Background: an optimization exercise with open tools, aiming at small area and a short achievable clock period. Do not read the settings as production practice. RTL that was checked went through simulation tests only; none was proved equivalent to the original. Not every run is shown, and edits may drop behaviour that the tests do not exercise. Only the layout flow was run in run 5; the RTL was not checked for function there. Power and IR drop assume default switching activity.

### design/flow/flow/run.sh
#!/bin/bash
# Own layout flow: the standard ORFS flow with two changes:
#  - synthesis runs Yosys's synth with -noabc (in addition to -nofsm -noshare), so the
#    carry-save adder cells written in the RTL reach extract_fa as written (no inverters
#    between full adders); the final ABC mapping of the remaining logic is unchanged.
#  - port buffers are plain sky130_fd_sc_hd__buf_1 cells instead of the default choice.
set -euo pipefail
HERE=$(pwd)
sed 's/yosys synth -nofsm -noshare/yosys synth -nofsm -noshare -noabc/' synth_recipe.tcl > my_synth.tcl
EXTRA=()
if [[ -f flow/extra_make_args ]]; then
  while IFS= read -r line; do [[ -n "$line" ]] && EXTRA+=("$line"); done < flow/extra_make_args
fi
bash standard.sh SYNTH_SCRIPT="$HERE/my_synth.tcl" \
  "BUFFER_PORTS_ARGS=-buffer_cell sky130_fd_sc_hd__buf_1" "${EXTRA[@]}" finish > standard_flow.log 2>&1
### design/flow/standard.sh
#!/bin/bash
# synth_recipe.tcl (not shown) runs the flow's synth.tcl, then flattens the netlist and writes it again
# the make line also repeats each setting of config.mk as NAME=value (left out here)
make -C /OpenROAD-flow-scripts/flow DESIGN_CONFIG=/design/flow/config.mk WORK_HOME=/design/flow/orfs CLKGATE_MAP_FILE= SYNTH_SCRIPT=/design/flow/synth_recipe.tcl "${@:-finish}"
### design/flow/config.mk
export PLATFORM = sky130hd
export DESIGN_NAME = TempVerilogMultiplier
export DESIGN_NICKNAME = TempVerilogMultiplier
export VERILOG_FILES = /design/flow/design.v
export SDC_FILE = /design/flow/constraint.sdc
export NUM_CORES = 4
export LEC_CHECK = 0
export CAP_MARGIN = 20
export CORE_MARGIN = 2
export CORE_UTILIZATION = 40
export SETUP_SLACK_MARGIN = 1.2
export SLEW_MARGIN = 20
### design/flow/constraint.sdc
create_clock -name core_clock -period 5.6 [get_ports {clk}]
set_input_delay 1.1200 -clock core_clock [delete_from_list [all_inputs] [get_ports {clk}]]
set_output_delay 1.1200 -clock core_clock [all_outputs]
set_load 0.01 [all_outputs]
### design/flow/design.v
module TempVerilogMultiplier(
    input clk,
    input reset,
    input en,
    input [31:0] in0,
    input [31:0] in1,
    input [31:0] in2,
    input signedOp,
    output [63:0] out0,
    output [63:0] out0Pre
    );
  reg [31:0] xr;
  reg xs;
  reg [33:0] x3r;
  reg bneg0;
  reg bm1_0;
  reg bm3_0;
  reg bm2_0;
  reg bm4_0;
  reg bneg1;
  reg bm1_1;
  reg bm3_1;
  reg bm2_1;
  reg bm4_1;
  reg bneg2;
  reg bm1_2;
  reg bm3_2;
  reg bm2_2;
  reg bm4_2;
  reg bneg3;
  reg bm1_3;
  reg bm3_3;
  reg bm2_3;
  reg bm4_3;
  reg bneg4;
  reg bm1_4;
  reg bm3_4;
  reg bm2_4;
  reg bm4_4;
  reg bneg5;
  reg bm1_5;
  reg bm3_5;
  reg bm2_5;
  reg bm4_5;
  reg bneg6;
  reg bm1_6;
  reg bm3_6;
  reg bm2_6;
  reg bm4_6;
  reg bneg7;
  reg bm1_7;
  reg bm3_7;
  reg bm2_7;
  reg bm4_7;
  reg bneg8;
  reg bm1_8;
  reg bm3_8;
  reg bm2_8;
  reg bm4_8;
  reg bneg9;
  reg bm1_9;
  reg bm3_9;
  reg bm2_9;
  reg bm4_9;
  reg bneg10;
  reg bm1_10;
  reg bm3_10;
  reg bm2_10;
  reg bm4_10;
  reg plo0;
  reg plo1;
  reg plo2;
  reg plo3;
  reg plo4;
  reg plo5;
  reg plo6;
  reg rp0;
  reg rg0;
  reg rp1;
  reg rg1;
  reg rp2;
  reg rg2;
  reg rp3;
  reg rg3;
  reg rp4;
  reg rg4;
  reg rp5;
  reg rg5;
  reg rp6;
  reg rg6;
  reg rp7;
  reg rg7;
  reg rp8;
  reg rg8;
  reg rp9;
  reg rg9;
  reg rp10;
  reg rg10;
  reg rp11;
  reg rg11;
  reg rp12;
  reg rg12;
  reg rp13;
  reg rg13;
  reg rp14;
  reg rg14;
  reg rp15;
  reg rg15;
  reg rp16;
  reg rg16;
  reg rp17;
  reg rg17;
  reg rp18;
  reg rg18;
  reg rp19;
  reg rg19;
  reg rp20;
  reg rg20;
  reg rp21;
  reg rg21;
  reg rp22;
  reg rg22;
  reg rp23;
  reg rg23;
  reg rp24;
  reg rg24;
  reg rp25;
  reg rg25;
  reg rp26;
  reg rg26;
  reg rp27;
  reg rg27;
  reg rp28;
  reg rg28;
  reg rp29;
  reg rg29;
  reg rp30;
  reg rg30;
  reg rp31;
  reg rg31;
  reg rp32;
  reg rg32;
  reg rp33;
  reg rg33;
  reg rp34;
  reg rg34;
  reg rp35;
  reg rg35;
  reg rp36;
  reg rg36;
  reg rp37;
  reg rg37;
  reg rp38;
  reg rg38;
  reg rp39;
  reg rg39;
  reg rp40;
  reg rg40;
  reg rp41;
  reg rg41;
  reg rp42;
  reg rg42;
  reg rp43;
  reg rg43;
  reg rp44;
  reg rg44;
  reg rp45;
  reg rg45;
  reg rp46;
  reg rg46;
  reg rp47;
  reg rg47;
  reg rp48;
  reg rg48;
  reg rp49;
  reg rg49;
  reg rp50;
  reg rg50;
  reg rp51;
  reg rg51;
  reg rp52;
  reg rg52;
  reg rp53;
  reg rg53;
  reg rp54;
  reg rg54;
  reg rp55;
  reg rg55;
  reg rp56;
  reg rg56;
  reg rcin;
  reg [63:0] result;
  assign out0 = result;
  wire x3sx = signedOp & in0[31];
  wire xg1 = in0[1] & in0[0];
  wire xg2 = in0[2] & in0[1];
  wire xg3 = in0[3] & in0[2];
  wire xg4 = in0[4] & in0[3];
  wire xg5 = in0[5] & in0[4];
  wire xg6 = in0[6] & in0[5];
  wire xg7 = in0[7] & in0[6];
  wire xg8 = in0[8] & in0[7];
  wire xg9 = in0[9] & in0[8];
  wire xg10 = in0[10] & in0[9];
  wire xg11 = in0[11] & in0[10];
  wire xg12 = in0[12] & in0[11];
  wire xg13 = in0[13] & in0[12];
  wire xg14 = in0[14] & in0[13];
  wire xg15 = in0[15] & in0[14];
  wire xg16 = in0[16] & in0[15];
  wire xg17 = in0[17] & in0[16];
  wire xg18 = in0[18] & in0[17];
  wire xg19 = in0[19] & in0[18];
  wire xg20 = in0[20] & in0[19];
  wire xg21 = in0[21] & in0[20];
  wire xg22 = in0[22] & in0[21];
  wire xg23 = in0[23] & in0[22];
  wire xg24 = in0[24] & in0[23];
  wire xg25 = in0[25] & in0[24];
  wire xg26 = in0[26] & in0[25];
  wire xg27 = in0[27] & in0[26];
  wire xg28 = in0[28] & in0[27];
  wire xg29 = in0[29] & in0[28];
  wire xg30 = in0[30] & in0[29];
  wire xg31 = in0[31] & in0[30];
  wire xg32 = x3sx & in0[31];
  wire xg33 = x3sx & x3sx;
  wire xg34 = x3sx & x3sx;
  wire xp35 = in0[1] ^ in0[0];
  wire xp36 = in0[2] ^ in0[1];
  wire xp37 = in0[3] ^ in0[2];
  wire xp38 = in0[4] ^ in0[3];
  wire xp39 = in0[5] ^ in0[4];
  wire xp40 = in0[6] ^ in0[5];
  wire xp41 = in0[7] ^ in0[6];
  wire xp42 = in0[8] ^ in0[7];
  wire xp43 = in0[9] ^ in0[8];
  wire xp44 = in0[10] ^ in0[9];
  wire xp45 = in0[11] ^ in0[10];
  wire xp46 = in0[12] ^ in0[11];
  wire xp47 = in0[13] ^ in0[12];
  wire xp48 = in0[14] ^ in0[13];
  wire xp49 = in0[15] ^ in0[14];
  wire xp50 = in0[16] ^ in0[15];
  wire xp51 = in0[17] ^ in0[16];
  wire xp52 = in0[18] ^ in0[17];
  wire xp53 = in0[19] ^ in0[18];
  wire xp54 = in0[20] ^ in0[19];
  wire xp55 = in0[21] ^ in0[20];
  wire xp56 = in0[22] ^ in0[21];
  wire xp57 = in0[23] ^ in0[22];
  wire xp58 = in0[24] ^ in0[23];
  wire xp59 = in0[25] ^ in0[24];
  wire xp60 = in0[26] ^ in0[25];
  wire xp61 = in0[27] ^ in0[26];
  wire xp62 = in0[28] ^ in0[27];
  wire xp63 = in0[29] ^ in0[28];
  wire xp64 = in0[30] ^ in0[29];
  wire xp65 = in0[31] ^ in0[30];
  wire xp66 = x3sx ^ in0[31];
  wire xp67 = x3sx ^ x3sx;
  wire xp68 = x3sx ^ x3sx;
  wire xg69 = xg2 | (xp36 & xg1);
  wire xp70 = xp36 & xp35;
  wire xg71 = xg4 | (xp38 & xg3);
  wire xp72 = xp38 & xp37;
  wire xg73 = xg6 | (xp40 & xg5);
  wire xp74 = xp40 & xp39;
  wire xg75 = xg8 | (xp42 & xg7);
  wire xp76 = xp42 & xp41;
  wire xg77 = xg10 | (xp44 & xg9);
  wire xp78 = xp44 & xp43;
  wire xg79 = xg12 | (xp46 & xg11);
  wire xp80 = xp46 & xp45;
  wire xg81 = xg14 | (xp48 & xg13);
  wire xp82 = xp48 & xp47;
  wire xg83 = xg16 | (xp50 & xg15);
  wire xp84 = xp50 & xp49;
  wire xg85 = xg18 | (xp52 & xg17);
  wire xp86 = xp52 & xp51;
  wire xg87 = xg20 | (xp54 & xg19);
  wire xp88 = xp54 & xp53;
  wire xg89 = xg22 | (xp56 & xg21);
  wire xp90 = xp56 & xp55;
  wire xg91 = xg24 | (xp58 & xg23);
  wire xp92 = xp58 & xp57;
  wire xg93 = xg26 | (xp60 & xg25);
  wire xp94 = xp60 & xp59;
  wire xg95 = xg28 | (xp62 & xg27);
  wire xp96 = xp62 & xp61;
  wire xg97 = xg30 | (xp64 & xg29);
  wire xp98 = xp64 & xp63;
  wire xg99 = xg32 | (xp66 & xg31);
  wire xp100 = xp66 & xp65;
  wire xg101 = xg34 | (xp68 & xg33);
  wire xp102 = xp68 & xp67;
  wire xg103 = xg71 | (xp72 & xg69);
  wire xp104 = xp72 & xp70;
  wire xg105 = xg75 | (xp76 & xg73);
  wire xp106 = xp76 & xp74;
  wire xg107 = xg79 | (xp80 & xg77);
  wire xp108 = xp80 & xp78;
  wire xg109 = xg83 | (xp84 & xg81);
  wire xp110 = xp84 & xp82;
  wire xg111 = xg87 | (xp88 & xg85);
  wire xp112 = xp88 & xp86;
  wire xg113 = xg91 | (xp92 & xg89);
  wire xp114 = xp92 & xp90;
  wire xg115 = xg95 | (xp96 & xg93);
  wire xp116 = xp96 & xp94;
  wire xg117 = xg99 | (xp100 & xg97);
  wire xp118 = xp100 & xp98;
  wire xg119 = xg105 | (xp106 & xg103);
  wire xp120 = xp106 & xp104;
  wire xg121 = xg109 | (xp110 & xg107);
  wire xp122 = xp110 & xp108;
  wire xg123 = xg113 | (xp114 & xg111);
  wire xp124 = xp114 & xp112;
  wire xg125 = xg117 | (xp118 & xg115);
  wire xp126 = xp118 & xp116;
  wire xg127 = xg121 | (xp122 & xg119);
  wire xp128 = xp122 & xp120;
  wire xg129 = xg125 | (xp126 & xg123);
  wire xp130 = xp126 & xp124;
  wire xg131 = xg129 | (xp130 & xg127);
  wire xp132 = xp130 & xp128;
  wire xg133 = xg123 | (xp124 & xg127);
  wire xp134 = xp124 & xp128;
  wire xg135 = xg107 | (xp108 & xg119);
  wire xp136 = xp108 & xp120;
  wire xg137 = xg111 | (xp112 & xg127);
  wire xp138 = xp112 & xp128;
  wire xg139 = xg115 | (xp116 & xg133);
  wire xp140 = xp116 & xp134;
  wire xg141 = xg73 | (xp74 & xg103);
  wire xp142 = xp74 & xp104;
  wire xg143 = xg77 | (xp78 & xg119);
  wire xp144 = xp78 & xp120;
  wire xg145 = xg81 | (xp82 & xg135);
  wire xp146 = xp82 & xp136;
  wire xg147 = xg85 | (xp86 & xg127);
  wire xp148 = xp86 & xp128;
  wire xg149 = xg89 | (xp90 & xg137);
  wire xp150 = xp90 & xp138;
  wire xg151 = xg93 | (xp94 & xg133);
  wire xp152 = xp94 & xp134;
  wire xg153 = xg97 | (xp98 & xg139);
  wire xp154 = xp98 & xp140;
  wire xg155 = xg101 | (xp102 & xg131);
  wire xp156 = xp102 & xp132;
  wire xg157 = xg3 | (xp37 & xg69);
  wire xp158 = xp37 & xp70;
  wire xg159 = xg5 | (xp39 & xg103);
  wire xp160 = xp39 & xp104;
  wire xg161 = xg7 | (xp41 & xg141);
  wire xp162 = xp41 & xp142;
  wire xg163 = xg9 | (xp43 & xg119);
  wire xp164 = xp43 & xp120;
  wire xg165 = xg11 | (xp45 & xg143);
  wire xp166 = xp45 & xp144;
  wire xg167 = xg13 | (xp47 & xg135);
  wire xp168 = xp47 & xp136;
  wire xg169 = xg15 | (xp49 & xg145);
  wire xp170 = xp49 & xp146;
  wire xg171 = xg17 | (xp51 & xg127);
  wire xp172 = xp51 & xp128;
  wire xg173 = xg19 | (xp53 & xg147);
  wire xp174 = xp53 & xp148;
  wire xg175 = xg21 | (xp55 & xg137);
  wire xp176 = xp55 & xp138;
  wire xg177 = xg23 | (xp57 & xg149);
  wire xp178 = xp57 & xp150;
  wire xg179 = xg25 | (xp59 & xg133);
  wire xp180 = xp59 & xp134;
  wire xg181 = xg27 | (xp61 & xg151);
  wire xp182 = xp61 & xp152;
  wire xg183 = xg29 | (xp63 & xg139);
  wire xp184 = xp63 & xp140;
  wire xg185 = xg31 | (xp65 & xg153);
  wire xp186 = xp65 & xp154;
  wire xg187 = xg33 | (xp67 & xg131);
  wire xp188 = xp67 & xp132;
  wire xs189 = xp36 ^ xg1;
  wire xs190 = xp37 ^ xg69;
  wire xs191 = xp38 ^ xg157;
  wire xs192 = xp39 ^ xg103;
  wire xs193 = xp40 ^ xg159;
  wire xs194 = xp41 ^ xg141;
  wire xs195 = xp42 ^ xg161;
  wire xs196 = xp43 ^ xg119;
  wire xs197 = xp44 ^ xg163;
  wire xs198 = xp45 ^ xg143;
  wire xs199 = xp46 ^ xg165;
  wire xs200 = xp47 ^ xg135;
  wire xs201 = xp48 ^ xg167;
  wire xs202 = xp49 ^ xg145;
  wire xs203 = xp50 ^ xg169;
  wire xs204 = xp51 ^ xg127;
  wire xs205 = xp52 ^ xg171;
  wire xs206 = xp53 ^ xg147;
  wire xs207 = xp54 ^ xg173;
  wire xs208 = xp55 ^ xg137;
  wire xs209 = xp56 ^ xg175;
  wire xs210 = xp57 ^ xg149;
  wire xs211 = xp58 ^ xg177;
  wire xs212 = xp59 ^ xg133;
  wire xs213 = xp60 ^ xg179;
  wire xs214 = xp61 ^ xg151;
  wire xs215 = xp62 ^ xg181;
  wire xs216 = xp63 ^ xg139;
  wire xs217 = xp64 ^ xg183;
  wire xs218 = xp65 ^ xg153;
  wire xs219 = xp66 ^ xg185;
  wire xs220 = xp67 ^ xg131;
  wire xs221 = xp68 ^ xg187;
  wire [33:0] x3a = {xs221, xs220, xs219, xs218, xs217, xs216, xs215, xs214, xs213, xs212, xs211, xs210, xs209, xs208, xs207, xs206, xs205, xs204, xs203, xs202, xs201, xs200, xs199, xs198, xs197, xs196, xs195, xs194, xs193, xs192, xs191, xs190, xs189, xp35};
  wire pp222 = ((bm1_0 & xr[0]) | (bm3_0 & xr[0])) ^ bneg0;
  wire pp223 = ((bm1_0 & xr[1]) | (bm2_0 & xr[0]) | (bm3_0 & x3r[0])) ^ bneg0;
  wire pp224 = ((bm1_0 & xr[2]) | (bm2_0 & xr[1]) | (bm3_0 & x3r[1]) | (bm4_0 & xr[0])) ^ bneg0;
  wire pp225 = ((bm1_0 & xr[3]) | (bm2_0 & xr[2]) | (bm3_0 & x3r[2]) | (bm4_0 & xr[1])) ^ bneg0;
  wire pp226 = ((bm1_0 & xr[4]) | (bm2_0 & xr[3]) | (bm3_0 & x3r[3]) | (bm4_0 & xr[2])) ^ bneg0;
  wire pp227 = ((bm1_0 & xr[5]) | (bm2_0 & xr[4]) | (bm3_0 & x3r[4]) | (bm4_0 & xr[3])) ^ bneg0;
  wire pp228 = ((bm1_0 & xr[6]) | (bm2_0 & xr[5]) | (bm3_0 & x3r[5]) | (bm4_0 & xr[4])) ^ bneg0;
  wire pp229 = ((bm1_0 & xr[7]) | (bm2_0 & xr[6]) | (bm3_0 & x3r[6]) | (bm4_0 & xr[5])) ^ bneg0;
  wire pp230 = ((bm1_0 & xr[8]) | (bm2_0 & xr[7]) | (bm3_0 & x3r[7]) | (bm4_0 & xr[6])) ^ bneg0;
  wire pp231 = ((bm1_0 & xr[9]) | (bm2_0 & xr[8]) | (bm3_0 & x3r[8]) | (bm4_0 & xr[7])) ^ bneg0;
  wire pp232 = ((bm1_0 & xr[10]) | (bm2_0 & xr[9]) | (bm3_0 & x3r[9]) | (bm4_0 & xr[8])) ^ bneg0;
  wire pp233 = ((bm1_0 & xr[11]) | (bm2_0 & xr[10]) | (bm3_0 & x3r[10]) | (bm4_0 & xr[9])) ^ bneg0;
  wire pp234 = ((bm1_0 & xr[12]) | (bm2_0 & xr[11]) | (bm3_0 & x3r[11]) | (bm4_0 & xr[10])) ^ bneg0;
  wire pp235 = ((bm1_0 & xr[13]) | (bm2_0 & xr[12]) | (bm3_0 & x3r[12]) | (bm4_0 & xr[11])) ^ bneg0;
  wire pp236 = ((bm1_0 & xr[14]) | (bm2_0 & xr[13]) | (bm3_0 & x3r[13]) | (bm4_0 & xr[12])) ^ bneg0;
  wire pp237 = ((bm1_0 & xr[15]) | (bm2_0 & xr[14]) | (bm3_0 & x3r[14]) | (bm4_0 & xr[13])) ^ bneg0;
  wire pp238 = ((bm1_0 & xr[16]) | (bm2_0 & xr[15]) | (bm3_0 & x3r[15]) | (bm4_0 & xr[14])) ^ bneg0;
  wire pp239 = ((bm1_0 & xr[17]) | (bm2_0 & xr[16]) | (bm3_0 & x3r[16]) | (bm4_0 & xr[15])) ^ bneg0;
  wire pp240 = ((bm1_0 & xr[18]) | (bm2_0 & xr[17]) | (bm3_0 & x3r[17]) | (bm4_0 & xr[16])) ^ bneg0;
  wire pp241 = ((bm1_0 & xr[19]) | (bm2_0 & xr[18]) | (bm3_0 & x3r[18]) | (bm4_0 & xr[17])) ^ bneg0;
  wire pp242 = ((bm1_0 & xr[20]) | (bm2_0 & xr[19]) | (bm3_0 & x3r[19]) | (bm4_0 & xr[18])) ^ bneg0;
  wire pp243 = ((bm1_0 & xr[21]) | (bm2_0 & xr[20]) | (bm3_0 & x3r[20]) | (bm4_0 & xr[19])) ^ bneg0;
  wire pp244 = ((bm1_0 & xr[22]) | (bm2_0 & xr[21]) | (bm3_0 & x3r[21]) | (bm4_0 & xr[20])) ^ bneg0;
  wire pp245 = ((bm1_0 & xr[23]) | (bm2_0 & xr[22]) | (bm3_0 & x3r[22]) | (bm4_0 & xr[21])) ^ bneg0;
  wire pp246 = ((bm1_0 & xr[24]) | (bm2_0 & xr[23]) | (bm3_0 & x3r[23]) | (bm4_0 & xr[22])) ^ bneg0;
  wire pp247 = ((bm1_0 & xr[25]) | (bm2_0 & xr[24]) | (bm3_0 & x3r[24]) | (bm4_0 & xr[23])) ^ bneg0;
  wire pp248 = ((bm1_0 & xr[26]) | (bm2_0 & xr[25]) | (bm3_0 & x3r[25]) | (bm4_0 & xr[24])) ^ bneg0;
  wire pp249 = ((bm1_0 & xr[27]) | (bm2_0 & xr[26]) | (bm3_0 & x3r[26]) | (bm4_0 & xr[25])) ^ bneg0;
  wire pp250 = ((bm1_0 & xr[28]) | (bm2_0 & xr[27]) | (bm3_0 & x3r[27]) | (bm4_0 & xr[26])) ^ bneg0;
  wire pp251 = ((bm1_0 & xr[29]) | (bm2_0 & xr[28]) | (bm3_0 & x3r[28]) | (bm4_0 & xr[27])) ^ bneg0;
  wire pp252 = ((bm1_0 & xr[30]) | (bm2_0 & xr[29]) | (bm3_0 & x3r[29]) | (bm4_0 & xr[28])) ^ bneg0;
  wire pp253 = ((bm1_0 & xr[31]) | (bm2_0 & xr[30]) | (bm3_0 & x3r[30]) | (bm4_0 & xr[29])) ^ bneg0;
  wire pp254 = ((bm1_0 & xs) | (bm2_0 & xr[31]) | (bm3_0 & x3r[31]) | (bm4_0 & xr[30])) ^ bneg0;
  wire pp255 = ((bm1_0 & xs) | (bm2_0 & xs) | (bm3_0 & x3r[32]) | (bm4_0 & xr[31])) ^ bneg0;
  wire pp256 = ((bm1_0 & xs) | (bm2_0 & xs) | (bm3_0 & x3r[33]) | (bm4_0 & xs)) ^ bneg0;
  wire pp257 = ~(((bm1_0 & xs) | (bm2_0 & xs) | (bm3_0 & x3r[33]) | (bm4_0 & xs)) ^ bneg0);
  wire pp258 = ((bm1_1 & xr[0]) | (bm3_1 & xr[0])) ^ bneg1;
  wire pp259 = ((bm1_1 & xr[1]) | (bm2_1 & xr[0]) | (bm3_1 & x3r[0])) ^ bneg1;
  wire pp260 = ((bm1_1 & xr[2]) | (bm2_1 & xr[1]) | (bm3_1 & x3r[1]) | (bm4_1 & xr[0])) ^ bneg1;
  wire pp261 = ((bm1_1 & xr[3]) | (bm2_1 & xr[2]) | (bm3_1 & x3r[2]) | (bm4_1 & xr[1])) ^ bneg1;
  wire pp262 = ((bm1_1 & xr[4]) | (bm2_1 & xr[3]) | (bm3_1 & x3r[3]) | (bm4_1 & xr[2])) ^ bneg1;
  wire pp263 = ((bm1_1 & xr[5]) | (bm2_1 & xr[4]) | (bm3_1 & x3r[4]) | (bm4_1 & xr[3])) ^ bneg1;
  wire pp264 = ((bm1_1 & xr[6]) | (bm2_1 & xr[5]) | (bm3_1 & x3r[5]) | (bm4_1 & xr[4])) ^ bneg1;
  wire pp265 = ((bm1_1 & xr[7]) | (bm2_1 & xr[6]) | (bm3_1 & x3r[6]) | (bm4_1 & xr[5])) ^ bneg1;
  wire pp266 = ((bm1_1 & xr[8]) | (bm2_1 & xr[7]) | (bm3_1 & x3r[7]) | (bm4_1 & xr[6])) ^ bneg1;
  wire pp267 = ((bm1_1 & xr[9]) | (bm2_1 & xr[8]) | (bm3_1 & x3r[8]) | (bm4_1 & xr[7])) ^ bneg1;
  wire pp268 = ((bm1_1 & xr[10]) | (bm2_1 & xr[9]) | (bm3_1 & x3r[9]) | (bm4_1 & xr[8])) ^ bneg1;
  wire pp269 = ((bm1_1 & xr[11]) | (bm2_1 & xr[10]) | (bm3_1 & x3r[10]) | (bm4_1 & xr[9])) ^ bneg1;
  wire pp270 = ((bm1_1 & xr[12]) | (bm2_1 & xr[11]) | (bm3_1 & x3r[11]) | (bm4_1 & xr[10])) ^ bneg1;
  wire pp271 = ((bm1_1 & xr[13]) | (bm2_1 & xr[12]) | (bm3_1 & x3r[12]) | (bm4_1 & xr[11])) ^ bneg1;
  wire pp272 = ((bm1_1 & xr[14]) | (bm2_1 & xr[13]) | (bm3_1 & x3r[13]) | (bm4_1 & xr[12])) ^ bneg1;
  wire pp273 = ((bm1_1 & xr[15]) | (bm2_1 & xr[14]) | (bm3_1 & x3r[14]) | (bm4_1 & xr[13])) ^ bneg1;
  wire pp274 = ((bm1_1 & xr[16]) | (bm2_1 & xr[15]) | (bm3_1 & x3r[15]) | (bm4_1 & xr[14])) ^ bneg1;
  wire pp275 = ((bm1_1 & xr[17]) | (bm2_1 & xr[16]) | (bm3_1 & x3r[16]) | (bm4_1 & xr[15])) ^ bneg1;
  wire pp276 = ((bm1_1 & xr[18]) | (bm2_1 & xr[17]) | (bm3_1 & x3r[17]) | (bm4_1 & xr[16])) ^ bneg1;
  wire pp277 = ((bm1_1 & xr[19]) | (bm2_1 & xr[18]) | (bm3_1 & x3r[18]) | (bm4_1 & xr[17])) ^ bneg1;
  wire pp278 = ((bm1_1 & xr[20]) | (bm2_1 & xr[19]) | (bm3_1 & x3r[19]) | (bm4_1 & xr[18])) ^ bneg1;
  wire pp279 = ((bm1_1 & xr[21]) | (bm2_1 & xr[20]) | (bm3_1 & x3r[20]) | (bm4_1 & xr[19])) ^ bneg1;
  wire pp280 = ((bm1_1 & xr[22]) | (bm2_1 & xr[21]) | (bm3_1 & x3r[21]) | (bm4_1 & xr[20])) ^ bneg1;
  wire pp281 = ((bm1_1 & xr[23]) | (bm2_1 & xr[22]) | (bm3_1 & x3r[22]) | (bm4_1 & xr[21])) ^ bneg1;
  wire pp282 = ((bm1_1 & xr[24]) | (bm2_1 & xr[23]) | (bm3_1 & x3r[23]) | (bm4_1 & xr[22])) ^ bneg1;
  wire pp283 = ((bm1_1 & xr[25]) | (bm2_1 & xr[24]) | (bm3_1 & x3r[24]) | (bm4_1 & xr[23])) ^ bneg1;
  wire pp284 = ((bm1_1 & xr[26]) | (bm2_1 & xr[25]) | (bm3_1 & x3r[25]) | (bm4_1 & xr[24])) ^ bneg1;
  wire pp285 = ((bm1_1 & xr[27]) | (bm2_1 & xr[26]) | (bm3_1 & x3r[26]) | (bm4_1 & xr[25])) ^ bneg1;
  wire pp286 = ((bm1_1 & xr[28]) | (bm2_1 & xr[27]) | (bm3_1 & x3r[27]) | (bm4_1 & xr[26])) ^ bneg1;
  wire pp287 = ((bm1_1 & xr[29]) | (bm2_1 & xr[28]) | (bm3_1 & x3r[28]) | (bm4_1 & xr[27])) ^ bneg1;
  wire pp288 = ((bm1_1 & xr[30]) | (bm2_1 & xr[29]) | (bm3_1 & x3r[29]) | (bm4_1 & xr[28])) ^ bneg1;
  wire pp289 = ((bm1_1 & xr[31]) | (bm2_1 & xr[30]) | (bm3_1 & x3r[30]) | (bm4_1 & xr[29])) ^ bneg1;
  wire pp290 = ((bm1_1 & xs) | (bm2_1 & xr[31]) | (bm3_1 & x3r[31]) | (bm4_1 & xr[30])) ^ bneg1;
  wire pp291 = ((bm1_1 & xs) | (bm2_1 & xs) | (bm3_1 & x3r[32]) | (bm4_1 & xr[31])) ^ bneg1;
  wire pp292 = ((bm1_1 & xs) | (bm2_1 & xs) | (bm3_1 & x3r[33]) | (bm4_1 & xs)) ^ bneg1;
  wire pp293 = ~(((bm1_1 & xs) | (bm2_1 & xs) | (bm3_1 & x3r[33]) | (bm4_1 & xs)) ^ bneg1);
  wire pp294 = ((bm1_2 & xr[0]) | (bm3_2 & xr[0])) ^ bneg2;
  wire pp295 = ((bm1_2 & xr[1]) | (bm2_2 & xr[0]) | (bm3_2 & x3r[0])) ^ bneg2;
  wire pp296 = ((bm1_2 & xr[2]) | (bm2_2 & xr[1]) | (bm3_2 & x3r[1]) | (bm4_2 & xr[0])) ^ bneg2;
  wire pp297 = ((bm1_2 & xr[3]) | (bm2_2 & xr[2]) | (bm3_2 & x3r[2]) | (bm4_2 & xr[1])) ^ bneg2;
  wire pp298 = ((bm1_2 & xr[4]) | (bm2_2 & xr[3]) | (bm3_2 & x3r[3]) | (bm4_2 & xr[2])) ^ bneg2;
  wire pp299 = ((bm1_2 & xr[5]) | (bm2_2 & xr[4]) | (bm3_2 & x3r[4]) | (bm4_2 & xr[3])) ^ bneg2;
  wire pp300 = ((bm1_2 & xr[6]) | (bm2_2 & xr[5]) | (bm3_2 & x3r[5]) | (bm4_2 & xr[4])) ^ bneg2;
  wire pp301 = ((bm1_2 & xr[7]) | (bm2_2 & xr[6]) | (bm3_2 & x3r[6]) | (bm4_2 & xr[5])) ^ bneg2;
  wire pp302 = ((bm1_2 & xr[8]) | (bm2_2 & xr[7]) | (bm3_2 & x3r[7]) | (bm4_2 & xr[6])) ^ bneg2;
  wire pp303 = ((bm1_2 & xr[9]) | (bm2_2 & xr[8]) | (bm3_2 & x3r[8]) | (bm4_2 & xr[7])) ^ bneg2;
  wire pp304 = ((bm1_2 & xr[10]) | (bm2_2 & xr[9]) | (bm3_2 & x3r[9]) | (bm4_2 & xr[8])) ^ bneg2;
  wire pp305 = ((bm1_2 & xr[11]) | (bm2_2 & xr[10]) | (bm3_2 & x3r[10]) | (bm4_2 & xr[9])) ^ bneg2;
  wire pp306 = ((bm1_2 & xr[12]) | (bm2_2 & xr[11]) | (bm3_2 & x3r[11]) | (bm4_2 & xr[10])) ^ bneg2;
  wire pp307 = ((bm1_2 & xr[13]) | (bm2_2 & xr[12]) | (bm3_2 & x3r[12]) | (bm4_2 & xr[11])) ^ bneg2;
  wire pp308 = ((bm1_2 & xr[14]) | (bm2_2 & xr[13]) | (bm3_2 & x3r[13]) | (bm4_2 & xr[12])) ^ bneg2;
  wire pp309 = ((bm1_2 & xr[15]) | (bm2_2 & xr[14]) | (bm3_2 & x3r[14]) | (bm4_2 & xr[13])) ^ bneg2;
  wire pp310 = ((bm1_2 & xr[16]) | (bm2_2 & xr[15]) | (bm3_2 & x3r[15]) | (bm4_2 & xr[14])) ^ bneg2;
  wire pp311 = ((bm1_2 & xr[17]) | (bm2_2 & xr[16]) | (bm3_2 & x3r[16]) | (bm4_2 & xr[15])) ^ bneg2;
  wire pp312 = ((bm1_2 & xr[18]) | (bm2_2 & xr[17]) | (bm3_2 & x3r[17]) | (bm4_2 & xr[16])) ^ bneg2;
  wire pp313 = ((bm1_2 & xr[19]) | (bm2_2 & xr[18]) | (bm3_2 & x3r[18]) | (bm4_2 & xr[17])) ^ bneg2;
  wire pp314 = ((bm1_2 & xr[20]) | (bm2_2 & xr[19]) | (bm3_2 & x3r[19]) | (bm4_2 & xr[18])) ^ bneg2;
  wire pp315 = ((bm1_2 & xr[21]) | (bm2_2 & xr[20]) | (bm3_2 & x3r[20]) | (bm4_2 & xr[19])) ^ bneg2;
  wire pp316 = ((bm1_2 & xr[22]) | (bm2_2 & xr[21]) | (bm3_2 & x3r[21]) | (bm4_2 & xr[20])) ^ bneg2;
  wire pp317 = ((bm1_2 & xr[23]) | (bm2_2 & xr[22]) | (bm3_2 & x3r[22]) | (bm4_2 & xr[21])) ^ bneg2;
  wire pp318 = ((bm1_2 & xr[24]) | (bm2_2 & xr[23]) | (bm3_2 & x3r[23]) | (bm4_2 & xr[22])) ^ bneg2;
  wire pp319 = ((bm1_2 & xr[25]) | (bm2_2 & xr[24]) | (bm3_2 & x3r[24]) | (bm4_2 & xr[23])) ^ bneg2;
  wire pp320 = ((bm1_2 & xr[26]) | (bm2_2 & xr[25]) | (bm3_2 & x3r[25]) | (bm4_2 & xr[24])) ^ bneg2;
  wire pp321 = ((bm1_2 & xr[27]) | (bm2_2 & xr[26]) | (bm3_2 & x3r[26]) | (bm4_2 & xr[25])) ^ bneg2;
  wire pp322 = ((bm1_2 & xr[28]) | (bm2_2 & xr[27]) | (bm3_2 & x3r[27]) | (bm4_2 & xr[26])) ^ bneg2;
  wire pp323 = ((bm1_2 & xr[29]) | (bm2_2 & xr[28]) | (bm3_2 & x3r[28]) | (bm4_2 & xr[27])) ^ bneg2;
  wire pp324 = ((bm1_2 & xr[30]) | (bm2_2 & xr[29]) | (bm3_2 & x3r[29]) | (bm4_2 & xr[28])) ^ bneg2;
  wire pp325 = ((bm1_2 & xr[31]) | (bm2_2 & xr[30]) | (bm3_2 & x3r[30]) | (bm4_2 & xr[29])) ^ bneg2;
  wire pp326 = ((bm1_2 & xs) | (bm2_2 & xr[31]) | (bm3_2 & x3r[31]) | (bm4_2 & xr[30])) ^ bneg2;
  wire pp327 = ((bm1_2 & xs) | (bm2_2 & xs) | (bm3_2 & x3r[32]) | (bm4_2 & xr[31])) ^ bneg2;
  wire pp328 = ((bm1_2 & xs) | (bm2_2 & xs) | (bm3_2 & x3r[33]) | (bm4_2 & xs)) ^ bneg2;
  wire pp329 = ~(((bm1_2 & xs) | (bm2_2 & xs) | (bm3_2 & x3r[33]) | (bm4_2 & xs)) ^ bneg2);
  wire pp330 = ((bm1_3 & xr[0]) | (bm3_3 & xr[0])) ^ bneg3;
  wire pp331 = ((bm1_3 & xr[1]) | (bm2_3 & xr[0]) | (bm3_3 & x3r[0])) ^ bneg3;
  wire pp332 = ((bm1_3 & xr[2]) | (bm2_3 & xr[1]) | (bm3_3 & x3r[1]) | (bm4_3 & xr[0])) ^ bneg3;
  wire pp333 = ((bm1_3 & xr[3]) | (bm2_3 & xr[2]) | (bm3_3 & x3r[2]) | (bm4_3 & xr[1])) ^ bneg3;
  wire pp334 = ((bm1_3 & xr[4]) | (bm2_3 & xr[3]) | (bm3_3 & x3r[3]) | (bm4_3 & xr[2])) ^ bneg3;
  wire pp335 = ((bm1_3 & xr[5]) | (bm2_3 & xr[4]) | (bm3_3 & x3r[4]) | (bm4_3 & xr[3])) ^ bneg3;
  wire pp336 = ((bm1_3 & xr[6]) | (bm2_3 & xr[5]) | (bm3_3 & x3r[5]) | (bm4_3 & xr[4])) ^ bneg3;
  wire pp337 = ((bm1_3 & xr[7]) | (bm2_3 & xr[6]) | (bm3_3 & x3r[6]) | (bm4_3 & xr[5])) ^ bneg3;
  wire pp338 = ((bm1_3 & xr[8]) | (bm2_3 & xr[7]) | (bm3_3 & x3r[7]) | (bm4_3 & xr[6])) ^ bneg3;
  wire pp339 = ((bm1_3 & xr[9]) | (bm2_3 & xr[8]) | (bm3_3 & x3r[8]) | (bm4_3 & xr[7])) ^ bneg3;
  wire pp340 = ((bm1_3 & xr[10]) | (bm2_3 & xr[9]) | (bm3_3 & x3r[9]) | (bm4_3 & xr[8])) ^ bneg3;
  wire pp341 = ((bm1_3 & xr[11]) | (bm2_3 & xr[10]) | (bm3_3 & x3r[10]) | (bm4_3 & xr[9])) ^ bneg3;
  wire pp342 = ((bm1_3 & xr[12]) | (bm2_3 & xr[11]) | (bm3_3 & x3r[11]) | (bm4_3 & xr[10])) ^ bneg3;
  wire pp343 = ((bm1_3 & xr[13]) | (bm2_3 & xr[12]) | (bm3_3 & x3r[12]) | (bm4_3 & xr[11])) ^ bneg3;
  wire pp344 = ((bm1_3 & xr[14]) | (bm2_3 & xr[13]) | (bm3_3 & x3r[13]) | (bm4_3 & xr[12])) ^ bneg3;
  wire pp345 = ((bm1_3 & xr[15]) | (bm2_3 & xr[14]) | (bm3_3 & x3r[14]) | (bm4_3 & xr[13])) ^ bneg3;
  wire pp346 = ((bm1_3 & xr[16]) | (bm2_3 & xr[15]) | (bm3_3 & x3r[15]) | (bm4_3 & xr[14])) ^ bneg3;
  wire pp347 = ((bm1_3 & xr[17]) | (bm2_3 & xr[16]) | (bm3_3 & x3r[16]) | (bm4_3 & xr[15])) ^ bneg3;
  wire pp348 = ((bm1_3 & xr[18]) | (bm2_3 & xr[17]) | (bm3_3 & x3r[17]) | (bm4_3 & xr[16])) ^ bneg3;
  wire pp349 = ((bm1_3 & xr[19]) | (bm2_3 & xr[18]) | (bm3_3 & x3r[18]) | (bm4_3 & xr[17])) ^ bneg3;
  wire pp350 = ((bm1_3 & xr[20]) | (bm2_3 & xr[19]) | (bm3_3 & x3r[19]) | (bm4_3 & xr[18])) ^ bneg3;
  wire pp351 = ((bm1_3 & xr[21]) | (bm2_3 & xr[20]) | (bm3_3 & x3r[20]) | (bm4_3 & xr[19])) ^ bneg3;
  wire pp352 = ((bm1_3 & xr[22]) | (bm2_3 & xr[21]) | (bm3_3 & x3r[21]) | (bm4_3 & xr[20])) ^ bneg3;
  wire pp353 = ((bm1_3 & xr[23]) | (bm2_3 & xr[22]) | (bm3_3 & x3r[22]) | (bm4_3 & xr[21])) ^ bneg3;
  wire pp354 = ((bm1_3 & xr[24]) | (bm2_3 & xr[23]) | (bm3_3 & x3r[23]) | (bm4_3 & xr[22])) ^ bneg3;
  wire pp355 = ((bm1_3 & xr[25]) | (bm2_3 & xr[24]) | (bm3_3 & x3r[24]) | (bm4_3 & xr[23])) ^ bneg3;
  wire pp356 = ((bm1_3 & xr[26]) | (bm2_3 & xr[25]) | (bm3_3 & x3r[25]) | (bm4_3 & xr[24])) ^ bneg3;
  wire pp357 = ((bm1_3 & xr[27]) | (bm2_3 & xr[26]) | (bm3_3 & x3r[26]) | (bm4_3 & xr[25])) ^ bneg3;
  wire pp358 = ((bm1_3 & xr[28]) | (bm2_3 & xr[27]) | (bm3_3 & x3r[27]) | (bm4_3 & xr[26])) ^ bneg3;
  wire pp359 = ((bm1_3 & xr[29]) | (bm2_3 & xr[28]) | (bm3_3 & x3r[28]) | (bm4_3 & xr[27])) ^ bneg3;
  wire pp360 = ((bm1_3 & xr[30]) | (bm2_3 & xr[29]) | (bm3_3 & x3r[29]) | (bm4_3 & xr[28])) ^ bneg3;
  wire pp361 = ((bm1_3 & xr[31]) | (bm2_3 & xr[30]) | (bm3_3 & x3r[30]) | (bm4_3 & xr[29])) ^ bneg3;
  wire pp362 = ((bm1_3 & xs) | (bm2_3 & xr[31]) | (bm3_3 & x3r[31]) | (bm4_3 & xr[30])) ^ bneg3;
  wire pp363 = ((bm1_3 & xs) | (bm2_3 & xs) | (bm3_3 & x3r[32]) | (bm4_3 & xr[31])) ^ bneg3;
  wire pp364 = ((bm1_3 & xs) | (bm2_3 & xs) | (bm3_3 & x3r[33]) | (bm4_3 & xs)) ^ bneg3;
  wire pp365 = ~(((bm1_3 & xs) | (bm2_3 & xs) | (bm3_3 & x3r[33]) | (bm4_3 & xs)) ^ bneg3);
  wire pp366 = ((bm1_4 & xr[0]) | (bm3_4 & xr[0])) ^ bneg4;
  wire pp367 = ((bm1_4 & xr[1]) | (bm2_4 & xr[0]) | (bm3_4 & x3r[0])) ^ bneg4;
  wire pp368 = ((bm1_4 & xr[2]) | (bm2_4 & xr[1]) | (bm3_4 & x3r[1]) | (bm4_4 & xr[0])) ^ bneg4;
  wire pp369 = ((bm1_4 & xr[3]) | (bm2_4 & xr[2]) | (bm3_4 & x3r[2]) | (bm4_4 & xr[1])) ^ bneg4;
  wire pp370 = ((bm1_4 & xr[4]) | (bm2_4 & xr[3]) | (bm3_4 & x3r[3]) | (bm4_4 & xr[2])) ^ bneg4;
  wire pp371 = ((bm1_4 & xr[5]) | (bm2_4 & xr[4]) | (bm3_4 & x3r[4]) | (bm4_4 & xr[3])) ^ bneg4;
  wire pp372 = ((bm1_4 & xr[6]) | (bm2_4 & xr[5]) | (bm3_4 & x3r[5]) | (bm4_4 & xr[4])) ^ bneg4;
  wire pp373 = ((bm1_4 & xr[7]) | (bm2_4 & xr[6]) | (bm3_4 & x3r[6]) | (bm4_4 & xr[5])) ^ bneg4;
  wire pp374 = ((bm1_4 & xr[8]) | (bm2_4 & xr[7]) | (bm3_4 & x3r[7]) | (bm4_4 & xr[6])) ^ bneg4;
  wire pp375 = ((bm1_4 & xr[9]) | (bm2_4 & xr[8]) | (bm3_4 & x3r[8]) | (bm4_4 & xr[7])) ^ bneg4;
  wire pp376 = ((bm1_4 & xr[10]) | (bm2_4 & xr[9]) | (bm3_4 & x3r[9]) | (bm4_4 & xr[8])) ^ bneg4;
  wire pp377 = ((bm1_4 & xr[11]) | (bm2_4 & xr[10]) | (bm3_4 & x3r[10]) | (bm4_4 & xr[9])) ^ bneg4;
  wire pp378 = ((bm1_4 & xr[12]) | (bm2_4 & xr[11]) | (bm3_4 & x3r[11]) | (bm4_4 & xr[10])) ^ bneg4;
  wire pp379 = ((bm1_4 & xr[13]) | (bm2_4 & xr[12]) | (bm3_4 & x3r[12]) | (bm4_4 & xr[11])) ^ bneg4;
  wire pp380 = ((bm1_4 & xr[14]) | (bm2_4 & xr[13]) | (bm3_4 & x3r[13]) | (bm4_4 & xr[12])) ^ bneg4;
  wire pp381 = ((bm1_4 & xr[15]) | (bm2_4 & xr[14]) | (bm3_4 & x3r[14]) | (bm4_4 & xr[13])) ^ bneg4;
  wire pp382 = ((bm1_4 & xr[16]) | (bm2_4 & xr[15]) | (bm3_4 & x3r[15]) | (bm4_4 & xr[14])) ^ bneg4;
  wire pp383 = ((bm1_4 & xr[17]) | (bm2_4 & xr[16]) | (bm3_4 & x3r[16]) | (bm4_4 & xr[15])) ^ bneg4;
  wire pp384 = ((bm1_4 & xr[18]) | (bm2_4 & xr[17]) | (bm3_4 & x3r[17]) | (bm4_4 & xr[16])) ^ bneg4;
  wire pp385 = ((bm1_4 & xr[19]) | (bm2_4 & xr[18]) | (bm3_4 & x3r[18]) | (bm4_4 & xr[17])) ^ bneg4;
  wire pp386 = ((bm1_4 & xr[20]) | (bm2_4 & xr[19]) | (bm3_4 & x3r[19]) | (bm4_4 & xr[18])) ^ bneg4;
  wire pp387 = ((bm1_4 & xr[21]) | (bm2_4 & xr[20]) | (bm3_4 & x3r[20]) | (bm4_4 & xr[19])) ^ bneg4;
  wire pp388 = ((bm1_4 & xr[22]) | (bm2_4 & xr[21]) | (bm3_4 & x3r[21]) | (bm4_4 & xr[20])) ^ bneg4;
  wire pp389 = ((bm1_4 & xr[23]) | (bm2_4 & xr[22]) | (bm3_4 & x3r[22]) | (bm4_4 & xr[21])) ^ bneg4;
  wire pp390 = ((bm1_4 & xr[24]) | (bm2_4 & xr[23]) | (bm3_4 & x3r[23]) | (bm4_4 & xr[22])) ^ bneg4;
  wire pp391 = ((bm1_4 & xr[25]) | (bm2_4 & xr[24]) | (bm3_4 & x3r[24]) | (bm4_4 & xr[23])) ^ bneg4;
  wire pp392 = ((bm1_4 & xr[26]) | (bm2_4 & xr[25]) | (bm3_4 & x3r[25]) | (bm4_4 & xr[24])) ^ bneg4;
  wire pp393 = ((bm1_4 & xr[27]) | (bm2_4 & xr[26]) | (bm3_4 & x3r[26]) | (bm4_4 & xr[25])) ^ bneg4;
  wire pp394 = ((bm1_4 & xr[28]) | (bm2_4 & xr[27]) | (bm3_4 & x3r[27]) | (bm4_4 & xr[26])) ^ bneg4;
  wire pp395 = ((bm1_4 & xr[29]) | (bm2_4 & xr[28]) | (bm3_4 & x3r[28]) | (bm4_4 & xr[27])) ^ bneg4;
  wire pp396 = ((bm1_4 & xr[30]) | (bm2_4 & xr[29]) | (bm3_4 & x3r[29]) | (bm4_4 & xr[28])) ^ bneg4;
  wire pp397 = ((bm1_4 & xr[31]) | (bm2_4 & xr[30]) | (bm3_4 & x3r[30]) | (bm4_4 & xr[29])) ^ bneg4;
  wire pp398 = ((bm1_4 & xs) | (bm2_4 & xr[31]) | (bm3_4 & x3r[31]) | (bm4_4 & xr[30])) ^ bneg4;
  wire pp399 = ((bm1_4 & xs) | (bm2_4 & xs) | (bm3_4 & x3r[32]) | (bm4_4 & xr[31])) ^ bneg4;
  wire pp400 = ((bm1_4 & xs) | (bm2_4 & xs) | (bm3_4 & x3r[33]) | (bm4_4 & xs)) ^ bneg4;
  wire pp401 = ~(((bm1_4 & xs) | (bm2_4 & xs) | (bm3_4 & x3r[33]) | (bm4_4 & xs)) ^ bneg4);
  wire pp402 = ((bm1_5 & xr[0]) | (bm3_5 & xr[0])) ^ bneg5;
  wire pp403 = ((bm1_5 & xr[1]) | (bm2_5 & xr[0]) | (bm3_5 & x3r[0])) ^ bneg5;
  wire pp404 = ((bm1_5 & xr[2]) | (bm2_5 & xr[1]) | (bm3_5 & x3r[1]) | (bm4_5 & xr[0])) ^ bneg5;
  wire pp405 = ((bm1_5 & xr[3]) | (bm2_5 & xr[2]) | (bm3_5 & x3r[2]) | (bm4_5 & xr[1])) ^ bneg5;
  wire pp406 = ((bm1_5 & xr[4]) | (bm2_5 & xr[3]) | (bm3_5 & x3r[3]) | (bm4_5 & xr[2])) ^ bneg5;
  wire pp407 = ((bm1_5 & xr[5]) | (bm2_5 & xr[4]) | (bm3_5 & x3r[4]) | (bm4_5 & xr[3])) ^ bneg5;
  wire pp408 = ((bm1_5 & xr[6]) | (bm2_5 & xr[5]) | (bm3_5 & x3r[5]) | (bm4_5 & xr[4])) ^ bneg5;
  wire pp409 = ((bm1_5 & xr[7]) | (bm2_5 & xr[6]) | (bm3_5 & x3r[6]) | (bm4_5 & xr[5])) ^ bneg5;
  wire pp410 = ((bm1_5 & xr[8]) | (bm2_5 & xr[7]) | (bm3_5 & x3r[7]) | (bm4_5 & xr[6])) ^ bneg5;
  wire pp411 = ((bm1_5 & xr[9]) | (bm2_5 & xr[8]) | (bm3_5 & x3r[8]) | (bm4_5 & xr[7])) ^ bneg5;
  wire pp412 = ((bm1_5 & xr[10]) | (bm2_5 & xr[9]) | (bm3_5 & x3r[9]) | (bm4_5 & xr[8])) ^ bneg5;
  wire pp413 = ((bm1_5 & xr[11]) | (bm2_5 & xr[10]) | (bm3_5 & x3r[10]) | (bm4_5 & xr[9])) ^ bneg5;
  wire pp414 = ((bm1_5 & xr[12]) | (bm2_5 & xr[11]) | (bm3_5 & x3r[11]) | (bm4_5 & xr[10])) ^ bneg5;
  wire pp415 = ((bm1_5 & xr[13]) | (bm2_5 & xr[12]) | (bm3_5 & x3r[12]) | (bm4_5 & xr[11])) ^ bneg5;
  wire pp416 = ((bm1_5 & xr[14]) | (bm2_5 & xr[13]) | (bm3_5 & x3r[13]) | (bm4_5 & xr[12])) ^ bneg5;
  wire pp417 = ((bm1_5 & xr[15]) | (bm2_5 & xr[14]) | (bm3_5 & x3r[14]) | (bm4_5 & xr[13])) ^ bneg5;
  wire pp418 = ((bm1_5 & xr[16]) | (bm2_5 & xr[15]) | (bm3_5 & x3r[15]) | (bm4_5 & xr[14])) ^ bneg5;
  wire pp419 = ((bm1_5 & xr[17]) | (bm2_5 & xr[16]) | (bm3_5 & x3r[16]) | (bm4_5 & xr[15])) ^ bneg5;
  wire pp420 = ((bm1_5 & xr[18]) | (bm2_5 & xr[17]) | (bm3_5 & x3r[17]) | (bm4_5 & xr[16])) ^ bneg5;
  wire pp421 = ((bm1_5 & xr[19]) | (bm2_5 & xr[18]) | (bm3_5 & x3r[18]) | (bm4_5 & xr[17])) ^ bneg5;
  wire pp422 = ((bm1_5 & xr[20]) | (bm2_5 & xr[19]) | (bm3_5 & x3r[19]) | (bm4_5 & xr[18])) ^ bneg5;
  wire pp423 = ((bm1_5 & xr[21]) | (bm2_5 & xr[20]) | (bm3_5 & x3r[20]) | (bm4_5 & xr[19])) ^ bneg5;
  wire pp424 = ((bm1_5 & xr[22]) | (bm2_5 & xr[21]) | (bm3_5 & x3r[21]) | (bm4_5 & xr[20])) ^ bneg5;
  wire pp425 = ((bm1_5 & xr[23]) | (bm2_5 & xr[22]) | (bm3_5 & x3r[22]) | (bm4_5 & xr[21])) ^ bneg5;
  wire pp426 = ((bm1_5 & xr[24]) | (bm2_5 & xr[23]) | (bm3_5 & x3r[23]) | (bm4_5 & xr[22])) ^ bneg5;
  wire pp427 = ((bm1_5 & xr[25]) | (bm2_5 & xr[24]) | (bm3_5 & x3r[24]) | (bm4_5 & xr[23])) ^ bneg5;
  wire pp428 = ((bm1_5 & xr[26]) | (bm2_5 & xr[25]) | (bm3_5 & x3r[25]) | (bm4_5 & xr[24])) ^ bneg5;
  wire pp429 = ((bm1_5 & xr[27]) | (bm2_5 & xr[26]) | (bm3_5 & x3r[26]) | (bm4_5 & xr[25])) ^ bneg5;
  wire pp430 = ((bm1_5 & xr[28]) | (bm2_5 & xr[27]) | (bm3_5 & x3r[27]) | (bm4_5 & xr[26])) ^ bneg5;
  wire pp431 = ((bm1_5 & xr[29]) | (bm2_5 & xr[28]) | (bm3_5 & x3r[28]) | (bm4_5 & xr[27])) ^ bneg5;
  wire pp432 = ((bm1_5 & xr[30]) | (bm2_5 & xr[29]) | (bm3_5 & x3r[29]) | (bm4_5 & xr[28])) ^ bneg5;
  wire pp433 = ((bm1_5 & xr[31]) | (bm2_5 & xr[30]) | (bm3_5 & x3r[30]) | (bm4_5 & xr[29])) ^ bneg5;
  wire pp434 = ((bm1_5 & xs) | (bm2_5 & xr[31]) | (bm3_5 & x3r[31]) | (bm4_5 & xr[30])) ^ bneg5;
  wire pp435 = ((bm1_5 & xs) | (bm2_5 & xs) | (bm3_5 & x3r[32]) | (bm4_5 & xr[31])) ^ bneg5;
  wire pp436 = ((bm1_5 & xs) | (bm2_5 & xs) | (bm3_5 & x3r[33]) | (bm4_5 & xs)) ^ bneg5;
  wire pp437 = ~(((bm1_5 & xs) | (bm2_5 & xs) | (bm3_5 & x3r[33]) | (bm4_5 & xs)) ^ bneg5);
  wire pp438 = ((bm1_6 & xr[0]) | (bm3_6 & xr[0])) ^ bneg6;
  wire pp439 = ((bm1_6 & xr[1]) | (bm2_6 & xr[0]) | (bm3_6 & x3r[0])) ^ bneg6;
  wire pp440 = ((bm1_6 & xr[2]) | (bm2_6 & xr[1]) | (bm3_6 & x3r[1]) | (bm4_6 & xr[0])) ^ bneg6;
  wire pp441 = ((bm1_6 & xr[3]) | (bm2_6 & xr[2]) | (bm3_6 & x3r[2]) | (bm4_6 & xr[1])) ^ bneg6;
  wire pp442 = ((bm1_6 & xr[4]) | (bm2_6 & xr[3]) | (bm3_6 & x3r[3]) | (bm4_6 & xr[2])) ^ bneg6;
  wire pp443 = ((bm1_6 & xr[5]) | (bm2_6 & xr[4]) | (bm3_6 & x3r[4]) | (bm4_6 & xr[3])) ^ bneg6;
  wire pp444 = ((bm1_6 & xr[6]) | (bm2_6 & xr[5]) | (bm3_6 & x3r[5]) | (bm4_6 & xr[4])) ^ bneg6;
  wire pp445 = ((bm1_6 & xr[7]) | (bm2_6 & xr[6]) | (bm3_6 & x3r[6]) | (bm4_6 & xr[5])) ^ bneg6;
  wire pp446 = ((bm1_6 & xr[8]) | (bm2_6 & xr[7]) | (bm3_6 & x3r[7]) | (bm4_6 & xr[6])) ^ bneg6;
  wire pp447 = ((bm1_6 & xr[9]) | (bm2_6 & xr[8]) | (bm3_6 & x3r[8]) | (bm4_6 & xr[7])) ^ bneg6;
  wire pp448 = ((bm1_6 & xr[10]) | (bm2_6 & xr[9]) | (bm3_6 & x3r[9]) | (bm4_6 & xr[8])) ^ bneg6;
  wire pp449 = ((bm1_6 & xr[11]) | (bm2_6 & xr[10]) | (bm3_6 & x3r[10]) | (bm4_6 & xr[9])) ^ bneg6;
  wire pp450 = ((bm1_6 & xr[12]) | (bm2_6 & xr[11]) | (bm3_6 & x3r[11]) | (bm4_6 & xr[10])) ^ bneg6;
  wire pp451 = ((bm1_6 & xr[13]) | (bm2_6 & xr[12]) | (bm3_6 & x3r[12]) | (bm4_6 & xr[11])) ^ bneg6;
  wire pp452 = ((bm1_6 & xr[14]) | (bm2_6 & xr[13]) | (bm3_6 & x3r[13]) | (bm4_6 & xr[12])) ^ bneg6;
  wire pp453 = ((bm1_6 & xr[15]) | (bm2_6 & xr[14]) | (bm3_6 & x3r[14]) | (bm4_6 & xr[13])) ^ bneg6;
  wire pp454 = ((bm1_6 & xr[16]) | (bm2_6 & xr[15]) | (bm3_6 & x3r[15]) | (bm4_6 & xr[14])) ^ bneg6;
  wire pp455 = ((bm1_6 & xr[17]) | (bm2_6 & xr[16]) | (bm3_6 & x3r[16]) | (bm4_6 & xr[15])) ^ bneg6;
  wire pp456 = ((bm1_6 & xr[18]) | (bm2_6 & xr[17]) | (bm3_6 & x3r[17]) | (bm4_6 & xr[16])) ^ bneg6;
  wire pp457 = ((bm1_6 & xr[19]) | (bm2_6 & xr[18]) | (bm3_6 & x3r[18]) | (bm4_6 & xr[17])) ^ bneg6;
  wire pp458 = ((bm1_6 & xr[20]) | (bm2_6 & xr[19]) | (bm3_6 & x3r[19]) | (bm4_6 & xr[18])) ^ bneg6;
  wire pp459 = ((bm1_6 & xr[21]) | (bm2_6 & xr[20]) | (bm3_6 & x3r[20]) | (bm4_6 & xr[19])) ^ bneg6;
  wire pp460 = ((bm1_6 & xr[22]) | (bm2_6 & xr[21]) | (bm3_6 & x3r[21]) | (bm4_6 & xr[20])) ^ bneg6;
  wire pp461 = ((bm1_6 & xr[23]) | (bm2_6 & xr[22]) | (bm3_6 & x3r[22]) | (bm4_6 & xr[21])) ^ bneg6;
  wire pp462 = ((bm1_6 & xr[24]) | (bm2_6 & xr[23]) | (bm3_6 & x3r[23]) | (bm4_6 & xr[22])) ^ bneg6;
  wire pp463 = ((bm1_6 & xr[25]) | (bm2_6 & xr[24]) | (bm3_6 & x3r[24]) | (bm4_6 & xr[23])) ^ bneg6;
  wire pp464 = ((bm1_6 & xr[26]) | (bm2_6 & xr[25]) | (bm3_6 & x3r[25]) | (bm4_6 & xr[24])) ^ bneg6;
  wire pp465 = ((bm1_6 & xr[27]) | (bm2_6 & xr[26]) | (bm3_6 & x3r[26]) | (bm4_6 & xr[25])) ^ bneg6;
  wire pp466 = ((bm1_6 & xr[28]) | (bm2_6 & xr[27]) | (bm3_6 & x3r[27]) | (bm4_6 & xr[26])) ^ bneg6;
  wire pp467 = ((bm1_6 & xr[29]) | (bm2_6 & xr[28]) | (bm3_6 & x3r[28]) | (bm4_6 & xr[27])) ^ bneg6;
  wire pp468 = ((bm1_6 & xr[30]) | (bm2_6 & xr[29]) | (bm3_6 & x3r[29]) | (bm4_6 & xr[28])) ^ bneg6;
  wire pp469 = ((bm1_6 & xr[31]) | (bm2_6 & xr[30]) | (bm3_6 & x3r[30]) | (bm4_6 & xr[29])) ^ bneg6;
  wire pp470 = ((bm1_6 & xs) | (bm2_6 & xr[31]) | (bm3_6 & x3r[31]) | (bm4_6 & xr[30])) ^ bneg6;
  wire pp471 = ((bm1_6 & xs) | (bm2_6 & xs) | (bm3_6 & x3r[32]) | (bm4_6 & xr[31])) ^ bneg6;
  wire pp472 = ((bm1_6 & xs) | (bm2_6 & xs) | (bm3_6 & x3r[33]) | (bm4_6 & xs)) ^ bneg6;
  wire pp473 = ~(((bm1_6 & xs) | (bm2_6 & xs) | (bm3_6 & x3r[33]) | (bm4_6 & xs)) ^ bneg6);
  wire pp474 = ((bm1_7 & xr[0]) | (bm3_7 & xr[0])) ^ bneg7;
  wire pp475 = ((bm1_7 & xr[1]) | (bm2_7 & xr[0]) | (bm3_7 & x3r[0])) ^ bneg7;
  wire pp476 = ((bm1_7 & xr[2]) | (bm2_7 & xr[1]) | (bm3_7 & x3r[1]) | (bm4_7 & xr[0])) ^ bneg7;
  wire pp477 = ((bm1_7 & xr[3]) | (bm2_7 & xr[2]) | (bm3_7 & x3r[2]) | (bm4_7 & xr[1])) ^ bneg7;
  wire pp478 = ((bm1_7 & xr[4]) | (bm2_7 & xr[3]) | (bm3_7 & x3r[3]) | (bm4_7 & xr[2])) ^ bneg7;
  wire pp479 = ((bm1_7 & xr[5]) | (bm2_7 & xr[4]) | (bm3_7 & x3r[4]) | (bm4_7 & xr[3])) ^ bneg7;
  wire pp480 = ((bm1_7 & xr[6]) | (bm2_7 & xr[5]) | (bm3_7 & x3r[5]) | (bm4_7 & xr[4])) ^ bneg7;
  wire pp481 = ((bm1_7 & xr[7]) | (bm2_7 & xr[6]) | (bm3_7 & x3r[6]) | (bm4_7 & xr[5])) ^ bneg7;
  wire pp482 = ((bm1_7 & xr[8]) | (bm2_7 & xr[7]) | (bm3_7 & x3r[7]) | (bm4_7 & xr[6])) ^ bneg7;
  wire pp483 = ((bm1_7 & xr[9]) | (bm2_7 & xr[8]) | (bm3_7 & x3r[8]) | (bm4_7 & xr[7])) ^ bneg7;
  wire pp484 = ((bm1_7 & xr[10]) | (bm2_7 & xr[9]) | (bm3_7 & x3r[9]) | (bm4_7 & xr[8])) ^ bneg7;
  wire pp485 = ((bm1_7 & xr[11]) | (bm2_7 & xr[10]) | (bm3_7 & x3r[10]) | (bm4_7 & xr[9])) ^ bneg7;
  wire pp486 = ((bm1_7 & xr[12]) | (bm2_7 & xr[11]) | (bm3_7 & x3r[11]) | (bm4_7 & xr[10])) ^ bneg7;
  wire pp487 = ((bm1_7 & xr[13]) | (bm2_7 & xr[12]) | (bm3_7 & x3r[12]) | (bm4_7 & xr[11])) ^ bneg7;
  wire pp488 = ((bm1_7 & xr[14]) | (bm2_7 & xr[13]) | (bm3_7 & x3r[13]) | (bm4_7 & xr[12])) ^ bneg7;
  wire pp489 = ((bm1_7 & xr[15]) | (bm2_7 & xr[14]) | (bm3_7 & x3r[14]) | (bm4_7 & xr[13])) ^ bneg7;
  wire pp490 = ((bm1_7 & xr[16]) | (bm2_7 & xr[15]) | (bm3_7 & x3r[15]) | (bm4_7 & xr[14])) ^ bneg7;
  wire pp491 = ((bm1_7 & xr[17]) | (bm2_7 & xr[16]) | (bm3_7 & x3r[16]) | (bm4_7 & xr[15])) ^ bneg7;
  wire pp492 = ((bm1_7 & xr[18]) | (bm2_7 & xr[17]) | (bm3_7 & x3r[17]) | (bm4_7 & xr[16])) ^ bneg7;
  wire pp493 = ((bm1_7 & xr[19]) | (bm2_7 & xr[18]) | (bm3_7 & x3r[18]) | (bm4_7 & xr[17])) ^ bneg7;
  wire pp494 = ((bm1_7 & xr[20]) | (bm2_7 & xr[19]) | (bm3_7 & x3r[19]) | (bm4_7 & xr[18])) ^ bneg7;
  wire pp495 = ((bm1_7 & xr[21]) | (bm2_7 & xr[20]) | (bm3_7 & x3r[20]) | (bm4_7 & xr[19])) ^ bneg7;
  wire pp496 = ((bm1_7 & xr[22]) | (bm2_7 & xr[21]) | (bm3_7 & x3r[21]) | (bm4_7 & xr[20])) ^ bneg7;
  wire pp497 = ((bm1_7 & xr[23]) | (bm2_7 & xr[22]) | (bm3_7 & x3r[22]) | (bm4_7 & xr[21])) ^ bneg7;
  wire pp498 = ((bm1_7 & xr[24]) | (bm2_7 & xr[23]) | (bm3_7 & x3r[23]) | (bm4_7 & xr[22])) ^ bneg7;
  wire pp499 = ((bm1_7 & xr[25]) | (bm2_7 & xr[24]) | (bm3_7 & x3r[24]) | (bm4_7 & xr[23])) ^ bneg7;
  wire pp500 = ((bm1_7 & xr[26]) | (bm2_7 & xr[25]) | (bm3_7 & x3r[25]) | (bm4_7 & xr[24])) ^ bneg7;
  wire pp501 = ((bm1_7 & xr[27]) | (bm2_7 & xr[26]) | (bm3_7 & x3r[26]) | (bm4_7 & xr[25])) ^ bneg7;
  wire pp502 = ((bm1_7 & xr[28]) | (bm2_7 & xr[27]) | (bm3_7 & x3r[27]) | (bm4_7 & xr[26])) ^ bneg7;
  wire pp503 = ((bm1_7 & xr[29]) | (bm2_7 & xr[28]) | (bm3_7 & x3r[28]) | (bm4_7 & xr[27])) ^ bneg7;
  wire pp504 = ((bm1_7 & xr[30]) | (bm2_7 & xr[29]) | (bm3_7 & x3r[29]) | (bm4_7 & xr[28])) ^ bneg7;
  wire pp505 = ((bm1_7 & xr[31]) | (bm2_7 & xr[30]) | (bm3_7 & x3r[30]) | (bm4_7 & xr[29])) ^ bneg7;
  wire pp506 = ((bm1_7 & xs) | (bm2_7 & xr[31]) | (bm3_7 & x3r[31]) | (bm4_7 & xr[30])) ^ bneg7;
  wire pp507 = ((bm1_7 & xs) | (bm2_7 & xs) | (bm3_7 & x3r[32]) | (bm4_7 & xr[31])) ^ bneg7;
  wire pp508 = ((bm1_7 & xs) | (bm2_7 & xs) | (bm3_7 & x3r[33]) | (bm4_7 & xs)) ^ bneg7;
  wire pp509 = ~(((bm1_7 & xs) | (bm2_7 & xs) | (bm3_7 & x3r[33]) | (bm4_7 & xs)) ^ bneg7);
  wire pp510 = ((bm1_8 & xr[0]) | (bm3_8 & xr[0])) ^ bneg8;
  wire pp511 = ((bm1_8 & xr[1]) | (bm2_8 & xr[0]) | (bm3_8 & x3r[0])) ^ bneg8;
  wire pp512 = ((bm1_8 & xr[2]) | (bm2_8 & xr[1]) | (bm3_8 & x3r[1]) | (bm4_8 & xr[0])) ^ bneg8;
  wire pp513 = ((bm1_8 & xr[3]) | (bm2_8 & xr[2]) | (bm3_8 & x3r[2]) | (bm4_8 & xr[1])) ^ bneg8;
  wire pp514 = ((bm1_8 & xr[4]) | (bm2_8 & xr[3]) | (bm3_8 & x3r[3]) | (bm4_8 & xr[2])) ^ bneg8;
  wire pp515 = ((bm1_8 & xr[5]) | (bm2_8 & xr[4]) | (bm3_8 & x3r[4]) | (bm4_8 & xr[3])) ^ bneg8;
  wire pp516 = ((bm1_8 & xr[6]) | (bm2_8 & xr[5]) | (bm3_8 & x3r[5]) | (bm4_8 & xr[4])) ^ bneg8;
  wire pp517 = ((bm1_8 & xr[7]) | (bm2_8 & xr[6]) | (bm3_8 & x3r[6]) | (bm4_8 & xr[5])) ^ bneg8;
  wire pp518 = ((bm1_8 & xr[8]) | (bm2_8 & xr[7]) | (bm3_8 & x3r[7]) | (bm4_8 & xr[6])) ^ bneg8;
  wire pp519 = ((bm1_8 & xr[9]) | (bm2_8 & xr[8]) | (bm3_8 & x3r[8]) | (bm4_8 & xr[7])) ^ bneg8;
  wire pp520 = ((bm1_8 & xr[10]) | (bm2_8 & xr[9]) | (bm3_8 & x3r[9]) | (bm4_8 & xr[8])) ^ bneg8;
  wire pp521 = ((bm1_8 & xr[11]) | (bm2_8 & xr[10]) | (bm3_8 & x3r[10]) | (bm4_8 & xr[9])) ^ bneg8;
  wire pp522 = ((bm1_8 & xr[12]) | (bm2_8 & xr[11]) | (bm3_8 & x3r[11]) | (bm4_8 & xr[10])) ^ bneg8;
  wire pp523 = ((bm1_8 & xr[13]) | (bm2_8 & xr[12]) | (bm3_8 & x3r[12]) | (bm4_8 & xr[11])) ^ bneg8;
  wire pp524 = ((bm1_8 & xr[14]) | (bm2_8 & xr[13]) | (bm3_8 & x3r[13]) | (bm4_8 & xr[12])) ^ bneg8;
  wire pp525 = ((bm1_8 & xr[15]) | (bm2_8 & xr[14]) | (bm3_8 & x3r[14]) | (bm4_8 & xr[13])) ^ bneg8;
  wire pp526 = ((bm1_8 & xr[16]) | (bm2_8 & xr[15]) | (bm3_8 & x3r[15]) | (bm4_8 & xr[14])) ^ bneg8;
  wire pp527 = ((bm1_8 & xr[17]) | (bm2_8 & xr[16]) | (bm3_8 & x3r[16]) | (bm4_8 & xr[15])) ^ bneg8;
  wire pp528 = ((bm1_8 & xr[18]) | (bm2_8 & xr[17]) | (bm3_8 & x3r[17]) | (bm4_8 & xr[16])) ^ bneg8;
  wire pp529 = ((bm1_8 & xr[19]) | (bm2_8 & xr[18]) | (bm3_8 & x3r[18]) | (bm4_8 & xr[17])) ^ bneg8;
  wire pp530 = ((bm1_8 & xr[20]) | (bm2_8 & xr[19]) | (bm3_8 & x3r[19]) | (bm4_8 & xr[18])) ^ bneg8;
  wire pp531 = ((bm1_8 & xr[21]) | (bm2_8 & xr[20]) | (bm3_8 & x3r[20]) | (bm4_8 & xr[19])) ^ bneg8;
  wire pp532 = ((bm1_8 & xr[22]) | (bm2_8 & xr[21]) | (bm3_8 & x3r[21]) | (bm4_8 & xr[20])) ^ bneg8;
  wire pp533 = ((bm1_8 & xr[23]) | (bm2_8 & xr[22]) | (bm3_8 & x3r[22]) | (bm4_8 & xr[21])) ^ bneg8;
  wire pp534 = ((bm1_8 & xr[24]) | (bm2_8 & xr[23]) | (bm3_8 & x3r[23]) | (bm4_8 & xr[22])) ^ bneg8;
  wire pp535 = ((bm1_8 & xr[25]) | (bm2_8 & xr[24]) | (bm3_8 & x3r[24]) | (bm4_8 & xr[23])) ^ bneg8;
  wire pp536 = ((bm1_8 & xr[26]) | (bm2_8 & xr[25]) | (bm3_8 & x3r[25]) | (bm4_8 & xr[24])) ^ bneg8;
  wire pp537 = ((bm1_8 & xr[27]) | (bm2_8 & xr[26]) | (bm3_8 & x3r[26]) | (bm4_8 & xr[25])) ^ bneg8;
  wire pp538 = ((bm1_8 & xr[28]) | (bm2_8 & xr[27]) | (bm3_8 & x3r[27]) | (bm4_8 & xr[26])) ^ bneg8;
  wire pp539 = ((bm1_8 & xr[29]) | (bm2_8 & xr[28]) | (bm3_8 & x3r[28]) | (bm4_8 & xr[27])) ^ bneg8;
  wire pp540 = ((bm1_8 & xr[30]) | (bm2_8 & xr[29]) | (bm3_8 & x3r[29]) | (bm4_8 & xr[28])) ^ bneg8;
  wire pp541 = ((bm1_8 & xr[31]) | (bm2_8 & xr[30]) | (bm3_8 & x3r[30]) | (bm4_8 & xr[29])) ^ bneg8;
  wire pp542 = ((bm1_8 & xs) | (bm2_8 & xr[31]) | (bm3_8 & x3r[31]) | (bm4_8 & xr[30])) ^ bneg8;
  wire pp543 = ((bm1_8 & xs) | (bm2_8 & xs) | (bm3_8 & x3r[32]) | (bm4_8 & xr[31])) ^ bneg8;
  wire pp544 = ((bm1_8 & xs) | (bm2_8 & xs) | (bm3_8 & x3r[33]) | (bm4_8 & xs)) ^ bneg8;
  wire pp545 = ~(((bm1_8 & xs) | (bm2_8 & xs) | (bm3_8 & x3r[33]) | (bm4_8 & xs)) ^ bneg8);
  wire pp546 = ((bm1_9 & xr[0]) | (bm3_9 & xr[0])) ^ bneg9;
  wire pp547 = ((bm1_9 & xr[1]) | (bm2_9 & xr[0]) | (bm3_9 & x3r[0])) ^ bneg9;
  wire pp548 = ((bm1_9 & xr[2]) | (bm2_9 & xr[1]) | (bm3_9 & x3r[1]) | (bm4_9 & xr[0])) ^ bneg9;
  wire pp549 = ((bm1_9 & xr[3]) | (bm2_9 & xr[2]) | (bm3_9 & x3r[2]) | (bm4_9 & xr[1])) ^ bneg9;
  wire pp550 = ((bm1_9 & xr[4]) | (bm2_9 & xr[3]) | (bm3_9 & x3r[3]) | (bm4_9 & xr[2])) ^ bneg9;
  wire pp551 = ((bm1_9 & xr[5]) | (bm2_9 & xr[4]) | (bm3_9 & x3r[4]) | (bm4_9 & xr[3])) ^ bneg9;
  wire pp552 = ((bm1_9 & xr[6]) | (bm2_9 & xr[5]) | (bm3_9 & x3r[5]) | (bm4_9 & xr[4])) ^ bneg9;
  wire pp553 = ((bm1_9 & xr[7]) | (bm2_9 & xr[6]) | (bm3_9 & x3r[6]) | (bm4_9 & xr[5])) ^ bneg9;
  wire pp554 = ((bm1_9 & xr[8]) | (bm2_9 & xr[7]) | (bm3_9 & x3r[7]) | (bm4_9 & xr[6])) ^ bneg9;
  wire pp555 = ((bm1_9 & xr[9]) | (bm2_9 & xr[8]) | (bm3_9 & x3r[8]) | (bm4_9 & xr[7])) ^ bneg9;
  wire pp556 = ((bm1_9 & xr[10]) | (bm2_9 & xr[9]) | (bm3_9 & x3r[9]) | (bm4_9 & xr[8])) ^ bneg9;
  wire pp557 = ((bm1_9 & xr[11]) | (bm2_9 & xr[10]) | (bm3_9 & x3r[10]) | (bm4_9 & xr[9])) ^ bneg9;
  wire pp558 = ((bm1_9 & xr[12]) | (bm2_9 & xr[11]) | (bm3_9 & x3r[11]) | (bm4_9 & xr[10])) ^ bneg9;
  wire pp559 = ((bm1_9 & xr[13]) | (bm2_9 & xr[12]) | (bm3_9 & x3r[12]) | (bm4_9 & xr[11])) ^ bneg9;
  wire pp560 = ((bm1_9 & xr[14]) | (bm2_9 & xr[13]) | (bm3_9 & x3r[13]) | (bm4_9 & xr[12])) ^ bneg9;
  wire pp561 = ((bm1_9 & xr[15]) | (bm2_9 & xr[14]) | (bm3_9 & x3r[14]) | (bm4_9 & xr[13])) ^ bneg9;
  wire pp562 = ((bm1_9 & xr[16]) | (bm2_9 & xr[15]) | (bm3_9 & x3r[15]) | (bm4_9 & xr[14])) ^ bneg9;
  wire pp563 = ((bm1_9 & xr[17]) | (bm2_9 & xr[16]) | (bm3_9 & x3r[16]) | (bm4_9 & xr[15])) ^ bneg9;
  wire pp564 = ((bm1_9 & xr[18]) | (bm2_9 & xr[17]) | (bm3_9 & x3r[17]) | (bm4_9 & xr[16])) ^ bneg9;
  wire pp565 = ((bm1_9 & xr[19]) | (bm2_9 & xr[18]) | (bm3_9 & x3r[18]) | (bm4_9 & xr[17])) ^ bneg9;
  wire pp566 = ((bm1_9 & xr[20]) | (bm2_9 & xr[19]) | (bm3_9 & x3r[19]) | (bm4_9 & xr[18])) ^ bneg9;
  wire pp567 = ((bm1_9 & xr[21]) | (bm2_9 & xr[20]) | (bm3_9 & x3r[20]) | (bm4_9 & xr[19])) ^ bneg9;
  wire pp568 = ((bm1_9 & xr[22]) | (bm2_9 & xr[21]) | (bm3_9 & x3r[21]) | (bm4_9 & xr[20])) ^ bneg9;
  wire pp569 = ((bm1_9 & xr[23]) | (bm2_9 & xr[22]) | (bm3_9 & x3r[22]) | (bm4_9 & xr[21])) ^ bneg9;
  wire pp570 = ((bm1_9 & xr[24]) | (bm2_9 & xr[23]) | (bm3_9 & x3r[23]) | (bm4_9 & xr[22])) ^ bneg9;
  wire pp571 = ((bm1_9 & xr[25]) | (bm2_9 & xr[24]) | (bm3_9 & x3r[24]) | (bm4_9 & xr[23])) ^ bneg9;
  wire pp572 = ((bm1_9 & xr[26]) | (bm2_9 & xr[25]) | (bm3_9 & x3r[25]) | (bm4_9 & xr[24])) ^ bneg9;
  wire pp573 = ((bm1_9 & xr[27]) | (bm2_9 & xr[26]) | (bm3_9 & x3r[26]) | (bm4_9 & xr[25])) ^ bneg9;
  wire pp574 = ((bm1_9 & xr[28]) | (bm2_9 & xr[27]) | (bm3_9 & x3r[27]) | (bm4_9 & xr[26])) ^ bneg9;
  wire pp575 = ((bm1_9 & xr[29]) | (bm2_9 & xr[28]) | (bm3_9 & x3r[28]) | (bm4_9 & xr[27])) ^ bneg9;
  wire pp576 = ((bm1_9 & xr[30]) | (bm2_9 & xr[29]) | (bm3_9 & x3r[29]) | (bm4_9 & xr[28])) ^ bneg9;
  wire pp577 = ((bm1_9 & xr[31]) | (bm2_9 & xr[30]) | (bm3_9 & x3r[30]) | (bm4_9 & xr[29])) ^ bneg9;
  wire pp578 = ((bm1_9 & xs) | (bm2_9 & xr[31]) | (bm3_9 & x3r[31]) | (bm4_9 & xr[30])) ^ bneg9;
  wire pp579 = ((bm1_9 & xs) | (bm2_9 & xs) | (bm3_9 & x3r[32]) | (bm4_9 & xr[31])) ^ bneg9;
  wire pp580 = ((bm1_9 & xs) | (bm2_9 & xs) | (bm3_9 & x3r[33]) | (bm4_9 & xs)) ^ bneg9;
  wire pp581 = ~(((bm1_9 & xs) | (bm2_9 & xs) | (bm3_9 & x3r[33]) | (bm4_9 & xs)) ^ bneg9);
  wire pp582 = ((bm1_10 & xr[0]) | (bm3_10 & xr[0])) ^ bneg10;
  wire pp583 = ((bm1_10 & xr[1]) | (bm2_10 & xr[0]) | (bm3_10 & x3r[0])) ^ bneg10;
  wire pp584 = ((bm1_10 & xr[2]) | (bm2_10 & xr[1]) | (bm3_10 & x3r[1]) | (bm4_10 & xr[0])) ^ bneg10;
  wire pp585 = ((bm1_10 & xr[3]) | (bm2_10 & xr[2]) | (bm3_10 & x3r[2]) | (bm4_10 & xr[1])) ^ bneg10;
  wire pp586 = ((bm1_10 & xr[4]) | (bm2_10 & xr[3]) | (bm3_10 & x3r[3]) | (bm4_10 & xr[2])) ^ bneg10;
  wire pp587 = ((bm1_10 & xr[5]) | (bm2_10 & xr[4]) | (bm3_10 & x3r[4]) | (bm4_10 & xr[3])) ^ bneg10;
  wire pp588 = ((bm1_10 & xr[6]) | (bm2_10 & xr[5]) | (bm3_10 & x3r[5]) | (bm4_10 & xr[4])) ^ bneg10;
  wire pp589 = ((bm1_10 & xr[7]) | (bm2_10 & xr[6]) | (bm3_10 & x3r[6]) | (bm4_10 & xr[5])) ^ bneg10;
  wire pp590 = ((bm1_10 & xr[8]) | (bm2_10 & xr[7]) | (bm3_10 & x3r[7]) | (bm4_10 & xr[6])) ^ bneg10;
  wire pp591 = ((bm1_10 & xr[9]) | (bm2_10 & xr[8]) | (bm3_10 & x3r[8]) | (bm4_10 & xr[7])) ^ bneg10;
  wire pp592 = ((bm1_10 & xr[10]) | (bm2_10 & xr[9]) | (bm3_10 & x3r[9]) | (bm4_10 & xr[8])) ^ bneg10;
  wire pp593 = ((bm1_10 & xr[11]) | (bm2_10 & xr[10]) | (bm3_10 & x3r[10]) | (bm4_10 & xr[9])) ^ bneg10;
  wire pp594 = ((bm1_10 & xr[12]) | (bm2_10 & xr[11]) | (bm3_10 & x3r[11]) | (bm4_10 & xr[10])) ^ bneg10;
  wire pp595 = ((bm1_10 & xr[13]) | (bm2_10 & xr[12]) | (bm3_10 & x3r[12]) | (bm4_10 & xr[11])) ^ bneg10;
  wire pp596 = ((bm1_10 & xr[14]) | (bm2_10 & xr[13]) | (bm3_10 & x3r[13]) | (bm4_10 & xr[12])) ^ bneg10;
  wire pp597 = ((bm1_10 & xr[15]) | (bm2_10 & xr[14]) | (bm3_10 & x3r[14]) | (bm4_10 & xr[13])) ^ bneg10;
  wire pp598 = ((bm1_10 & xr[16]) | (bm2_10 & xr[15]) | (bm3_10 & x3r[15]) | (bm4_10 & xr[14])) ^ bneg10;
  wire pp599 = ((bm1_10 & xr[17]) | (bm2_10 & xr[16]) | (bm3_10 & x3r[16]) | (bm4_10 & xr[15])) ^ bneg10;
  wire pp600 = ((bm1_10 & xr[18]) | (bm2_10 & xr[17]) | (bm3_10 & x3r[17]) | (bm4_10 & xr[16])) ^ bneg10;
  wire pp601 = ((bm1_10 & xr[19]) | (bm2_10 & xr[18]) | (bm3_10 & x3r[18]) | (bm4_10 & xr[17])) ^ bneg10;
  wire pp602 = ((bm1_10 & xr[20]) | (bm2_10 & xr[19]) | (bm3_10 & x3r[19]) | (bm4_10 & xr[18])) ^ bneg10;
  wire pp603 = ((bm1_10 & xr[21]) | (bm2_10 & xr[20]) | (bm3_10 & x3r[20]) | (bm4_10 & xr[19])) ^ bneg10;
  wire pp604 = ((bm1_10 & xr[22]) | (bm2_10 & xr[21]) | (bm3_10 & x3r[21]) | (bm4_10 & xr[20])) ^ bneg10;
  wire pp605 = ((bm1_10 & xr[23]) | (bm2_10 & xr[22]) | (bm3_10 & x3r[22]) | (bm4_10 & xr[21])) ^ bneg10;
  wire pp606 = ((bm1_10 & xr[24]) | (bm2_10 & xr[23]) | (bm3_10 & x3r[23]) | (bm4_10 & xr[22])) ^ bneg10;
  wire pp607 = ((bm1_10 & xr[25]) | (bm2_10 & xr[24]) | (bm3_10 & x3r[24]) | (bm4_10 & xr[23])) ^ bneg10;
  wire pp608 = ((bm1_10 & xr[26]) | (bm2_10 & xr[25]) | (bm3_10 & x3r[25]) | (bm4_10 & xr[24])) ^ bneg10;
  wire pp609 = ((bm1_10 & xr[27]) | (bm2_10 & xr[26]) | (bm3_10 & x3r[26]) | (bm4_10 & xr[25])) ^ bneg10;
  wire pp610 = ((bm1_10 & xr[28]) | (bm2_10 & xr[27]) | (bm3_10 & x3r[27]) | (bm4_10 & xr[26])) ^ bneg10;
  wire pp611 = ((bm1_10 & xr[29]) | (bm2_10 & xr[28]) | (bm3_10 & x3r[28]) | (bm4_10 & xr[27])) ^ bneg10;
  wire pp612 = ((bm1_10 & xr[30]) | (bm2_10 & xr[29]) | (bm3_10 & x3r[29]) | (bm4_10 & xr[28])) ^ bneg10;
  wire pp613 = ((bm1_10 & xr[31]) | (bm2_10 & xr[30]) | (bm3_10 & x3r[30]) | (bm4_10 & xr[29])) ^ bneg10;
  wire pp614 = ((bm1_10 & xs) | (bm2_10 & xr[31]) | (bm3_10 & x3r[31]) | (bm4_10 & xr[30])) ^ bneg10;
  wire pp615 = ((bm1_10 & xs) | (bm2_10 & xs) | (bm3_10 & x3r[32]) | (bm4_10 & xr[31])) ^ bneg10;
  wire s616 = bneg1 ^ pp225;
  wire c617 = bneg1 & pp225;
  wire s618 = pp226 ^ pp259;
  wire c619 = pp226 & pp259;
  wire s620 = pp227 ^ pp260;
  wire c621 = pp227 & pp260;
  wire x624 = bneg2 ^ pp228;
  wire s622 = x624 ^ pp261;
  wire c623 = (bneg2 & pp228) | (x624 & pp261);
  wire s625 = pp294 ^ c621;
  wire c626 = pp294 & c621;
  wire x629 = pp229 ^ pp262;
  wire s627 = x629 ^ pp295;
  wire c628 = (pp229 & pp262) | (x629 & pp295);
  wire s630 = c623 ^ c626;
  wire c631 = c623 & c626;
  wire x634 = pp230 ^ pp263;
  wire s632 = x634 ^ pp296;
  wire c633 = (pp230 & pp263) | (x634 & pp296);
  wire s635 = c628 ^ s632;
  wire c636 = c628 & s632;
  wire x639 = bneg3 ^ pp231;
  wire s637 = x639 ^ pp264;
  wire c638 = (bneg3 & pp231) | (x639 & pp264);
  wire x642 = pp297 ^ pp330;
  wire s640 = x642 ^ c633;
  wire c641 = (pp297 & pp330) | (x642 & c633);
  wire s643 = s637 ^ c636;
  wire c644 = s637 & c636;
  wire x647 = pp232 ^ pp265;
  wire s645 = x647 ^ pp298;
  wire c646 = (pp232 & pp265) | (x647 & pp298);
  wire x650 = pp331 ^ c638;
  wire s648 = x650 ^ s645;
  wire c649 = (pp331 & c638) | (x650 & s645);
  wire s651 = c641 ^ c644;
  wire c652 = c641 & c644;
  wire x655 = pp233 ^ pp266;
  wire s653 = x655 ^ pp299;
  wire c654 = (pp233 & pp266) | (x655 & pp299);
  wire x658 = pp332 ^ c646;
  wire s656 = x658 ^ s653;
  wire c657 = (pp332 & c646) | (x658 & s653);
  wire s659 = c649 ^ s656;
  wire c660 = c649 & s656;
  wire x663 = bneg4 ^ pp234;
  wire s661 = x663 ^ pp267;
  wire c662 = (bneg4 & pp234) | (x663 & pp267);
  wire x666 = pp300 ^ pp333;
  wire s664 = x666 ^ pp366;
  wire c665 = (pp300 & pp333) | (x666 & pp366);
  wire x669 = c654 ^ s661;
  wire s667 = x669 ^ s664;
  wire c668 = (c654 & s661) | (x669 & s664);
  wire s670 = c657 ^ s667;
  wire c671 = c657 & s667;
  wire x674 = pp235 ^ pp268;
  wire s672 = x674 ^ pp301;
  wire c673 = (pp235 & pp268) | (x674 & pp301);
  wire x677 = pp334 ^ pp367;
  wire s675 = x677 ^ c662;
  wire c676 = (pp334 & pp367) | (x677 & c662);
  wire x680 = c665 ^ s672;
  wire s678 = x680 ^ c668;
  wire c679 = (c665 & s672) | (x680 & c668);
  wire s681 = s675 ^ c671;
  wire c682 = s675 & c671;
  wire x685 = pp236 ^ pp269;
  wire s683 = x685 ^ pp302;
  wire c684 = (pp236 & pp269) | (x685 & pp302);
  wire x688 = pp335 ^ pp368;
  wire s686 = x688 ^ c673;
  wire c687 = (pp335 & pp368) | (x688 & c673);
  wire x691 = s683 ^ c676;
  wire s689 = x691 ^ s686;
  wire c690 = (s683 & c676) | (x691 & s686);
  wire s692 = c679 ^ s689;
  wire c693 = c679 & s689;
  wire x696 = bneg5 ^ pp237;
  wire s694 = x696 ^ pp270;
  wire c695 = (bneg5 & pp237) | (x696 & pp270);
  wire x699 = pp303 ^ pp336;
  wire s697 = x699 ^ pp369;
  wire c698 = (pp303 & pp336) | (x699 & pp369);
  wire x702 = pp402 ^ c684;
  wire s700 = x702 ^ s694;
  wire c701 = (pp402 & c684) | (x702 & s694);
  wire x705 = s697 ^ c687;
  wire s703 = x705 ^ s700;
  wire c704 = (s697 & c687) | (x705 & s700);
  wire s706 = c690 ^ s703;
  wire c707 = c690 & s703;
  wire x710 = pp238 ^ pp271;
  wire s708 = x710 ^ pp304;
  wire c709 = (pp238 & pp271) | (x710 & pp304);
  wire x713 = pp337 ^ pp370;
  wire s711 = x713 ^ pp403;
  wire c712 = (pp337 & pp370) | (x713 & pp403);
  wire x716 = c695 ^ c698;
  wire s714 = x716 ^ s708;
  wire c715 = (c695 & c698) | (x716 & s708);
  wire x719 = s711 ^ c701;
  wire s717 = x719 ^ s714;
  wire c718 = (s711 & c701) | (x719 & s714);
  wire s720 = c704 ^ s717;
  wire c721 = c704 & s717;
  wire x724 = pp239 ^ pp272;
  wire s722 = x724 ^ pp305;
  wire c723 = (pp239 & pp272) | (x724 & pp305);
  wire x727 = pp338 ^ pp371;
  wire s725 = x727 ^ pp404;
  wire c726 = (pp338 & pp371) | (x727 & pp404);
  wire x730 = c709 ^ c712;
  wire s728 = x730 ^ s722;
  wire c729 = (c709 & c712) | (x730 & s722);
  wire x733 = s725 ^ c715;
  wire s731 = x733 ^ s728;
  wire c732 = (s725 & c715) | (x733 & s728);
  wire s734 = c718 ^ s731;
  wire c735 = c718 & s731;
  wire x738 = bneg6 ^ pp240;
  wire s736 = x738 ^ pp273;
  wire c737 = (bneg6 & pp240) | (x738 & pp273);
  wire x741 = pp306 ^ pp339;
  wire s739 = x741 ^ pp372;
  wire c740 = (pp306 & pp339) | (x741 & pp372);
  wire x744 = pp405 ^ pp438;
  wire s742 = x744 ^ c723;
  wire c743 = (pp405 & pp438) | (x744 & c723);
  wire x747 = c726 ^ s736;
  wire s745 = x747 ^ s739;
  wire c746 = (c726 & s736) | (x747 & s739);
  wire x750 = c729 ^ s742;
  wire s748 = x750 ^ s745;
  wire c749 = (c729 & s742) | (x750 & s745);
  wire s751 = c732 ^ s748;
  wire c752 = c732 & s748;
  wire x755 = pp241 ^ pp274;
  wire s753 = x755 ^ pp307;
  wire c754 = (pp241 & pp274) | (x755 & pp307);
  wire x758 = pp340 ^ pp373;
  wire s756 = x758 ^ pp406;
  wire c757 = (pp340 & pp373) | (x758 & pp406);
  wire x761 = pp439 ^ c737;
  wire s759 = x761 ^ c740;
  wire c760 = (pp439 & c737) | (x761 & c740);
  wire x764 = s753 ^ s756;
  wire s762 = x764 ^ c743;
  wire c763 = (s753 & s756) | (x764 & c743);
  wire x767 = c746 ^ s759;
  wire s765 = x767 ^ s762;
  wire c766 = (c746 & s759) | (x767 & s762);
  wire s768 = c749 ^ c752;
  wire c769 = c749 & c752;
  wire x772 = pp242 ^ pp275;
  wire s770 = x772 ^ pp308;
  wire c771 = (pp242 & pp275) | (x772 & pp308);
  wire x775 = pp341 ^ pp374;
  wire s773 = x775 ^ pp407;
  wire c774 = (pp341 & pp374) | (x775 & pp407);
  wire x778 = pp440 ^ c754;
  wire s776 = x778 ^ c757;
  wire c777 = (pp440 & c754) | (x778 & c757);
  wire x781 = s770 ^ s773;
  wire s779 = x781 ^ c760;
  wire c780 = (s770 & s773) | (x781 & c760);
  wire x784 = s776 ^ c763;
  wire s782 = x784 ^ s779;
  wire c783 = (s776 & c763) | (x784 & s779);
  wire s785 = c766 ^ s782;
  wire c786 = c766 & s782;
  wire x789 = bneg7 ^ pp243;
  wire s787 = x789 ^ pp276;
  wire c788 = (bneg7 & pp243) | (x789 & pp276);
  wire x792 = pp309 ^ pp342;
  wire s790 = x792 ^ pp375;
  wire c791 = (pp309 & pp342) | (x792 & pp375);
  wire x795 = pp408 ^ pp441;
  wire s793 = x795 ^ pp474;
  wire c794 = (pp408 & pp441) | (x795 & pp474);
  wire x798 = c771 ^ c774;
  wire s796 = x798 ^ s787;
  wire c797 = (c771 & c774) | (x798 & s787);
  wire x801 = s790 ^ s793;
  wire s799 = x801 ^ c777;
  wire c800 = (s790 & s793) | (x801 & c777);
  wire x804 = s796 ^ c780;
  wire s802 = x804 ^ s799;
  wire c803 = (s796 & c780) | (x804 & s799);
  wire s805 = c783 ^ s802;
  wire c806 = c783 & s802;
  wire x809 = pp244 ^ pp277;
  wire s807 = x809 ^ pp310;
  wire c808 = (pp244 & pp277) | (x809 & pp310);
  wire x812 = pp343 ^ pp376;
  wire s810 = x812 ^ pp409;
  wire c811 = (pp343 & pp376) | (x812 & pp409);
  wire x815 = pp442 ^ pp475;
  wire s813 = x815 ^ c788;
  wire c814 = (pp442 & pp475) | (x815 & c788);
  wire x818 = c791 ^ c794;
  wire s816 = x818 ^ s807;
  wire c817 = (c791 & c794) | (x818 & s807);
  wire x821 = s810 ^ c797;
  wire s819 = x821 ^ s813;
  wire c820 = (s810 & c797) | (x821 & s813);
  wire x824 = s816 ^ c800;
  wire s822 = x824 ^ s819;
  wire c823 = (s816 & c800) | (x824 & s819);
  wire s825 = c803 ^ s822;
  wire c826 = c803 & s822;
  wire x829 = pp245 ^ pp278;
  wire s827 = x829 ^ pp311;
  wire c828 = (pp245 & pp278) | (x829 & pp311);
  wire x832 = pp344 ^ pp377;
  wire s830 = x832 ^ pp410;
  wire c831 = (pp344 & pp377) | (x832 & pp410);
  wire x835 = pp443 ^ pp476;
  wire s833 = x835 ^ c808;
  wire c834 = (pp443 & pp476) | (x835 & c808);
  wire x838 = c811 ^ s827;
  wire s836 = x838 ^ s830;
  wire c837 = (c811 & s827) | (x838 & s830);
  wire x841 = c814 ^ c817;
  wire s839 = x841 ^ s833;
  wire c840 = (c814 & c817) | (x841 & s833);
  wire x844 = s836 ^ c820;
  wire s842 = x844 ^ s839;
  wire c843 = (s836 & c820) | (x844 & s839);
  wire s845 = c823 ^ s842;
  wire c846 = c823 & s842;
  wire x849 = bneg8 ^ pp246;
  wire s847 = x849 ^ pp279;
  wire c848 = (bneg8 & pp246) | (x849 & pp279);
  wire x852 = pp312 ^ pp345;
  wire s850 = x852 ^ pp378;
  wire c851 = (pp312 & pp345) | (x852 & pp378);
  wire x855 = pp411 ^ pp444;
  wire s853 = x855 ^ pp477;
  wire c854 = (pp411 & pp444) | (x855 & pp477);
  wire x858 = pp510 ^ c828;
  wire s856 = x858 ^ c831;
  wire c857 = (pp510 & c828) | (x858 & c831);
  wire x861 = s847 ^ s850;
  wire s859 = x861 ^ s853;
  wire c860 = (s847 & s850) | (x861 & s853);
  wire x864 = c834 ^ c837;
  wire s862 = x864 ^ s856;
  wire c863 = (c834 & c837) | (x864 & s856);
  wire x867 = s859 ^ c840;
  wire s865 = x867 ^ s862;
  wire c866 = (s859 & c840) | (x867 & s862);
  wire s868 = c843 ^ s865;
  wire c869 = c843 & s865;
  wire x872 = pp247 ^ pp280;
  wire s870 = x872 ^ pp313;
  wire c871 = (pp247 & pp280) | (x872 & pp313);
  wire x875 = pp346 ^ pp379;
  wire s873 = x875 ^ pp412;
  wire c874 = (pp346 & pp379) | (x875 & pp412);
  wire x878 = pp445 ^ pp478;
  wire s876 = x878 ^ pp511;
  wire c877 = (pp445 & pp478) | (x878 & pp511);
  wire x881 = c848 ^ c851;
  wire s879 = x881 ^ c854;
  wire c880 = (c848 & c851) | (x881 & c854);
  wire x884 = s870 ^ s873;
  wire s882 = x884 ^ s876;
  wire c883 = (s870 & s873) | (x884 & s876);
  wire x887 = c857 ^ c860;
  wire s885 = x887 ^ s879;
  wire c886 = (c857 & c860) | (x887 & s879);
  wire x890 = s882 ^ c863;
  wire s888 = x890 ^ s885;
  wire c889 = (s882 & c863) | (x890 & s885);
  wire s891 = c866 ^ s888;
  wire c892 = c866 & s888;
  wire x895 = pp248 ^ pp281;
  wire s893 = x895 ^ pp314;
  wire c894 = (pp248 & pp281) | (x895 & pp314);
  wire x898 = pp347 ^ pp380;
  wire s896 = x898 ^ pp413;
  wire c897 = (pp347 & pp380) | (x898 & pp413);
  wire x901 = pp446 ^ pp479;
  wire s899 = x901 ^ pp512;
  wire c900 = (pp446 & pp479) | (x901 & pp512);
  wire x904 = c871 ^ c874;
  wire s902 = x904 ^ c877;
  wire c903 = (c871 & c874) | (x904 & c877);
  wire x907 = s893 ^ s896;
  wire s905 = x907 ^ s899;
  wire c906 = (s893 & s896) | (x907 & s899);
  wire x910 = c880 ^ c883;
  wire s908 = x910 ^ s902;
  wire c909 = (c880 & c883) | (x910 & s902);
  wire x913 = s905 ^ c886;
  wire s911 = x913 ^ s908;
  wire c912 = (s905 & c886) | (x913 & s908);
  wire s914 = c889 ^ s911;
  wire c915 = c889 & s911;
  wire x918 = bneg9 ^ pp249;
  wire s916 = x918 ^ pp282;
  wire c917 = (bneg9 & pp249) | (x918 & pp282);
  wire x921 = pp315 ^ pp348;
  wire s919 = x921 ^ pp381;
  wire c920 = (pp315 & pp348) | (x921 & pp381);
  wire x924 = pp414 ^ pp447;
  wire s922 = x924 ^ pp480;
  wire c923 = (pp414 & pp447) | (x924 & pp480);
  wire x927 = pp513 ^ pp546;
  wire s925 = x927 ^ c894;
  wire c926 = (pp513 & pp546) | (x927 & c894);
  wire x930 = c897 ^ c900;
  wire s928 = x930 ^ s916;
  wire c929 = (c897 & c900) | (x930 & s916);
  wire x933 = s919 ^ s922;
  wire s931 = x933 ^ c903;
  wire c932 = (s919 & s922) | (x933 & c903);
  wire x936 = c906 ^ s925;
  wire s934 = x936 ^ s928;
  wire c935 = (c906 & s925) | (x936 & s928);
  wire x939 = c909 ^ s931;
  wire s937 = x939 ^ s934;
  wire c938 = (c909 & s931) | (x939 & s934);
  wire s940 = c912 ^ s937;
  wire c941 = c912 & s937;
  wire x944 = pp250 ^ pp283;
  wire s942 = x944 ^ pp316;
  wire c943 = (pp250 & pp283) | (x944 & pp316);
  wire x947 = pp349 ^ pp382;
  wire s945 = x947 ^ pp415;
  wire c946 = (pp349 & pp382) | (x947 & pp415);
  wire x950 = pp448 ^ pp481;
  wire s948 = x950 ^ pp514;
  wire c949 = (pp448 & pp481) | (x950 & pp514);
  wire x953 = pp547 ^ c917;
  wire s951 = x953 ^ c920;
  wire c952 = (pp547 & c917) | (x953 & c920);
  wire x956 = c923 ^ s942;
  wire s954 = x956 ^ s945;
  wire c955 = (c923 & s942) | (x956 & s945);
  wire x959 = s948 ^ c926;
  wire s957 = x959 ^ c929;
  wire c958 = (s948 & c926) | (x959 & c929);
  wire x962 = s951 ^ s954;
  wire s960 = x962 ^ c932;
  wire c961 = (s951 & s954) | (x962 & c932);
  wire x965 = c935 ^ s957;
  wire s963 = x965 ^ s960;
  wire c964 = (c935 & s957) | (x965 & s960);
  wire s966 = c938 ^ c941;
  wire c967 = c938 & c941;
  wire x970 = pp251 ^ pp284;
  wire s968 = x970 ^ pp317;
  wire c969 = (pp251 & pp284) | (x970 & pp317);
  wire x973 = pp350 ^ pp383;
  wire s971 = x973 ^ pp416;
  wire c972 = (pp350 & pp383) | (x973 & pp416);
  wire x976 = pp449 ^ pp482;
  wire s974 = x976 ^ pp515;
  wire c975 = (pp449 & pp482) | (x976 & pp515);
  wire x979 = pp548 ^ c943;
  wire s977 = x979 ^ c946;
  wire c978 = (pp548 & c943) | (x979 & c946);
  wire x982 = c949 ^ s968;
  wire s980 = x982 ^ s971;
  wire c981 = (c949 & s968) | (x982 & s971);
  wire x985 = s974 ^ c952;
  wire s983 = x985 ^ c955;
  wire c984 = (s974 & c952) | (x985 & c955);
  wire x988 = s977 ^ s980;
  wire s986 = x988 ^ c958;
  wire c987 = (s977 & s980) | (x988 & c958);
  wire x991 = s983 ^ c961;
  wire s989 = x991 ^ s986;
  wire c990 = (s983 & c961) | (x991 & s986);
  wire s992 = c964 ^ s989;
  wire c993 = c964 & s989;
  wire x996 = bneg10 ^ pp252;
  wire s994 = x996 ^ pp285;
  wire c995 = (bneg10 & pp252) | (x996 & pp285);
  wire x999 = pp318 ^ pp351;
  wire s997 = x999 ^ pp384;
  wire c998 = (pp318 & pp351) | (x999 & pp384);
  wire x1002 = pp417 ^ pp450;
  wire s1000 = x1002 ^ pp483;
  wire c1001 = (pp417 & pp450) | (x1002 & pp483);
  wire x1005 = pp516 ^ pp549;
  wire s1003 = x1005 ^ pp582;
  wire c1004 = (pp516 & pp549) | (x1005 & pp582);
  wire x1008 = c969 ^ c972;
  wire s1006 = x1008 ^ c975;
  wire c1007 = (c969 & c972) | (x1008 & c975);
  wire x1011 = s994 ^ s997;
  wire s1009 = x1011 ^ s1000;
  wire c1010 = (s994 & s997) | (x1011 & s1000);
  wire x1014 = s1003 ^ c978;
  wire s1012 = x1014 ^ c981;
  wire c1013 = (s1003 & c978) | (x1014 & c981);
  wire x1017 = s1006 ^ s1009;
  wire s1015 = x1017 ^ c984;
  wire c1016 = (s1006 & s1009) | (x1017 & c984);
  wire x1020 = s1012 ^ c987;
  wire s1018 = x1020 ^ s1015;
  wire c1019 = (s1012 & c987) | (x1020 & s1015);
  wire s1021 = c990 ^ s1018;
  wire c1022 = c990 & s1018;
  wire x1025 = pp253 ^ pp286;
  wire s1023 = x1025 ^ pp319;
  wire c1024 = (pp253 & pp286) | (x1025 & pp319);
  wire x1028 = pp352 ^ pp385;
  wire s1026 = x1028 ^ pp418;
  wire c1027 = (pp352 & pp385) | (x1028 & pp418);
  wire x1031 = pp451 ^ pp484;
  wire s1029 = x1031 ^ pp517;
  wire c1030 = (pp451 & pp484) | (x1031 & pp517);
  wire x1034 = pp550 ^ pp583;
  wire s1032 = x1034 ^ c995;
  wire c1033 = (pp550 & pp583) | (x1034 & c995);
  wire x1037 = c998 ^ c1001;
  wire s1035 = x1037 ^ c1004;
  wire c1036 = (c998 & c1001) | (x1037 & c1004);
  wire x1040 = s1023 ^ s1026;
  wire s1038 = x1040 ^ s1029;
  wire c1039 = (s1023 & s1026) | (x1040 & s1029);
  wire x1043 = c1007 ^ c1010;
  wire s1041 = x1043 ^ s1032;
  wire c1042 = (c1007 & c1010) | (x1043 & s1032);
  wire x1046 = s1035 ^ s1038;
  wire s1044 = x1046 ^ c1013;
  wire c1045 = (s1035 & s1038) | (x1046 & c1013);
  wire x1049 = s1041 ^ c1016;
  wire s1047 = x1049 ^ s1044;
  wire c1048 = (s1041 & c1016) | (x1049 & s1044);
  wire s1050 = c1019 ^ s1047;
  wire c1051 = c1019 & s1047;
  wire x1054 = pp254 ^ pp287;
  wire s1052 = x1054 ^ pp320;
  wire c1053 = (pp254 & pp287) | (x1054 & pp320);
  wire x1057 = pp353 ^ pp386;
  wire s1055 = x1057 ^ pp419;
  wire c1056 = (pp353 & pp386) | (x1057 & pp419);
  wire x1060 = pp452 ^ pp485;
  wire s1058 = x1060 ^ pp518;
  wire c1059 = (pp452 & pp485) | (x1060 & pp518);
  wire x1063 = pp551 ^ pp584;
  wire s1061 = x1063 ^ c1024;
  wire c1062 = (pp551 & pp584) | (x1063 & c1024);
  wire x1066 = c1027 ^ c1030;
  wire s1064 = x1066 ^ s1052;
  wire c1065 = (c1027 & c1030) | (x1066 & s1052);
  wire x1069 = s1055 ^ s1058;
  wire s1067 = x1069 ^ c1033;
  wire c1068 = (s1055 & s1058) | (x1069 & c1033);
  wire x1072 = c1036 ^ c1039;
  wire s1070 = x1072 ^ s1061;
  wire c1071 = (c1036 & c1039) | (x1072 & s1061);
  wire x1075 = s1064 ^ c1042;
  wire s1073 = x1075 ^ s1067;
  wire c1074 = (s1064 & c1042) | (x1075 & s1067);
  wire x1078 = s1070 ^ c1045;
  wire s1076 = x1078 ^ s1073;
  wire c1077 = (s1070 & c1045) | (x1078 & s1073);
  wire s1079 = c1048 ^ s1076;
  wire c1080 = c1048 & s1076;
  wire x1083 = pp255 ^ pp288;
  wire s1081 = x1083 ^ pp321;
  wire c1082 = (pp255 & pp288) | (x1083 & pp321);
  wire x1086 = pp354 ^ pp387;
  wire s1084 = x1086 ^ pp420;
  wire c1085 = (pp354 & pp387) | (x1086 & pp420);
  wire x1089 = pp453 ^ pp486;
  wire s1087 = x1089 ^ pp519;
  wire c1088 = (pp453 & pp486) | (x1089 & pp519);
  wire x1092 = pp552 ^ pp585;
  wire s1090 = x1092 ^ c1053;
  wire c1091 = (pp552 & pp585) | (x1092 & c1053);
  wire x1095 = c1056 ^ c1059;
  wire s1093 = x1095 ^ s1081;
  wire c1094 = (c1056 & c1059) | (x1095 & s1081);
  wire x1098 = s1084 ^ s1087;
  wire s1096 = x1098 ^ c1062;
  wire c1097 = (s1084 & s1087) | (x1098 & c1062);
  wire x1101 = c1065 ^ s1090;
  wire s1099 = x1101 ^ s1093;
  wire c1100 = (c1065 & s1090) | (x1101 & s1093);
  wire x1104 = c1068 ^ c1071;
  wire s1102 = x1104 ^ s1096;
  wire c1103 = (c1068 & c1071) | (x1104 & s1096);
  wire x1107 = s1099 ^ c1074;
  wire s1105 = x1107 ^ s1102;
  wire c1106 = (s1099 & c1074) | (x1107 & s1102);
  wire s1108 = c1077 ^ s1105;
  wire c1109 = c1077 & s1105;
  wire x1112 = pp256 ^ pp289;
  wire s1110 = x1112 ^ pp322;
  wire c1111 = (pp256 & pp289) | (x1112 & pp322);
  wire x1115 = pp355 ^ pp388;
  wire s1113 = x1115 ^ pp421;
  wire c1114 = (pp355 & pp388) | (x1115 & pp421);
  wire x1118 = pp454 ^ pp487;
  wire s1116 = x1118 ^ pp520;
  wire c1117 = (pp454 & pp487) | (x1118 & pp520);
  wire x1121 = pp553 ^ pp586;
  wire s1119 = x1121 ^ c1082;
  wire c1120 = (pp553 & pp586) | (x1121 & c1082);
  wire x1124 = c1085 ^ c1088;
  wire s1122 = x1124 ^ s1110;
  wire c1123 = (c1085 & c1088) | (x1124 & s1110);
  wire x1127 = s1113 ^ s1116;
  wire s1125 = x1127 ^ c1091;
  wire c1126 = (s1113 & s1116) | (x1127 & c1091);
  wire x1130 = c1094 ^ s1119;
  wire s1128 = x1130 ^ s1122;
  wire c1129 = (c1094 & s1119) | (x1130 & s1122);
  wire x1133 = c1097 ^ s1125;
  wire s1131 = x1133 ^ c1100;
  wire c1132 = (c1097 & s1125) | (x1133 & c1100);
  wire x1136 = s1128 ^ c1103;
  wire s1134 = x1136 ^ s1131;
  wire c1135 = (s1128 & c1103) | (x1136 & s1131);
  wire s1137 = c1106 ^ s1134;
  wire c1138 = c1106 & s1134;
  wire x1141 = 1'b1 ^ pp257;
  wire s1139 = x1141 ^ pp290;
  wire c1140 = (1'b1 & pp257) | (x1141 & pp290);
  wire x1144 = pp323 ^ pp356;
  wire s1142 = x1144 ^ pp389;
  wire c1143 = (pp323 & pp356) | (x1144 & pp389);
  wire x1147 = pp422 ^ pp455;
  wire s1145 = x1147 ^ pp488;
  wire c1146 = (pp422 & pp455) | (x1147 & pp488);
  wire x1150 = pp521 ^ pp554;
  wire s1148 = x1150 ^ pp587;
  wire c1149 = (pp521 & pp554) | (x1150 & pp587);
  wire x1153 = c1111 ^ c1114;
  wire s1151 = x1153 ^ c1117;
  wire c1152 = (c1111 & c1114) | (x1153 & c1117);
  wire x1156 = s1139 ^ s1142;
  wire s1154 = x1156 ^ s1145;
  wire c1155 = (s1139 & s1142) | (x1156 & s1145);
  wire x1159 = s1148 ^ c1120;
  wire s1157 = x1159 ^ c1123;
  wire c1158 = (s1148 & c1120) | (x1159 & c1123);
  wire x1162 = s1151 ^ s1154;
  wire s1160 = x1162 ^ c1126;
  wire c1161 = (s1151 & s1154) | (x1162 & c1126);
  wire x1165 = c1129 ^ s1157;
  wire s1163 = x1165 ^ s1160;
  wire c1164 = (c1129 & s1157) | (x1165 & s1160);
  wire x1168 = c1132 ^ s1163;
  wire s1166 = x1168 ^ c1135;
  wire c1167 = (c1132 & s1163) | (x1168 & c1135);
  wire x1171 = 1'b1 ^ pp291;
  wire s1169 = x1171 ^ pp324;
  wire c1170 = (1'b1 & pp291) | (x1171 & pp324);
  wire x1174 = pp357 ^ pp390;
  wire s1172 = x1174 ^ pp423;
  wire c1173 = (pp357 & pp390) | (x1174 & pp423);
  wire x1177 = pp456 ^ pp489;
  wire s1175 = x1177 ^ pp522;
  wire c1176 = (pp456 & pp489) | (x1177 & pp522);
  wire x1180 = pp555 ^ pp588;
  wire s1178 = x1180 ^ c1140;
  wire c1179 = (pp555 & pp588) | (x1180 & c1140);
  wire x1183 = c1143 ^ c1146;
  wire s1181 = x1183 ^ c1149;
  wire c1182 = (c1143 & c1146) | (x1183 & c1149);
  wire x1186 = s1169 ^ s1172;
  wire s1184 = x1186 ^ s1175;
  wire c1185 = (s1169 & s1172) | (x1186 & s1175);
  wire x1189 = c1152 ^ c1155;
  wire s1187 = x1189 ^ s1178;
  wire c1188 = (c1152 & c1155) | (x1189 & s1178);
  wire x1192 = s1181 ^ s1184;
  wire s1190 = x1192 ^ c1158;
  wire c1191 = (s1181 & s1184) | (x1192 & c1158);
  wire x1195 = s1187 ^ c1161;
  wire s1193 = x1195 ^ s1190;
  wire c1194 = (s1187 & c1161) | (x1195 & s1190);
  wire s1196 = c1164 ^ s1193;
  wire c1197 = c1164 & s1193;
  wire x1200 = 1'b1 ^ pp292;
  wire s1198 = x1200 ^ pp325;
  wire c1199 = (1'b1 & pp292) | (x1200 & pp325);
  wire x1203 = pp358 ^ pp391;
  wire s1201 = x1203 ^ pp424;
  wire c1202 = (pp358 & pp391) | (x1203 & pp424);
  wire x1206 = pp457 ^ pp490;
  wire s1204 = x1206 ^ pp523;
  wire c1205 = (pp457 & pp490) | (x1206 & pp523);
  wire x1209 = pp556 ^ pp589;
  wire s1207 = x1209 ^ c1170;
  wire c1208 = (pp556 & pp589) | (x1209 & c1170);
  wire x1212 = c1173 ^ c1176;
  wire s1210 = x1212 ^ s1198;
  wire c1211 = (c1173 & c1176) | (x1212 & s1198);
  wire x1215 = s1201 ^ s1204;
  wire s1213 = x1215 ^ c1179;
  wire c1214 = (s1201 & s1204) | (x1215 & c1179);
  wire x1218 = c1182 ^ c1185;
  wire s1216 = x1218 ^ s1207;
  wire c1217 = (c1182 & c1185) | (x1218 & s1207);
  wire x1221 = s1210 ^ c1188;
  wire s1219 = x1221 ^ s1213;
  wire c1220 = (s1210 & c1188) | (x1221 & s1213);
  wire x1224 = s1216 ^ c1191;
  wire s1222 = x1224 ^ s1219;
  wire c1223 = (s1216 & c1191) | (x1224 & s1219);
  wire s1225 = c1194 ^ s1222;
  wire c1226 = c1194 & s1222;
  wire x1229 = pp293 ^ pp326;
  wire s1227 = x1229 ^ pp359;
  wire c1228 = (pp293 & pp326) | (x1229 & pp359);
  wire x1232 = pp392 ^ pp425;
  wire s1230 = x1232 ^ pp458;
  wire c1231 = (pp392 & pp425) | (x1232 & pp458);
  wire x1235 = pp491 ^ pp524;
  wire s1233 = x1235 ^ pp557;
  wire c1234 = (pp491 & pp524) | (x1235 & pp557);
  wire x1238 = pp590 ^ c1199;
  wire s1236 = x1238 ^ c1202;
  wire c1237 = (pp590 & c1199) | (x1238 & c1202);
  wire x1241 = c1205 ^ s1227;
  wire s1239 = x1241 ^ s1230;
  wire c1240 = (c1205 & s1227) | (x1241 & s1230);
  wire x1244 = s1233 ^ c1208;
  wire s1242 = x1244 ^ c1211;
  wire c1243 = (s1233 & c1208) | (x1244 & c1211);
  wire x1247 = s1236 ^ s1239;
  wire s1245 = x1247 ^ c1214;
  wire c1246 = (s1236 & s1239) | (x1247 & c1214);
  wire x1250 = c1217 ^ s1242;
  wire s1248 = x1250 ^ s1245;
  wire c1249 = (c1217 & s1242) | (x1250 & s1245);
  wire x1253 = c1220 ^ s1248;
  wire s1251 = x1253 ^ c1223;
  wire c1252 = (c1220 & s1248) | (x1253 & c1223);
  wire x1256 = 1'b1 ^ pp327;
  wire s1254 = x1256 ^ pp360;
  wire c1255 = (1'b1 & pp327) | (x1256 & pp360);
  wire x1259 = pp393 ^ pp426;
  wire s1257 = x1259 ^ pp459;
  wire c1258 = (pp393 & pp426) | (x1259 & pp459);
  wire x1262 = pp492 ^ pp525;
  wire s1260 = x1262 ^ pp558;
  wire c1261 = (pp492 & pp525) | (x1262 & pp558);
  wire x1265 = pp591 ^ c1228;
  wire s1263 = x1265 ^ c1231;
  wire c1264 = (pp591 & c1228) | (x1265 & c1231);
  wire x1268 = c1234 ^ s1254;
  wire s1266 = x1268 ^ s1257;
  wire c1267 = (c1234 & s1254) | (x1268 & s1257);
  wire x1271 = s1260 ^ c1237;
  wire s1269 = x1271 ^ c1240;
  wire c1270 = (s1260 & c1237) | (x1271 & c1240);
  wire x1274 = s1263 ^ s1266;
  wire s1272 = x1274 ^ c1243;
  wire c1273 = (s1263 & s1266) | (x1274 & c1243);
  wire x1277 = s1269 ^ c1246;
  wire s1275 = x1277 ^ s1272;
  wire c1276 = (s1269 & c1246) | (x1277 & s1272);
  wire s1278 = c1249 ^ s1275;
  wire c1279 = c1249 & s1275;
  wire x1282 = 1'b1 ^ pp328;
  wire s1280 = x1282 ^ pp361;
  wire c1281 = (1'b1 & pp328) | (x1282 & pp361);
  wire x1285 = pp394 ^ pp427;
  wire s1283 = x1285 ^ pp460;
  wire c1284 = (pp394 & pp427) | (x1285 & pp460);
  wire x1288 = pp493 ^ pp526;
  wire s1286 = x1288 ^ pp559;
  wire c1287 = (pp493 & pp526) | (x1288 & pp559);
  wire x1291 = pp592 ^ c1255;
  wire s1289 = x1291 ^ c1258;
  wire c1290 = (pp592 & c1255) | (x1291 & c1258);
  wire x1294 = c1261 ^ s1280;
  wire s1292 = x1294 ^ s1283;
  wire c1293 = (c1261 & s1280) | (x1294 & s1283);
  wire x1297 = s1286 ^ c1264;
  wire s1295 = x1297 ^ c1267;
  wire c1296 = (s1286 & c1264) | (x1297 & c1267);
  wire x1300 = s1289 ^ s1292;
  wire s1298 = x1300 ^ c1270;
  wire c1299 = (s1289 & s1292) | (x1300 & c1270);
  wire x1303 = s1295 ^ c1273;
  wire s1301 = x1303 ^ s1298;
  wire c1302 = (s1295 & c1273) | (x1303 & s1298);
  wire s1304 = c1276 ^ s1301;
  wire c1305 = c1276 & s1301;
  wire x1308 = pp329 ^ pp362;
  wire s1306 = x1308 ^ pp395;
  wire c1307 = (pp329 & pp362) | (x1308 & pp395);
  wire x1311 = pp428 ^ pp461;
  wire s1309 = x1311 ^ pp494;
  wire c1310 = (pp428 & pp461) | (x1311 & pp494);
  wire x1314 = pp527 ^ pp560;
  wire s1312 = x1314 ^ pp593;
  wire c1313 = (pp527 & pp560) | (x1314 & pp593);
  wire x1317 = c1281 ^ c1284;
  wire s1315 = x1317 ^ c1287;
  wire c1316 = (c1281 & c1284) | (x1317 & c1287);
  wire x1320 = s1306 ^ s1309;
  wire s1318 = x1320 ^ s1312;
  wire c1319 = (s1306 & s1309) | (x1320 & s1312);
  wire x1323 = c1290 ^ c1293;
  wire s1321 = x1323 ^ s1315;
  wire c1322 = (c1290 & c1293) | (x1323 & s1315);
  wire x1326 = s1318 ^ c1296;
  wire s1324 = x1326 ^ s1321;
  wire c1325 = (s1318 & c1296) | (x1326 & s1321);
  wire x1329 = c1299 ^ s1324;
  wire s1327 = x1329 ^ c1302;
  wire c1328 = (c1299 & s1324) | (x1329 & c1302);
  wire x1332 = 1'b1 ^ pp363;
  wire s1330 = x1332 ^ pp396;
  wire c1331 = (1'b1 & pp363) | (x1332 & pp396);
  wire x1335 = pp429 ^ pp462;
  wire s1333 = x1335 ^ pp495;
  wire c1334 = (pp429 & pp462) | (x1335 & pp495);
  wire x1338 = pp528 ^ pp561;
  wire s1336 = x1338 ^ pp594;
  wire c1337 = (pp528 & pp561) | (x1338 & pp594);
  wire x1341 = c1307 ^ c1310;
  wire s1339 = x1341 ^ c1313;
  wire c1340 = (c1307 & c1310) | (x1341 & c1313);
  wire x1344 = s1330 ^ s1333;
  wire s1342 = x1344 ^ s1336;
  wire c1343 = (s1330 & s1333) | (x1344 & s1336);
  wire x1347 = c1316 ^ c1319;
  wire s1345 = x1347 ^ s1339;
  wire c1346 = (c1316 & c1319) | (x1347 & s1339);
  wire x1350 = s1342 ^ c1322;
  wire s1348 = x1350 ^ s1345;
  wire c1349 = (s1342 & c1322) | (x1350 & s1345);
  wire s1351 = c1325 ^ s1348;
  wire c1352 = c1325 & s1348;
  wire x1355 = 1'b1 ^ pp364;
  wire s1353 = x1355 ^ pp397;
  wire c1354 = (1'b1 & pp364) | (x1355 & pp397);
  wire x1358 = pp430 ^ pp463;
  wire s1356 = x1358 ^ pp496;
  wire c1357 = (pp430 & pp463) | (x1358 & pp496);
  wire x1361 = pp529 ^ pp562;
  wire s1359 = x1361 ^ pp595;
  wire c1360 = (pp529 & pp562) | (x1361 & pp595);
  wire x1364 = c1331 ^ c1334;
  wire s1362 = x1364 ^ c1337;
  wire c1363 = (c1331 & c1334) | (x1364 & c1337);
  wire x1367 = s1353 ^ s1356;
  wire s1365 = x1367 ^ s1359;
  wire c1366 = (s1353 & s1356) | (x1367 & s1359);
  wire x1370 = c1340 ^ c1343;
  wire s1368 = x1370 ^ s1362;
  wire c1369 = (c1340 & c1343) | (x1370 & s1362);
  wire x1373 = s1365 ^ c1346;
  wire s1371 = x1373 ^ s1368;
  wire c1372 = (s1365 & c1346) | (x1373 & s1368);
  wire s1374 = c1349 ^ s1371;
  wire c1375 = c1349 & s1371;
  wire x1378 = pp365 ^ pp398;
  wire s1376 = x1378 ^ pp431;
  wire c1377 = (pp365 & pp398) | (x1378 & pp431);
  wire x1381 = pp464 ^ pp497;
  wire s1379 = x1381 ^ pp530;
  wire c1380 = (pp464 & pp497) | (x1381 & pp530);
  wire x1384 = pp563 ^ pp596;
  wire s1382 = x1384 ^ c1354;
  wire c1383 = (pp563 & pp596) | (x1384 & c1354);
  wire x1387 = c1357 ^ c1360;
  wire s1385 = x1387 ^ s1376;
  wire c1386 = (c1357 & c1360) | (x1387 & s1376);
  wire x1390 = s1379 ^ c1363;
  wire s1388 = x1390 ^ c1366;
  wire c1389 = (s1379 & c1363) | (x1390 & c1366);
  wire x1393 = s1382 ^ s1385;
  wire s1391 = x1393 ^ c1369;
  wire c1392 = (s1382 & s1385) | (x1393 & c1369);
  wire x1396 = s1388 ^ c1372;
  wire s1394 = x1396 ^ s1391;
  wire c1395 = (s1388 & c1372) | (x1396 & s1391);
  wire x1399 = 1'b1 ^ pp399;
  wire s1397 = x1399 ^ pp432;
  wire c1398 = (1'b1 & pp399) | (x1399 & pp432);
  wire x1402 = pp465 ^ pp498;
  wire s1400 = x1402 ^ pp531;
  wire c1401 = (pp465 & pp498) | (x1402 & pp531);
  wire x1405 = pp564 ^ pp597;
  wire s1403 = x1405 ^ c1377;
  wire c1404 = (pp564 & pp597) | (x1405 & c1377);
  wire x1408 = c1380 ^ s1397;
  wire s1406 = x1408 ^ s1400;
  wire c1407 = (c1380 & s1397) | (x1408 & s1400);
  wire x1411 = c1383 ^ c1386;
  wire s1409 = x1411 ^ s1403;
  wire c1410 = (c1383 & c1386) | (x1411 & s1403);
  wire x1414 = s1406 ^ c1389;
  wire s1412 = x1414 ^ s1409;
  wire c1413 = (s1406 & c1389) | (x1414 & s1409);
  wire s1415 = c1392 ^ s1412;
  wire c1416 = c1392 & s1412;
  wire x1419 = 1'b1 ^ pp400;
  wire s1417 = x1419 ^ pp433;
  wire c1418 = (1'b1 & pp400) | (x1419 & pp433);
  wire x1422 = pp466 ^ pp499;
  wire s1420 = x1422 ^ pp532;
  wire c1421 = (pp466 & pp499) | (x1422 & pp532);
  wire x1425 = pp565 ^ pp598;
  wire s1423 = x1425 ^ c1398;
  wire c1424 = (pp565 & pp598) | (x1425 & c1398);
  wire x1428 = c1401 ^ s1417;
  wire s1426 = x1428 ^ s1420;
  wire c1427 = (c1401 & s1417) | (x1428 & s1420);
  wire x1431 = c1404 ^ c1407;
  wire s1429 = x1431 ^ s1423;
  wire c1430 = (c1404 & c1407) | (x1431 & s1423);
  wire x1434 = s1426 ^ c1410;
  wire s1432 = x1434 ^ s1429;
  wire c1433 = (s1426 & c1410) | (x1434 & s1429);
  wire s1435 = c1413 ^ s1432;
  wire c1436 = c1413 & s1432;
  wire x1439 = pp401 ^ pp434;
  wire s1437 = x1439 ^ pp467;
  wire c1438 = (pp401 & pp434) | (x1439 & pp467);
  wire x1442 = pp500 ^ pp533;
  wire s1440 = x1442 ^ pp566;
  wire c1441 = (pp500 & pp533) | (x1442 & pp566);
  wire x1445 = pp599 ^ c1418;
  wire s1443 = x1445 ^ c1421;
  wire c1444 = (pp599 & c1418) | (x1445 & c1421);
  wire x1448 = s1437 ^ s1440;
  wire s1446 = x1448 ^ c1424;
  wire c1447 = (s1437 & s1440) | (x1448 & c1424);
  wire x1451 = c1427 ^ s1443;
  wire s1449 = x1451 ^ c1430;
  wire c1450 = (c1427 & s1443) | (x1451 & c1430);
  wire x1454 = s1446 ^ c1433;
  wire s1452 = x1454 ^ s1449;
  wire c1453 = (s1446 & c1433) | (x1454 & s1449);
  wire x1457 = 1'b1 ^ pp435;
  wire s1455 = x1457 ^ pp468;
  wire c1456 = (1'b1 & pp435) | (x1457 & pp468);
  wire x1460 = pp501 ^ pp534;
  wire s1458 = x1460 ^ pp567;
  wire c1459 = (pp501 & pp534) | (x1460 & pp567);
  wire x1463 = pp600 ^ c1438;
  wire s1461 = x1463 ^ c1441;
  wire c1462 = (pp600 & c1438) | (x1463 & c1441);
  wire x1466 = s1455 ^ s1458;
  wire s1464 = x1466 ^ c1444;
  wire c1465 = (s1455 & s1458) | (x1466 & c1444);
  wire x1469 = s1461 ^ c1447;
  wire s1467 = x1469 ^ s1464;
  wire c1468 = (s1461 & c1447) | (x1469 & s1464);
  wire s1470 = c1450 ^ s1467;
  wire c1471 = c1450 & s1467;
  wire x1474 = 1'b1 ^ pp436;
  wire s1472 = x1474 ^ pp469;
  wire c1473 = (1'b1 & pp436) | (x1474 & pp469);
  wire x1477 = pp502 ^ pp535;
  wire s1475 = x1477 ^ pp568;
  wire c1476 = (pp502 & pp535) | (x1477 & pp568);
  wire x1480 = pp601 ^ c1456;
  wire s1478 = x1480 ^ c1459;
  wire c1479 = (pp601 & c1456) | (x1480 & c1459);
  wire x1483 = s1472 ^ s1475;
  wire s1481 = x1483 ^ c1462;
  wire c1482 = (s1472 & s1475) | (x1483 & c1462);
  wire x1486 = s1478 ^ c1465;
  wire s1484 = x1486 ^ s1481;
  wire c1485 = (s1478 & c1465) | (x1486 & s1481);
  wire s1487 = c1468 ^ s1484;
  wire c1488 = c1468 & s1484;
  wire x1491 = pp437 ^ pp470;
  wire s1489 = x1491 ^ pp503;
  wire c1490 = (pp437 & pp470) | (x1491 & pp503);
  wire x1494 = pp536 ^ pp569;
  wire s1492 = x1494 ^ pp602;
  wire c1493 = (pp536 & pp569) | (x1494 & pp602);
  wire x1497 = c1473 ^ c1476;
  wire s1495 = x1497 ^ s1489;
  wire c1496 = (c1473 & c1476) | (x1497 & s1489);
  wire x1500 = s1492 ^ c1479;
  wire s1498 = x1500 ^ s1495;
  wire c1499 = (s1492 & c1479) | (x1500 & s1495);
  wire x1503 = c1482 ^ s1498;
  wire s1501 = x1503 ^ c1485;
  wire c1502 = (c1482 & s1498) | (x1503 & c1485);
  wire x1506 = 1'b1 ^ pp471;
  wire s1504 = x1506 ^ pp504;
  wire c1505 = (1'b1 & pp471) | (x1506 & pp504);
  wire x1509 = pp537 ^ pp570;
  wire s1507 = x1509 ^ pp603;
  wire c1508 = (pp537 & pp570) | (x1509 & pp603);
  wire x1512 = c1490 ^ c1493;
  wire s1510 = x1512 ^ s1504;
  wire c1511 = (c1490 & c1493) | (x1512 & s1504);
  wire x1515 = s1507 ^ c1496;
  wire s1513 = x1515 ^ s1510;
  wire c1514 = (s1507 & c1496) | (x1515 & s1510);
  wire s1516 = c1499 ^ s1513;
  wire c1517 = c1499 & s1513;
  wire x1520 = 1'b1 ^ pp472;
  wire s1518 = x1520 ^ pp505;
  wire c1519 = (1'b1 & pp472) | (x1520 & pp505);
  wire x1523 = pp538 ^ pp571;
  wire s1521 = x1523 ^ pp604;
  wire c1522 = (pp538 & pp571) | (x1523 & pp604);
  wire x1526 = c1505 ^ c1508;
  wire s1524 = x1526 ^ s1518;
  wire c1525 = (c1505 & c1508) | (x1526 & s1518);
  wire x1529 = s1521 ^ c1511;
  wire s1527 = x1529 ^ s1524;
  wire c1528 = (s1521 & c1511) | (x1529 & s1524);
  wire s1530 = c1514 ^ s1527;
  wire c1531 = c1514 & s1527;
  wire x1534 = pp473 ^ pp506;
  wire s1532 = x1534 ^ pp539;
  wire c1533 = (pp473 & pp506) | (x1534 & pp539);
  wire x1537 = pp572 ^ pp605;
  wire s1535 = x1537 ^ c1519;
  wire c1536 = (pp572 & pp605) | (x1537 & c1519);
  wire x1540 = c1522 ^ s1532;
  wire s1538 = x1540 ^ c1525;
  wire c1539 = (c1522 & s1532) | (x1540 & c1525);
  wire x1543 = s1535 ^ c1528;
  wire s1541 = x1543 ^ s1538;
  wire c1542 = (s1535 & c1528) | (x1543 & s1538);
  wire x1546 = 1'b1 ^ pp507;
  wire s1544 = x1546 ^ pp540;
  wire c1545 = (1'b1 & pp507) | (x1546 & pp540);
  wire x1549 = pp573 ^ pp606;
  wire s1547 = x1549 ^ c1533;
  wire c1548 = (pp573 & pp606) | (x1549 & c1533);
  wire x1552 = s1544 ^ c1536;
  wire s1550 = x1552 ^ s1547;
  wire c1551 = (s1544 & c1536) | (x1552 & s1547);
  wire s1553 = c1539 ^ s1550;
  wire c1554 = c1539 & s1550;
  wire x1557 = 1'b1 ^ pp508;
  wire s1555 = x1557 ^ pp541;
  wire c1556 = (1'b1 & pp508) | (x1557 & pp541);
  wire x1560 = pp574 ^ pp607;
  wire s1558 = x1560 ^ c1545;
  wire c1559 = (pp574 & pp607) | (x1560 & c1545);
  wire x1563 = s1555 ^ c1548;
  wire s1561 = x1563 ^ s1558;
  wire c1562 = (s1555 & c1548) | (x1563 & s1558);
  wire s1564 = c1551 ^ s1561;
  wire c1565 = c1551 & s1561;
  wire x1568 = pp509 ^ pp542;
  wire s1566 = x1568 ^ pp575;
  wire c1567 = (pp509 & pp542) | (x1568 & pp575);
  wire x1571 = pp608 ^ c1556;
  wire s1569 = x1571 ^ s1566;
  wire c1570 = (pp608 & c1556) | (x1571 & s1566);
  wire x1574 = c1559 ^ s1569;
  wire s1572 = x1574 ^ c1562;
  wire c1573 = (c1559 & s1569) | (x1574 & c1562);
  wire x1577 = 1'b1 ^ pp543;
  wire s1575 = x1577 ^ pp576;
  wire c1576 = (1'b1 & pp543) | (x1577 & pp576);
  wire x1580 = pp609 ^ c1567;
  wire s1578 = x1580 ^ s1575;
  wire c1579 = (pp609 & c1567) | (x1580 & s1575);
  wire s1581 = c1570 ^ s1578;
  wire c1582 = c1570 & s1578;
  wire x1585 = 1'b1 ^ pp544;
  wire s1583 = x1585 ^ pp577;
  wire c1584 = (1'b1 & pp544) | (x1585 & pp577);
  wire x1588 = pp610 ^ c1576;
  wire s1586 = x1588 ^ s1583;
  wire c1587 = (pp610 & c1576) | (x1588 & s1583);
  wire s1589 = c1579 ^ s1586;
  wire c1590 = c1579 & s1586;
  wire x1593 = pp545 ^ pp578;
  wire s1591 = x1593 ^ pp611;
  wire c1592 = (pp545 & pp578) | (x1593 & pp611);
  wire x1596 = c1584 ^ s1591;
  wire s1594 = x1596 ^ c1587;
  wire c1595 = (c1584 & s1591) | (x1596 & c1587);
  wire x1599 = 1'b1 ^ pp579;
  wire s1597 = x1599 ^ pp612;
  wire c1598 = (1'b1 & pp579) | (x1599 & pp612);
  wire s1600 = c1592 ^ s1597;
  wire c1601 = c1592 & s1597;
  wire x1604 = 1'b1 ^ pp580;
  wire s1602 = x1604 ^ pp613;
  wire c1603 = (1'b1 & pp580) | (x1604 & pp613);
  wire s1605 = c1598 ^ s1602;
  wire c1606 = c1598 & s1602;
  wire x1609 = pp581 ^ pp614;
  wire s1607 = x1609 ^ c1603;
  wire c1608 = (pp581 & pp614) | (x1609 & c1603);
  wire s1610 = 1'b1 ^ pp615;
  wire c1611 = 1'b1 & pp615;
  wire s1612 = bneg0 ^ pp222;
  wire c1613 = bneg0 & pp222;
  wire s1614 = pp223 ^ c1613;
  wire c1615 = pp223 & c1613;
  wire s1616 = pp224 ^ c1615;
  wire c1617 = pp224 & c1615;
  wire x1620 = pp258 ^ s616;
  wire s1618 = x1620 ^ c1617;
  wire c1619 = (pp258 & s616) | (x1620 & c1617);
  wire x1623 = c617 ^ s618;
  wire s1621 = x1623 ^ c1619;
  wire c1622 = (c617 & s618) | (x1623 & c1619);
  wire x1626 = c619 ^ s620;
  wire s1624 = x1626 ^ c1622;
  wire c1625 = (c619 & s620) | (x1626 & c1622);
  wire x1629 = s622 ^ s625;
  wire s1627 = x1629 ^ c1625;
  wire c1628 = (s622 & s625) | (x1629 & c1625);
  wire g1630 = s627 & s630;
  wire g1631 = c631 & s635;
  wire g1632 = s640 & s643;
  wire g1633 = s648 & s651;
  wire g1634 = c652 & s659;
  wire g1635 = c660 & s670;
  wire g1636 = s678 & s681;
  wire g1637 = c682 & s692;
  wire g1638 = c693 & s706;
  wire g1639 = c707 & s720;
  wire g1640 = c721 & s734;
  wire g1641 = c735 & s751;
  wire g1642 = s765 & s768;
  wire g1643 = c769 & s785;
  wire g1644 = c786 & s805;
  wire g1645 = c806 & s825;
  wire g1646 = c826 & s845;
  wire g1647 = c846 & s868;
  wire g1648 = c869 & s891;
  wire g1649 = c892 & s914;
  wire g1650 = c915 & s940;
  wire g1651 = s963 & s966;
  wire g1652 = c967 & s992;
  wire g1653 = c993 & s1021;
  wire g1654 = c1022 & s1050;
  wire g1655 = c1051 & s1079;
  wire g1656 = c1080 & s1108;
  wire g1657 = c1109 & s1137;
  wire g1658 = c1138 & s1166;
  wire g1659 = s1196 & c1167;
  wire g1660 = c1197 & s1225;
  wire g1661 = c1226 & s1251;
  wire g1662 = s1278 & c1252;
  wire g1663 = c1279 & s1304;
  wire g1664 = c1305 & s1327;
  wire g1665 = s1351 & c1328;
  wire g1666 = c1352 & s1374;
  wire g1667 = c1375 & s1394;
  wire g1668 = s1415 & c1395;
  wire g1669 = c1416 & s1435;
  wire g1670 = c1436 & s1452;
  wire g1671 = s1470 & c1453;
  wire g1672 = c1471 & s1487;
  wire g1673 = c1488 & s1501;
  wire g1674 = s1516 & c1502;
  wire g1675 = c1517 & s1530;
  wire g1676 = c1531 & s1541;
  wire g1677 = s1553 & c1542;
  wire g1678 = c1554 & s1564;
  wire g1679 = c1565 & s1572;
  wire g1680 = s1581 & c1573;
  wire g1681 = c1582 & s1589;
  wire g1682 = c1590 & s1594;
  wire g1683 = s1600 & c1595;
  wire g1684 = c1601 & s1605;
  wire g1685 = c1606 & s1607;
  wire g1686 = s1610 & c1608;
  wire p1687 = s627 ^ s630;
  wire p1688 = c631 ^ s635;
  wire p1689 = s640 ^ s643;
  wire p1690 = s648 ^ s651;
  wire p1691 = c652 ^ s659;
  wire p1692 = c660 ^ s670;
  wire p1693 = s678 ^ s681;
  wire p1694 = c682 ^ s692;
  wire p1695 = c693 ^ s706;
  wire p1696 = c707 ^ s720;
  wire p1697 = c721 ^ s734;
  wire p1698 = c735 ^ s751;
  wire p1699 = s765 ^ s768;
  wire p1700 = c769 ^ s785;
  wire p1701 = c786 ^ s805;
  wire p1702 = c806 ^ s825;
  wire p1703 = c826 ^ s845;
  wire p1704 = c846 ^ s868;
  wire p1705 = c869 ^ s891;
  wire p1706 = c892 ^ s914;
  wire p1707 = c915 ^ s940;
  wire p1708 = s963 ^ s966;
  wire p1709 = c967 ^ s992;
  wire p1710 = c993 ^ s1021;
  wire p1711 = c1022 ^ s1050;
  wire p1712 = c1051 ^ s1079;
  wire p1713 = c1080 ^ s1108;
  wire p1714 = c1109 ^ s1137;
  wire p1715 = c1138 ^ s1166;
  wire p1716 = s1196 ^ c1167;
  wire p1717 = c1197 ^ s1225;
  wire p1718 = c1226 ^ s1251;
  wire p1719 = s1278 ^ c1252;
  wire p1720 = c1279 ^ s1304;
  wire p1721 = c1305 ^ s1327;
  wire p1722 = s1351 ^ c1328;
  wire p1723 = c1352 ^ s1374;
  wire p1724 = c1375 ^ s1394;
  wire p1725 = s1415 ^ c1395;
  wire p1726 = c1416 ^ s1435;
  wire p1727 = c1436 ^ s1452;
  wire p1728 = s1470 ^ c1453;
  wire p1729 = c1471 ^ s1487;
  wire p1730 = c1488 ^ s1501;
  wire p1731 = s1516 ^ c1502;
  wire p1732 = c1517 ^ s1530;
  wire p1733 = c1531 ^ s1541;
  wire p1734 = s1553 ^ c1542;
  wire p1735 = c1554 ^ s1564;
  wire p1736 = c1565 ^ s1572;
  wire p1737 = s1581 ^ c1573;
  wire p1738 = c1582 ^ s1589;
  wire p1739 = c1590 ^ s1594;
  wire p1740 = s1600 ^ c1595;
  wire p1741 = c1601 ^ s1605;
  wire p1742 = c1606 ^ s1607;
  wire p1743 = s1610 ^ c1608;
  wire g1744 = g1630 | (p1687 & c1628);
  wire g1745 = g1631 | (p1688 & g1744);
  wire p1746 = p1688 & p1687;
  wire g1747 = g1633 | (p1690 & g1632);
  wire p1748 = p1690 & p1689;
  wire g1749 = g1635 | (p1692 & g1634);
  wire p1750 = p1692 & p1691;
  wire g1751 = g1637 | (p1694 & g1636);
  wire p1752 = p1694 & p1693;
  wire g1753 = g1639 | (p1696 & g1638);
  wire p1754 = p1696 & p1695;
  wire g1755 = g1641 | (p1698 & g1640);
  wire p1756 = p1698 & p1697;
  wire g1757 = g1643 | (p1700 & g1642);
  wire p1758 = p1700 & p1699;
  wire g1759 = g1645 | (p1702 & g1644);
  wire p1760 = p1702 & p1701;
  wire g1761 = g1647 | (p1704 & g1646);
  wire p1762 = p1704 & p1703;
  wire g1763 = g1649 | (p1706 & g1648);
  wire p1764 = p1706 & p1705;
  wire g1765 = g1651 | (p1708 & g1650);
  wire p1766 = p1708 & p1707;
  wire g1767 = g1653 | (p1710 & g1652);
  wire p1768 = p1710 & p1709;
  wire g1769 = g1655 | (p1712 & g1654);
  wire p1770 = p1712 & p1711;
  wire g1771 = g1657 | (p1714 & g1656);
  wire p1772 = p1714 & p1713;
  wire g1773 = g1659 | (p1716 & g1658);
  wire p1774 = p1716 & p1715;
  wire g1775 = g1661 | (p1718 & g1660);
  wire p1776 = p1718 & p1717;
  wire g1777 = g1663 | (p1720 & g1662);
  wire p1778 = p1720 & p1719;
  wire g1779 = g1665 | (p1722 & g1664);
  wire p1780 = p1722 & p1721;
  wire g1781 = g1667 | (p1724 & g1666);
  wire p1782 = p1724 & p1723;
  wire g1783 = g1669 | (p1726 & g1668);
  wire p1784 = p1726 & p1725;
  wire g1785 = g1671 | (p1728 & g1670);
  wire p1786 = p1728 & p1727;
  wire g1787 = g1673 | (p1730 & g1672);
  wire p1788 = p1730 & p1729;
  wire g1789 = g1675 | (p1732 & g1674);
  wire p1790 = p1732 & p1731;
  wire g1791 = g1677 | (p1734 & g1676);
  wire p1792 = p1734 & p1733;
  wire g1793 = g1679 | (p1736 & g1678);
  wire p1794 = p1736 & p1735;
  wire g1795 = g1681 | (p1738 & g1680);
  wire p1796 = p1738 & p1737;
  wire g1797 = g1683 | (p1740 & g1682);
  wire p1798 = p1740 & p1739;
  wire g1799 = g1685 | (p1742 & g1684);
  wire p1800 = p1742 & p1741;
  wire p1801 = rp0 & rp1;
  wire p1802 = rp2 & rp3;
  wire p1803 = rp4 & rp5;
  wire p1804 = rp6 & rp7;
  wire p1805 = rp8 & rp9;
  wire p1806 = rp10 & rp11;
  wire p1807 = rp12 & rp13;
  wire p1808 = rp14 & rp15;
  wire p1809 = rp16 & rp17;
  wire p1810 = rp18 & rp19;
  wire p1811 = rp20 & rp21;
  wire p1812 = rp22 & rp23;
  wire p1813 = rp24 & rp25;
  wire p1814 = rp26 & rp27;
  wire p1815 = rp28 & rp29;
  wire p1816 = rp30 & rp31;
  wire p1817 = rp32 & rp33;
  wire p1818 = rp34 & rp35;
  wire p1819 = rp36 & rp37;
  wire p1820 = rp38 & rp39;
  wire p1821 = rp40 & rp41;
  wire p1822 = rp42 & rp43;
  wire p1823 = rp44 & rp45;
  wire p1824 = rp46 & rp47;
  wire p1825 = rp48 & rp49;
  wire p1826 = rp50 & rp51;
  wire p1827 = rp52 & rp53;
  wire p1828 = rp54 & rp55;
  wire g1829 = rg2 | (rp2 & rg1);
  wire p1830 = rp2 & p1801;
  wire g1831 = rg3 | (p1802 & rg1);
  wire p1832 = p1802 & p1801;
  wire g1833 = rg6 | (rp6 & rg5);
  wire p1834 = rp6 & p1803;
  wire g1835 = rg7 | (p1804 & rg5);
  wire p1836 = p1804 & p1803;
  wire g1837 = rg10 | (rp10 & rg9);
  wire p1838 = rp10 & p1805;
  wire g1839 = rg11 | (p1806 & rg9);
  wire p1840 = p1806 & p1805;
  wire g1841 = rg14 | (rp14 & rg13);
  wire p1842 = rp14 & p1807;
  wire g1843 = rg15 | (p1808 & rg13);
  wire p1844 = p1808 & p1807;
  wire g1845 = rg18 | (rp18 & rg17);
  wire p1846 = rp18 & p1809;
  wire g1847 = rg19 | (p1810 & rg17);
  wire p1848 = p1810 & p1809;
  wire g1849 = rg22 | (rp22 & rg21);
  wire p1850 = rp22 & p1811;
  wire g1851 = rg23 | (p1812 & rg21);
  wire p1852 = p1812 & p1811;
  wire g1853 = rg26 | (rp26 & rg25);
  wire p1854 = rp26 & p1813;
  wire g1855 = rg27 | (p1814 & rg25);
  wire p1856 = p1814 & p1813;
  wire g1857 = rg30 | (rp30 & rg29);
  wire p1858 = rp30 & p1815;
  wire g1859 = rg31 | (p1816 & rg29);
  wire p1860 = p1816 & p1815;
  wire g1861 = rg34 | (rp34 & rg33);
  wire p1862 = rp34 & p1817;
  wire g1863 = rg35 | (p1818 & rg33);
  wire p1864 = p1818 & p1817;
  wire g1865 = rg38 | (rp38 & rg37);
  wire p1866 = rp38 & p1819;
  wire g1867 = rg39 | (p1820 & rg37);
  wire p1868 = p1820 & p1819;
  wire g1869 = rg42 | (rp42 & rg41);
  wire p1870 = rp42 & p1821;
  wire g1871 = rg43 | (p1822 & rg41);
  wire p1872 = p1822 & p1821;
  wire g1873 = rg46 | (rp46 & rg45);
  wire p1874 = rp46 & p1823;
  wire g1875 = rg47 | (p1824 & rg45);
  wire p1876 = p1824 & p1823;
  wire g1877 = rg50 | (rp50 & rg49);
  wire p1878 = rp50 & p1825;
  wire g1879 = rg51 | (p1826 & rg49);
  wire p1880 = p1826 & p1825;
  wire g1881 = rg54 | (rp54 & rg53);
  wire p1882 = rp54 & p1827;
  wire g1883 = rg55 | (p1828 & rg53);
  wire p1884 = p1828 & p1827;
  wire g1885 = rg4 | (rp4 & g1831);
  wire p1886 = rp4 & p1832;
  wire g1887 = rg5 | (p1803 & g1831);
  wire p1888 = p1803 & p1832;
  wire g1889 = g1833 | (p1834 & g1831);
  wire p1890 = p1834 & p1832;
  wire g1891 = g1835 | (p1836 & g1831);
  wire p1892 = p1836 & p1832;
  wire g1893 = rg12 | (rp12 & g1839);
  wire p1894 = rp12 & p1840;
  wire g1895 = rg13 | (p1807 & g1839);
  wire p1896 = p1807 & p1840;
  wire g1897 = g1841 | (p1842 & g1839);
  wire p1898 = p1842 & p1840;
  wire g1899 = g1843 | (p1844 & g1839);
  wire p1900 = p1844 & p1840;
  wire g1901 = rg20 | (rp20 & g1847);
  wire p1902 = rp20 & p1848;
  wire g1903 = rg21 | (p1811 & g1847);
  wire p1904 = p1811 & p1848;
  wire g1905 = g1849 | (p1850 & g1847);
  wire p1906 = p1850 & p1848;
  wire g1907 = g1851 | (p1852 & g1847);
  wire p1908 = p1852 & p1848;
  wire g1909 = rg28 | (rp28 & g1855);
  wire p1910 = rp28 & p1856;
  wire g1911 = rg29 | (p1815 & g1855);
  wire p1912 = p1815 & p1856;
  wire g1913 = g1857 | (p1858 & g1855);
  wire p1914 = p1858 & p1856;
  wire g1915 = g1859 | (p1860 & g1855);
  wire p1916 = p1860 & p1856;
  wire g1917 = rg36 | (rp36 & g1863);
  wire p1918 = rp36 & p1864;
  wire g1919 = rg37 | (p1819 & g1863);
  wire p1920 = p1819 & p1864;
  wire g1921 = g1865 | (p1866 & g1863);
  wire p1922 = p1866 & p1864;
  wire g1923 = g1867 | (p1868 & g1863);
  wire p1924 = p1868 & p1864;
  wire g1925 = rg44 | (rp44 & g1871);
  wire p1926 = rp44 & p1872;
  wire g1927 = rg45 | (p1823 & g1871);
  wire p1928 = p1823 & p1872;
  wire g1929 = g1873 | (p1874 & g1871);
  wire p1930 = p1874 & p1872;
  wire g1931 = g1875 | (p1876 & g1871);
  wire p1932 = p1876 & p1872;
  wire g1933 = rg52 | (rp52 & g1879);
  wire p1934 = rp52 & p1880;
  wire g1935 = rg53 | (p1827 & g1879);
  wire p1936 = p1827 & p1880;
  wire g1937 = g1881 | (p1882 & g1879);
  wire p1938 = p1882 & p1880;
  wire g1939 = g1883 | (p1884 & g1879);
  wire p1940 = p1884 & p1880;
  wire g1941 = rg8 | (rp8 & g1891);
  wire p1942 = rp8 & p1892;
  wire g1943 = rg9 | (p1805 & g1891);
  wire p1944 = p1805 & p1892;
  wire g1945 = g1837 | (p1838 & g1891);
  wire p1946 = p1838 & p1892;
  wire g1947 = g1839 | (p1840 & g1891);
  wire p1948 = p1840 & p1892;
  wire g1949 = g1893 | (p1894 & g1891);
  wire p1950 = p1894 & p1892;
  wire g1951 = g1895 | (p1896 & g1891);
  wire p1952 = p1896 & p1892;
  wire g1953 = g1897 | (p1898 & g1891);
  wire p1954 = p1898 & p1892;
  wire g1955 = g1899 | (p1900 & g1891);
  wire p1956 = p1900 & p1892;
  wire g1957 = rg24 | (rp24 & g1907);
  wire p1958 = rp24 & p1908;
  wire g1959 = rg25 | (p1813 & g1907);
  wire p1960 = p1813 & p1908;
  wire g1961 = g1853 | (p1854 & g1907);
  wire p1962 = p1854 & p1908;
  wire g1963 = g1855 | (p1856 & g1907);
  wire p1964 = p1856 & p1908;
  wire g1965 = g1909 | (p1910 & g1907);
  wire p1966 = p1910 & p1908;
  wire g1967 = g1911 | (p1912 & g1907);
  wire p1968 = p1912 & p1908;
  wire g1969 = g1913 | (p1914 & g1907);
  wire p1970 = p1914 & p1908;
  wire g1971 = g1915 | (p1916 & g1907);
  wire p1972 = p1916 & p1908;
  wire g1973 = rg40 | (rp40 & g1923);
  wire p1974 = rp40 & p1924;
  wire g1975 = rg41 | (p1821 & g1923);
  wire p1976 = p1821 & p1924;
  wire g1977 = g1869 | (p1870 & g1923);
  wire p1978 = p1870 & p1924;
  wire g1979 = g1871 | (p1872 & g1923);
  wire p1980 = p1872 & p1924;
  wire g1981 = g1925 | (p1926 & g1923);
  wire p1982 = p1926 & p1924;
  wire g1983 = g1927 | (p1928 & g1923);
  wire p1984 = p1928 & p1924;
  wire g1985 = g1929 | (p1930 & g1923);
  wire p1986 = p1930 & p1924;
  wire g1987 = g1931 | (p1932 & g1923);
  wire p1988 = p1932 & p1924;
  wire g1989 = rg56 | (rp56 & g1939);
  wire p1990 = rp56 & p1940;
  wire g1991 = rg16 | (rp16 & g1955);
  wire p1992 = rp16 & p1956;
  wire g1993 = rg17 | (p1809 & g1955);
  wire p1994 = p1809 & p1956;
  wire g1995 = g1845 | (p1846 & g1955);
  wire p1996 = p1846 & p1956;
  wire g1997 = g1847 | (p1848 & g1955);
  wire p1998 = p1848 & p1956;
  wire g1999 = g1901 | (p1902 & g1955);
  wire p2000 = p1902 & p1956;
  wire g2001 = g1903 | (p1904 & g1955);
  wire p2002 = p1904 & p1956;
  wire g2003 = g1905 | (p1906 & g1955);
  wire p2004 = p1906 & p1956;
  wire g2005 = g1907 | (p1908 & g1955);
  wire p2006 = p1908 & p1956;
  wire g2007 = g1957 | (p1958 & g1955);
  wire p2008 = p1958 & p1956;
  wire g2009 = g1959 | (p1960 & g1955);
  wire p2010 = p1960 & p1956;
  wire g2011 = g1961 | (p1962 & g1955);
  wire p2012 = p1962 & p1956;
  wire g2013 = g1963 | (p1964 & g1955);
  wire p2014 = p1964 & p1956;
  wire g2015 = g1965 | (p1966 & g1955);
  wire p2016 = p1966 & p1956;
  wire g2017 = g1967 | (p1968 & g1955);
  wire p2018 = p1968 & p1956;
  wire g2019 = g1969 | (p1970 & g1955);
  wire p2020 = p1970 & p1956;
  wire g2021 = g1971 | (p1972 & g1955);
  wire p2022 = p1972 & p1956;
  wire g2023 = rg48 | (rp48 & g1987);
  wire p2024 = rp48 & p1988;
  wire g2025 = rg49 | (p1825 & g1987);
  wire p2026 = p1825 & p1988;
  wire g2027 = g1877 | (p1878 & g1987);
  wire p2028 = p1878 & p1988;
  wire g2029 = g1879 | (p1880 & g1987);
  wire p2030 = p1880 & p1988;
  wire g2031 = g1933 | (p1934 & g1987);
  wire p2032 = p1934 & p1988;
  wire g2033 = g1935 | (p1936 & g1987);
  wire p2034 = p1936 & p1988;
  wire g2035 = g1937 | (p1938 & g1987);
  wire p2036 = p1938 & p1988;
  wire g2037 = g1939 | (p1940 & g1987);
  wire p2038 = p1940 & p1988;
  wire g2039 = g1989 | (p1990 & g1987);
  wire p2040 = p1990 & p1988;
  wire g2041 = rg32 | (rp32 & g2021);
  wire p2042 = rp32 & p2022;
  wire g2043 = rg33 | (p1817 & g2021);
  wire p2044 = p1817 & p2022;
  wire g2045 = g1861 | (p1862 & g2021);
  wire p2046 = p1862 & p2022;
  wire g2047 = g1863 | (p1864 & g2021);
  wire p2048 = p1864 & p2022;
  wire g2049 = g1917 | (p1918 & g2021);
  wire p2050 = p1918 & p2022;
  wire g2051 = g1919 | (p1920 & g2021);
  wire p2052 = p1920 & p2022;
  wire g2053 = g1921 | (p1922 & g2021);
  wire p2054 = p1922 & p2022;
  wire g2055 = g1923 | (p1924 & g2021);
  wire p2056 = p1924 & p2022;
  wire g2057 = g1973 | (p1974 & g2021);
  wire p2058 = p1974 & p2022;
  wire g2059 = g1975 | (p1976 & g2021);
  wire p2060 = p1976 & p2022;
  wire g2061 = g1977 | (p1978 & g2021);
  wire p2062 = p1978 & p2022;
  wire g2063 = g1979 | (p1980 & g2021);
  wire p2064 = p1980 & p2022;
  wire g2065 = g1981 | (p1982 & g2021);
  wire p2066 = p1982 & p2022;
  wire g2067 = g1983 | (p1984 & g2021);
  wire p2068 = p1984 & p2022;
  wire g2069 = g1985 | (p1986 & g2021);
  wire p2070 = p1986 & p2022;
  wire g2071 = g1987 | (p1988 & g2021);
  wire p2072 = p1988 & p2022;
  wire g2073 = g2023 | (p2024 & g2021);
  wire p2074 = p2024 & p2022;
  wire g2075 = g2025 | (p2026 & g2021);
  wire p2076 = p2026 & p2022;
  wire g2077 = g2027 | (p2028 & g2021);
  wire p2078 = p2028 & p2022;
  wire g2079 = g2029 | (p2030 & g2021);
  wire p2080 = p2030 & p2022;
  wire g2081 = g2031 | (p2032 & g2021);
  wire p2082 = p2032 & p2022;
  wire g2083 = g2033 | (p2034 & g2021);
  wire p2084 = p2034 & p2022;
  wire g2085 = g2035 | (p2036 & g2021);
  wire p2086 = p2036 & p2022;
  wire g2087 = g2037 | (p2038 & g2021);
  wire p2088 = p2038 & p2022;
  wire g2089 = g2039 | (p2040 & g2021);
  wire p2090 = p2040 & p2022;
  wire sum2091 = rp0 ^ rcin;
  wire sum2092 = rp1 ^ rg0;
  wire sum2093 = rp2 ^ rg1;
  wire sum2094 = rp3 ^ g1829;
  wire sum2095 = rp4 ^ g1831;
  wire sum2096 = rp5 ^ g1885;
  wire sum2097 = rp6 ^ g1887;
  wire sum2098 = rp7 ^ g1889;
  wire sum2099 = rp8 ^ g1891;
  wire sum2100 = rp9 ^ g1941;
  wire sum2101 = rp10 ^ g1943;
  wire sum2102 = rp11 ^ g1945;
  wire sum2103 = rp12 ^ g1947;
  wire sum2104 = rp13 ^ g1949;
  wire sum2105 = rp14 ^ g1951;
  wire sum2106 = rp15 ^ g1953;
  wire sum2107 = rp16 ^ g1955;
  wire sum2108 = rp17 ^ g1991;
  wire sum2109 = rp18 ^ g1993;
  wire sum2110 = rp19 ^ g1995;
  wire sum2111 = rp20 ^ g1997;
  wire sum2112 = rp21 ^ g1999;
  wire sum2113 = rp22 ^ g2001;
  wire sum2114 = rp23 ^ g2003;
  wire sum2115 = rp24 ^ g2005;
  wire sum2116 = rp25 ^ g2007;
  wire sum2117 = rp26 ^ g2009;
  wire sum2118 = rp27 ^ g2011;
  wire sum2119 = rp28 ^ g2013;
  wire sum2120 = rp29 ^ g2015;
  wire sum2121 = rp30 ^ g2017;
  wire sum2122 = rp31 ^ g2019;
  wire sum2123 = rp32 ^ g2021;
  wire sum2124 = rp33 ^ g2041;
  wire sum2125 = rp34 ^ g2043;
  wire sum2126 = rp35 ^ g2045;
  wire sum2127 = rp36 ^ g2047;
  wire sum2128 = rp37 ^ g2049;
  wire sum2129 = rp38 ^ g2051;
  wire sum2130 = rp39 ^ g2053;
  wire sum2131 = rp40 ^ g2055;
  wire sum2132 = rp41 ^ g2057;
  wire sum2133 = rp42 ^ g2059;
  wire sum2134 = rp43 ^ g2061;
  wire sum2135 = rp44 ^ g2063;
  wire sum2136 = rp45 ^ g2065;
  wire sum2137 = rp46 ^ g2067;
  wire sum2138 = rp47 ^ g2069;
  wire sum2139 = rp48 ^ g2071;
  wire sum2140 = rp49 ^ g2073;
  wire sum2141 = rp50 ^ g2075;
  wire sum2142 = rp51 ^ g2077;
  wire sum2143 = rp52 ^ g2079;
  wire sum2144 = rp53 ^ g2081;
  wire sum2145 = rp54 ^ g2083;
  wire sum2146 = rp55 ^ g2085;
  wire sum2147 = rp56 ^ g2087;
  assign out0Pre = {sum2147, sum2146, sum2145, sum2144, sum2143, sum2142, sum2141, sum2140, sum2139, sum2138, sum2137, sum2136, sum2135, sum2134, sum2133, sum2132, sum2131, sum2130, sum2129, sum2128, sum2127, sum2126, sum2125, sum2124, sum2123, sum2122, sum2121, sum2120, sum2119, sum2118, sum2117, sum2116, sum2115, sum2114, sum2113, sum2112, sum2111, sum2110, sum2109, sum2108, sum2107, sum2106, sum2105, sum2104, sum2103, sum2102, sum2101, sum2100, sum2099, sum2098, sum2097, sum2096, sum2095, sum2094, sum2093, sum2092, sum2091, plo6, plo5, plo4, plo3, plo2, plo1, plo0};
  always @(posedge clk) begin
    xr <= in0;
    xs <= signedOp & in0[31];
    x3r <= x3a;
    bneg0 <= in1[2] & ~(in1[1] & in1[0] & 1'b0);
    bm1_0 <= (in1[0] ^ 1'b0) & ~(in1[2] ^ in1[1]);
    bm3_0 <= (in1[0] ^ 1'b0) & (in1[2] ^ in1[1]);
    bm2_0 <= (in1[1] & ~in1[0] & ~1'b0) | (~in1[1] & in1[0] & 1'b0);
    bm4_0 <= (~in1[2] & in1[1] & in1[0] & 1'b0) | (in1[2] & ~in1[1] & ~in1[0] & ~1'b0);
    bneg1 <= in1[5] & ~(in1[4] & in1[3] & in1[2]);
    bm1_1 <= (in1[3] ^ in1[2]) & ~(in1[5] ^ in1[4]);
    bm3_1 <= (in1[3] ^ in1[2]) & (in1[5] ^ in1[4]);
    bm2_1 <= (in1[4] & ~in1[3] & ~in1[2]) | (~in1[4] & in1[3] & in1[2]);
    bm4_1 <= (~in1[5] & in1[4] & in1[3] & in1[2]) | (in1[5] & ~in1[4] & ~in1[3] & ~in1[2]);
    bneg2 <= in1[8] & ~(in1[7] & in1[6] & in1[5]);
    bm1_2 <= (in1[6] ^ in1[5]) & ~(in1[8] ^ in1[7]);
    bm3_2 <= (in1[6] ^ in1[5]) & (in1[8] ^ in1[7]);
    bm2_2 <= (in1[7] & ~in1[6] & ~in1[5]) | (~in1[7] & in1[6] & in1[5]);
    bm4_2 <= (~in1[8] & in1[7] & in1[6] & in1[5]) | (in1[8] & ~in1[7] & ~in1[6] & ~in1[5]);
    bneg3 <= in1[11] & ~(in1[10] & in1[9] & in1[8]);
    bm1_3 <= (in1[9] ^ in1[8]) & ~(in1[11] ^ in1[10]);
    bm3_3 <= (in1[9] ^ in1[8]) & (in1[11] ^ in1[10]);
    bm2_3 <= (in1[10] & ~in1[9] & ~in1[8]) | (~in1[10] & in1[9] & in1[8]);
    bm4_3 <= (~in1[11] & in1[10] & in1[9] & in1[8]) | (in1[11] & ~in1[10] & ~in1[9] & ~in1[8]);
    bneg4 <= in1[14] & ~(in1[13] & in1[12] & in1[11]);
    bm1_4 <= (in1[12] ^ in1[11]) & ~(in1[14] ^ in1[13]);
    bm3_4 <= (in1[12] ^ in1[11]) & (in1[14] ^ in1[13]);
    bm2_4 <= (in1[13] & ~in1[12] & ~in1[11]) | (~in1[13] & in1[12] & in1[11]);
    bm4_4 <= (~in1[14] & in1[13] & in1[12] & in1[11]) | (in1[14] & ~in1[13] & ~in1[12] & ~in1[11]);
    bneg5 <= in1[17] & ~(in1[16] & in1[15] & in1[14]);
    bm1_5 <= (in1[15] ^ in1[14]) & ~(in1[17] ^ in1[16]);
    bm3_5 <= (in1[15] ^ in1[14]) & (in1[17] ^ in1[16]);
    bm2_5 <= (in1[16] & ~in1[15] & ~in1[14]) | (~in1[16] & in1[15] & in1[14]);
    bm4_5 <= (~in1[17] & in1[16] & in1[15] & in1[14]) | (in1[17] & ~in1[16] & ~in1[15] & ~in1[14]);
    bneg6 <= in1[20] & ~(in1[19] & in1[18] & in1[17]);
    bm1_6 <= (in1[18] ^ in1[17]) & ~(in1[20] ^ in1[19]);
    bm3_6 <= (in1[18] ^ in1[17]) & (in1[20] ^ in1[19]);
    bm2_6 <= (in1[19] & ~in1[18] & ~in1[17]) | (~in1[19] & in1[18] & in1[17]);
    bm4_6 <= (~in1[20] & in1[19] & in1[18] & in1[17]) | (in1[20] & ~in1[19] & ~in1[18] & ~in1[17]);
    bneg7 <= in1[23] & ~(in1[22] & in1[21] & in1[20]);
    bm1_7 <= (in1[21] ^ in1[20]) & ~(in1[23] ^ in1[22]);
    bm3_7 <= (in1[21] ^ in1[20]) & (in1[23] ^ in1[22]);
    bm2_7 <= (in1[22] & ~in1[21] & ~in1[20]) | (~in1[22] & in1[21] & in1[20]);
    bm4_7 <= (~in1[23] & in1[22] & in1[21] & in1[20]) | (in1[23] & ~in1[22] & ~in1[21] & ~in1[20]);
    bneg8 <= in1[26] & ~(in1[25] & in1[24] & in1[23]);
    bm1_8 <= (in1[24] ^ in1[23]) & ~(in1[26] ^ in1[25]);
    bm3_8 <= (in1[24] ^ in1[23]) & (in1[26] ^ in1[25]);
    bm2_8 <= (in1[25] & ~in1[24] & ~in1[23]) | (~in1[25] & in1[24] & in1[23]);
    bm4_8 <= (~in1[26] & in1[25] & in1[24] & in1[23]) | (in1[26] & ~in1[25] & ~in1[24] & ~in1[23]);
    bneg9 <= in1[29] & ~(in1[28] & in1[27] & in1[26]);
    bm1_9 <= (in1[27] ^ in1[26]) & ~(in1[29] ^ in1[28]);
    bm3_9 <= (in1[27] ^ in1[26]) & (in1[29] ^ in1[28]);
    bm2_9 <= (in1[28] & ~in1[27] & ~in1[26]) | (~in1[28] & in1[27] & in1[26]);
    bm4_9 <= (~in1[29] & in1[28] & in1[27] & in1[26]) | (in1[29] & ~in1[28] & ~in1[27] & ~in1[26]);
    bneg10 <= (signedOp & in1[31]) & ~(in1[31] & in1[30] & in1[29]);
    bm1_10 <= (in1[30] ^ in1[29]) & ~((signedOp & in1[31]) ^ in1[31]);
    bm3_10 <= (in1[30] ^ in1[29]) & ((signedOp & in1[31]) ^ in1[31]);
    bm2_10 <= (in1[31] & ~in1[30] & ~in1[29]) | (~in1[31] & in1[30] & in1[29]);
    bm4_10 <= (~(signedOp & in1[31]) & in1[31] & in1[30] & in1[29]) | ((signedOp & in1[31]) & ~in1[31] & ~in1[30] & ~in1[29]);
    plo0 <= s1612;
    plo1 <= s1614;
    plo2 <= s1616;
    plo3 <= s1618;
    plo4 <= s1621;
    plo5 <= s1624;
    plo6 <= s1627;
    rp0 <= p1687;
    rg0 <= g1744;
    rp1 <= p1688;
    rg1 <= g1745;
    rp2 <= p1689;
    rg2 <= g1632;
    rp3 <= p1690;
    rg3 <= g1747;
    rp4 <= p1691;
    rg4 <= g1634;
    rp5 <= p1692;
    rg5 <= g1749;
    rp6 <= p1693;
    rg6 <= g1636;
    rp7 <= p1694;
    rg7 <= g1751;
    rp8 <= p1695;
    rg8 <= g1638;
    rp9 <= p1696;
    rg9 <= g1753;
    rp10 <= p1697;
    rg10 <= g1640;
    rp11 <= p1698;
    rg11 <= g1755;
    rp12 <= p1699;
    rg12 <= g1642;
    rp13 <= p1700;
    rg13 <= g1757;
    rp14 <= p1701;
    rg14 <= g1644;
    rp15 <= p1702;
    rg15 <= g1759;
    rp16 <= p1703;
    rg16 <= g1646;
    rp17 <= p1704;
    rg17 <= g1761;
    rp18 <= p1705;
    rg18 <= g1648;
    rp19 <= p1706;
    rg19 <= g1763;
    rp20 <= p1707;
    rg20 <= g1650;
    rp21 <= p1708;
    rg21 <= g1765;
    rp22 <= p1709;
    rg22 <= g1652;
    rp23 <= p1710;
    rg23 <= g1767;
    rp24 <= p1711;
    rg24 <= g1654;
    rp25 <= p1712;
    rg25 <= g1769;
    rp26 <= p1713;
    rg26 <= g1656;
    rp27 <= p1714;
    rg27 <= g1771;
    rp28 <= p1715;
    rg28 <= g1658;
    rp29 <= p1716;
    rg29 <= g1773;
    rp30 <= p1717;
    rg30 <= g1660;
    rp31 <= p1718;
    rg31 <= g1775;
    rp32 <= p1719;
    rg32 <= g1662;
    rp33 <= p1720;
    rg33 <= g1777;
    rp34 <= p1721;
    rg34 <= g1664;
    rp35 <= p1722;
    rg35 <= g1779;
    rp36 <= p1723;
    rg36 <= g1666;
    rp37 <= p1724;
    rg37 <= g1781;
    rp38 <= p1725;
    rg38 <= g1668;
    rp39 <= p1726;
    rg39 <= g1783;
    rp40 <= p1727;
    rg40 <= g1670;
    rp41 <= p1728;
    rg41 <= g1785;
    rp42 <= p1729;
    rg42 <= g1672;
    rp43 <= p1730;
    rg43 <= g1787;
    rp44 <= p1731;
    rg44 <= g1674;
    rp45 <= p1732;
    rg45 <= g1789;
    rp46 <= p1733;
    rg46 <= g1676;
    rp47 <= p1734;
    rg47 <= g1791;
    rp48 <= p1735;
    rg48 <= g1678;
    rp49 <= p1736;
    rg49 <= g1793;
    rp50 <= p1737;
    rg50 <= g1680;
    rp51 <= p1738;
    rg51 <= g1795;
    rp52 <= p1739;
    rg52 <= g1682;
    rp53 <= p1740;
    rg53 <= g1797;
    rp54 <= p1741;
    rg54 <= g1684;
    rp55 <= p1742;
    rg55 <= g1799;
    rp56 <= p1743;
    rg56 <= g1686;
    rcin <= c1628;
    result <= out0Pre;
  end
endmodule
Fig. 1: run 1, clock wires, drivers and flops
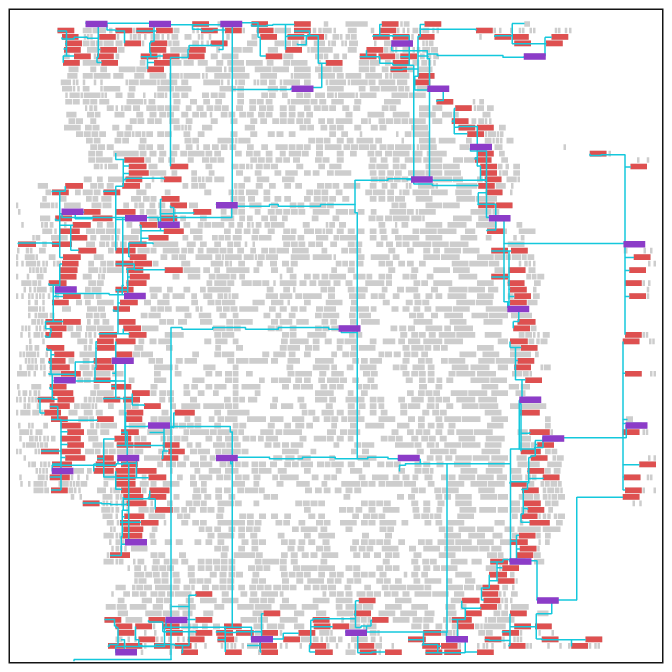
- cyan: clock wires (length 4410 µm)
- red: flip-flops (count 306)
- purple: clock drivers (count 37)
- routed clock nets: 38
- flops lie: widely spread

Fig. 2: run 1, metal layers overlaid
Only two layers are drawn.
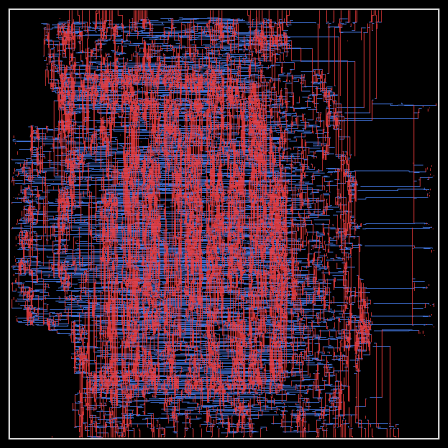
- red: metal 2 (wire length 43.8 mm)
- blue: metal 1 (wire length 42.6 mm)
GRT Util Overall: 0.270
WL final: 104000 µm

==> qor.csv, run 1 <==
metric;value;unit
p_int;14000;µW
finClkSkew;0.0342;ns
cp.arrival;4.81;ns
stdcell_count;3891;
r2r_slack;1.23;ns
synth_nets;3471;
area_growth;16.7;%
whs;0.343;ns
drv_cap;0;
max_stage_delay;0.56;ns
critPathSlowestCell;fa_1;
netlist_area;29100;µm²
rows;98;
swShare;0.445;
synth-async-reset-ratio;0;
numCtsBuffers;37;
cts_sinks;306;
ys_seq_area_frac;0.210;
relSlewSlack;0.553;
finalHoldViolations;0;
drv_slew;0;
cp_top_family;adder cells;
cp.depth;12;
synth_edf_count;0;
cp_max_fo;10;
seq_power_share;0.174;
port_buffers;193;
ys_seq_elements;306;
power.leakage;0.0132;µW
path_clk_slew;0.06;ns
core_area;71700;µm²
crit_path_frequent_cell;fa_1;
outcome;finished clean;
grt_pass1_wl;155000;µm
p_per_area;742;nW/µm²
power.clock.fraction;0.097;
synth_flop_cell;dfxtp_1;
viasPerCell;6.32;
hold_path_depth;0;
grt_overflow;0;
cp_num_buf_inv;2;
die_w;274;µm
crit_end;rg31$_DFF_P_;
layout_worst_path_cycle_share;0.781;
rsz0062_at_grt;yes;
drcViolationCount;0;
grt_pass1_vias;24500;
Fig. 3: run 1, the routed nets
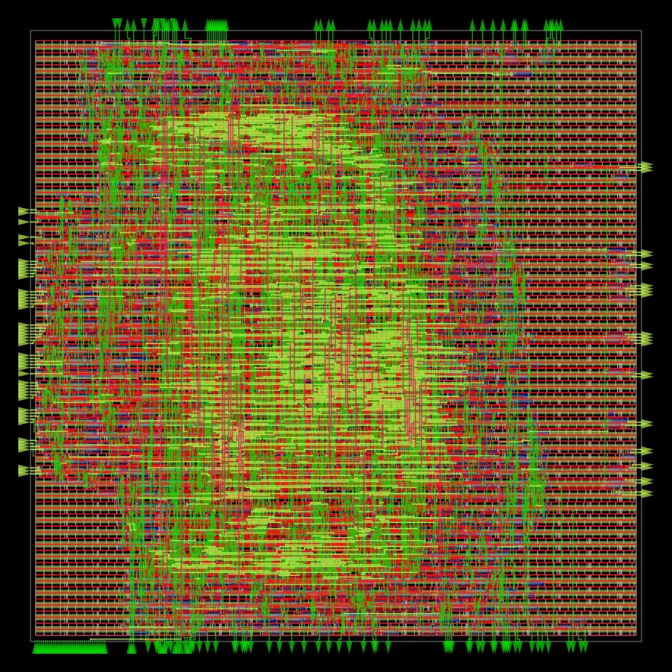
Routed wire per std cell: 26.7 µm
Max Used Layer: met4
vias: 24600

run 1: layout by cell type, fill, tap and decap left out, types with 69 or more instances in the layout:
| cell type | synthesis | routed |
|---|---|---|
| nand2_1 | 80 | 73 |
| xnor2_1 | 382 | 374 |
| a221oi_2 | 1 | 92 |
| buf_1 | 25 | 186 |
| xor2_1 | 71 | 69 |
| dfxtp_1 | 306 | 211 |
| ha_1 | 186 | 177 |
| inv_1 | 98 | 96 |
| a22o_1 | 341 | 341 |
| buf_4 | 64 | 185 |
| a221oi_1 | 343 | 251 |
| fa_1 | 299 | 233 |
run 1: cells by family after synthesis:
kind of cell,count (synthesis),share of synthesized area
buf+inv,544,0.0784
flops,306,0.210
compound gates,892,0.257
simple gates,202,0.0313
xor+xnor,453,0.136
mux,4,0.00146
fa+ha+maj,485,0.286
run 1: metal layers:
metal  vias to the layer above  part of all wire  GRT usage  wire, µm
li1                      10500                 -          -         -
met1                     12200              0.41      0.361     42600
met2                      1584              0.42      0.394     43800
met3                       291              0.13      0.102     13900
met4                         0             0.036     0.0982      3790
met5                         -                 0          0         0
run 1: power by group through the flow:
| stage | Sequential, µW | Clock, µW | Combinational [µW] |
|---|---|---|---|
| final | 4380 | 2440 | 18400 |
| after global routing | 4440 | 2590 | 21200 |
| after CTS | 4310 | 2510 | 16900 |
| after detailed placement | 4300 | 0 | 16400 |
| after global placement | 4280 | 0 | 16000 |
| after floorplan | 3970 | 0 | 12500 |
run 1: per-stage QoR:
stage	worst slack [ns]	utilization	cell area [µm²]
finish	1.23	0.474	34000
global route	1.09	0.474	34000
CTS	1.20	0.455	32600
detailed placement	0.683	0.425	30500
global placement	0.713	0.425	30500
floorplan	1.20	-	29200
run 1: layout make-up:
| cell class | count | share of cell area |
|---|---|---|
| Antenna cell | 6 | 0.000442 |
| Inverter | 98 | 0.0108 |
| Multi-Input combinational cell | 2036 | 0.647 |
| Tap cell | 950 | 0.0350 |
| Timing Repair Buffer | 430 | 0.0837 |
| Clock buffer | 49 | 0.0303 |
| Sequential cell | 306 | 0.187 |
| Clock inverter | 16 | 0.00611 |
run 1: what timing repair did:
item,4_1_cts,5_1_grt
endpoints found under the setup margin,66,44
cloned,1,2
gates resized for setup,220,192
pin swaps,45,95
setup buffers,15,56
Fig. 4: run 1, sequential cells coloured by netlist name
Other sequential cells in the stronger grey, the rest of the logic in the fainter grey.
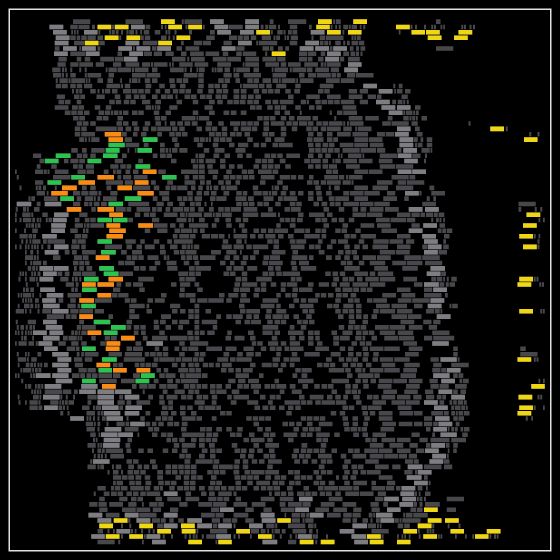

==> run 2: changes to the inputs <==
--- a/design/flow/config.mk
+++ b/design/flow/config.mk
@@ -10,2 +10,4 @@
 export CORE_UTILIZATION = 40
+export CTS_CLUSTER_DIAMETER = 150
+export CTS_CLUSTER_SIZE = 30
 export SETUP_SLACK_MARGIN = 1.2
Fig. 5: run 2, sequential cells coloured by netlist name
Other sequential cells in the stronger grey, the rest of the logic in the fainter grey.
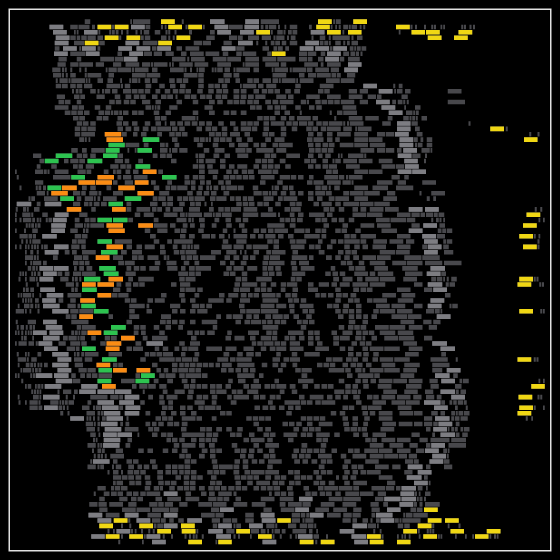
- orange: xr (flops 32)
- green: x3r (flops 33)
- yellow: result (flops 64; where widely spread)
Seq area share: 0.193
Register Area: 6370 µm²
Final Util: 0.460

Fig. 6: run 2, signal wires on met2
Cells faint in the background.
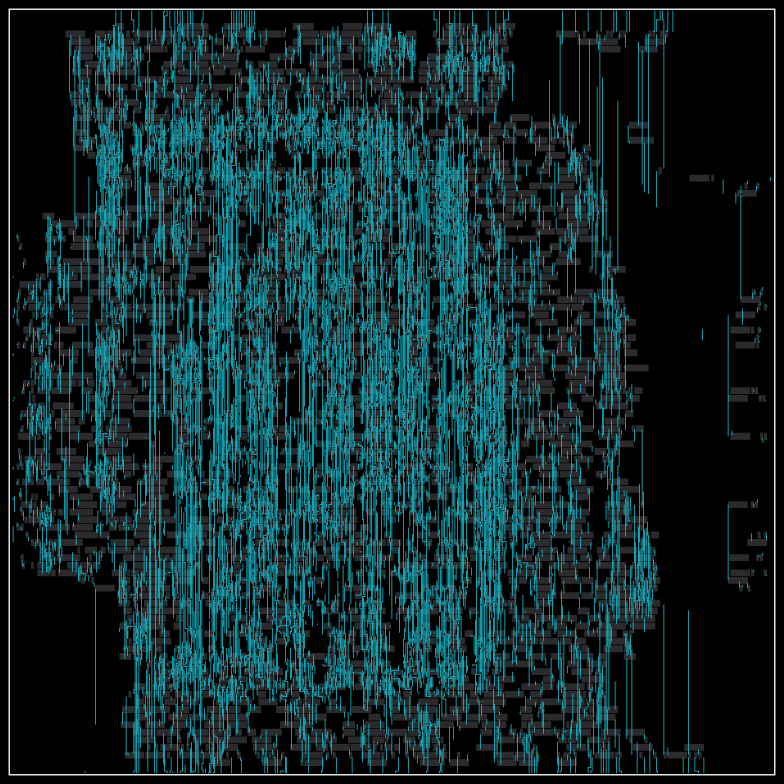
- main direction: vertical
- longest straight run: 78.9 µm
- nets with wire on the layer: 2876
- share of all routed wire: 42%
met2 Use GR: 0.396
vias: 24600

==> run 2 against run 1 <==
  * Still clean
  * Non-clock buffer count is 6 lower
  * Register-to-register slack hardly changed
  * Core utilization is 1.4 points lower
  * Cell area is 3.0% lower
  * Sequential power hardly changed
  * Sequential cell count stayed put
  * Routed wire length is 0.55% lower
  * Critical path depth is 2 lower
  * Sequential share of layout area is 0.62 points higher
  * Highest routed layer unchanged
==> qor.csv, run 2 <==
metric;value;unit;change
cp.depth;10;;-2
grt_pass1_vias;24400;;-0.49%
drv_cap;0;;unchanged
synth_top_area_share;0.210;;
synth-async-reset-ratio;0;;unchanged
cp-end-kind;primary output;;
finalHoldViolations;0;;unchanged
largest_reg_flops;64;;
grt_pass1_wl;155000;µm;about the same
viasPerCell;6.40;;+1.3%
path_clk_slew;0.11;ns;+0.05 ns
ant_nets;0;;
cp_max_fo;4;;-6
layout_worst_path_cycle_share;0.792;;+0.0108
synth_edf_count;0;;unchanged
h-tree-depth;1;;
p_per_area;720;nW/µm²;-2.9%
stdcell_count;3838;;-1.4%
dpl.cell_count;3746;;
rr_worst_depth;12;;
grt_overflow;0;;unchanged
drcViolationCount;0;;unchanged
first_pass_iters;8;;
synth_warnings;1;;
drive_gt1_frac;0.202;;
synth_top_cell_by_area;dfxtp_1;;
finalPower;23700;µW;
reg.largest.list;result: 64 flops, x3r: 33 flops, xr: 32 flops;;
outcome;finished clean;;
setup_viol;0;;
nNetsFinal;3465;;
cp_top_family;compound AO/OA/AOI/OAI gates;;
syn_inst;2886;;
layout_commonest_cell;xnor2_1;;
r2r_end;rg31$_DFF_P_;;
cp_num_buf_inv;2;;unchanged
final_cell_mix;374 x xnor2_1, 341 x a22o_1, 250 x a221oi_1;;
crit_end;out0Pre[52];;
port_buffers;193;;unchanged
fin_area;33000;µm²;-3.0%
path_class;reg2out;;
ys_seq_elements;306;;unchanged
min_period;4.43;ns;
cts_tree;built;;
tns;0;ns;
core_area;71700;µm²;unchanged
drv_slew;0;;unchanged
fillers;6715;;
synth_flop_cell;dfxtp_1;;
netlist_area;29100;µm²;unchanged
setup_slack;1.17;ns;-0.0603 ns
r2r_slack;1.22;ns;about the same
cp.arrival;3.31;ns;-1.50 ns
whs;0.358;ns;+0.0152 ns
ys_types;58;;
synth.top_cells.by_area;dfxtp_1 21%, fa_1 21%, xnor2_1 11%, a221oi_1 10%, a22o_1 10%;;
globalplace.congestion;0.943;;
startpoint;rg9$_DFF_P_;;
cts_sinks;306;;unchanged
postCtsHoldBufs;0;;
r2r-start;bm3_3$_DFF_P_;;
numCtsBuffers;14;;-62%
avgSynthCellArea;10.1;µm²;
hold_class;reg2reg;;
cts_root_buf;clkbuf_16;;
rsz0062_at_grt;yes;;
synth.most_common_cell;xnor2_1;;
netlist_top_cells_count;382 x xnor2_1, 357 x clkbuf_1, 343 x a221oi_1;;
ir_worst_vdd;1.19;mV;
worst_slew_pin_slew;0.668;ns;
clock.fmax;226;MHz;
cts_buffer_depth;3;;
pre_cts_ws;0.683;ns;unchanged
start_util;0.406;;
die_w;274;µm;unchanged
max_stage_delay;0.49;ns;-0.07 ns
ys_seq_area_frac;0.210;;unchanged
num_io_pins;228;;
relSlewSlack;0.554;;+0.00179
first_iter_violations;2876;;
rows;98;;unchanged
path_cells;a311oi_4 -> o31ai_4 -> a32oi_4 -> a211oi_4 -> o211ai_1 -> a21oi_2 -> buf_4 -> or4b_4 -> o311ai_4 -> buf_2;;
power.leakage;0.0127;µW;-3.4%
synth_nets;3471;;unchanged
critPathSlowestCell;or4b_4;;
area_growth;13.3;%;
regMostFlops;result;;
finClkSkew;0.0282;ns;-0.00601 ns
placed_area;30500;µm²;unchanged
Fig. 7: run 2, metal layers overlaid
Only two layers are drawn.
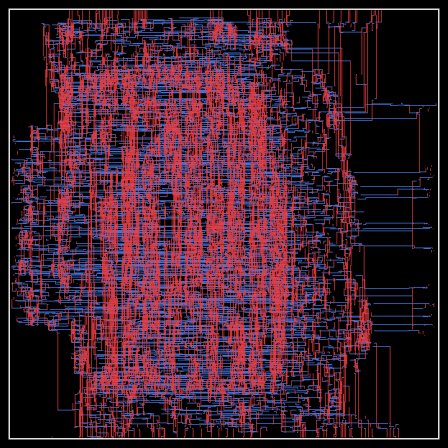
- blue: metal 1 (wire length 42.5 mm)
- red: metal 2 (wire length 43.6 mm)
Routed wire per std cell: 27.0 µm
WL final: 103000 µm
GRT Util Overall: 0.269

-- run 2: cell count changes in the layout (fill, tap and decap cells not counted), moves of 5 or more --
cell	before	now
clkbuf_8	6	1
clkbuf_16	39	16
dfxtp_1	211	203
buf_4	185	192
buf_6	38	22
dfxtp_2	50	55
clkbuf_1	6	0
-- run 2: cell type report --
cell class / instances / area [µm²] / share of cell area
clock inverters: 2 / 25.0 / 0.000759
repair buffers: 424 / 2720 / 0.0826
multi-input cells: 2036 / 21900 / 0.664
diodes: 6 / 15.0 / 0.000455
inverters: 98 / 368 / 0.0112
clock buffers: 16 / 389 / 0.0118
well taps: 950 / 1190 / 0.0360
flip-flops and latches: 306 / 6370 / 0.193
-- run 2: repair_timing --
item,CTS,global route
gates resized for setup,217,183
pin swaps,46,89
setup endpoints to repair,64,47
gates cloned,1,1
buffers inserted,28,38
-- run 2: layer usage --
layer | GRT usage | up-vias | wire length (µm)
met1 | 0.369 | 12200 | 42500
li1 | - | 10400 | -
met3 | 0.0851 | 290 | 13700
met5 | 0 | - | 0
met4 | 0.0933 | 0 | 3640
met2 | 0.396 | 1684 | 43600
-- run 2: worst min path at each step --
| stage | cells past startpoint | slack, ns | to | from |
|---|---|---|---|---|
| after global routing | 0 | 0.37 | result[6]$_DFF_P_ | plo6$_DFF_P_ |
| final | 0 | 0.36 | result[6]$_DFF_P_ | plo6$_DFF_P_ |
| after floorplan | 0 | 0.33 | result[0]$_DFF_P_ | plo0$_DFF_P_ |
| after detailed placement | 0 | 0.34 | result[3]$_DFF_P_ | plo3$_DFF_P_ |
| after CTS | 0 | 0.36 | result[3]$_DFF_P_ | plo3$_DFF_P_ |
| after global placement | 0 | 0.34 | result[6]$_DFF_P_ | plo6$_DFF_P_ |
-- run 2: kinds of logic (layout without fill, tap and decap cells) --
logic type | after synthesis | count (layout) | share of synthesized area
AND/OR/NAND/NOR | 202 | 202 | 0.0313
buffers and inverters | 544 | 540 | 0.0784
adder cells (fa/ha/maj) | 485 | 485 | 0.286
other | 0 | 6 | 0
AO/OA/AOI/OAI | 892 | 892 | 0.257
XOR/XNOR | 453 | 453 | 0.136
flip-flops | 306 | 306 | 0.210
multiplexers | 4 | 4 | 0.00146
-- run 2: where the power goes --
part / internal, µW / switching [µW]
combinational: 8820 / 9310
clock: 510 / 743
sequential: 3510 / 852
total: 12800 / 10900
Fig. 8: run 2, clock wires, drivers and flops
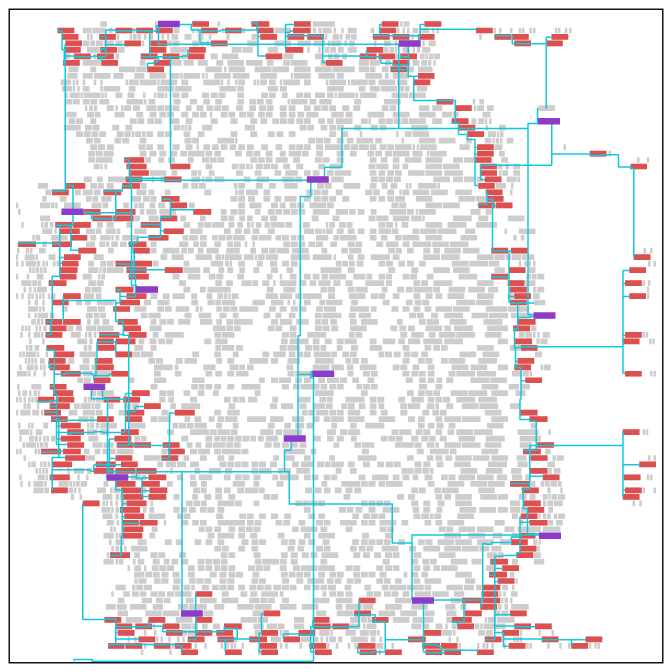

==> run 3: changes to the inputs <==
--- a/design/flow/config.mk
+++ b/design/flow/config.mk
@@ -12,3 +12,3 @@
 export CTS_CLUSTER_SIZE = 30
-export SETUP_SLACK_MARGIN = 1.2
+export SETUP_SLACK_MARGIN = 0.8
 export SLEW_MARGIN = 20
Fig. 9: run 3, clock wires, drivers and flops
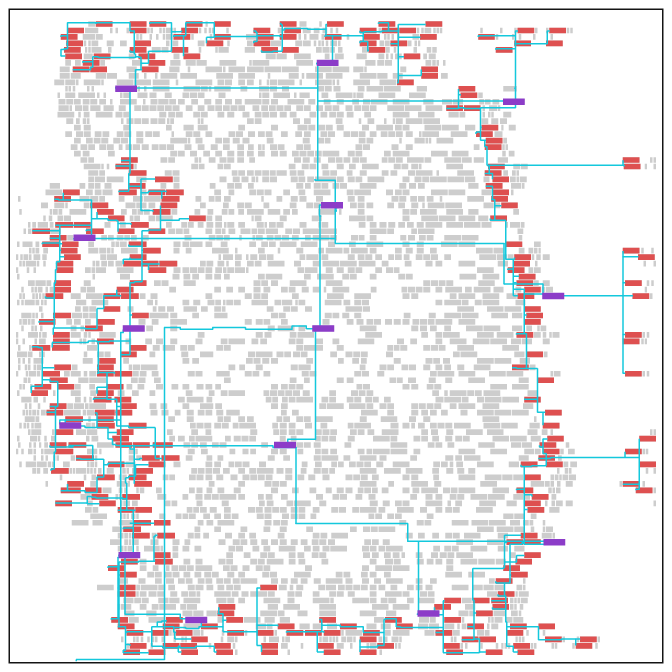
- purple: clock drivers (count 14)
- red: flip-flops (count 306)
- cyan: clock wires (length 3930 µm)
- routed clock nets: 15
- flops lie: widely spread

Fig. 10: run 3, metal layers overlaid
Only two layers are drawn.
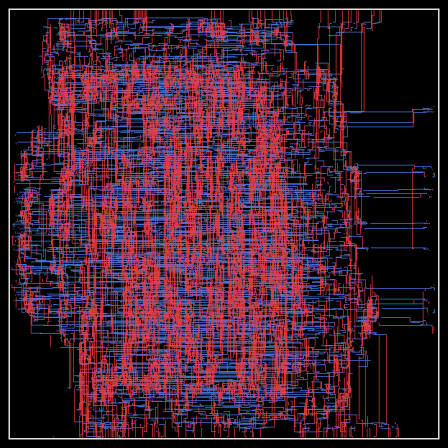
- red: metal 2 (wire length 43.2 mm)
- blue: metal 1 (wire length 43.0 mm)
Routed wire per std cell: 27.3 µm
vias: 24200
GRT Util Overall: 0.270

==> run 3 against run 2 <==
  * Setup slack got worse by 0.31 ns
  * Still clean on timing, DRC and antenna
  * Via count decreased by 1.5%
  * Highest routed layer is now met5
  * Sequential share of layout area increased by 0.58 points
  * Clock skew decreased by 0.0015 ns
==> qor.csv, run 3 <==
metric;value;unit;change
drcViolationCount;0;;unchanged
regMostFlops;result;;
postCtsHoldBufs;0;;unchanged
globalplace.congestion;0.964;;+2.2%
netlist_area;29100;µm²;unchanged
rr_worst_depth;11;;-1
drv_cap;0;;unchanged
ys_seq_elements;306;;unchanged
synth_top_area_share;0.210;;unchanged
reg.largest.list;result: 64 flops, x3r: 33 flops, xr: 32 flops;;
largest_reg_flops;64;;unchanged
grt_overflow;0;;unchanged
synth-async-reset-ratio;0;;unchanged
power.group.top;combinational logic;;
fin_area;31100;µm²;-5.6%
seq_power_share;0.195;;+0.011
dpl.cell_count;3761;;+0.40%
syn_inst;2886;;unchanged
pre_cts_ws;0.726;ns;+0.0429 ns
finClkSkew;0.0267;ns;-0.00148 ns
outcome;finished clean;;
clock.fmax;211;MHz;-6.6%
setup_viol;0;;unchanged
synth_nets;3471;;unchanged
startpoint;x3r[20]$_DFF_P_;;
crit_end;rg31$_DFF_P_;;
path_class;reg2reg;;
r2r_end;rg31$_DFF_P_;;
synth_edf_count;0;;unchanged
n_antenna_cell;0;;-6
cp-start-kind;flop;;
seqCellArea;6200;µm²;-2.8%
synth_warnings;1;;unchanged
area_growth;6.91;%;
tns;0;ns;unchanged
multi_input_area;20800;µm²;-4.8%
r2r-start;x3r[20]$_DFF_P_;;
netlist_top_cells_count;382 x xnor2_1, 357 x clkbuf_1, 343 x a221oi_1;;
stdcell_count;3778;;-1.6%
min_period;4.75;ns;+0.314 ns
power.leakage;0.0121;µW;-4.5%
hold_class;reg2reg;;
core_area;71700;µm²;unchanged
viasPerCell;6.41;;about the same
r2r_slack;0.85;ns;-0.37 ns
drive_gt1_frac;0.100;;-0.101
layout_commonest_cell;xnor2_1;;
ys_seq_area_frac;0.210;;unchanged
num_io_pins;228;;unchanged
synth_flop_cell;dfxtp_1;;
cts_tree;built;;
power.clock.fraction;0.056;;+0.003
fillers;6881;;+2.5%
p_int;11700;µW;-8.8%
synth.most_common_cell;xnor2_1;;
drv_slew;0;;unchanged
rsz0062_at_grt;yes;;
finalHoldViolations;0;;unchanged
grt_pass1_vias;24200;;-0.91%
numCtsBuffers;14;;unchanged
sequentialPower;4310;µW;-1%
ir_worst_vdd;0.519;mV;-57%
nNetsFinal;3412;;-1.5%
combPwrFrac;0.748;;-0.015
cp_max_fo;11;;+7
h-tree-depth;1;;unchanged
p_switching;10300;µW;-5.1%
cts_sinks;306;;unchanged
rows;98;;unchanged
setup_slack;0.852;ns;-0.314 ns
first_iter_violations;2788;;-3.1%
cts_buffer_depth;3;;unchanged
ant_nets;0;;unchanged
relSlewSlack;0.357;;-0.197
synth.top_cells.by_area;dfxtp_1 21%, fa_1 21%, xnor2_1 11%, a221oi_1 10%, a22o_1 10%;;
placed_area;30500;µm²;+0.19%
port_buffers;193;;unchanged
Fig. 11: run 3, the routed nets
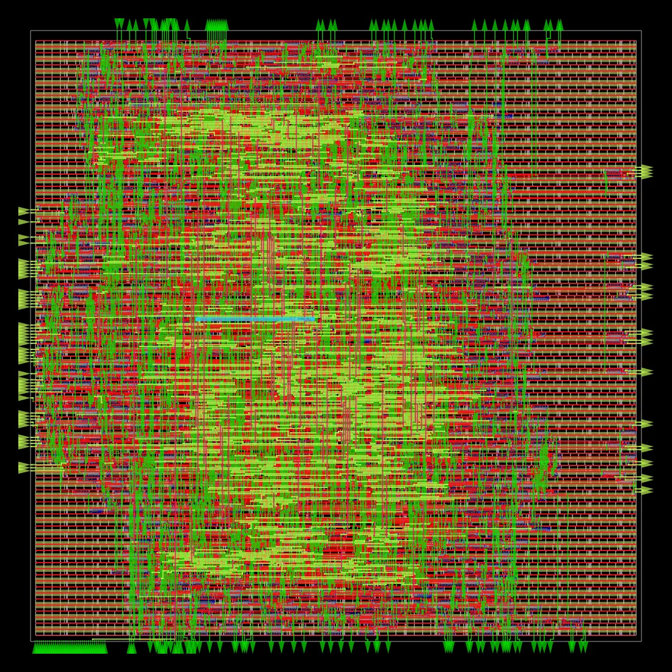
Max Used Layer: met5
Met3 Routed Length: 13900 µm
wl on met1: 43000 µm

==> run 3: critical path, cell delays in order, from the launching register on <==
cell	delay, ns
dfxtp_1	0.83
a22o_1	0.25
a221oi_1	0.05
xnor2_1	0.20
fa_1	0.56
fa_1	0.50
fa_1	0.44
fa_1	0.46
fa_1	0.45
fa_1	0.47
ha_1	0.29
a21o_1	0.15
==> run 3: metrics by stage <==
step | hold WS [ns] | util | total power, µW
after global routing | 0.348 | 0.434 | 25000
after CTS | 0.342 | 0.432 | 22300
final | 0.347 | 0.434 | 22100
after detailed placement | 0.336 | 0.426 | 20800
after floorplan | 0.332 | - | 16400
after global placement | 0.337 | 0.426 | 20400
==> run 3: area by class of cell <==
class / count / share of cell area
Multi-Input combinational cell: 2036 / 0.670
Tap cell: 950 / 0.0382
Clock buffer: 15 / 0.0121
Timing Repair Buffer: 371 / 0.0681
Sequential cell: 306 / 0.199
Inverter: 98 / 0.0118
Clock inverter: 2 / 0.00105
==> run 3: cells by family (layout without fill, tap and decap cells) <==
logic type / after synthesis / after routing / share of synthesized area
buf+inv: 544 / 486 / 0.0784
compound gates: 892 / 892 / 0.257
simple gates: 202 / 202 / 0.0313
mux: 4 / 4 / 0.00146
flops: 306 / 306 / 0.210
fa+ha+maj: 485 / 485 / 0.286
xor+xnor: 453 / 453 / 0.136
==> run 3: what timing repair did <==
item | in CTS | in global routing
setup buffers | 0 | 0
pin swaps | 0 | 2
setup endpoints to repair | 5 | 16
resized for setup | 9 | 54
==> run 3: how the worst min path moves through the flow <==
| stage | cells past startpoint | slack (ns) | to | from |
|---|---|---|---|---|
| CTS | 0 | 0.34 | result[0]$_DFF_P_ | plo0$_DFF_P_ |
| floorplan | 0 | 0.33 | result[0]$_DFF_P_ | plo0$_DFF_P_ |
| finish | 0 | 0.35 | result[0]$_DFF_P_ | plo0$_DFF_P_ |
| global placement | 0 | 0.34 | result[6]$_DFF_P_ | plo6$_DFF_P_ |
| detailed placement | 0 | 0.34 | result[4]$_DFF_P_ | plo4$_DFF_P_ |
| global route | 0 | 0.35 | result[0]$_DFF_P_ | plo0$_DFF_P_ |
==> run 3: layer usage <==
layer / part of all wire / vias to the layer above / GRT usage
met2: 0.42 / 1616 / 0.392
met1: 0.42 / 12000 / 0.375
met3: 0.13 / 251 / 0.0888
li1: - / 10300 / -
met4: 0.031 / 2 / 0.0850
met5: 0.00049 / - / 0.0148
Fig. 12: run 3, signal wires on met2
Cells faint in the background.
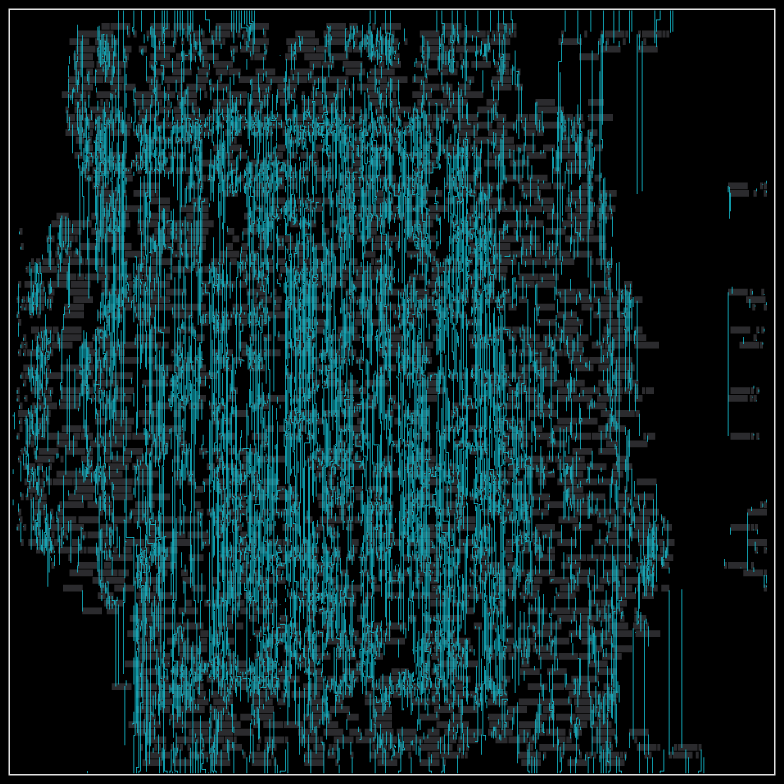

==> run 4: changes to the inputs <==
--- a/design/flow/config.mk
+++ b/design/flow/config.mk
@@ -12,3 +12,3 @@
 export CTS_CLUSTER_SIZE = 30
-export SETUP_SLACK_MARGIN = 0.8
+export SETUP_SLACK_MARGIN = 1.0
 export SLEW_MARGIN = 20
Fig. 13: run 4, signal wires on met2
Cells faint in the background.
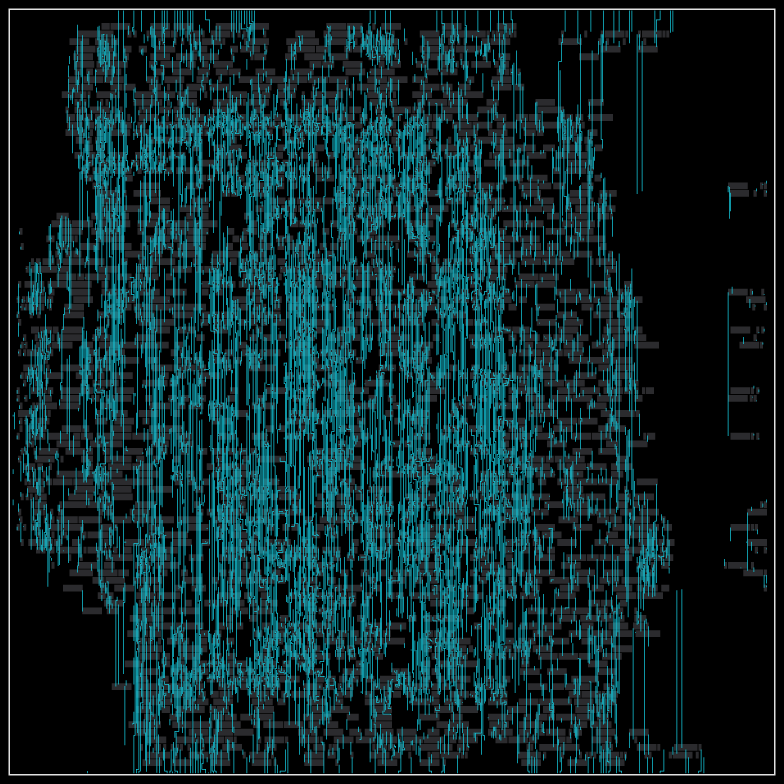
- main direction: vertical
- nets with wire on the layer: 2803
- share of all routed wire: 42%
- wire length on this layer: 43.8 mm

Fig. 14: run 4, clock wires, drivers and flops
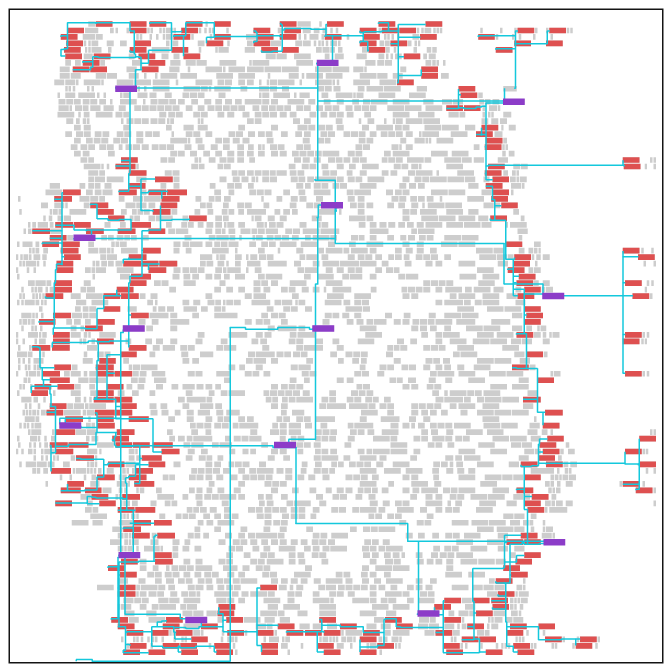
- cyan: clock wires (length 3950 µm)
- red: flip-flops (count 306)
- purple: clock drivers (count 14)
- routed clock nets: 15
- flops lie: widely spread

Fig. 15: run 4, sequential cells coloured by netlist name
Other sequential cells in the stronger grey, the rest of the logic in the fainter grey.
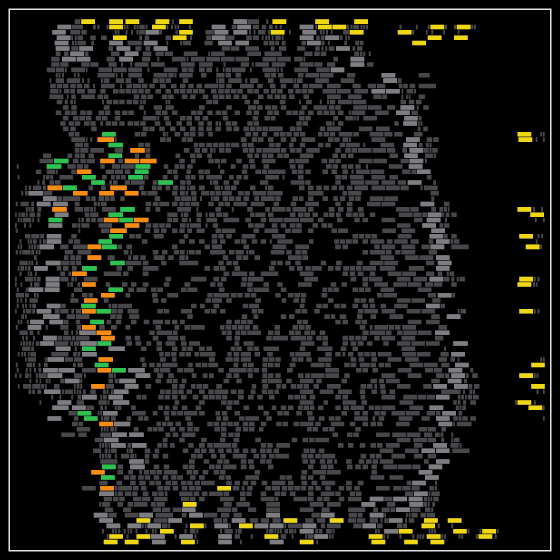
- yellow: result (flops 64; where widely spread)
- green: x3r (flops 33)
- orange: xr (flops 32)

==> run 4 against run 3 <==
  * Still clean on timing, DRC and antenna
  * Clock power about the same
  * Core utilization rose by 0.60 points
  * Area after synthesis is the same
  * Setup slack improved by 0.17 ns
  * Worst hold slack about the same
  * Via count shrank 0.13%
  * Synthesized cell count stayed put
  * Non-clock buffer count up 10
  * Sequential cell count is the same
  * Clock skew decreased by 0.0051 ns
  * Total power up 0.81%
  * Die area did not move
  * Largest power group unchanged
==> qor.csv, run 4 <==
metric;value;unit;change
cts_buffer_depth;3;;unchanged
r2r_end;rg31$_DFF_P_;;
globalplace.congestion;0.964;;unchanged
finalHoldViolations;0;;unchanged
wl_per_cell;27.4;µm;+0.29%
first_iter_violations;2968;;+6.5%
cts_tree;built;;
n_antenna_cell;0;;unchanged
h-tree-depth;1;;unchanged
port_buffers;193;;unchanged
grt_overflow;0;;unchanged
path_clk_slew;0.11;ns;
synth-async-reset-ratio;0;;unchanged
cp.depth;12;;+1
path_cells;buf_4 -> a22o_1 -> a221oi_1 -> xnor2_1 -> fa_1 -> fa_1 -> fa_2 -> fa_1 -> fa_1 -> fa_1 -> ha_1 -> a21o_1;;
clock_latency;0.56;ns;
cts_sinks;306;;unchanged
crit_end;rg31$_DFF_P_;;
rows;98;;unchanged
setup_viol;0;;unchanged
synth_nets;3471;;unchanged
synth.top_cells.by_area;dfxtp_1 21%, fa_1 21%, xnor2_1 11%, a221oi_1 10%, a22o_1 10%;;
hold_class;reg2reg;;
cp_num_buf_inv;1;;+1
startpoint;xr[12]$_DFF_P_;;
numCtsBuffers;14;;unchanged
ys_seq_area_frac;0.210;;unchanged
netlist_top_cells_count;382 x xnor2_1, 357 x clkbuf_1, 343 x a221oi_1;;
area_growth;8.38;%;
synth_flop_cell;dfxtp_1;;
cp_max_fo;21;;+10
r2r_slack;1.02;ns;+0.17 ns
cp-start-kind;flop;;
layout_commonest_cell;xnor2_1;;
postCtsHoldBufs;0;;unchanged
vias;24200;;-0.13%
syn_inst;2886;;unchanged
fin_area;31600;µm²;+1.4%
netlist_area;29100;µm²;unchanged
required;6.07;ns;
synth_edf_count;0;;unchanged
regMostFlops;result;;
rsz0062_at_grt;yes;;
drcViolationCount;0;;unchanged
first_pass_iters;6;;
grt_usage;0.271;;+0.000957
num_io_pins;228;;unchanged
placed_area;30500;µm²;unchanged
clock.fmax;219;MHz;+3.8%
synth_top_cell_by_area;dfxtp_1;;
grt_max_degree;36;;
min_period;4.58;ns;-0.173 ns
utilization;0.440;;+0.00600
synth_top_area_share;0.210;;unchanged
viasPerCell;6.38;;-0.40%
relSlewSlack;0.365;;+0.00789
cts_root_buf;clkbuf_16;;
crit_path_frequent_cell;fa_1;;
ant_nets;0;;unchanged
finClkSkew;0.0216;ns;-0.00509 ns
outcome;finished clean;;
rr_worst_depth;12;;+1
ys_seq_elements;306;;unchanged
die_w;274;µm;
drv_cap;0;;unchanged
max_stage_delay;0.54;ns;-0.29 ns
reg.largest.list;result: 64 flops, x3r: 33 flops, xr: 32 flops;;
drv_slew;0;;unchanged
largest_reg_flops;64;;unchanged
grt_pass1_vias;24200;;+0.19%
nNetsFinal;3422;;+0.29%
synth_warnings;1;;unchanged
core_area;71700;µm²;unchanged
synth.most_common_cell;xnor2_1;;
tns;0;ns;unchanged
setup_slack;1.02;ns;+0.173 ns
pre_cts_ws;0.726;ns;unchanged
path_class;reg2reg;;
hpwl;76700;µm;
critPathSlowestCell;fa_1;;
r2r-start;xr[12]$_DFF_P_;;
cp_top_family;adder cells;;
ir_worst_vdd;0.521;mV;+0.34%
fillers;6847;;-0.49%
drive_gt1_frac;0.128;;+0.0278
power.leakage;0.0123;µW;+0.86%
-- run 4: cell counts after synthesis --
Identical to the previous run, type by type.
-- run 4: cells by family after synthesis --
| group | share of synthesized area |
|---|---|
| compound gates | 0.257 |
| xor+xnor | 0.136 |
| fa+ha+maj | 0.286 |
| buf+inv | 0.0784 |
| flops | 0.210 |
| mux | 0.00146 |
| simple gates | 0.0313 |
-- run 4: per-stage QoR --
stage	power (µW)	hold slack (ns)	instances
finish	22200	0.346	3788
floorplan	16400	0.332	2886
global route	25200	0.348	3788
detailed placement	20800	0.336	3761
CTS	22400	0.342	3785
global placement	20400	0.337	3761
-- run 4: final cells by class --
cell class                 instances  area (µm²)  share of cell area
sequential                       306        6260               0.198
timing repair buffer             381        2230              0.0707
multi-input combinational       2036       21100               0.669
inverter                          98         368              0.0117
tap                              950        1190              0.0377
clock buffer                      15         375              0.0119
clock inverter                     2        32.5             0.00103
-- run 4: routing by layer --
layer,global-route usage,part of all wire,vias to the layer above,wire (µm)
li1,-,-,10300,-
met3,0.0876,0.13,273,13500
met2,0.396,0.42,1584,43800
met1,0.377,0.42,12000,43500
met5,0,0,-,0
met4,0.0827,0.030,0,3140
-- run 4: worst min path at each step --
stage	startpoint	endpoint	slack (ns)	cells after the start
2_1_floorplan	plo0$_DFF_P_	result[0]$_DFF_P_	0.33	0
3_3_place_gp	plo6$_DFF_P_	result[6]$_DFF_P_	0.34	0
3_5_place_dp	plo4$_DFF_P_	result[4]$_DFF_P_	0.34	0
4_1_cts	plo0$_DFF_P_	result[0]$_DFF_P_	0.34	0
5_1_grt	plo0$_DFF_P_	result[0]$_DFF_P_	0.35	0
6_report	plo0$_DFF_P_	result[0]$_DFF_P_	0.35	0
-- run 4: where the power goes --
part,switching [µW],total (µW),internal (µW)
Sequential,832,4320,3490
Combinational,8820,16700,7860
Clock,748,1240,495
-- run 4: what timing repair did --
item	CTS	global route
resized for setup	72	85
gates cloned	0	1
pin swaps	6	15
setup endpoints to repair	31	24
setup buffers	7	2
Fig. 16: run 4, the routed nets
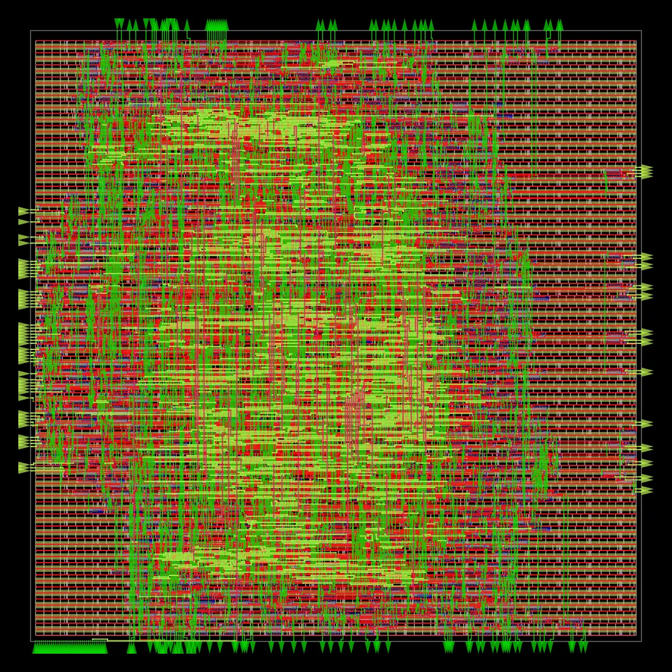

==> run 5: too many edits to list; what changed since run 4 <==
design/flow/design.v: 2527 -> 2795 lines; modules unchanged: 0
  TempVerilogMultiplier: edited, 2527 -> 2795 lines
Fig. 17: run 5, the routed nets
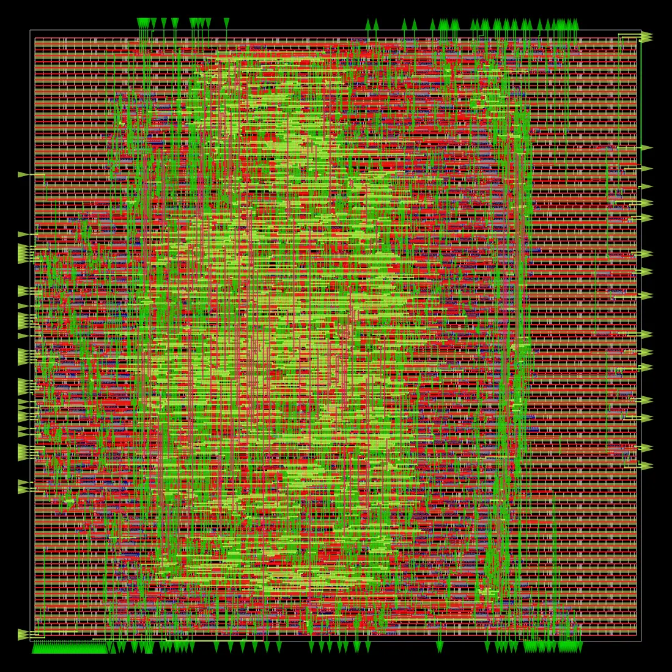
met2 wire len: 46200 µm
Met3 Routed Length: 14600 µm
WL final: 111000 µm

Fig. 18: run 5, clock wires, drivers and flops
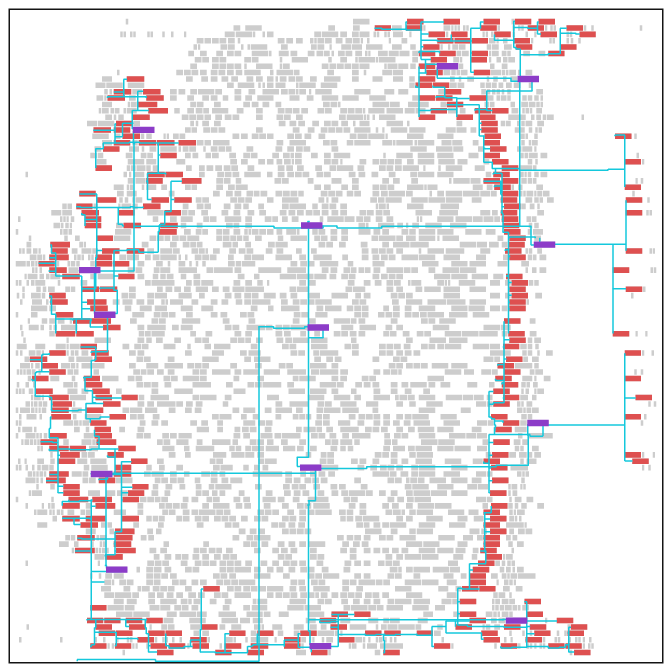
- cyan: clock wires (length 3660 µm)
- purple: clock drivers (count 14)
- red: flip-flops (count 306)
- routed clock nets: 15
- flops lie: widely spread

Fig. 19: run 5, metal layers overlaid
Only two layers are drawn.
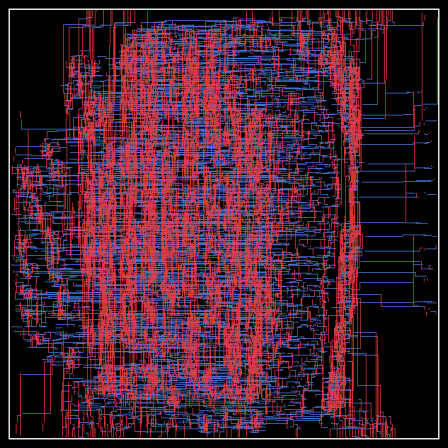
- red: metal 2 (wire length 46.2 mm)
- blue: metal 1 (wire length 45.5 mm)

==> run 5 against run 4 <==
  * Combinational power up 19%
  * Sequential share of layout area down 0.76 points
  * Area after synthesis up 3.4%
  * Setup slack worse by 0.086 ns
  * Critical path type unchanged
  * Largest power group unchanged
==> qor.csv, run 5 <==
metric;value;unit;change
rows;100;;+2.0%
path_class;reg2reg;;
ys_seq_area_frac;0.204;;-0.00687
synth_warnings;1;;unchanged
finClkSkew;0.0183;ns;-0.00331 ns
h-tree-depth;1;;unchanged
seq_cells;306;;unchanged
buffers_excl_clock;397;;+4.2%
path_cells;buf_4 -> a22o_1 -> a221oi_1 -> xnor2_1 -> fa_1 -> fa_1 -> fa_2 -> fa_1 -> fa_1 -> fa_1 -> ha_1 -> a21o_1;;
grt_usage;0.275;;+0.00422
largest_reg_flops;64;;unchanged
synth-async-reset-ratio;0;;unchanged
port_buffers;193;;unchanged
numCtsBuffers;14;;unchanged
synth_top_area_share;0.204;;-0.00687
n_antenna_cell;1;;+1
pre_cts_ws;0.289;ns;-0.436 ns
finalHoldViolations;0;;unchanged
drive_gt1_frac;0.148;;+0.0194
netlist_top_cells_count;371 x clkbuf_1, 366 x xnor2_1, 342 x a221oi_1;;
final_cell_mix;360 x xnor2_1, 341 x a22o_1, 291 x a221oi_1;;
multi_input_area;22300;µm²;+5.5%
cp-start-kind;flop;;
synth_top_cell_by_area;dfxtp_1;;
hold_class;reg2reg;;
grt_overflow;0;;unchanged
drcViolationCount;0;;unchanged
critPathSlowestCell;fa_1;;
inv_count;93;;-5.1%
first_pass_iters;7;;+1
cts_root_buf;clkbuf_16;;
multi_input_gates;2165;;+6.3%
relSlewSlack;0.433;;+0.0684
stdcell_count;3950;;+4.3%
seqCellArea;6280;µm²;+0.44%
combPwrFrac;0.772;;+0.022
seq_power_share;0.179;;-0.015
cts_tree;built;;
drv_cap;0;;unchanged
nClkBuffers;15;;unchanged
path_clk_slew;0.11;ns;about the same
synth_edf_count;0;;unchanged
viasPerCell;6.54;;+2.4%
crit_path_frequent_cell;fa_1;;
max_stage_delay;0.52;ns;-0.02 ns
cts_sinks;306;;unchanged
synth_flop_cell;dfxtp_1;;
p_int;13400;µW;+13%
ant_nets;0;;unchanged
hpwl;81900;µm;+6.9%
power.leakage;0.0128;µW;+4.4%
area_growth;9.50;%;
layout_commonest_cell;xnor2_1;;
drv_slew;0;;unchanged
min_period;4.66;ns;+0.0861 ns
cp_max_fo;13;;-38%
die_w;278;µm;+1.6%
multi_input_area_share;0.675;;+0.00657
grt_max_degree;36;;unchanged
placed_area;31500;µm²;+3.2%
utilization;0.443;;+0.00278
p_switching;12200;µW;+17%
synth.most_common_cell;clkbuf_1;;
regMostFlops;result;;
outcome;finished clean;;
syn_inst;3034;;+5.1%
clock.fmax;215;MHz;-1.8%
wl_per_cell;28.1;µm;+2.5%
vias;25800;;+6.8%
dpl.cell_count;3911;;+4.0%
buffer_area_frac;0.0735;;+0.00272
power.clock.fraction;0.049;;-0.007
reg.largest.list;result: 64 flops, x3r: 33 flops, xr: 32 flops;;
first_iter_violations;3136;;+5.7%
dominant_cells;multi-input combinational cells;;
setup_slack;0.938;ns;-0.0861 ns
grt_pass1_vias;25200;;+4.0%
rsz0062_at_grt;yes;;
## run 5: cell count changes after synthesis, sizes merged, moves of 10 or more
cell | previous run | this run
a21o | 47 | 67
nand4 | 4 | 25
clkbuf | 357 | 375
o21ai | 39 | 54
xor2 | 71 | 97
and2 | 5 | 15
xnor2 | 382 | 366
a31oi | 20 | 48
## run 5: routing by layer
| layer | vias up | share of wire | track usage |
|---|---|---|---|
| li1 | 10900 | - | - |
| met1 | 12700 | 0.41 | 0.375 |
| met2 | 1812 | 0.42 | 0.402 |
| met3 | 334 | 0.13 | 0.0883 |
| met4 | 0 | 0.043 | 0.106 |
| met5 | - | 0 | 0 |
## run 5: cell families (layout without fill, tap and decap cells)
kind of cell / count (synthesis) / count (layout) / synth area share
AO/OA/AOI/OAI: 970 / 970 / 0.266
buffers and inverters: 563 / 509 / 0.0794
adder cells (fa/ha/maj): 480 / 480 / 0.274
XOR/XNOR: 463 / 463 / 0.135
flip-flops: 306 / 306 / 0.204
AND/OR/NAND/NOR: 251 / 251 / 0.0418
multiplexers: 1 / 1 / 0.000333
other: 0 / 1 / 0
## run 5: repair_timing
item	in CTS	in global routing
pin swaps	17	17
setup buffers	8	11
resized for setup	113	113
setup endpoints to repair	53	39
## run 5: worst max-delay path, delay by kind of cell, from the launching register on
kind / cells / cell delay, ns
AO/OA/AOI/OAI: 3 / 0.69
XOR/XNOR: 1 / 0.16
adder cells (fa/ha/maj): 7 / 3.05
buffers and inverters: 1 / 0.24
flip-flops: 1 / 0.43
## run 5: power by group through the flow
stage / combinational, µW / sequential (µW) / clock [µW]
after floorplan: 14400 / 4030 / 0
after global placement: 18800 / 4530 / 0
after detailed placement: 19100 / 4550 / 0
after CTS: 19600 / 4500 / 1310
after global routing: 22900 / 4640 / 1390
final: 19800 / 4590 / 1260
## run 5: worst paths after layout
kind         depth (start not counted)           endpoint           start  slack [ns]
min reg2reg                          0  result[6]$_DFF_P_    plo6$_DFF_P_        0.34
max reg2reg                         12       rg31$_DFF_P_  xr[13]$_DFF_P_        0.94
min                                  0  result[6]$_DFF_P_    plo6$_DFF_P_        0.34
max                                 12       rg31$_DFF_P_  xr[13]$_DFF_P_        0.94
## run 5: metrics by stage
step	total power [µW]	hold slack (ns)
6_report	25600	0.342
5_1_grt	28900	0.355
4_1_cts	25400	0.345
3_5_place_dp	23700	0.338
3_3_place_gp	23300	0.337
2_1_floorplan	18500	0.332
Fig. 20: run 5, signal wires on met2
Cells faint in the background.
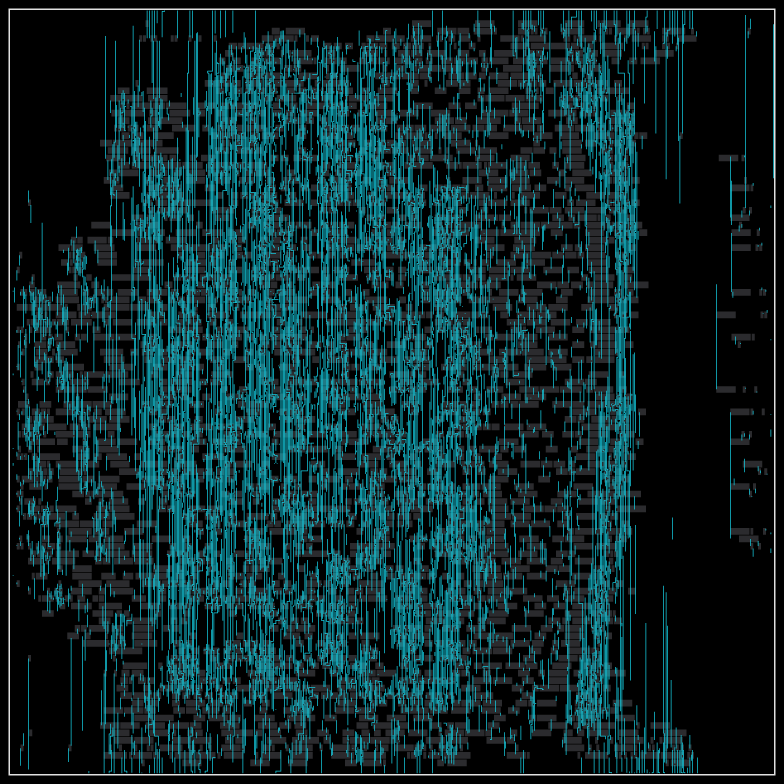

==> run 6: too many edits to list; what changed since run 5 <==
design/flow/design.v: 2795 -> 2543 lines; modules unchanged: 0
  TempVerilogMultiplier: edited, 2795 -> 2543 lines
Fig. 21: run 6, signal wires on met2
Cells faint in the background.
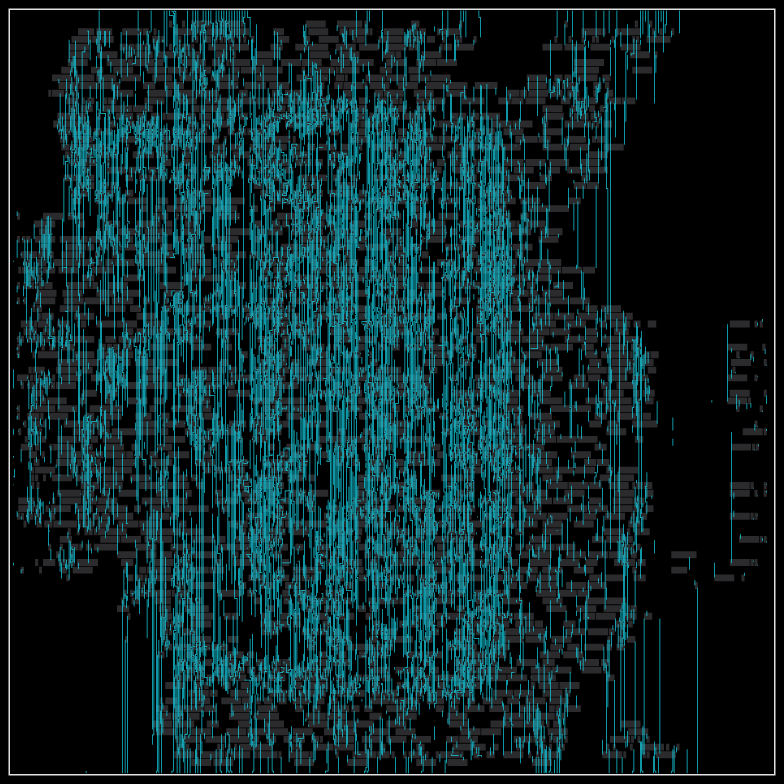
- share of all routed wire: 43%
- wire length on this layer: 42.8 mm
met2 Use GR: 0.393
WL final: 100000 µm
vias: 23500

Fig. 22: run 6, the routed nets
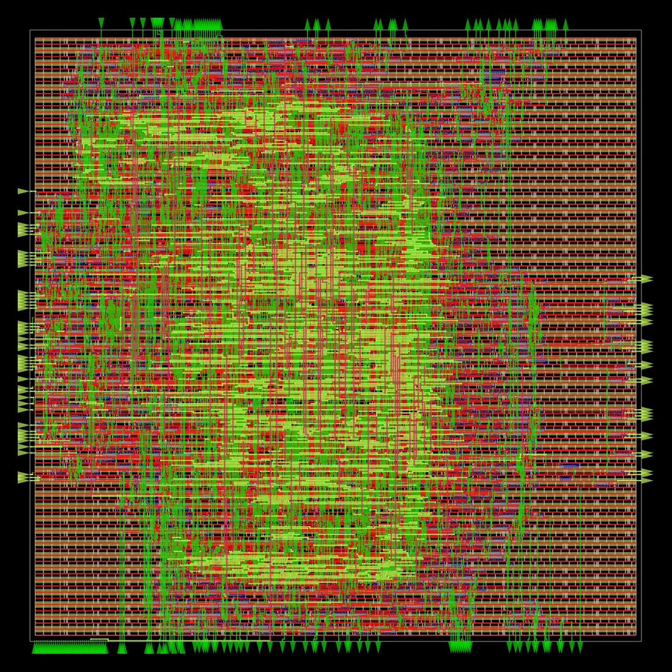
wl on met1: 39900 µm
Max Used Layer: met4
met2 wire len: 42800 µm
Met3 Routed Length: 13500 µm
GRT Util Overall: 0.263

==> run 6 against run 5 <==
  * Still clean on timing, DRC and antenna
  * Via count is 9.0% lower
  * Worst hold slack better by 0.0087 ns
  * Sequential cell count shrank 18
  * Area after synthesis fell by 5.9%
  * Core utilization increased by 0.62 points
  * Largest cell class unchanged
==> qor.csv, run 6 <==
metric;value;unit;change
outcome;finished clean;;
wl_per_cell;27.0;µm;-3.9%
cp_num_buf_inv;2;;+1
cp_max_fo;28;;+15
area_growth;10.9;%;
die_w;270;µm;-2.9%
multi_input_area;21100;µm²;-5.4%
synthXorXnorAreaFrac;0.142;;+0.00684
synth_mux_area_frac;0.000353;;+0.0000207
max_stage_delay;0.47;ns;-0.05 ns
path_class;reg2reg;;
whs;0.351;ns;+0.00867 ns
synth_flop_cell;dfxtp_1;;
drv_slew;0;;unchanged
cp_top_family;adder cells;;
synthAdderAreaFrac;0.290;;+0.0155
synthSimpleGateAreaFrac;0.0310;;-0.0108
grt_overflow;0;;unchanged
synth-async-reset-ratio;0;;unchanged
first_pass_iters;6;;-1
synth_warnings;1;;unchanged
h-tree-depth;1;;unchanged
power.leakage;0.0119;µW;-7.2%
hold_path_depth;0;;unchanged
ant_nets;0;;unchanged
rr_worst_depth;12;;unchanged
first_iter_violations;3081;;-1.8%
cts_tree;built;;
finalHoldViolations;0;;unchanged
min_to;result[1]$_DFF_P_;;
synth_compound_gate_area_share;0.254;;-0.0119
ys_seq_area_frac;0.203;;about the same
synth_top_area_share;0.228;;+0.0247
synth_top_family_by_area;adder cells;;
drive_gt1_frac;0.161;;+0.0131
grt_pass1_vias;23700;;-6.0%
r2r-start;bm2_0$_DFF_P_;;
path_clk_slew;0.12;ns;about the same
synth.most_common_cell;xnor2_1;;
regMostFlops;result;;
drv_cap;0;;unchanged
cp.depth;12;;unchanged
rows;97;;-3.0%
reg.largest.list;result: 64 flops, x3r: 33 flops, xr: 32 flops;;
port_buffers;193;;unchanged
hpwl;72100;µm;-12%
cts_root_buf;clkbuf_16;;
syn_inst;2786;;-8.2%
viasPerCell;6.35;;-2.9%
hold_class;reg2reg;;
layout_commonest_cell;xnor2_1;;
drcViolationCount;0;;unchanged
critPathSlowestCell;dfxtp_2;;
cp-start-kind;flop;;
final_cell_mix;372 x xnor2_1, 341 x a22o_1, 279 x fa_1;;
clock.fmax;221;MHz;+2.9%
r2r_slack;1.07;ns;+0.13 ns
seqCellArea;5910;µm²;-6.0%
crit_path_frequent_cell;fa_1;;
Fig. 23: run 6, sequential cells coloured by netlist name
Other sequential cells in the stronger grey, the rest of the logic in the fainter grey.
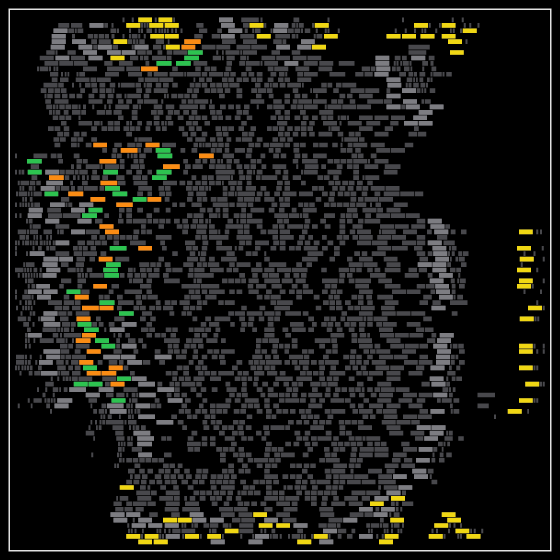
- yellow: result (flops 64; where widely spread)
- green: x3r (flops 33)
- orange: xr (flops 32)
- not coloured: 159

==> run 6: area by class of cell <==
type / count / share of cell area
timing repair buffer: 396 / 0.0790
multi-input combinational: 1960 / 0.670
clock inverter: 5 / 0.00243
sequential: 288 / 0.188
tap: 940 / 0.0374
inverter: 92 / 0.0110
clock buffer: 15 / 0.0119
antenna: 6 / 0.000478
==> run 6: where the power goes <==
group | internal [µW] | switching, µW | leakage (µW) | total [µW]
sequential | 3300 | 688 | 0.00243 | 3990
combinational | 7540 | 8450 | 0.00922 | 16000
clock | 550 | 720 | 0.000222 | 1270
==> run 6: worst register-to-register path, stage by stage (launching register included) <==
cell and delay (ns):
dfxtp_2 0.47, buf_6 0.31, a221oi_1 0.14, xnor2_1 0.32, buf_4 0.21, fa_1 0.44
fa_1 0.42, fa_1 0.44, fa_1 0.47, fa_1 0.44, ha_1 0.31, ha_1 0.29
a21o_1 0.16
==> run 6: kinds of logic (layout without fill, tap and decap cells) <==
logic type | count (synthesis) | count (layout)
fa+ha+maj | 462 | 462
compound gates | 850 | 850
xor+xnor | 458 | 458
mux | 1 | 1
flops | 288 | 288
buf+inv | 538 | 508
simple gates | 189 | 189
other cells | 0 | 6
==> run 6: metal layers <==
metal  routed length (µm)  GRT usage
met1                39900      0.350
met2                42800      0.393
met3                13500     0.0940
met4                 3790     0.0958
met5                    0          0
==> run 6: through the flow <==
| stage | instance area (µm²) | cells | power, µW | setup WS (ns) |
|---|---|---|---|---|
| 6_report | 31400 | 3702 | 21200 | 1.07 |
| 5_1_grt | 31400 | 3701 | 24000 | 0.952 |
| 4_1_cts | 30400 | 3677 | 21300 | 0.866 |
| 3_5_place_dp | 29800 | 3650 | 19800 | 0.706 |
| 3_3_place_gp | 29800 | 3650 | 19500 | 0.709 |
| 2_1_floorplan | 28300 | 2786 | 15500 | 1.02 |
==> run 6: worst max path at each step <==
stage | endpoint | slack (ns)
floorplan | rg33$_DFF_P_ | 1.02
global placement | rg33$_DFF_P_ | 0.71
detailed placement | rg23$_DFF_P_ | 0.71
CTS | rg33$_DFF_P_ | 0.87
global route | rg33$_DFF_P_ | 0.95
finish | rg23$_DFF_P_ | 1.07
==> run 6: what timing repair did <==
item                                    in CTS  in global routing
endpoints found under the setup margin      45                 44
pin swaps                                    8                 25
gates resized for setup                     53                188
setup buffers                                7                 19
Fig. 24: run 6, metal layers overlaid
Only two layers are drawn.
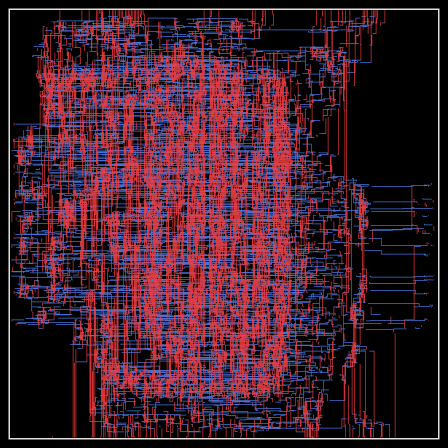

--- run 7: outline of the changes from run 6 ---
design/flow/design.v: 2543 -> 2515 lines; modules unchanged: 0
  TempVerilogMultiplier: edited, 2543 -> 2515 lines
Fig. 25: run 7, metal layers overlaid
Only two layers are drawn.
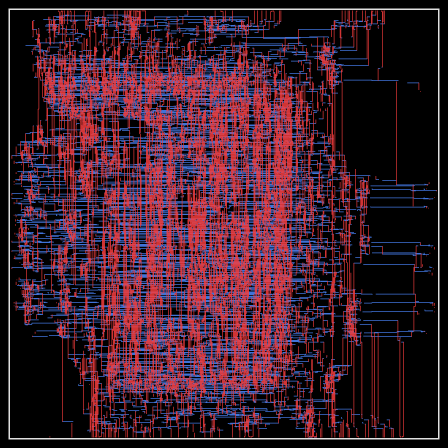
- blue: metal 1 (wire length 39.4 mm)
- red: metal 2 (wire length 41.7 mm)
WL final: 98200 µm
GRT Util Overall: 0.264
Routed wire per std cell: 27.0 µm
vias: 23300

Fig. 26: run 7, clock wires, drivers and flops
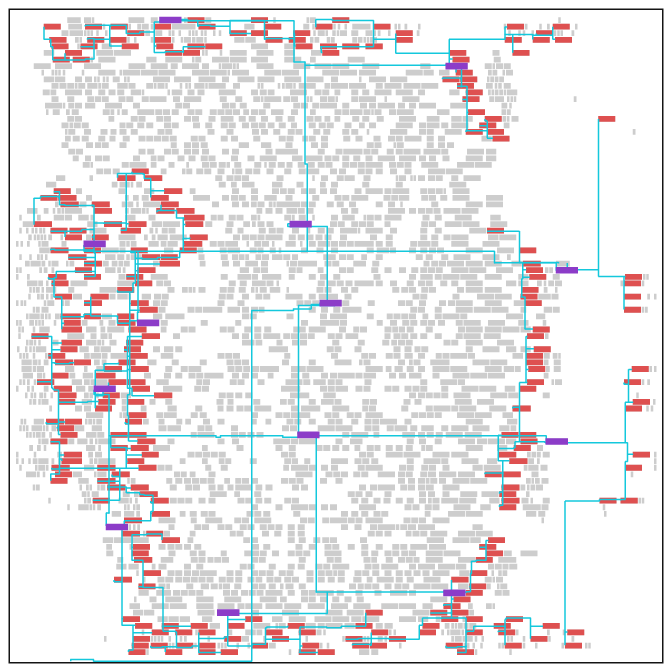
- purple: clock drivers (count 13)
- red: flip-flops (count 284)
- cyan: clock wires (length 3660 µm)
- flops lie: widely spread
clock power share: 0.055
Clock Skew: 0.0157 ns
P_clk: 1100 µW
worst skew pair latency: 0.55 ns

==> run 7 against run 6 <==
  * Largest cell class unchanged
  * Core utilization shrank 1.4 points
  * Critical path type unchanged
  * Still clean
  * Clock-buffer cell count shrank 2
  * Cell count shrank 1.7%
  * Register-to-register slack lost 0.07 ns
  * Clock power shrank 13%
  * Global-route usage grew 0.058 points
==> qor.csv, run 7 <==
metric;value;unit;change
multi_input_area_share;0.678;;+0.00795
swShare;0.471;;+0.00682
pre_cts_ws;0.746;ns;+0.0399 ns
seq_share;0.191;;+0.00293
synth_top_area_share;0.230;;+0.00140
h-tree-depth;1;;unchanged
port_buffers;193;;unchanged
finalPower;20000;µW;-6.1%
highest_layer;met4;;
met1Wirelength;39400;µm;-1.2%
buffers_excl_clock;351;;-11%
r2r-start;bm1_10$_DFF_P_;;
n_antenna_cell;1;;-5
drv_slew;0;;unchanged
synth_flop_cell;dfxtp_1;;
cts_root_buf;clkbuf_16;;
seqCellArea;5800;µm²;-1.8%
ys_seq_area_frac;0.202;;-0.00160
final_cell_mix;376 x xnor2_1, 341 x a22o_1, 304 x a221oi_1, 304 x fa_1, 207 x dfxtp_1;;
die_w;269;µm;-0.30%
drive_gt1_frac;0.123;;-0.0376
cp_max_fo;25;;-11%
cp-start-kind;flop;;
seq_cells;284;;-1.4%
syn_inst;2777;;-0.32%
synth-async-reset-ratio;0;;unchanged
setup_slack;1.00;ns;-0.0722 ns
max_stage_delay;0.54;ns;+0.07 ns
regMostFlops;result;;
p_switching;9390;µW;-4.7%
rows;97;;unchanged
nClkBuffers;13;;-2
multi_input_area;20600;µm²;-2.2%
dominant_cells;multi-input combinational cells;;
clock.fmax;217;MHz;-1.6%
p_int;10600;µW;-7.3%
taps;940;;unchanged
crit_path_frequent_cell;fa_1;;
dpl.cell_count;3615;;-0.96%
seq_power_share;0.203;;+0.015
first_pass_iters;6;;unchanged
drv_cap;0;;unchanged
synth.most_common_cell;xnor2_1;;
power.leakage;0.0114;µW;-4.0%
hold_class;reg2reg;;
rr_worst_depth;10;;-2
hpwl;70800;µm;-1.8%
cp_top_family;adder cells;;
inv_count;96;;+4.3%
combPwrFrac;0.742;;-0.010
cp.depth;10;;-2
critPathSlowestCell;dfxtp_1;;
viasPerCell;6.41;;+0.96%
outcome;finished clean;;
layout_commonest_cell;xnor2_1;;
buffer_area_frac;0.0695;;-0.00951
area_growth;7.91;%;
cp_num_buf_inv;1;;-1
met2WireLength;41700;µm;-2.6%
hold_path_depth;0;;unchanged
Fig. 27: run 7, signal wires on met2
Cells faint in the background.
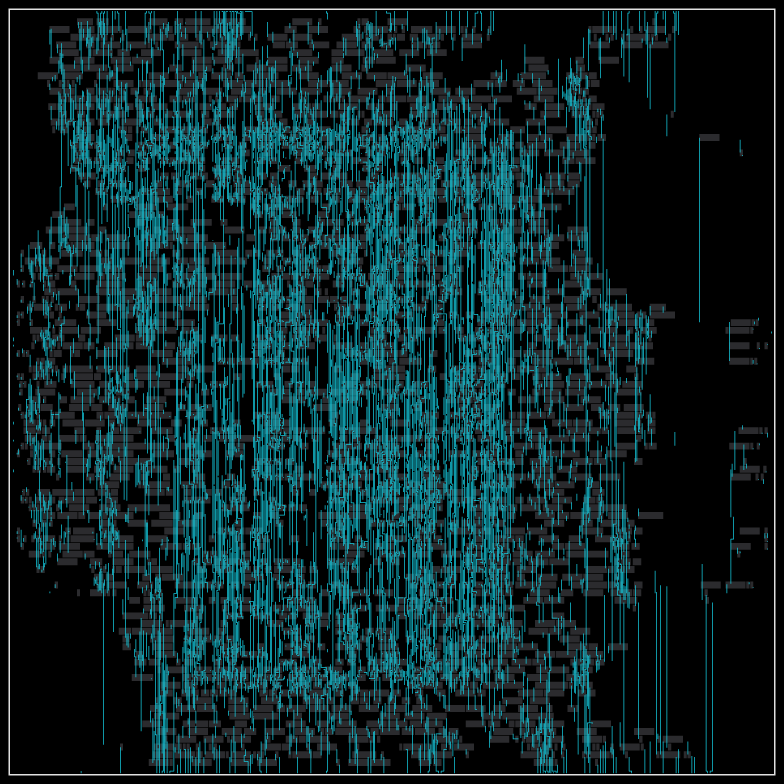
- main direction: vertical
- share of all routed wire: 42%
met2 Use GR: 0.395

## run 7: cell types whose count changed after synthesis, sizes merged, moves of 5 or more
cell	before	now
a31oi	20	14
a21oi	22	28
a31o	9	3
nand3	14	20
o21ai	39	45
and2	11	6
## run 7: worst paths after layout
check                 endpoint  slack [ns]
min reg2reg  result[2]$_DFF_P_        0.35
min          result[2]$_DFF_P_        0.35
max               rp38$_DFF_P_         1.0
max reg2reg       rp38$_DFF_P_         1.0
## run 7: cell families (layout without fill, tap and decap cells)
group | count (synthesis) | in the layout | share of synthesized area
flip-flops | 284 | 284 | 0.202
AO/OA/AOI/OAI | 845 | 845 | 0.252
other | 0 | 1 | 0
AND/OR/NAND/NOR | 188 | 188 | 0.0315
buffers and inverters | 541 | 461 | 0.0806
XOR/XNOR | 457 | 457 | 0.142
adder cells (fa/ha/maj) | 462 | 462 | 0.291
## run 7: power groups by stage
stage | combinational (µW) | sequential, µW | clock (µW)
6_report | 14800 | 4060 | 1100
5_1_grt | 17300 | 4110 | 1230
4_1_cts | 15100 | 3990 | 1160
3_5_place_dp | 14900 | 4030 | 0
3_3_place_gp | 14500 | 4000 | 0
2_1_floorplan | 11000 | 3690 | 0
## run 7: worst reg2reg max path, stage by stage, from the launching register on
cell      delay [ns]
dfxtp_1         0.54
buf_12          0.28
a221oi_1        0.50
xnor2_1         0.20
fa_1            0.46
fa_1            0.41
fa_1            0.50
fa_1            0.41
fa_1            0.45
fa_1            0.41
ha_1            0.32
## run 7: what timing repair did
action                     4_1_cts  5_1_grt
resized for setup               42      123
setup endpoints to repair       41       44
buffers inserted                 2        6
gates cloned                     0        0
pin swaps                        1       14
## run 7: per-stage QoR
stage | instance area [µm²] | hold slack, ns | utilization
after global placement | 29400 | 0.332 | 0.421
after floorplan | 28200 | 0.332 | -
after global routing | 30400 | 0.361 | 0.435
final | 30400 | 0.352 | 0.435
after detailed placement | 29400 | 0.334 | 0.421
after CTS | 29800 | 0.357 | 0.427
## run 7: metal layers
layer / vias to the layer above / global-route usage
li1: 9829 / -
met1: 11500 / 0.357
met2: 1629 / 0.395
met3: 326 / 0.0818
met4: 0 / 0.0985
met5: - / 0
Fig. 28: run 7, sequential cells coloured by netlist name
Other sequential cells in the stronger grey, the rest of the logic in the fainter grey.
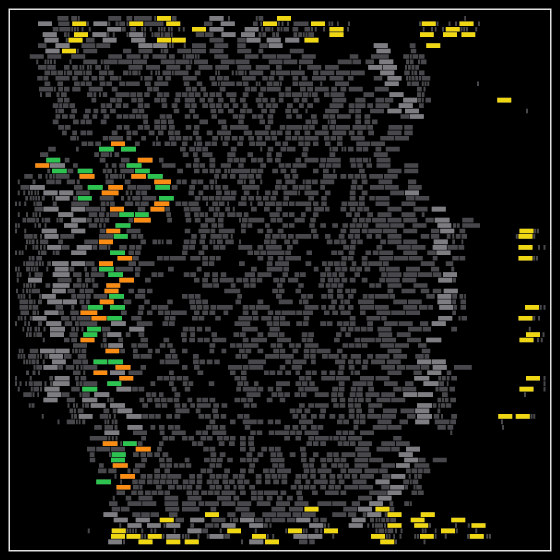

==> run 8: changes to the inputs <==
--- a/design/flow/design.v
+++ b/design/flow/design.v
@@ -1963,45 +1963,45 @@
   wire g1769 = g1657 | (p1713 & c1656);
-  wire g1770 = g1658 | (p1714 & g1769);
-  wire g1771 = g1660 | (p1716 & g1659);
-  wire g1772 = g1662 | (p1718 & g1661);
-  wire g1773 = g1664 | (p1720 & g1663);
-  wire g1774 = g1666 | (p1722 & g1665);
-  wire g1775 = g1668 | (p1724 & g1667);
-  wire g1776 = g1670 | (p1726 & g1669);
-  wire g1777 = g1672 | (p1728 & g1671);
-  wire g1778 = g1674 | (p1730 & g1673);
-  wire g1779 = g1676 | (p1732 & g1675);
-  wire g1780 = g1680 | (p1736 & g1679);
-  wire g1781 = g1682 | (p1738 & g1681);
-  wire g1782 = g1710 | (p1766 & g1709);
-  wire g1783 = g1712 | (p1768 & g1711);
-  wire p1784 = rp0 & rp1;
-  wire p1785 = rp2 & rp3;
-  wire p1786 = rp4 & rp5;
-  wire p1787 = rp6 & rp7;
-  wire p1788 = rp8 & rp9;
-  wire p1789 = rp10 & rp11;
-  wire p1790 = rp12 & rp13;
-  wire p1791 = rp14 & rp15;
-  wire p1792 = rp16 & rp17;
-  wire p1793 = rp18 & rp19;
-  wire p1794 = rp20 & rp21;
-  wire p1795 = rp22 & rp23;
-  wire p1796 = rp24 & rp25;
-  wire p1797 = rp26 & rp27;
-  wire p1798 = rp28 & rp29;
-  wire p1799 = rp30 & rp31;
-  wire p1800 = rp32 & rp33;
-  wire p1801 = rp34 & rp35;
-  wire p1802 = rp36 & rp37;
-  wire p1803 = rp38 & rp39;
-  wire p1804 = rp40 & rp41;
-  wire p1805 = rp42 & rp43;
-  wire p1806 = rp44 & rp45;
-  wire p1807 = rp46 & rp47;
-  wire p1808 = rp48 & rp49;
-  wire p1809 = rp50 & rp51;
-  wire p1810 = rp52 & rp53;
-  wire p1811 = rp54 & rp55;
-  wire g1812 = rg21 | (rp21 & rg20);
+  wire g1770 = g1660 | (p1716 & g1659);
+  wire g1771 = g1710 | (p1766 & g1709);
+  wire g1772 = g1712 | (p1768 & g1711);
+  wire p1773 = rp0 & rp1;
+  wire p1774 = rp2 & rp3;
+  wire p1775 = rp4 & rp5;
+  wire p1776 = rp6 & rp7;
+  wire p1777 = rp8 & rp9;
+  wire p1778 = rp10 & rp11;
+  wire p1779 = rp12 & rp13;
+  wire p1780 = rp14 & rp15;
+  wire p1781 = rp16 & rp17;
+  wire p1782 = rp18 & rp19;
+  wire p1783 = rp20 & rp21;
+  wire p1784 = rp22 & rp23;
+  wire p1785 = rp24 & rp25;
+  wire p1786 = rp26 & rp27;
+  wire p1787 = rp28 & rp29;
+  wire p1788 = rp30 & rp31;
+  wire p1789 = rp32 & rp33;
+  wire p1790 = rp34 & rp35;
+  wire p1791 = rp36 & rp37;
+  wire p1792 = rp38 & rp39;
+  wire p1793 = rp40 & rp41;
+  wire p1794 = rp42 & rp43;
+  wire p1795 = rp44 & rp45;
+  wire p1796 = rp46 & rp47;
+  wire p1797 = rp48 & rp49;
+  wire p1798 = rp50 & rp51;
+  wire p1799 = rp52 & rp53;
+  wire p1800 = rp54 & rp55;
+  wire g1801 = rg1 | (rp1 & rg0);
+  wire g1802 = rg5 | (rp5 & rg4);
+  wire g1803 = rg7 | (rp7 & rg6);
+  wire g1804 = rg9 | (rp9 & rg8);
+  wire g1805 = rg11 | (rp11 & rg10);
+  wire g1806 = rg13 | (rp13 & rg12);
+  wire g1807 = rg15 | (rp15 & rg14);
+  wire g1808 = rg17 | (rp17 & rg16);
+  wire g1809 = rg19 | (rp19 & rg18);
+  wire g1810 = rg21 | (rp21 & rg20);
+  wire g1811 = rg23 | (rp23 & rg22);
+  wire g1812 = rg25 | (rp25 & rg24);
   wire g1813 = rg27 | (rp27 & rg26);
@@ -2019,62 +2019,62 @@
   wire g1825 = rg51 | (rp51 & rg50);
-  wire g1826 = rg2 | (rp2 & rg1);
-  wire p1827 = rp2 & p1784;
-  wire g1828 = rg3 | (p1785 & rg1);
-  wire p1829 = p1785 & p1784;
-  wire g1830 = rg6 | (rp6 & rg5);
-  wire p1831 = rp6 & p1786;
-  wire g1832 = rg7 | (p1787 & rg5);
-  wire p1833 = p1787 & p1786;
-  wire g1834 = rg10 | (rp10 & rg9);
-  wire p1835 = rp10 & p1788;
-  wire g1836 = rg11 | (p1789 & rg9);
-  wire p1837 = p1789 & p1788;
-  wire g1838 = rg14 | (rp14 & rg13);
-  wire p1839 = rp14 & p1790;
-  wire g1840 = rg15 | (p1791 & rg13);
-  wire p1841 = p1791 & p1790;
-  wire g1842 = rg18 | (rp18 & rg17);
-  wire p1843 = rp18 & p1792;
-  wire g1844 = rg19 | (p1793 & rg17);
-  wire p1845 = p1793 & p1792;
-  wire g1846 = rg22 | (rp22 & g1812);
-  wire p1847 = rp22 & p1794;
-  wire g1848 = rg23 | (p1795 & g1812);
-  wire p1849 = p1795 & p1794;
-  wire g1850 = rg26 | (rp26 & rg25);
-  wire p1851 = rp26 & p1796;
-  wire g1852 = g1813 | (p1797 & rg25);
-  wire p1853 = p1797 & p1796;
+  wire g1826 = rg2 | (rp2 & g1801);
+  wire p1827 = rp2 & p1773;
+  wire g1828 = rg3 | (p1774 & g1801);
+  wire p1829 = p1774 & p1773;
+  wire g1830 = rg6 | (rp6 & g1802);
+  wire p1831 = rp6 & p1775;
+  wire g1832 = g1803 | (p1776 & g1802);
+  wire p1833 = p1776 & p1775;
+  wire g1834 = rg10 | (rp10 & g1804);
+  wire p1835 = rp10 & p1777;
+  wire g1836 = g1805 | (p1778 & g1804);
+  wire p1837 = p1778 & p1777;
+  wire g1838 = rg14 | (rp14 & g1806);
+  wire p1839 = rp14 & p1779;
+  wire g1840 = g1807 | (p1780 & g1806);
+  wire p1841 = p1780 & p1779;
+  wire g1842 = rg18 | (rp18 & g1808);
+  wire p1843 = rp18 & p1781;
+  wire g1844 = g1809 | (p1782 & g1808);
+  wire p1845 = p1782 & p1781;
+  wire g1846 = rg22 | (rp22 & g1810);
+  wire p1847 = rp22 & p1783;
+  wire g1848 = g1811 | (p1784 & g1810);
+  wire p1849 = p1784 & p1783;
+  wire g1850 = rg26 | (rp26 & g1812);
+  wire p1851 = rp26 & p1785;
+  wire g1852 = g1813 | (p1786 & g1812);
+  wire p1853 = p1786 & p1785;
   wire g1854 = rg30 | (rp30 & g1814);
-  wire p1855 = rp30 & p1798;
-  wire g1856 = g1815 | (p1799 & g1814);
-  wire p1857 = p1799 & p1798;
+  wire p1855 = rp30 & p1787;
+  wire g1856 = g1815 | (p1788 & g1814);
+  wire p1857 = p1788 & p1787;
   wire g1858 = rg34 | (rp34 & g1816);
-  wire p1859 = rp34 & p1800;
-  wire g1860 = g1817 | (p1801 & g1816);
-  wire p1861 = p1801 & p1800;
+  wire p1859 = rp34 & p1789;
+  wire g1860 = g1817 | (p1790 & g1816);
+  wire p1861 = p1790 & p1789;
   wire g1862 = rg38 | (rp38 & g1818);
-  wire p1863 = rp38 & p1802;
-  wire g1864 = g1819 | (p1803 & g1818);
-  wire p1865 = p1803 & p1802;
+  wire p1863 = rp38 & p1791;
+  wire g1864 = g1819 | (p1792 & g1818);
+  wire p1865 = p1792 & p1791;
   wire g1866 = rg42 | (rp42 & g1820);
-  wire p1867 = rp42 & p1804;
-  wire g1868 = g1821 | (p1805 & g1820);
-  wire p1869 = p1805 & p1804;
+  wire p1867 = rp42 & p1793;
+  wire g1868 = g1821 | (p1794 & g1820);
+  wire p1869 = p1794 & p1793;
   wire g1870 = rg46 | (rp46 & g1822);
-  wire p1871 = rp46 & p1806;
-  wire g1872 = g1823 | (p1807 & g1822);
-  wire p1873 = p1807 & p1806;
+  wire p1871 = rp46 & p1795;
+  wire g1872 = g1823 | (p1796 & g1822);
+  wire p1873 = p1796 & p1795;
   wire g1874 = rg50 | (rp50 & g1824);
-  wire p1875 = rp50 & p1808;
-  wire g1876 = g1825 | (p1809 & g1824);
-  wire p1877 = p1809 & p1808;
+  wire p1875 = rp50 & p1797;
+  wire g1876 = g1825 | (p1798 & g1824);
+  wire p1877 = p1798 & p1797;
   wire g1878 = rg54 | (rp54 & rg53);
-  wire p1879 = rp54 & p1810;
-  wire g1880 = rg55 | (p1811 & rg53);
-  wire p1881 = p1811 & p1810;
+  wire p1879 = rp54 & p1799;
+  wire g1880 = rg55 | (p1800 & rg53);
+  wire p1881 = p1800 & p1799;
   wire g1882 = rg4 | (rp4 & g1828);
   wire p1883 = rp4 & p1829;
-  wire g1884 = rg5 | (p1786 & g1828);
-  wire p1885 = p1786 & p1829;
+  wire g1884 = g1802 | (p1775 & g1828);
+  wire p1885 = p1775 & p1829;
   wire g1886 = g1830 | (p1831 & g1828);
@@ -2085,4 +2085,4 @@
   wire p1891 = rp12 & p1837;
-  wire g1892 = rg13 | (p1790 & g1836);
-  wire p1893 = p1790 & p1837;
+  wire g1892 = g1806 | (p1779 & g1836);
+  wire p1893 = p1779 & p1837;
   wire g1894 = g1838 | (p1839 & g1836);
@@ -2093,4 +2093,4 @@
   wire p1899 = rp20 & p1845;
-  wire g1900 = g1812 | (p1794 & g1844);
-  wire p1901 = p1794 & p1845;
+  wire g1900 = g1810 | (p1783 & g1844);
+  wire p1901 = p1783 & p1845;
   wire g1902 = g1846 | (p1847 & g1844);
@@ -2101,4 +2101,4 @@
   wire p1907 = rp28 & p1853;
-  wire g1908 = g1814 | (p1798 & g1852);
-  wire p1909 = p1798 & p1853;
+  wire g1908 = g1814 | (p1787 & g1852);
+  wire p1909 = p1787 & p1853;
   wire g1910 = g1854 | (p1855 & g1852);
@@ -2109,4 +2109,4 @@
   wire p1915 = rp36 & p1861;
-  wire g1916 = g1818 | (p1802 & g1860);
-  wire p1917 = p1802 & p1861;
+  wire g1916 = g1818 | (p1791 & g1860);
+  wire p1917 = p1791 & p1861;
   wire g1918 = g1862 | (p1863 & g1860);
@@ -2117,4 +2117,4 @@
   wire p1923 = rp44 & p1869;
-  wire g1924 = g1822 | (p1806 & g1868);
-  wire p1925 = p1806 & p1869;
+  wire g1924 = g1822 | (p1795 & g1868);
+  wire p1925 = p1795 & p1869;
   wire g1926 = g1870 | (p1871 & g1868);
@@ -2125,4 +2125,4 @@
   wire p1931 = rp52 & p1877;
-  wire g1932 = rg53 | (p1810 & g1876);
-  wire p1933 = p1810 & p1877;
+  wire g1932 = rg53 | (p1799 & g1876);
+  wire p1933 = p1799 & p1877;
   wire g1934 = g1878 | (p1879 & g1876);
@@ -2133,4 +2133,4 @@
   wire p1939 = rp8 & p1889;
-  wire g1940 = rg9 | (p1788 & g1888);
-  wire p1941 = p1788 & p1889;
+  wire g1940 = g1804 | (p1777 & g1888);
+  wire p1941 = p1777 & p1889;
   wire g1942 = g1834 | (p1835 & g1888);
@@ -2149,4 +2149,4 @@
   wire p1955 = rp24 & p1905;
-  wire g1956 = rg25 | (p1796 & g1904);
-  wire p1957 = p1796 & p1905;
+  wire g1956 = g1812 | (p1785 & g1904);
+  wire p1957 = p1785 & p1905;
   wire g1958 = g1850 | (p1851 & g1904);
@@ -2165,4 +2165,4 @@
   wire p1971 = rp40 & p1921;
-  wire g1972 = g1820 | (p1804 & g1920);
-  wire p1973 = p1804 & p1921;
+  wire g1972 = g1820 | (p1793 & g1920);
+  wire p1973 = p1793 & p1921;
   wire g1974 = g1866 | (p1867 & g1920);
@@ -2181,4 +2181,4 @@
   wire p1987 = rp16 & p1953;
-  wire g1988 = rg17 | (p1792 & g1952);
-  wire p1989 = p1792 & p1953;
+  wire g1988 = g1808 | (p1781 & g1952);
+  wire p1989 = p1781 & p1953;
   wire g1990 = g1842 | (p1843 & g1952);
@@ -2213,4 +2213,4 @@
   wire p2019 = rp48 & p1985;
-  wire g2020 = g1824 | (p1808 & g1984);
-  wire p2021 = p1808 & p1985;
+  wire g2020 = g1824 | (p1797 & g1984);
+  wire p2021 = p1797 & p1985;
   wire g2022 = g1874 | (p1875 & g1984);
@@ -2229,4 +2229,4 @@
   wire p2035 = rp32 & p2017;
-  wire g2036 = g1816 | (p1800 & g2016);
-  wire p2037 = p1800 & p2017;
+  wire g2036 = g1816 | (p1789 & g2016);
+  wire p2037 = p1789 & p2017;
   wire g2038 = g1858 | (p1859 & g2016);
@@ -2277,3 +2277,3 @@
   wire sum2083 = rp1 ^ rg0;
-  wire sum2084 = rp2 ^ rg1;
+  wire sum2084 = rp2 ^ g1801;
   wire sum2085 = rp3 ^ g1826;
@@ -2402,3 +2402,3 @@
     rp1 <= p1714;
-    rg1 <= g1770;
+    rg1 <= g1658;
     rp2 <= p1715;
@@ -2406,3 +2406,3 @@
     rp3 <= p1716;
-    rg3 <= g1771;
+    rg3 <= g1770;
     rp4 <= p1717;
@@ -2410,3 +2410,3 @@
     rp5 <= p1718;
-    rg5 <= g1772;
+    rg5 <= g1662;
     rp6 <= p1719;
@@ -2414,3 +2414,3 @@
     rp7 <= p1720;
-    rg7 <= g1773;
+    rg7 <= g1664;
     rp8 <= p1721;
@@ -2418,3 +2418,3 @@
     rp9 <= p1722;
-    rg9 <= g1774;
+    rg9 <= g1666;
     rp10 <= p1723;
@@ -2422,3 +2422,3 @@
     rp11 <= p1724;
-    rg11 <= g1775;
+    rg11 <= g1668;
     rp12 <= p1725;
@@ -2426,3 +2426,3 @@
     rp13 <= p1726;
-    rg13 <= g1776;
+    rg13 <= g1670;
     rp14 <= p1727;
@@ -2430,3 +2430,3 @@
     rp15 <= p1728;
-    rg15 <= g1777;
+    rg15 <= g1672;
     rp16 <= p1729;
@@ -2434,3 +2434,3 @@
     rp17 <= p1730;
-    rg17 <= g1778;
+    rg17 <= g1674;
     rp18 <= p1731;
@@ -2438,3 +2438,3 @@
     rp19 <= p1732;
-    rg19 <= g1779;
+    rg19 <= g1676;
     rp20 <= p1733;
@@ -2446,3 +2446,3 @@
     rp23 <= p1736;
-    rg23 <= g1780;
+    rg23 <= g1680;
     rp24 <= p1737;
@@ -2450,3 +2450,3 @@
     rp25 <= p1738;
-    rg25 <= g1781;
+    rg25 <= g1682;
     rp26 <= p1739;
@@ -2506,3 +2506,3 @@
     rp53 <= p1766;
-    rg53 <= g1782;
+    rg53 <= g1771;
     rp54 <= p1767;
@@ -2510,3 +2510,3 @@
     rp55 <= p1768;
-    rg55 <= g1783;
+    rg55 <= g1772;
     rcin <= c1656;
--- a/design/flow/config.mk
+++ b/design/flow/config.mk
@@ -12,2 +12,3 @@
 export CTS_CLUSTER_SIZE = 30
+export PLACE_DENSITY = 0.7
 export SETUP_SLACK_MARGIN = 1.0
Fig. 29: run 8, sequential cells coloured by netlist name
Other sequential cells in the stronger grey, the rest of the logic in the fainter grey.
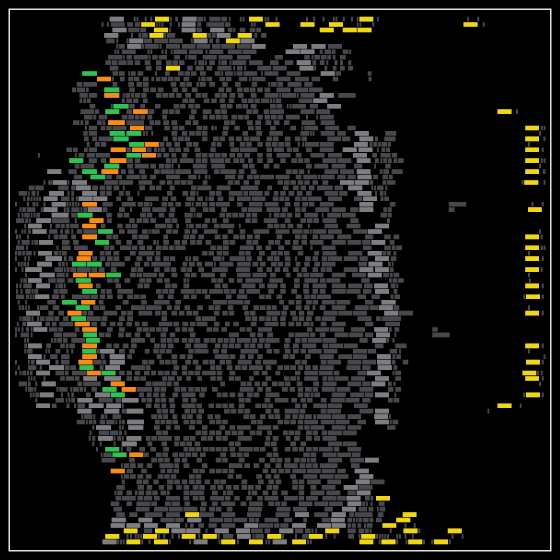
- yellow: result (flops 64; where widely spread)
- orange: xr (flops 32)
- green: x3r (flops 33)
- not coloured: 154
Seq power: 4050 µW
Final Util: 0.432
Seq area share: 0.191
Register Area: 5770 µm²

Fig. 30: run 8, signal wires on met2
Cells faint in the background.
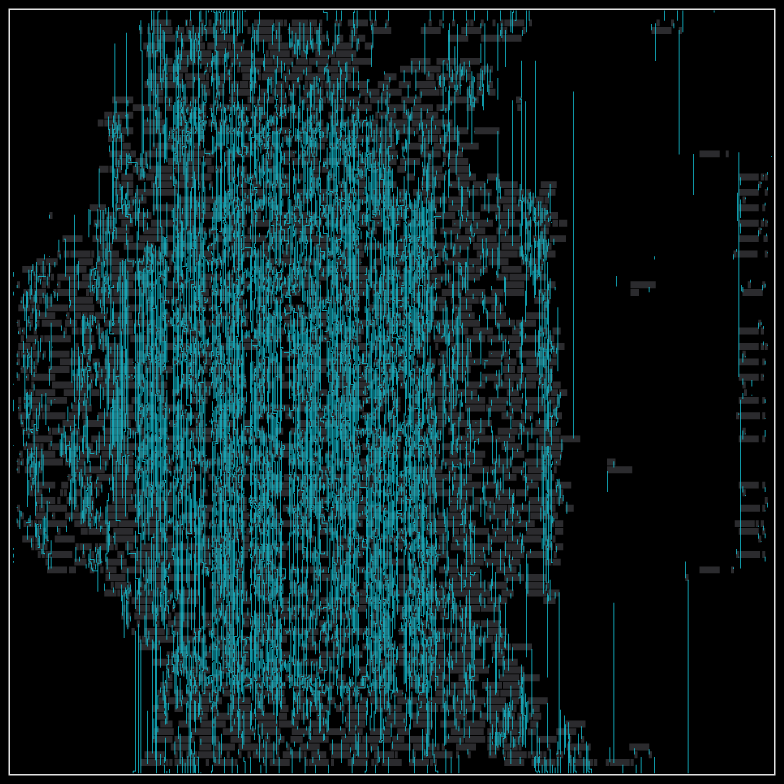
- longest straight run: 122 µm
- share of all routed wire: 41%
- main direction: vertical
vias: 23600
met2 Use GR: 0.360
WL final: 93500 µm

Fig. 31: run 8, metal layers overlaid
Only two layers are drawn.
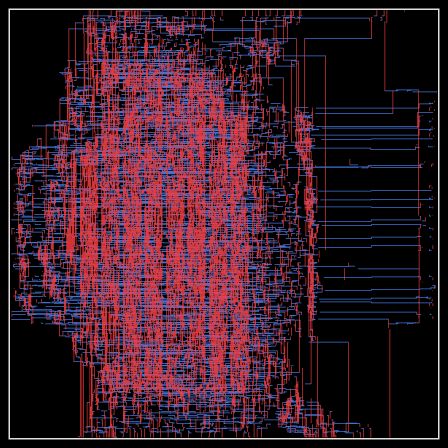
- red: metal 2 (wire length 38.0 mm)
- blue: metal 1 (wire length 36.0 mm)

==> run 8 against run 7 <==
  * Sequential share of layout area is essentially flat
  * Clock-buffer cell count grew 2
  * Cell count grew 0.19%
  * Critical endpoint unchanged
  * Routed wire length shrank 4.7%
  * Total power shrank 0.91%
==> qor.csv, run 8 <==
metric;value;unit;change
required;6.03;ns;
first_pass_iters;8;;+2
n_antenna_cell;5;;+4
syn_inst;2783;;+0.22%
synth-async-reset-ratio;0;;unchanged
wl_per_cell;25.7;µm;-4.9%
synth_top_area_share;0.229;;-0.000702
die_area;72800;µm²;
multi_input_area;20500;µm²;-0.27%
crit_path_frequent_cell;fa_1;;
viasPerCell;6.47;;+0.89%
area_growth;7.05;%;
synth.most_common_cell;xnor2_1;;
nNetsFinal;3260;;
cp-end-kind;flop;;
cp_top_family;adder cells;;
critPathSlowestCell;dfxtp_1;;
cp_num_buf_inv;0;;-1
inv_count;92;;-4.2%
power.leakage;0.0114;µW;about the same
cp-start-kind;flop;;
outcome;finished clean;;
numCtsBuffers;14;;
max_stage_delay;0.85;ns;+0.31 ns
path_cells;a22o_1 -> a221oi_1 -> xnor2_1 -> fa_1 -> fa_1 -> fa_1 -> fa_2 -> fa_1 -> fa_1 -> ha_1;;
ys_types;58;;
ant_nets;0;;
grt_max_degree;36;;
layout_commonest_cell;xnor2_1;;
seq_cells;283;;-0.35%
drv_cap;0;;unchanged
reg.largest.list;result: 64 flops, x3r: 33 flops, xr: 32 flops;;
regMostFlops;result;;
finClkSkew;0.0236;ns;+0.00788 ns
finalHoldViolations;0;;
cts_sinks;283;;
worst_slew_pin_slew;1.00;ns;
drive_gt1_frac;0.107;;-0.0157
multi_input_area_share;0.679;;+0.00154
clock_latency;0.55;ns;about the same
p_per_area;654;nW/µm²;
netlist_area;28200;µm²;
die_w;270;µm;+0.15%
dpl.cell_count;3613;;-0.055%
cts_root_buf;clkbuf_16;;
rows;97;;unchanged
core_area;70000;µm²;
cp.arrival;5.05;ns;
grt_pass1_vias;23100;;
layout_worst_path_cycle_share;0.825;;
taps;940;;unchanged
postCtsHoldBufs;0;;
buffer_area_frac;0.0650;;-0.00450
synth_nets;3346;;
cp_max_fo;12;;-52%
nClkBuffers;15;;+2
clock.fmax;216;MHz;-0.43%
hold_class;reg2reg;;
grt_pass1_wl;141000;µm;
antenna_found_initial;2;;
setup_viol;0;;
final_cell_mix;371 x xnor2_1, 342 x a22o_1, 329 x a221oi_1;;
fillers;6642;;
h-tree-depth;1;;unchanged
synth_flop_cell;dfxtp_1;;
path_class;reg2reg;;
port_buffers;193;;unchanged
grt_usage;0.249;;-0.0151
buffers_excl_clock;344;;-2.0%
cts_tree;built;;
cts_buffer_depth;3;;
ys_seq_area_frac;0.201;;-0.00133
dominant_cells;multi-input combinational cells;;
hpwl;65700;µm;-7.2%
drv_slew;0;;unchanged
path_clk_slew;0.11;ns;
min_period;4.62;ns;
[run 8: cell count changes in the layout (fill, tap and decap cells not counted), sizes merged, moves of 4 or more]
cell	previous run	this run
buf	351	343
nor2	42	35
a21o	17	22
a21oi	28	23
a31oi	14	19
o21ai	45	40
or2	0	5
and2	6	10
diode	1	5
xnor2	379	375
[run 8: kinds of logic (layout without fill, tap and decap cells)]
family / after synthesis / in the layout / synth area share
XOR/XNOR: 456 / 456 / 0.141
AND/OR/NAND/NOR: 189 / 189 / 0.0316
buffers and inverters: 538 / 455 / 0.0800
adder cells (fa/ha/maj): 463 / 463 / 0.291
flip-flops: 283 / 283 / 0.201
other: 0 / 5 / 0
AO/OA/AOI/OAI: 854 / 854 / 0.256
[run 8: power by group]
part	switching [µW]	total, µW	internal, µW
logic	7810	14500	6690
clock network	713	1220	509
registers	833	4050	3220
total	9360	19800	10400
[run 8: repair_timing]
| action | 4_1_cts | 5_1_grt |
|---|---|---|
| buffers inserted | 3 | 5 |
| pin swaps | 1 | 12 |
| setup endpoints to repair | 41 | 54 |
| resized for setup | 32 | 84 |
[run 8: stage by stage]
| stage | utilization | hold slack [ns] | area [µm²] | power, µW | worst slack [ns] |
|---|---|---|---|---|---|
| global route | 0.432 | 0.364 | 30200 | 22500 | 0.934 |
| detailed placement | 0.419 | 0.337 | 29400 | 18400 | 0.821 |
| finish | 0.432 | 0.356 | 30200 | 19800 | 0.980 |
| global placement | 0.419 | 0.334 | 29400 | 17900 | 0.835 |
| floorplan | - | 0.332 | 28200 | 14500 | 1.16 |
| CTS | 0.427 | 0.358 | 29900 | 19800 | 1.01 |
[run 8: path summary, 6_finish.rpt]
| path | slack [ns] | endpoint | from | cells after the start |
|---|---|---|---|---|
| worst max-delay path | 0.98 | rp38$_DFF_P_ | x3r[10]$_DFF_P_ | 10 |
| worst min-delay path | 0.36 | result[1]$_DFF_P_ | plo1$_DFF_P_ | 0 |
| worst max register to register | 0.98 | rp38$_DFF_P_ | x3r[10]$_DFF_P_ | 10 |
| worst min register to register | 0.36 | result[1]$_DFF_P_ | plo1$_DFF_P_ | 0 |
[run 8: layer usage]
metal	global-route usage	vias to the layer above	part of all wire
met5	0	-	0
met4	0.106	0	0.053
met3	0.115	461	0.16
met2	0.360	1919	0.41
met1	0.318	11300	0.39
li1	-	9860	-
Fig. 32: run 8, clock wires, drivers and flops
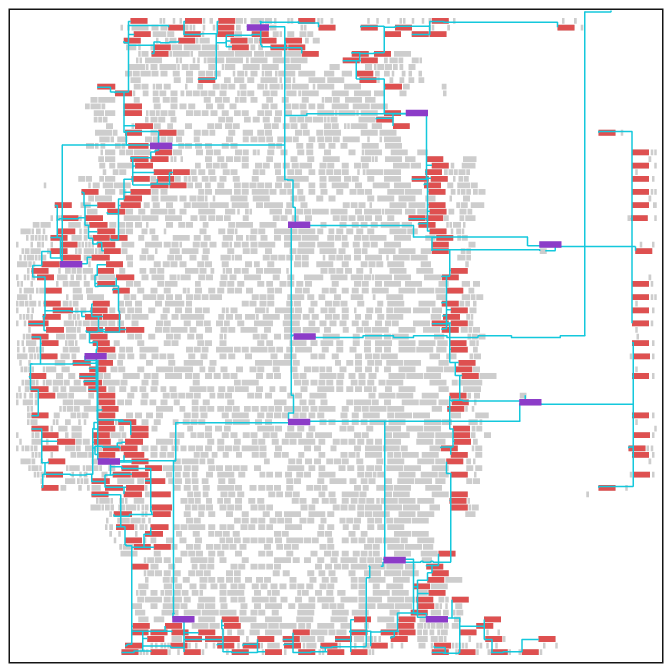

==> run 9: changes to the inputs <==
--- a/design/flow/config.mk
+++ b/design/flow/config.mk
@@ -12,3 +12,2 @@
 export CTS_CLUSTER_SIZE = 30
-export PLACE_DENSITY = 0.7
 export SETUP_SLACK_MARGIN = 1.0
Fig. 33: run 9, clock wires, drivers and flops
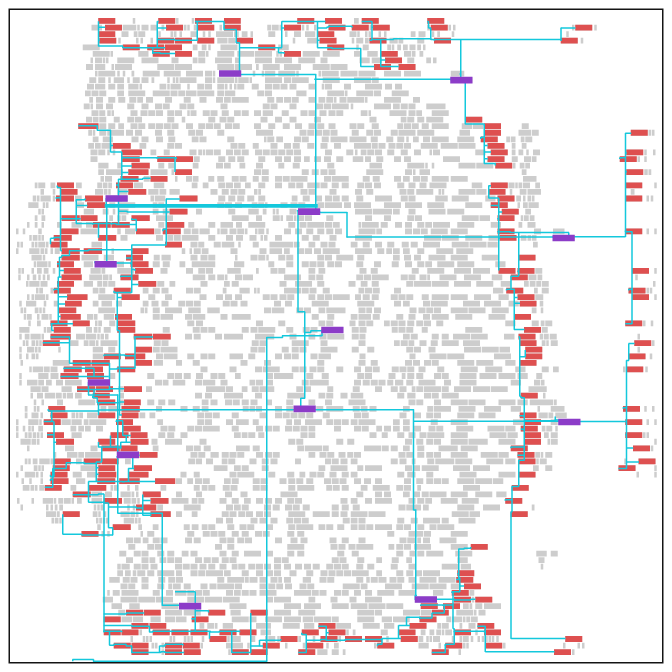
- purple: clock drivers (count 13)
- cyan: clock wires (length 3600 µm)
- red: flip-flops (count 283)
- flops lie: widely spread
- routed clock nets: 14
clock power share: 0.058
P_clk: 1140 µW
Clock Skew: 0.0280 ns

Fig. 34: run 9, metal layers overlaid
Only two layers are drawn.
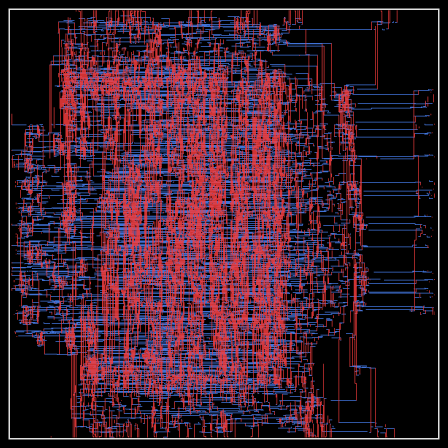
- red: metal 2 (wire length 40.3 mm)
- blue: metal 1 (wire length 40.3 mm)

==> run 9 against run 8 <==
  * Cell area rose by 0.34%
  * Sequential cell count is the same
  * Non-clock buffer count increased by 7
  * Critical path depth did not move
  * Setup slack improved by 0.048 ns
  * Clock skew up 0.0044 ns
  * Still clean on timing, DRC and antenna
  * Total power decreased by 1.2%
==> qor.csv, run 9 <==
metric;value;unit;change
utilization;0.433;;+0.00148
setup_slack;1.03;ns;+0.0481 ns
dpl.cell_count;3620;;+0.19%
synthXorXnorAreaFrac;0.141;;unchanged
layout_worst_path_cycle_share;0.816;;-0.00859
clock.fmax;219;MHz;+1.1%
path_cells;a22o_1 -> a221oi_1 -> xnor2_1 -> fa_1 -> fa_2 -> fa_1 -> fa_1 -> fa_1 -> fa_1 -> ha_1;;
grt_pass1_wl;147000;µm;+4.4%
pre_cts_ws;0.730;ns;-0.0908 ns
grt_pass1_vias;23300;;+0.74%
path_class;reg2reg;;
worst_slew_pin_slew;0.959;ns;-0.0431 ns
drv_slew;0;;unchanged
final_cell_mix;368 x xnor2_1, 342 x a22o_1, 324 x a221oi_1;;
viasPerCell;6.39;;-1.2%
synth_nets;3346;;unchanged
r2r_slack;1.03;ns;+0.05 ns
cp_num_buf_inv;0;;unchanged
nNetsFinal;3266;;+0.18%
max_stage_delay;0.86;ns;about the same
critPathSlowestCell;dfxtp_1;;
crit_end;rp27$_DFF_P_;;
synth_flop_cell;dfxtp_1;;
synth_compound_gate_area_share;0.256;;unchanged
outcome;finished clean;;
synth_top_family_by_area;adder cells;;
port_buffers;193;;unchanged
cp-end-kind;flop;;
die_area;72800;µm²;unchanged
path_clk_slew;0.11;ns;about the same
r2r-start;x3r[12]$_DFF_P_;;
numCtsBuffers;13;;-1
h-tree-depth;1;;unchanged
hold_class;reg2reg;;
grt_max_degree;36;;unchanged
startpoint;x3r[12]$_DFF_P_;;
core_area;70000;µm²;unchanged
synth_mux_area_frac;0;;unchanged
hpwl;70800;µm;+7.9%
required;6.02;ns;about the same
regMostFlops;result;;
clock_latency;0.55;ns;about the same
power.leakage;0.0114;µW;+0.41%
first_pass_iters;6;;-2
synthAdderAreaFrac;0.291;;unchanged
whs;0.354;ns;-0.00175 ns
crit_path_frequent_cell;fa_1;;
r2r_end;rp27$_DFF_P_;;
ys_seq_area_frac;0.201;;unchanged
layout_commonest_cell;xnor2_1;;
cts_root_buf;clkbuf_16;;
synth_top_area_share;0.229;;unchanged
cp_top_family;adder cells;;
Fig. 35: run 9, the routed nets
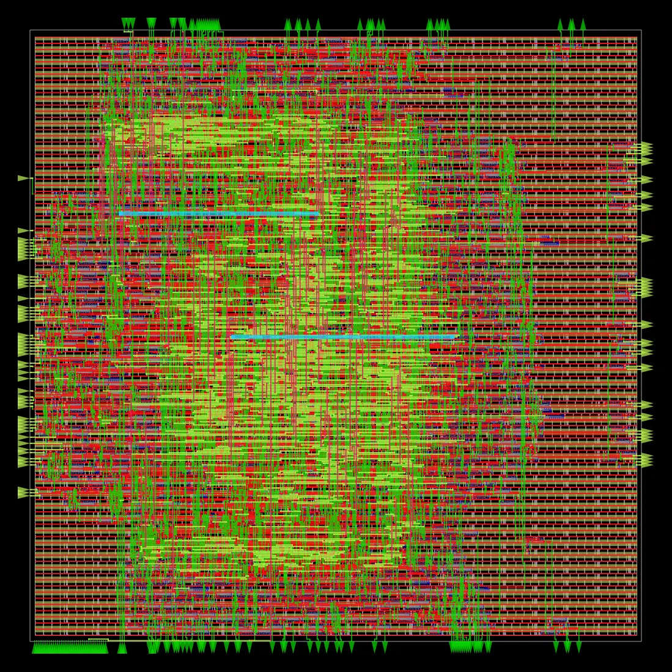
Met3 Routed Length: 13100 µm
wl on met1: 40300 µm

run 9: cell counts after synthesis:
No cell type changed its count.
run 9: report_power, final:
group          internal, µW  switching (µW)  leakage, µW  total [µW]
Sequential             3220             849      0.00239        4070
Combinational          6680            7660      0.00887       14300
Clock                   472             670     0.000189        1140
run 9: worst min-delay path by stage:
stage	slack (ns)	end	from	cells after the start
global placement	0.33	result[7]$_DFF_P_	plo7$_DFF_P_	0
global route	0.36	result[7]$_DFF_P_	plo7$_DFF_P_	0
finish	0.35	result[7]$_DFF_P_	plo7$_DFF_P_	0
CTS	0.36	result[7]$_DFF_P_	plo7$_DFF_P_	0
detailed placement	0.34	result[7]$_DFF_P_	plo7$_DFF_P_	0
floorplan	0.33	result[0]$_DFF_P_	plo0$_DFF_P_	0
run 9: layout make-up:
| type | instances | area (µm²) | area share |
|---|---|---|---|
| antenna | 5 | 12.5 | 0.000412 |
| clock buffer | 16 | 367 | 0.0121 |
| clock inverter | 1 | 16.3 | 0.000536 |
| timing repair buffer | 351 | 2040 | 0.0673 |
| inverter | 92 | 345 | 0.0114 |
| multi-input combinational | 1962 | 20600 | 0.679 |
| sequential | 283 | 5790 | 0.191 |
| tap | 940 | 1180 | 0.0388 |
run 9: layer usage:
layer / track usage / vias up / wire [µm]
li1: - / 9871 / -
met1: 0.360 / 11500 / 40300
met2: 0.379 / 1637 / 40300
met3: 0.0839 / 308 / 13100
met4: 0.0934 / 4 / 3760
met5: 0.0184 / - / 183
run 9: worst reg2reg max path, delay by kind of cell (launching register included):
family                     cells  cell delay, ns
adders and majority gates      7            3.10
AOI/OAI and AO/OA              2            0.31
xor gates and xnor gates       1            0.19
DFF                            1            0.86
run 9: timing repair:
item / in CTS / in global routing
setup endpoints to repair: 50 / 45
endpoints found under the hold margin: 0 / 0
gates resized for setup: 35 / 112
hold buffers: 0 / 0
setup buffers: 4 / 4
pin swaps: 4 / 6

## Gallery

The routed nets.
picture 1
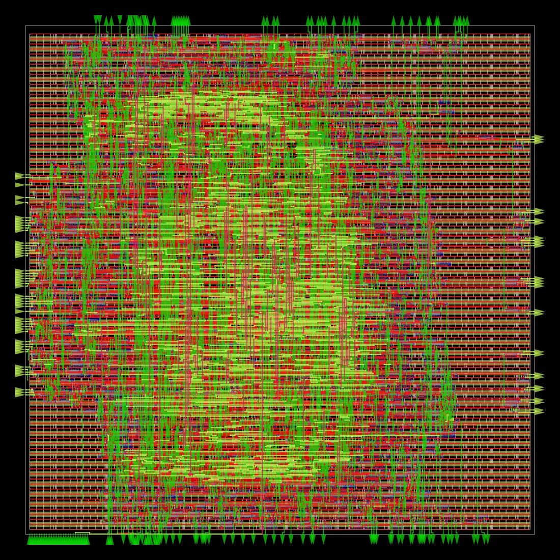
picture 2
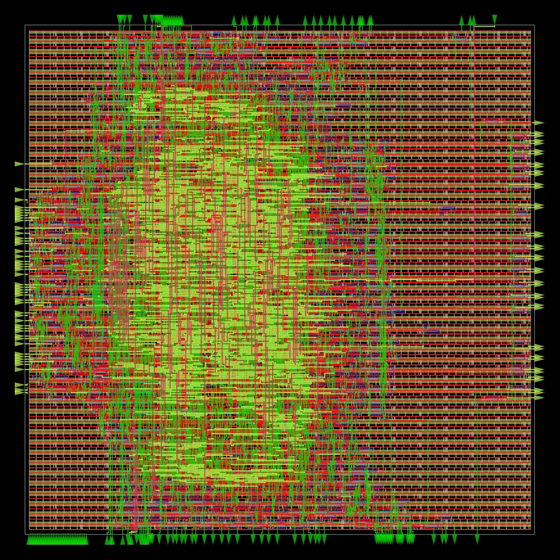
picture 1: run 2
picture 2: run 8


## Gallery

Sequential cells coloured by netlist name.
Other sequential cells in the stronger grey, the rest of the logic in the fainter grey.
shot_01.png
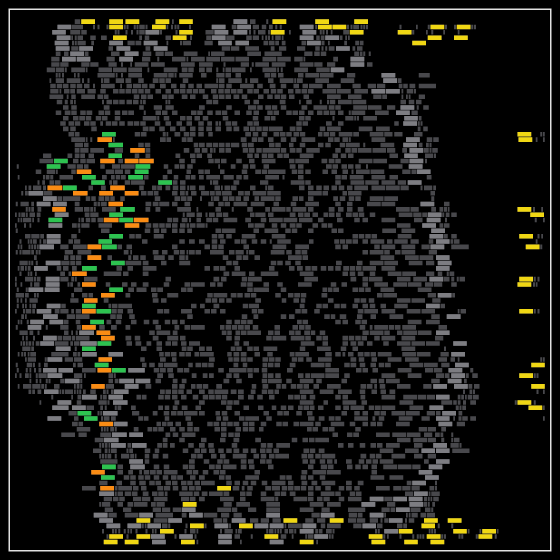
shot_02.png
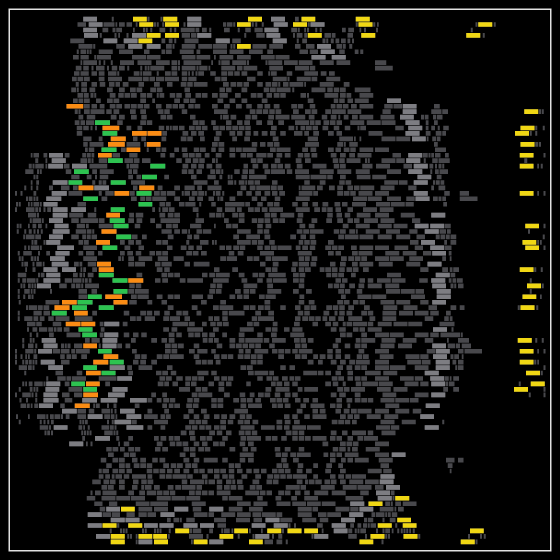
shot_03.png
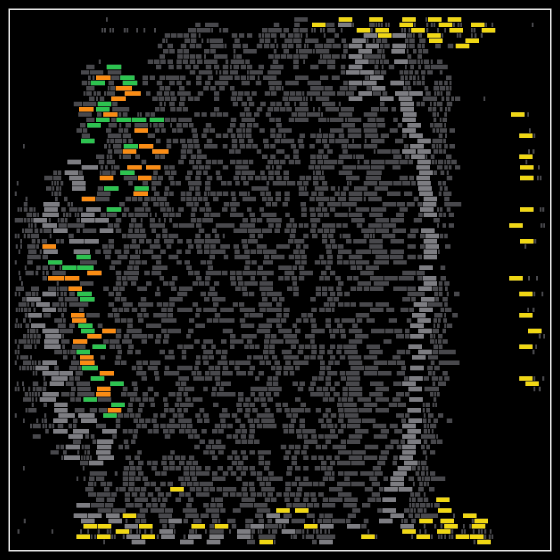
shot_01.png: run 3
shot_02.png: run 9
shot_03.png: run 5

Key to shot_03.png:
- yellow: result (flops 64; where widely spread)
- green: x3r (flops 33)
- orange: xr (flops 32)
- not coloured: 177

## what the ideal ports hide
The results above use ideal ports. As a check the final layouts listed here were re-extracted and re-timed, cells and wires unchanged. Step 1: set_driving_cell puts a clkbuf_16 on clk and a buf_2 on each other input, an assumption about the parent block. Step 2 also shifts input and output timing later by t, the mid clock arrival at the registers, as if the neighbouring blocks saw the same clock. Slacks: ideal ports / drivers / drivers and shift; pairs: ideal ports / drivers.
run | t, ns | slack for setup (ns) | slew at the worst register clock pin (ns)
run 1 | 0.619 | 1.226 / 1.159 / 1.061 | 0.06 / 0.06
run 2 | 0.610 | 1.166 / 1.108 / 1.090 | 0.12 / 0.12
run 3 | 0.621 | 0.852 / 0.852 / 0.852 | 0.11 / 0.11
run 4 | 0.613 | 1.025 / 1.025 / 1.025 | 0.11 / 0.11
run 5 | 0.607 | 0.938 / 0.938 / 0.938 | 0.12 / 0.12
run 6 | 0.603 | 1.072 / 1.072 / 0.781 | 0.12 / 0.12
run 7 | 0.604 | 1.000 / 1.000 / 0.816 | 0.11 / 0.11
run 8 | 0.598 | 0.980 / 0.980 / 0.980 | 0.11 / 0.11
run 9 | 0.595 | 1.028 / 1.028 / 1.028 | 0.11 / 0.11
After both steps every run listed still meets setup and hold. For run 6, which loses most, drivers alone change the setup slack by 0.000 ns; drivers and shift together by -0.291 ns.
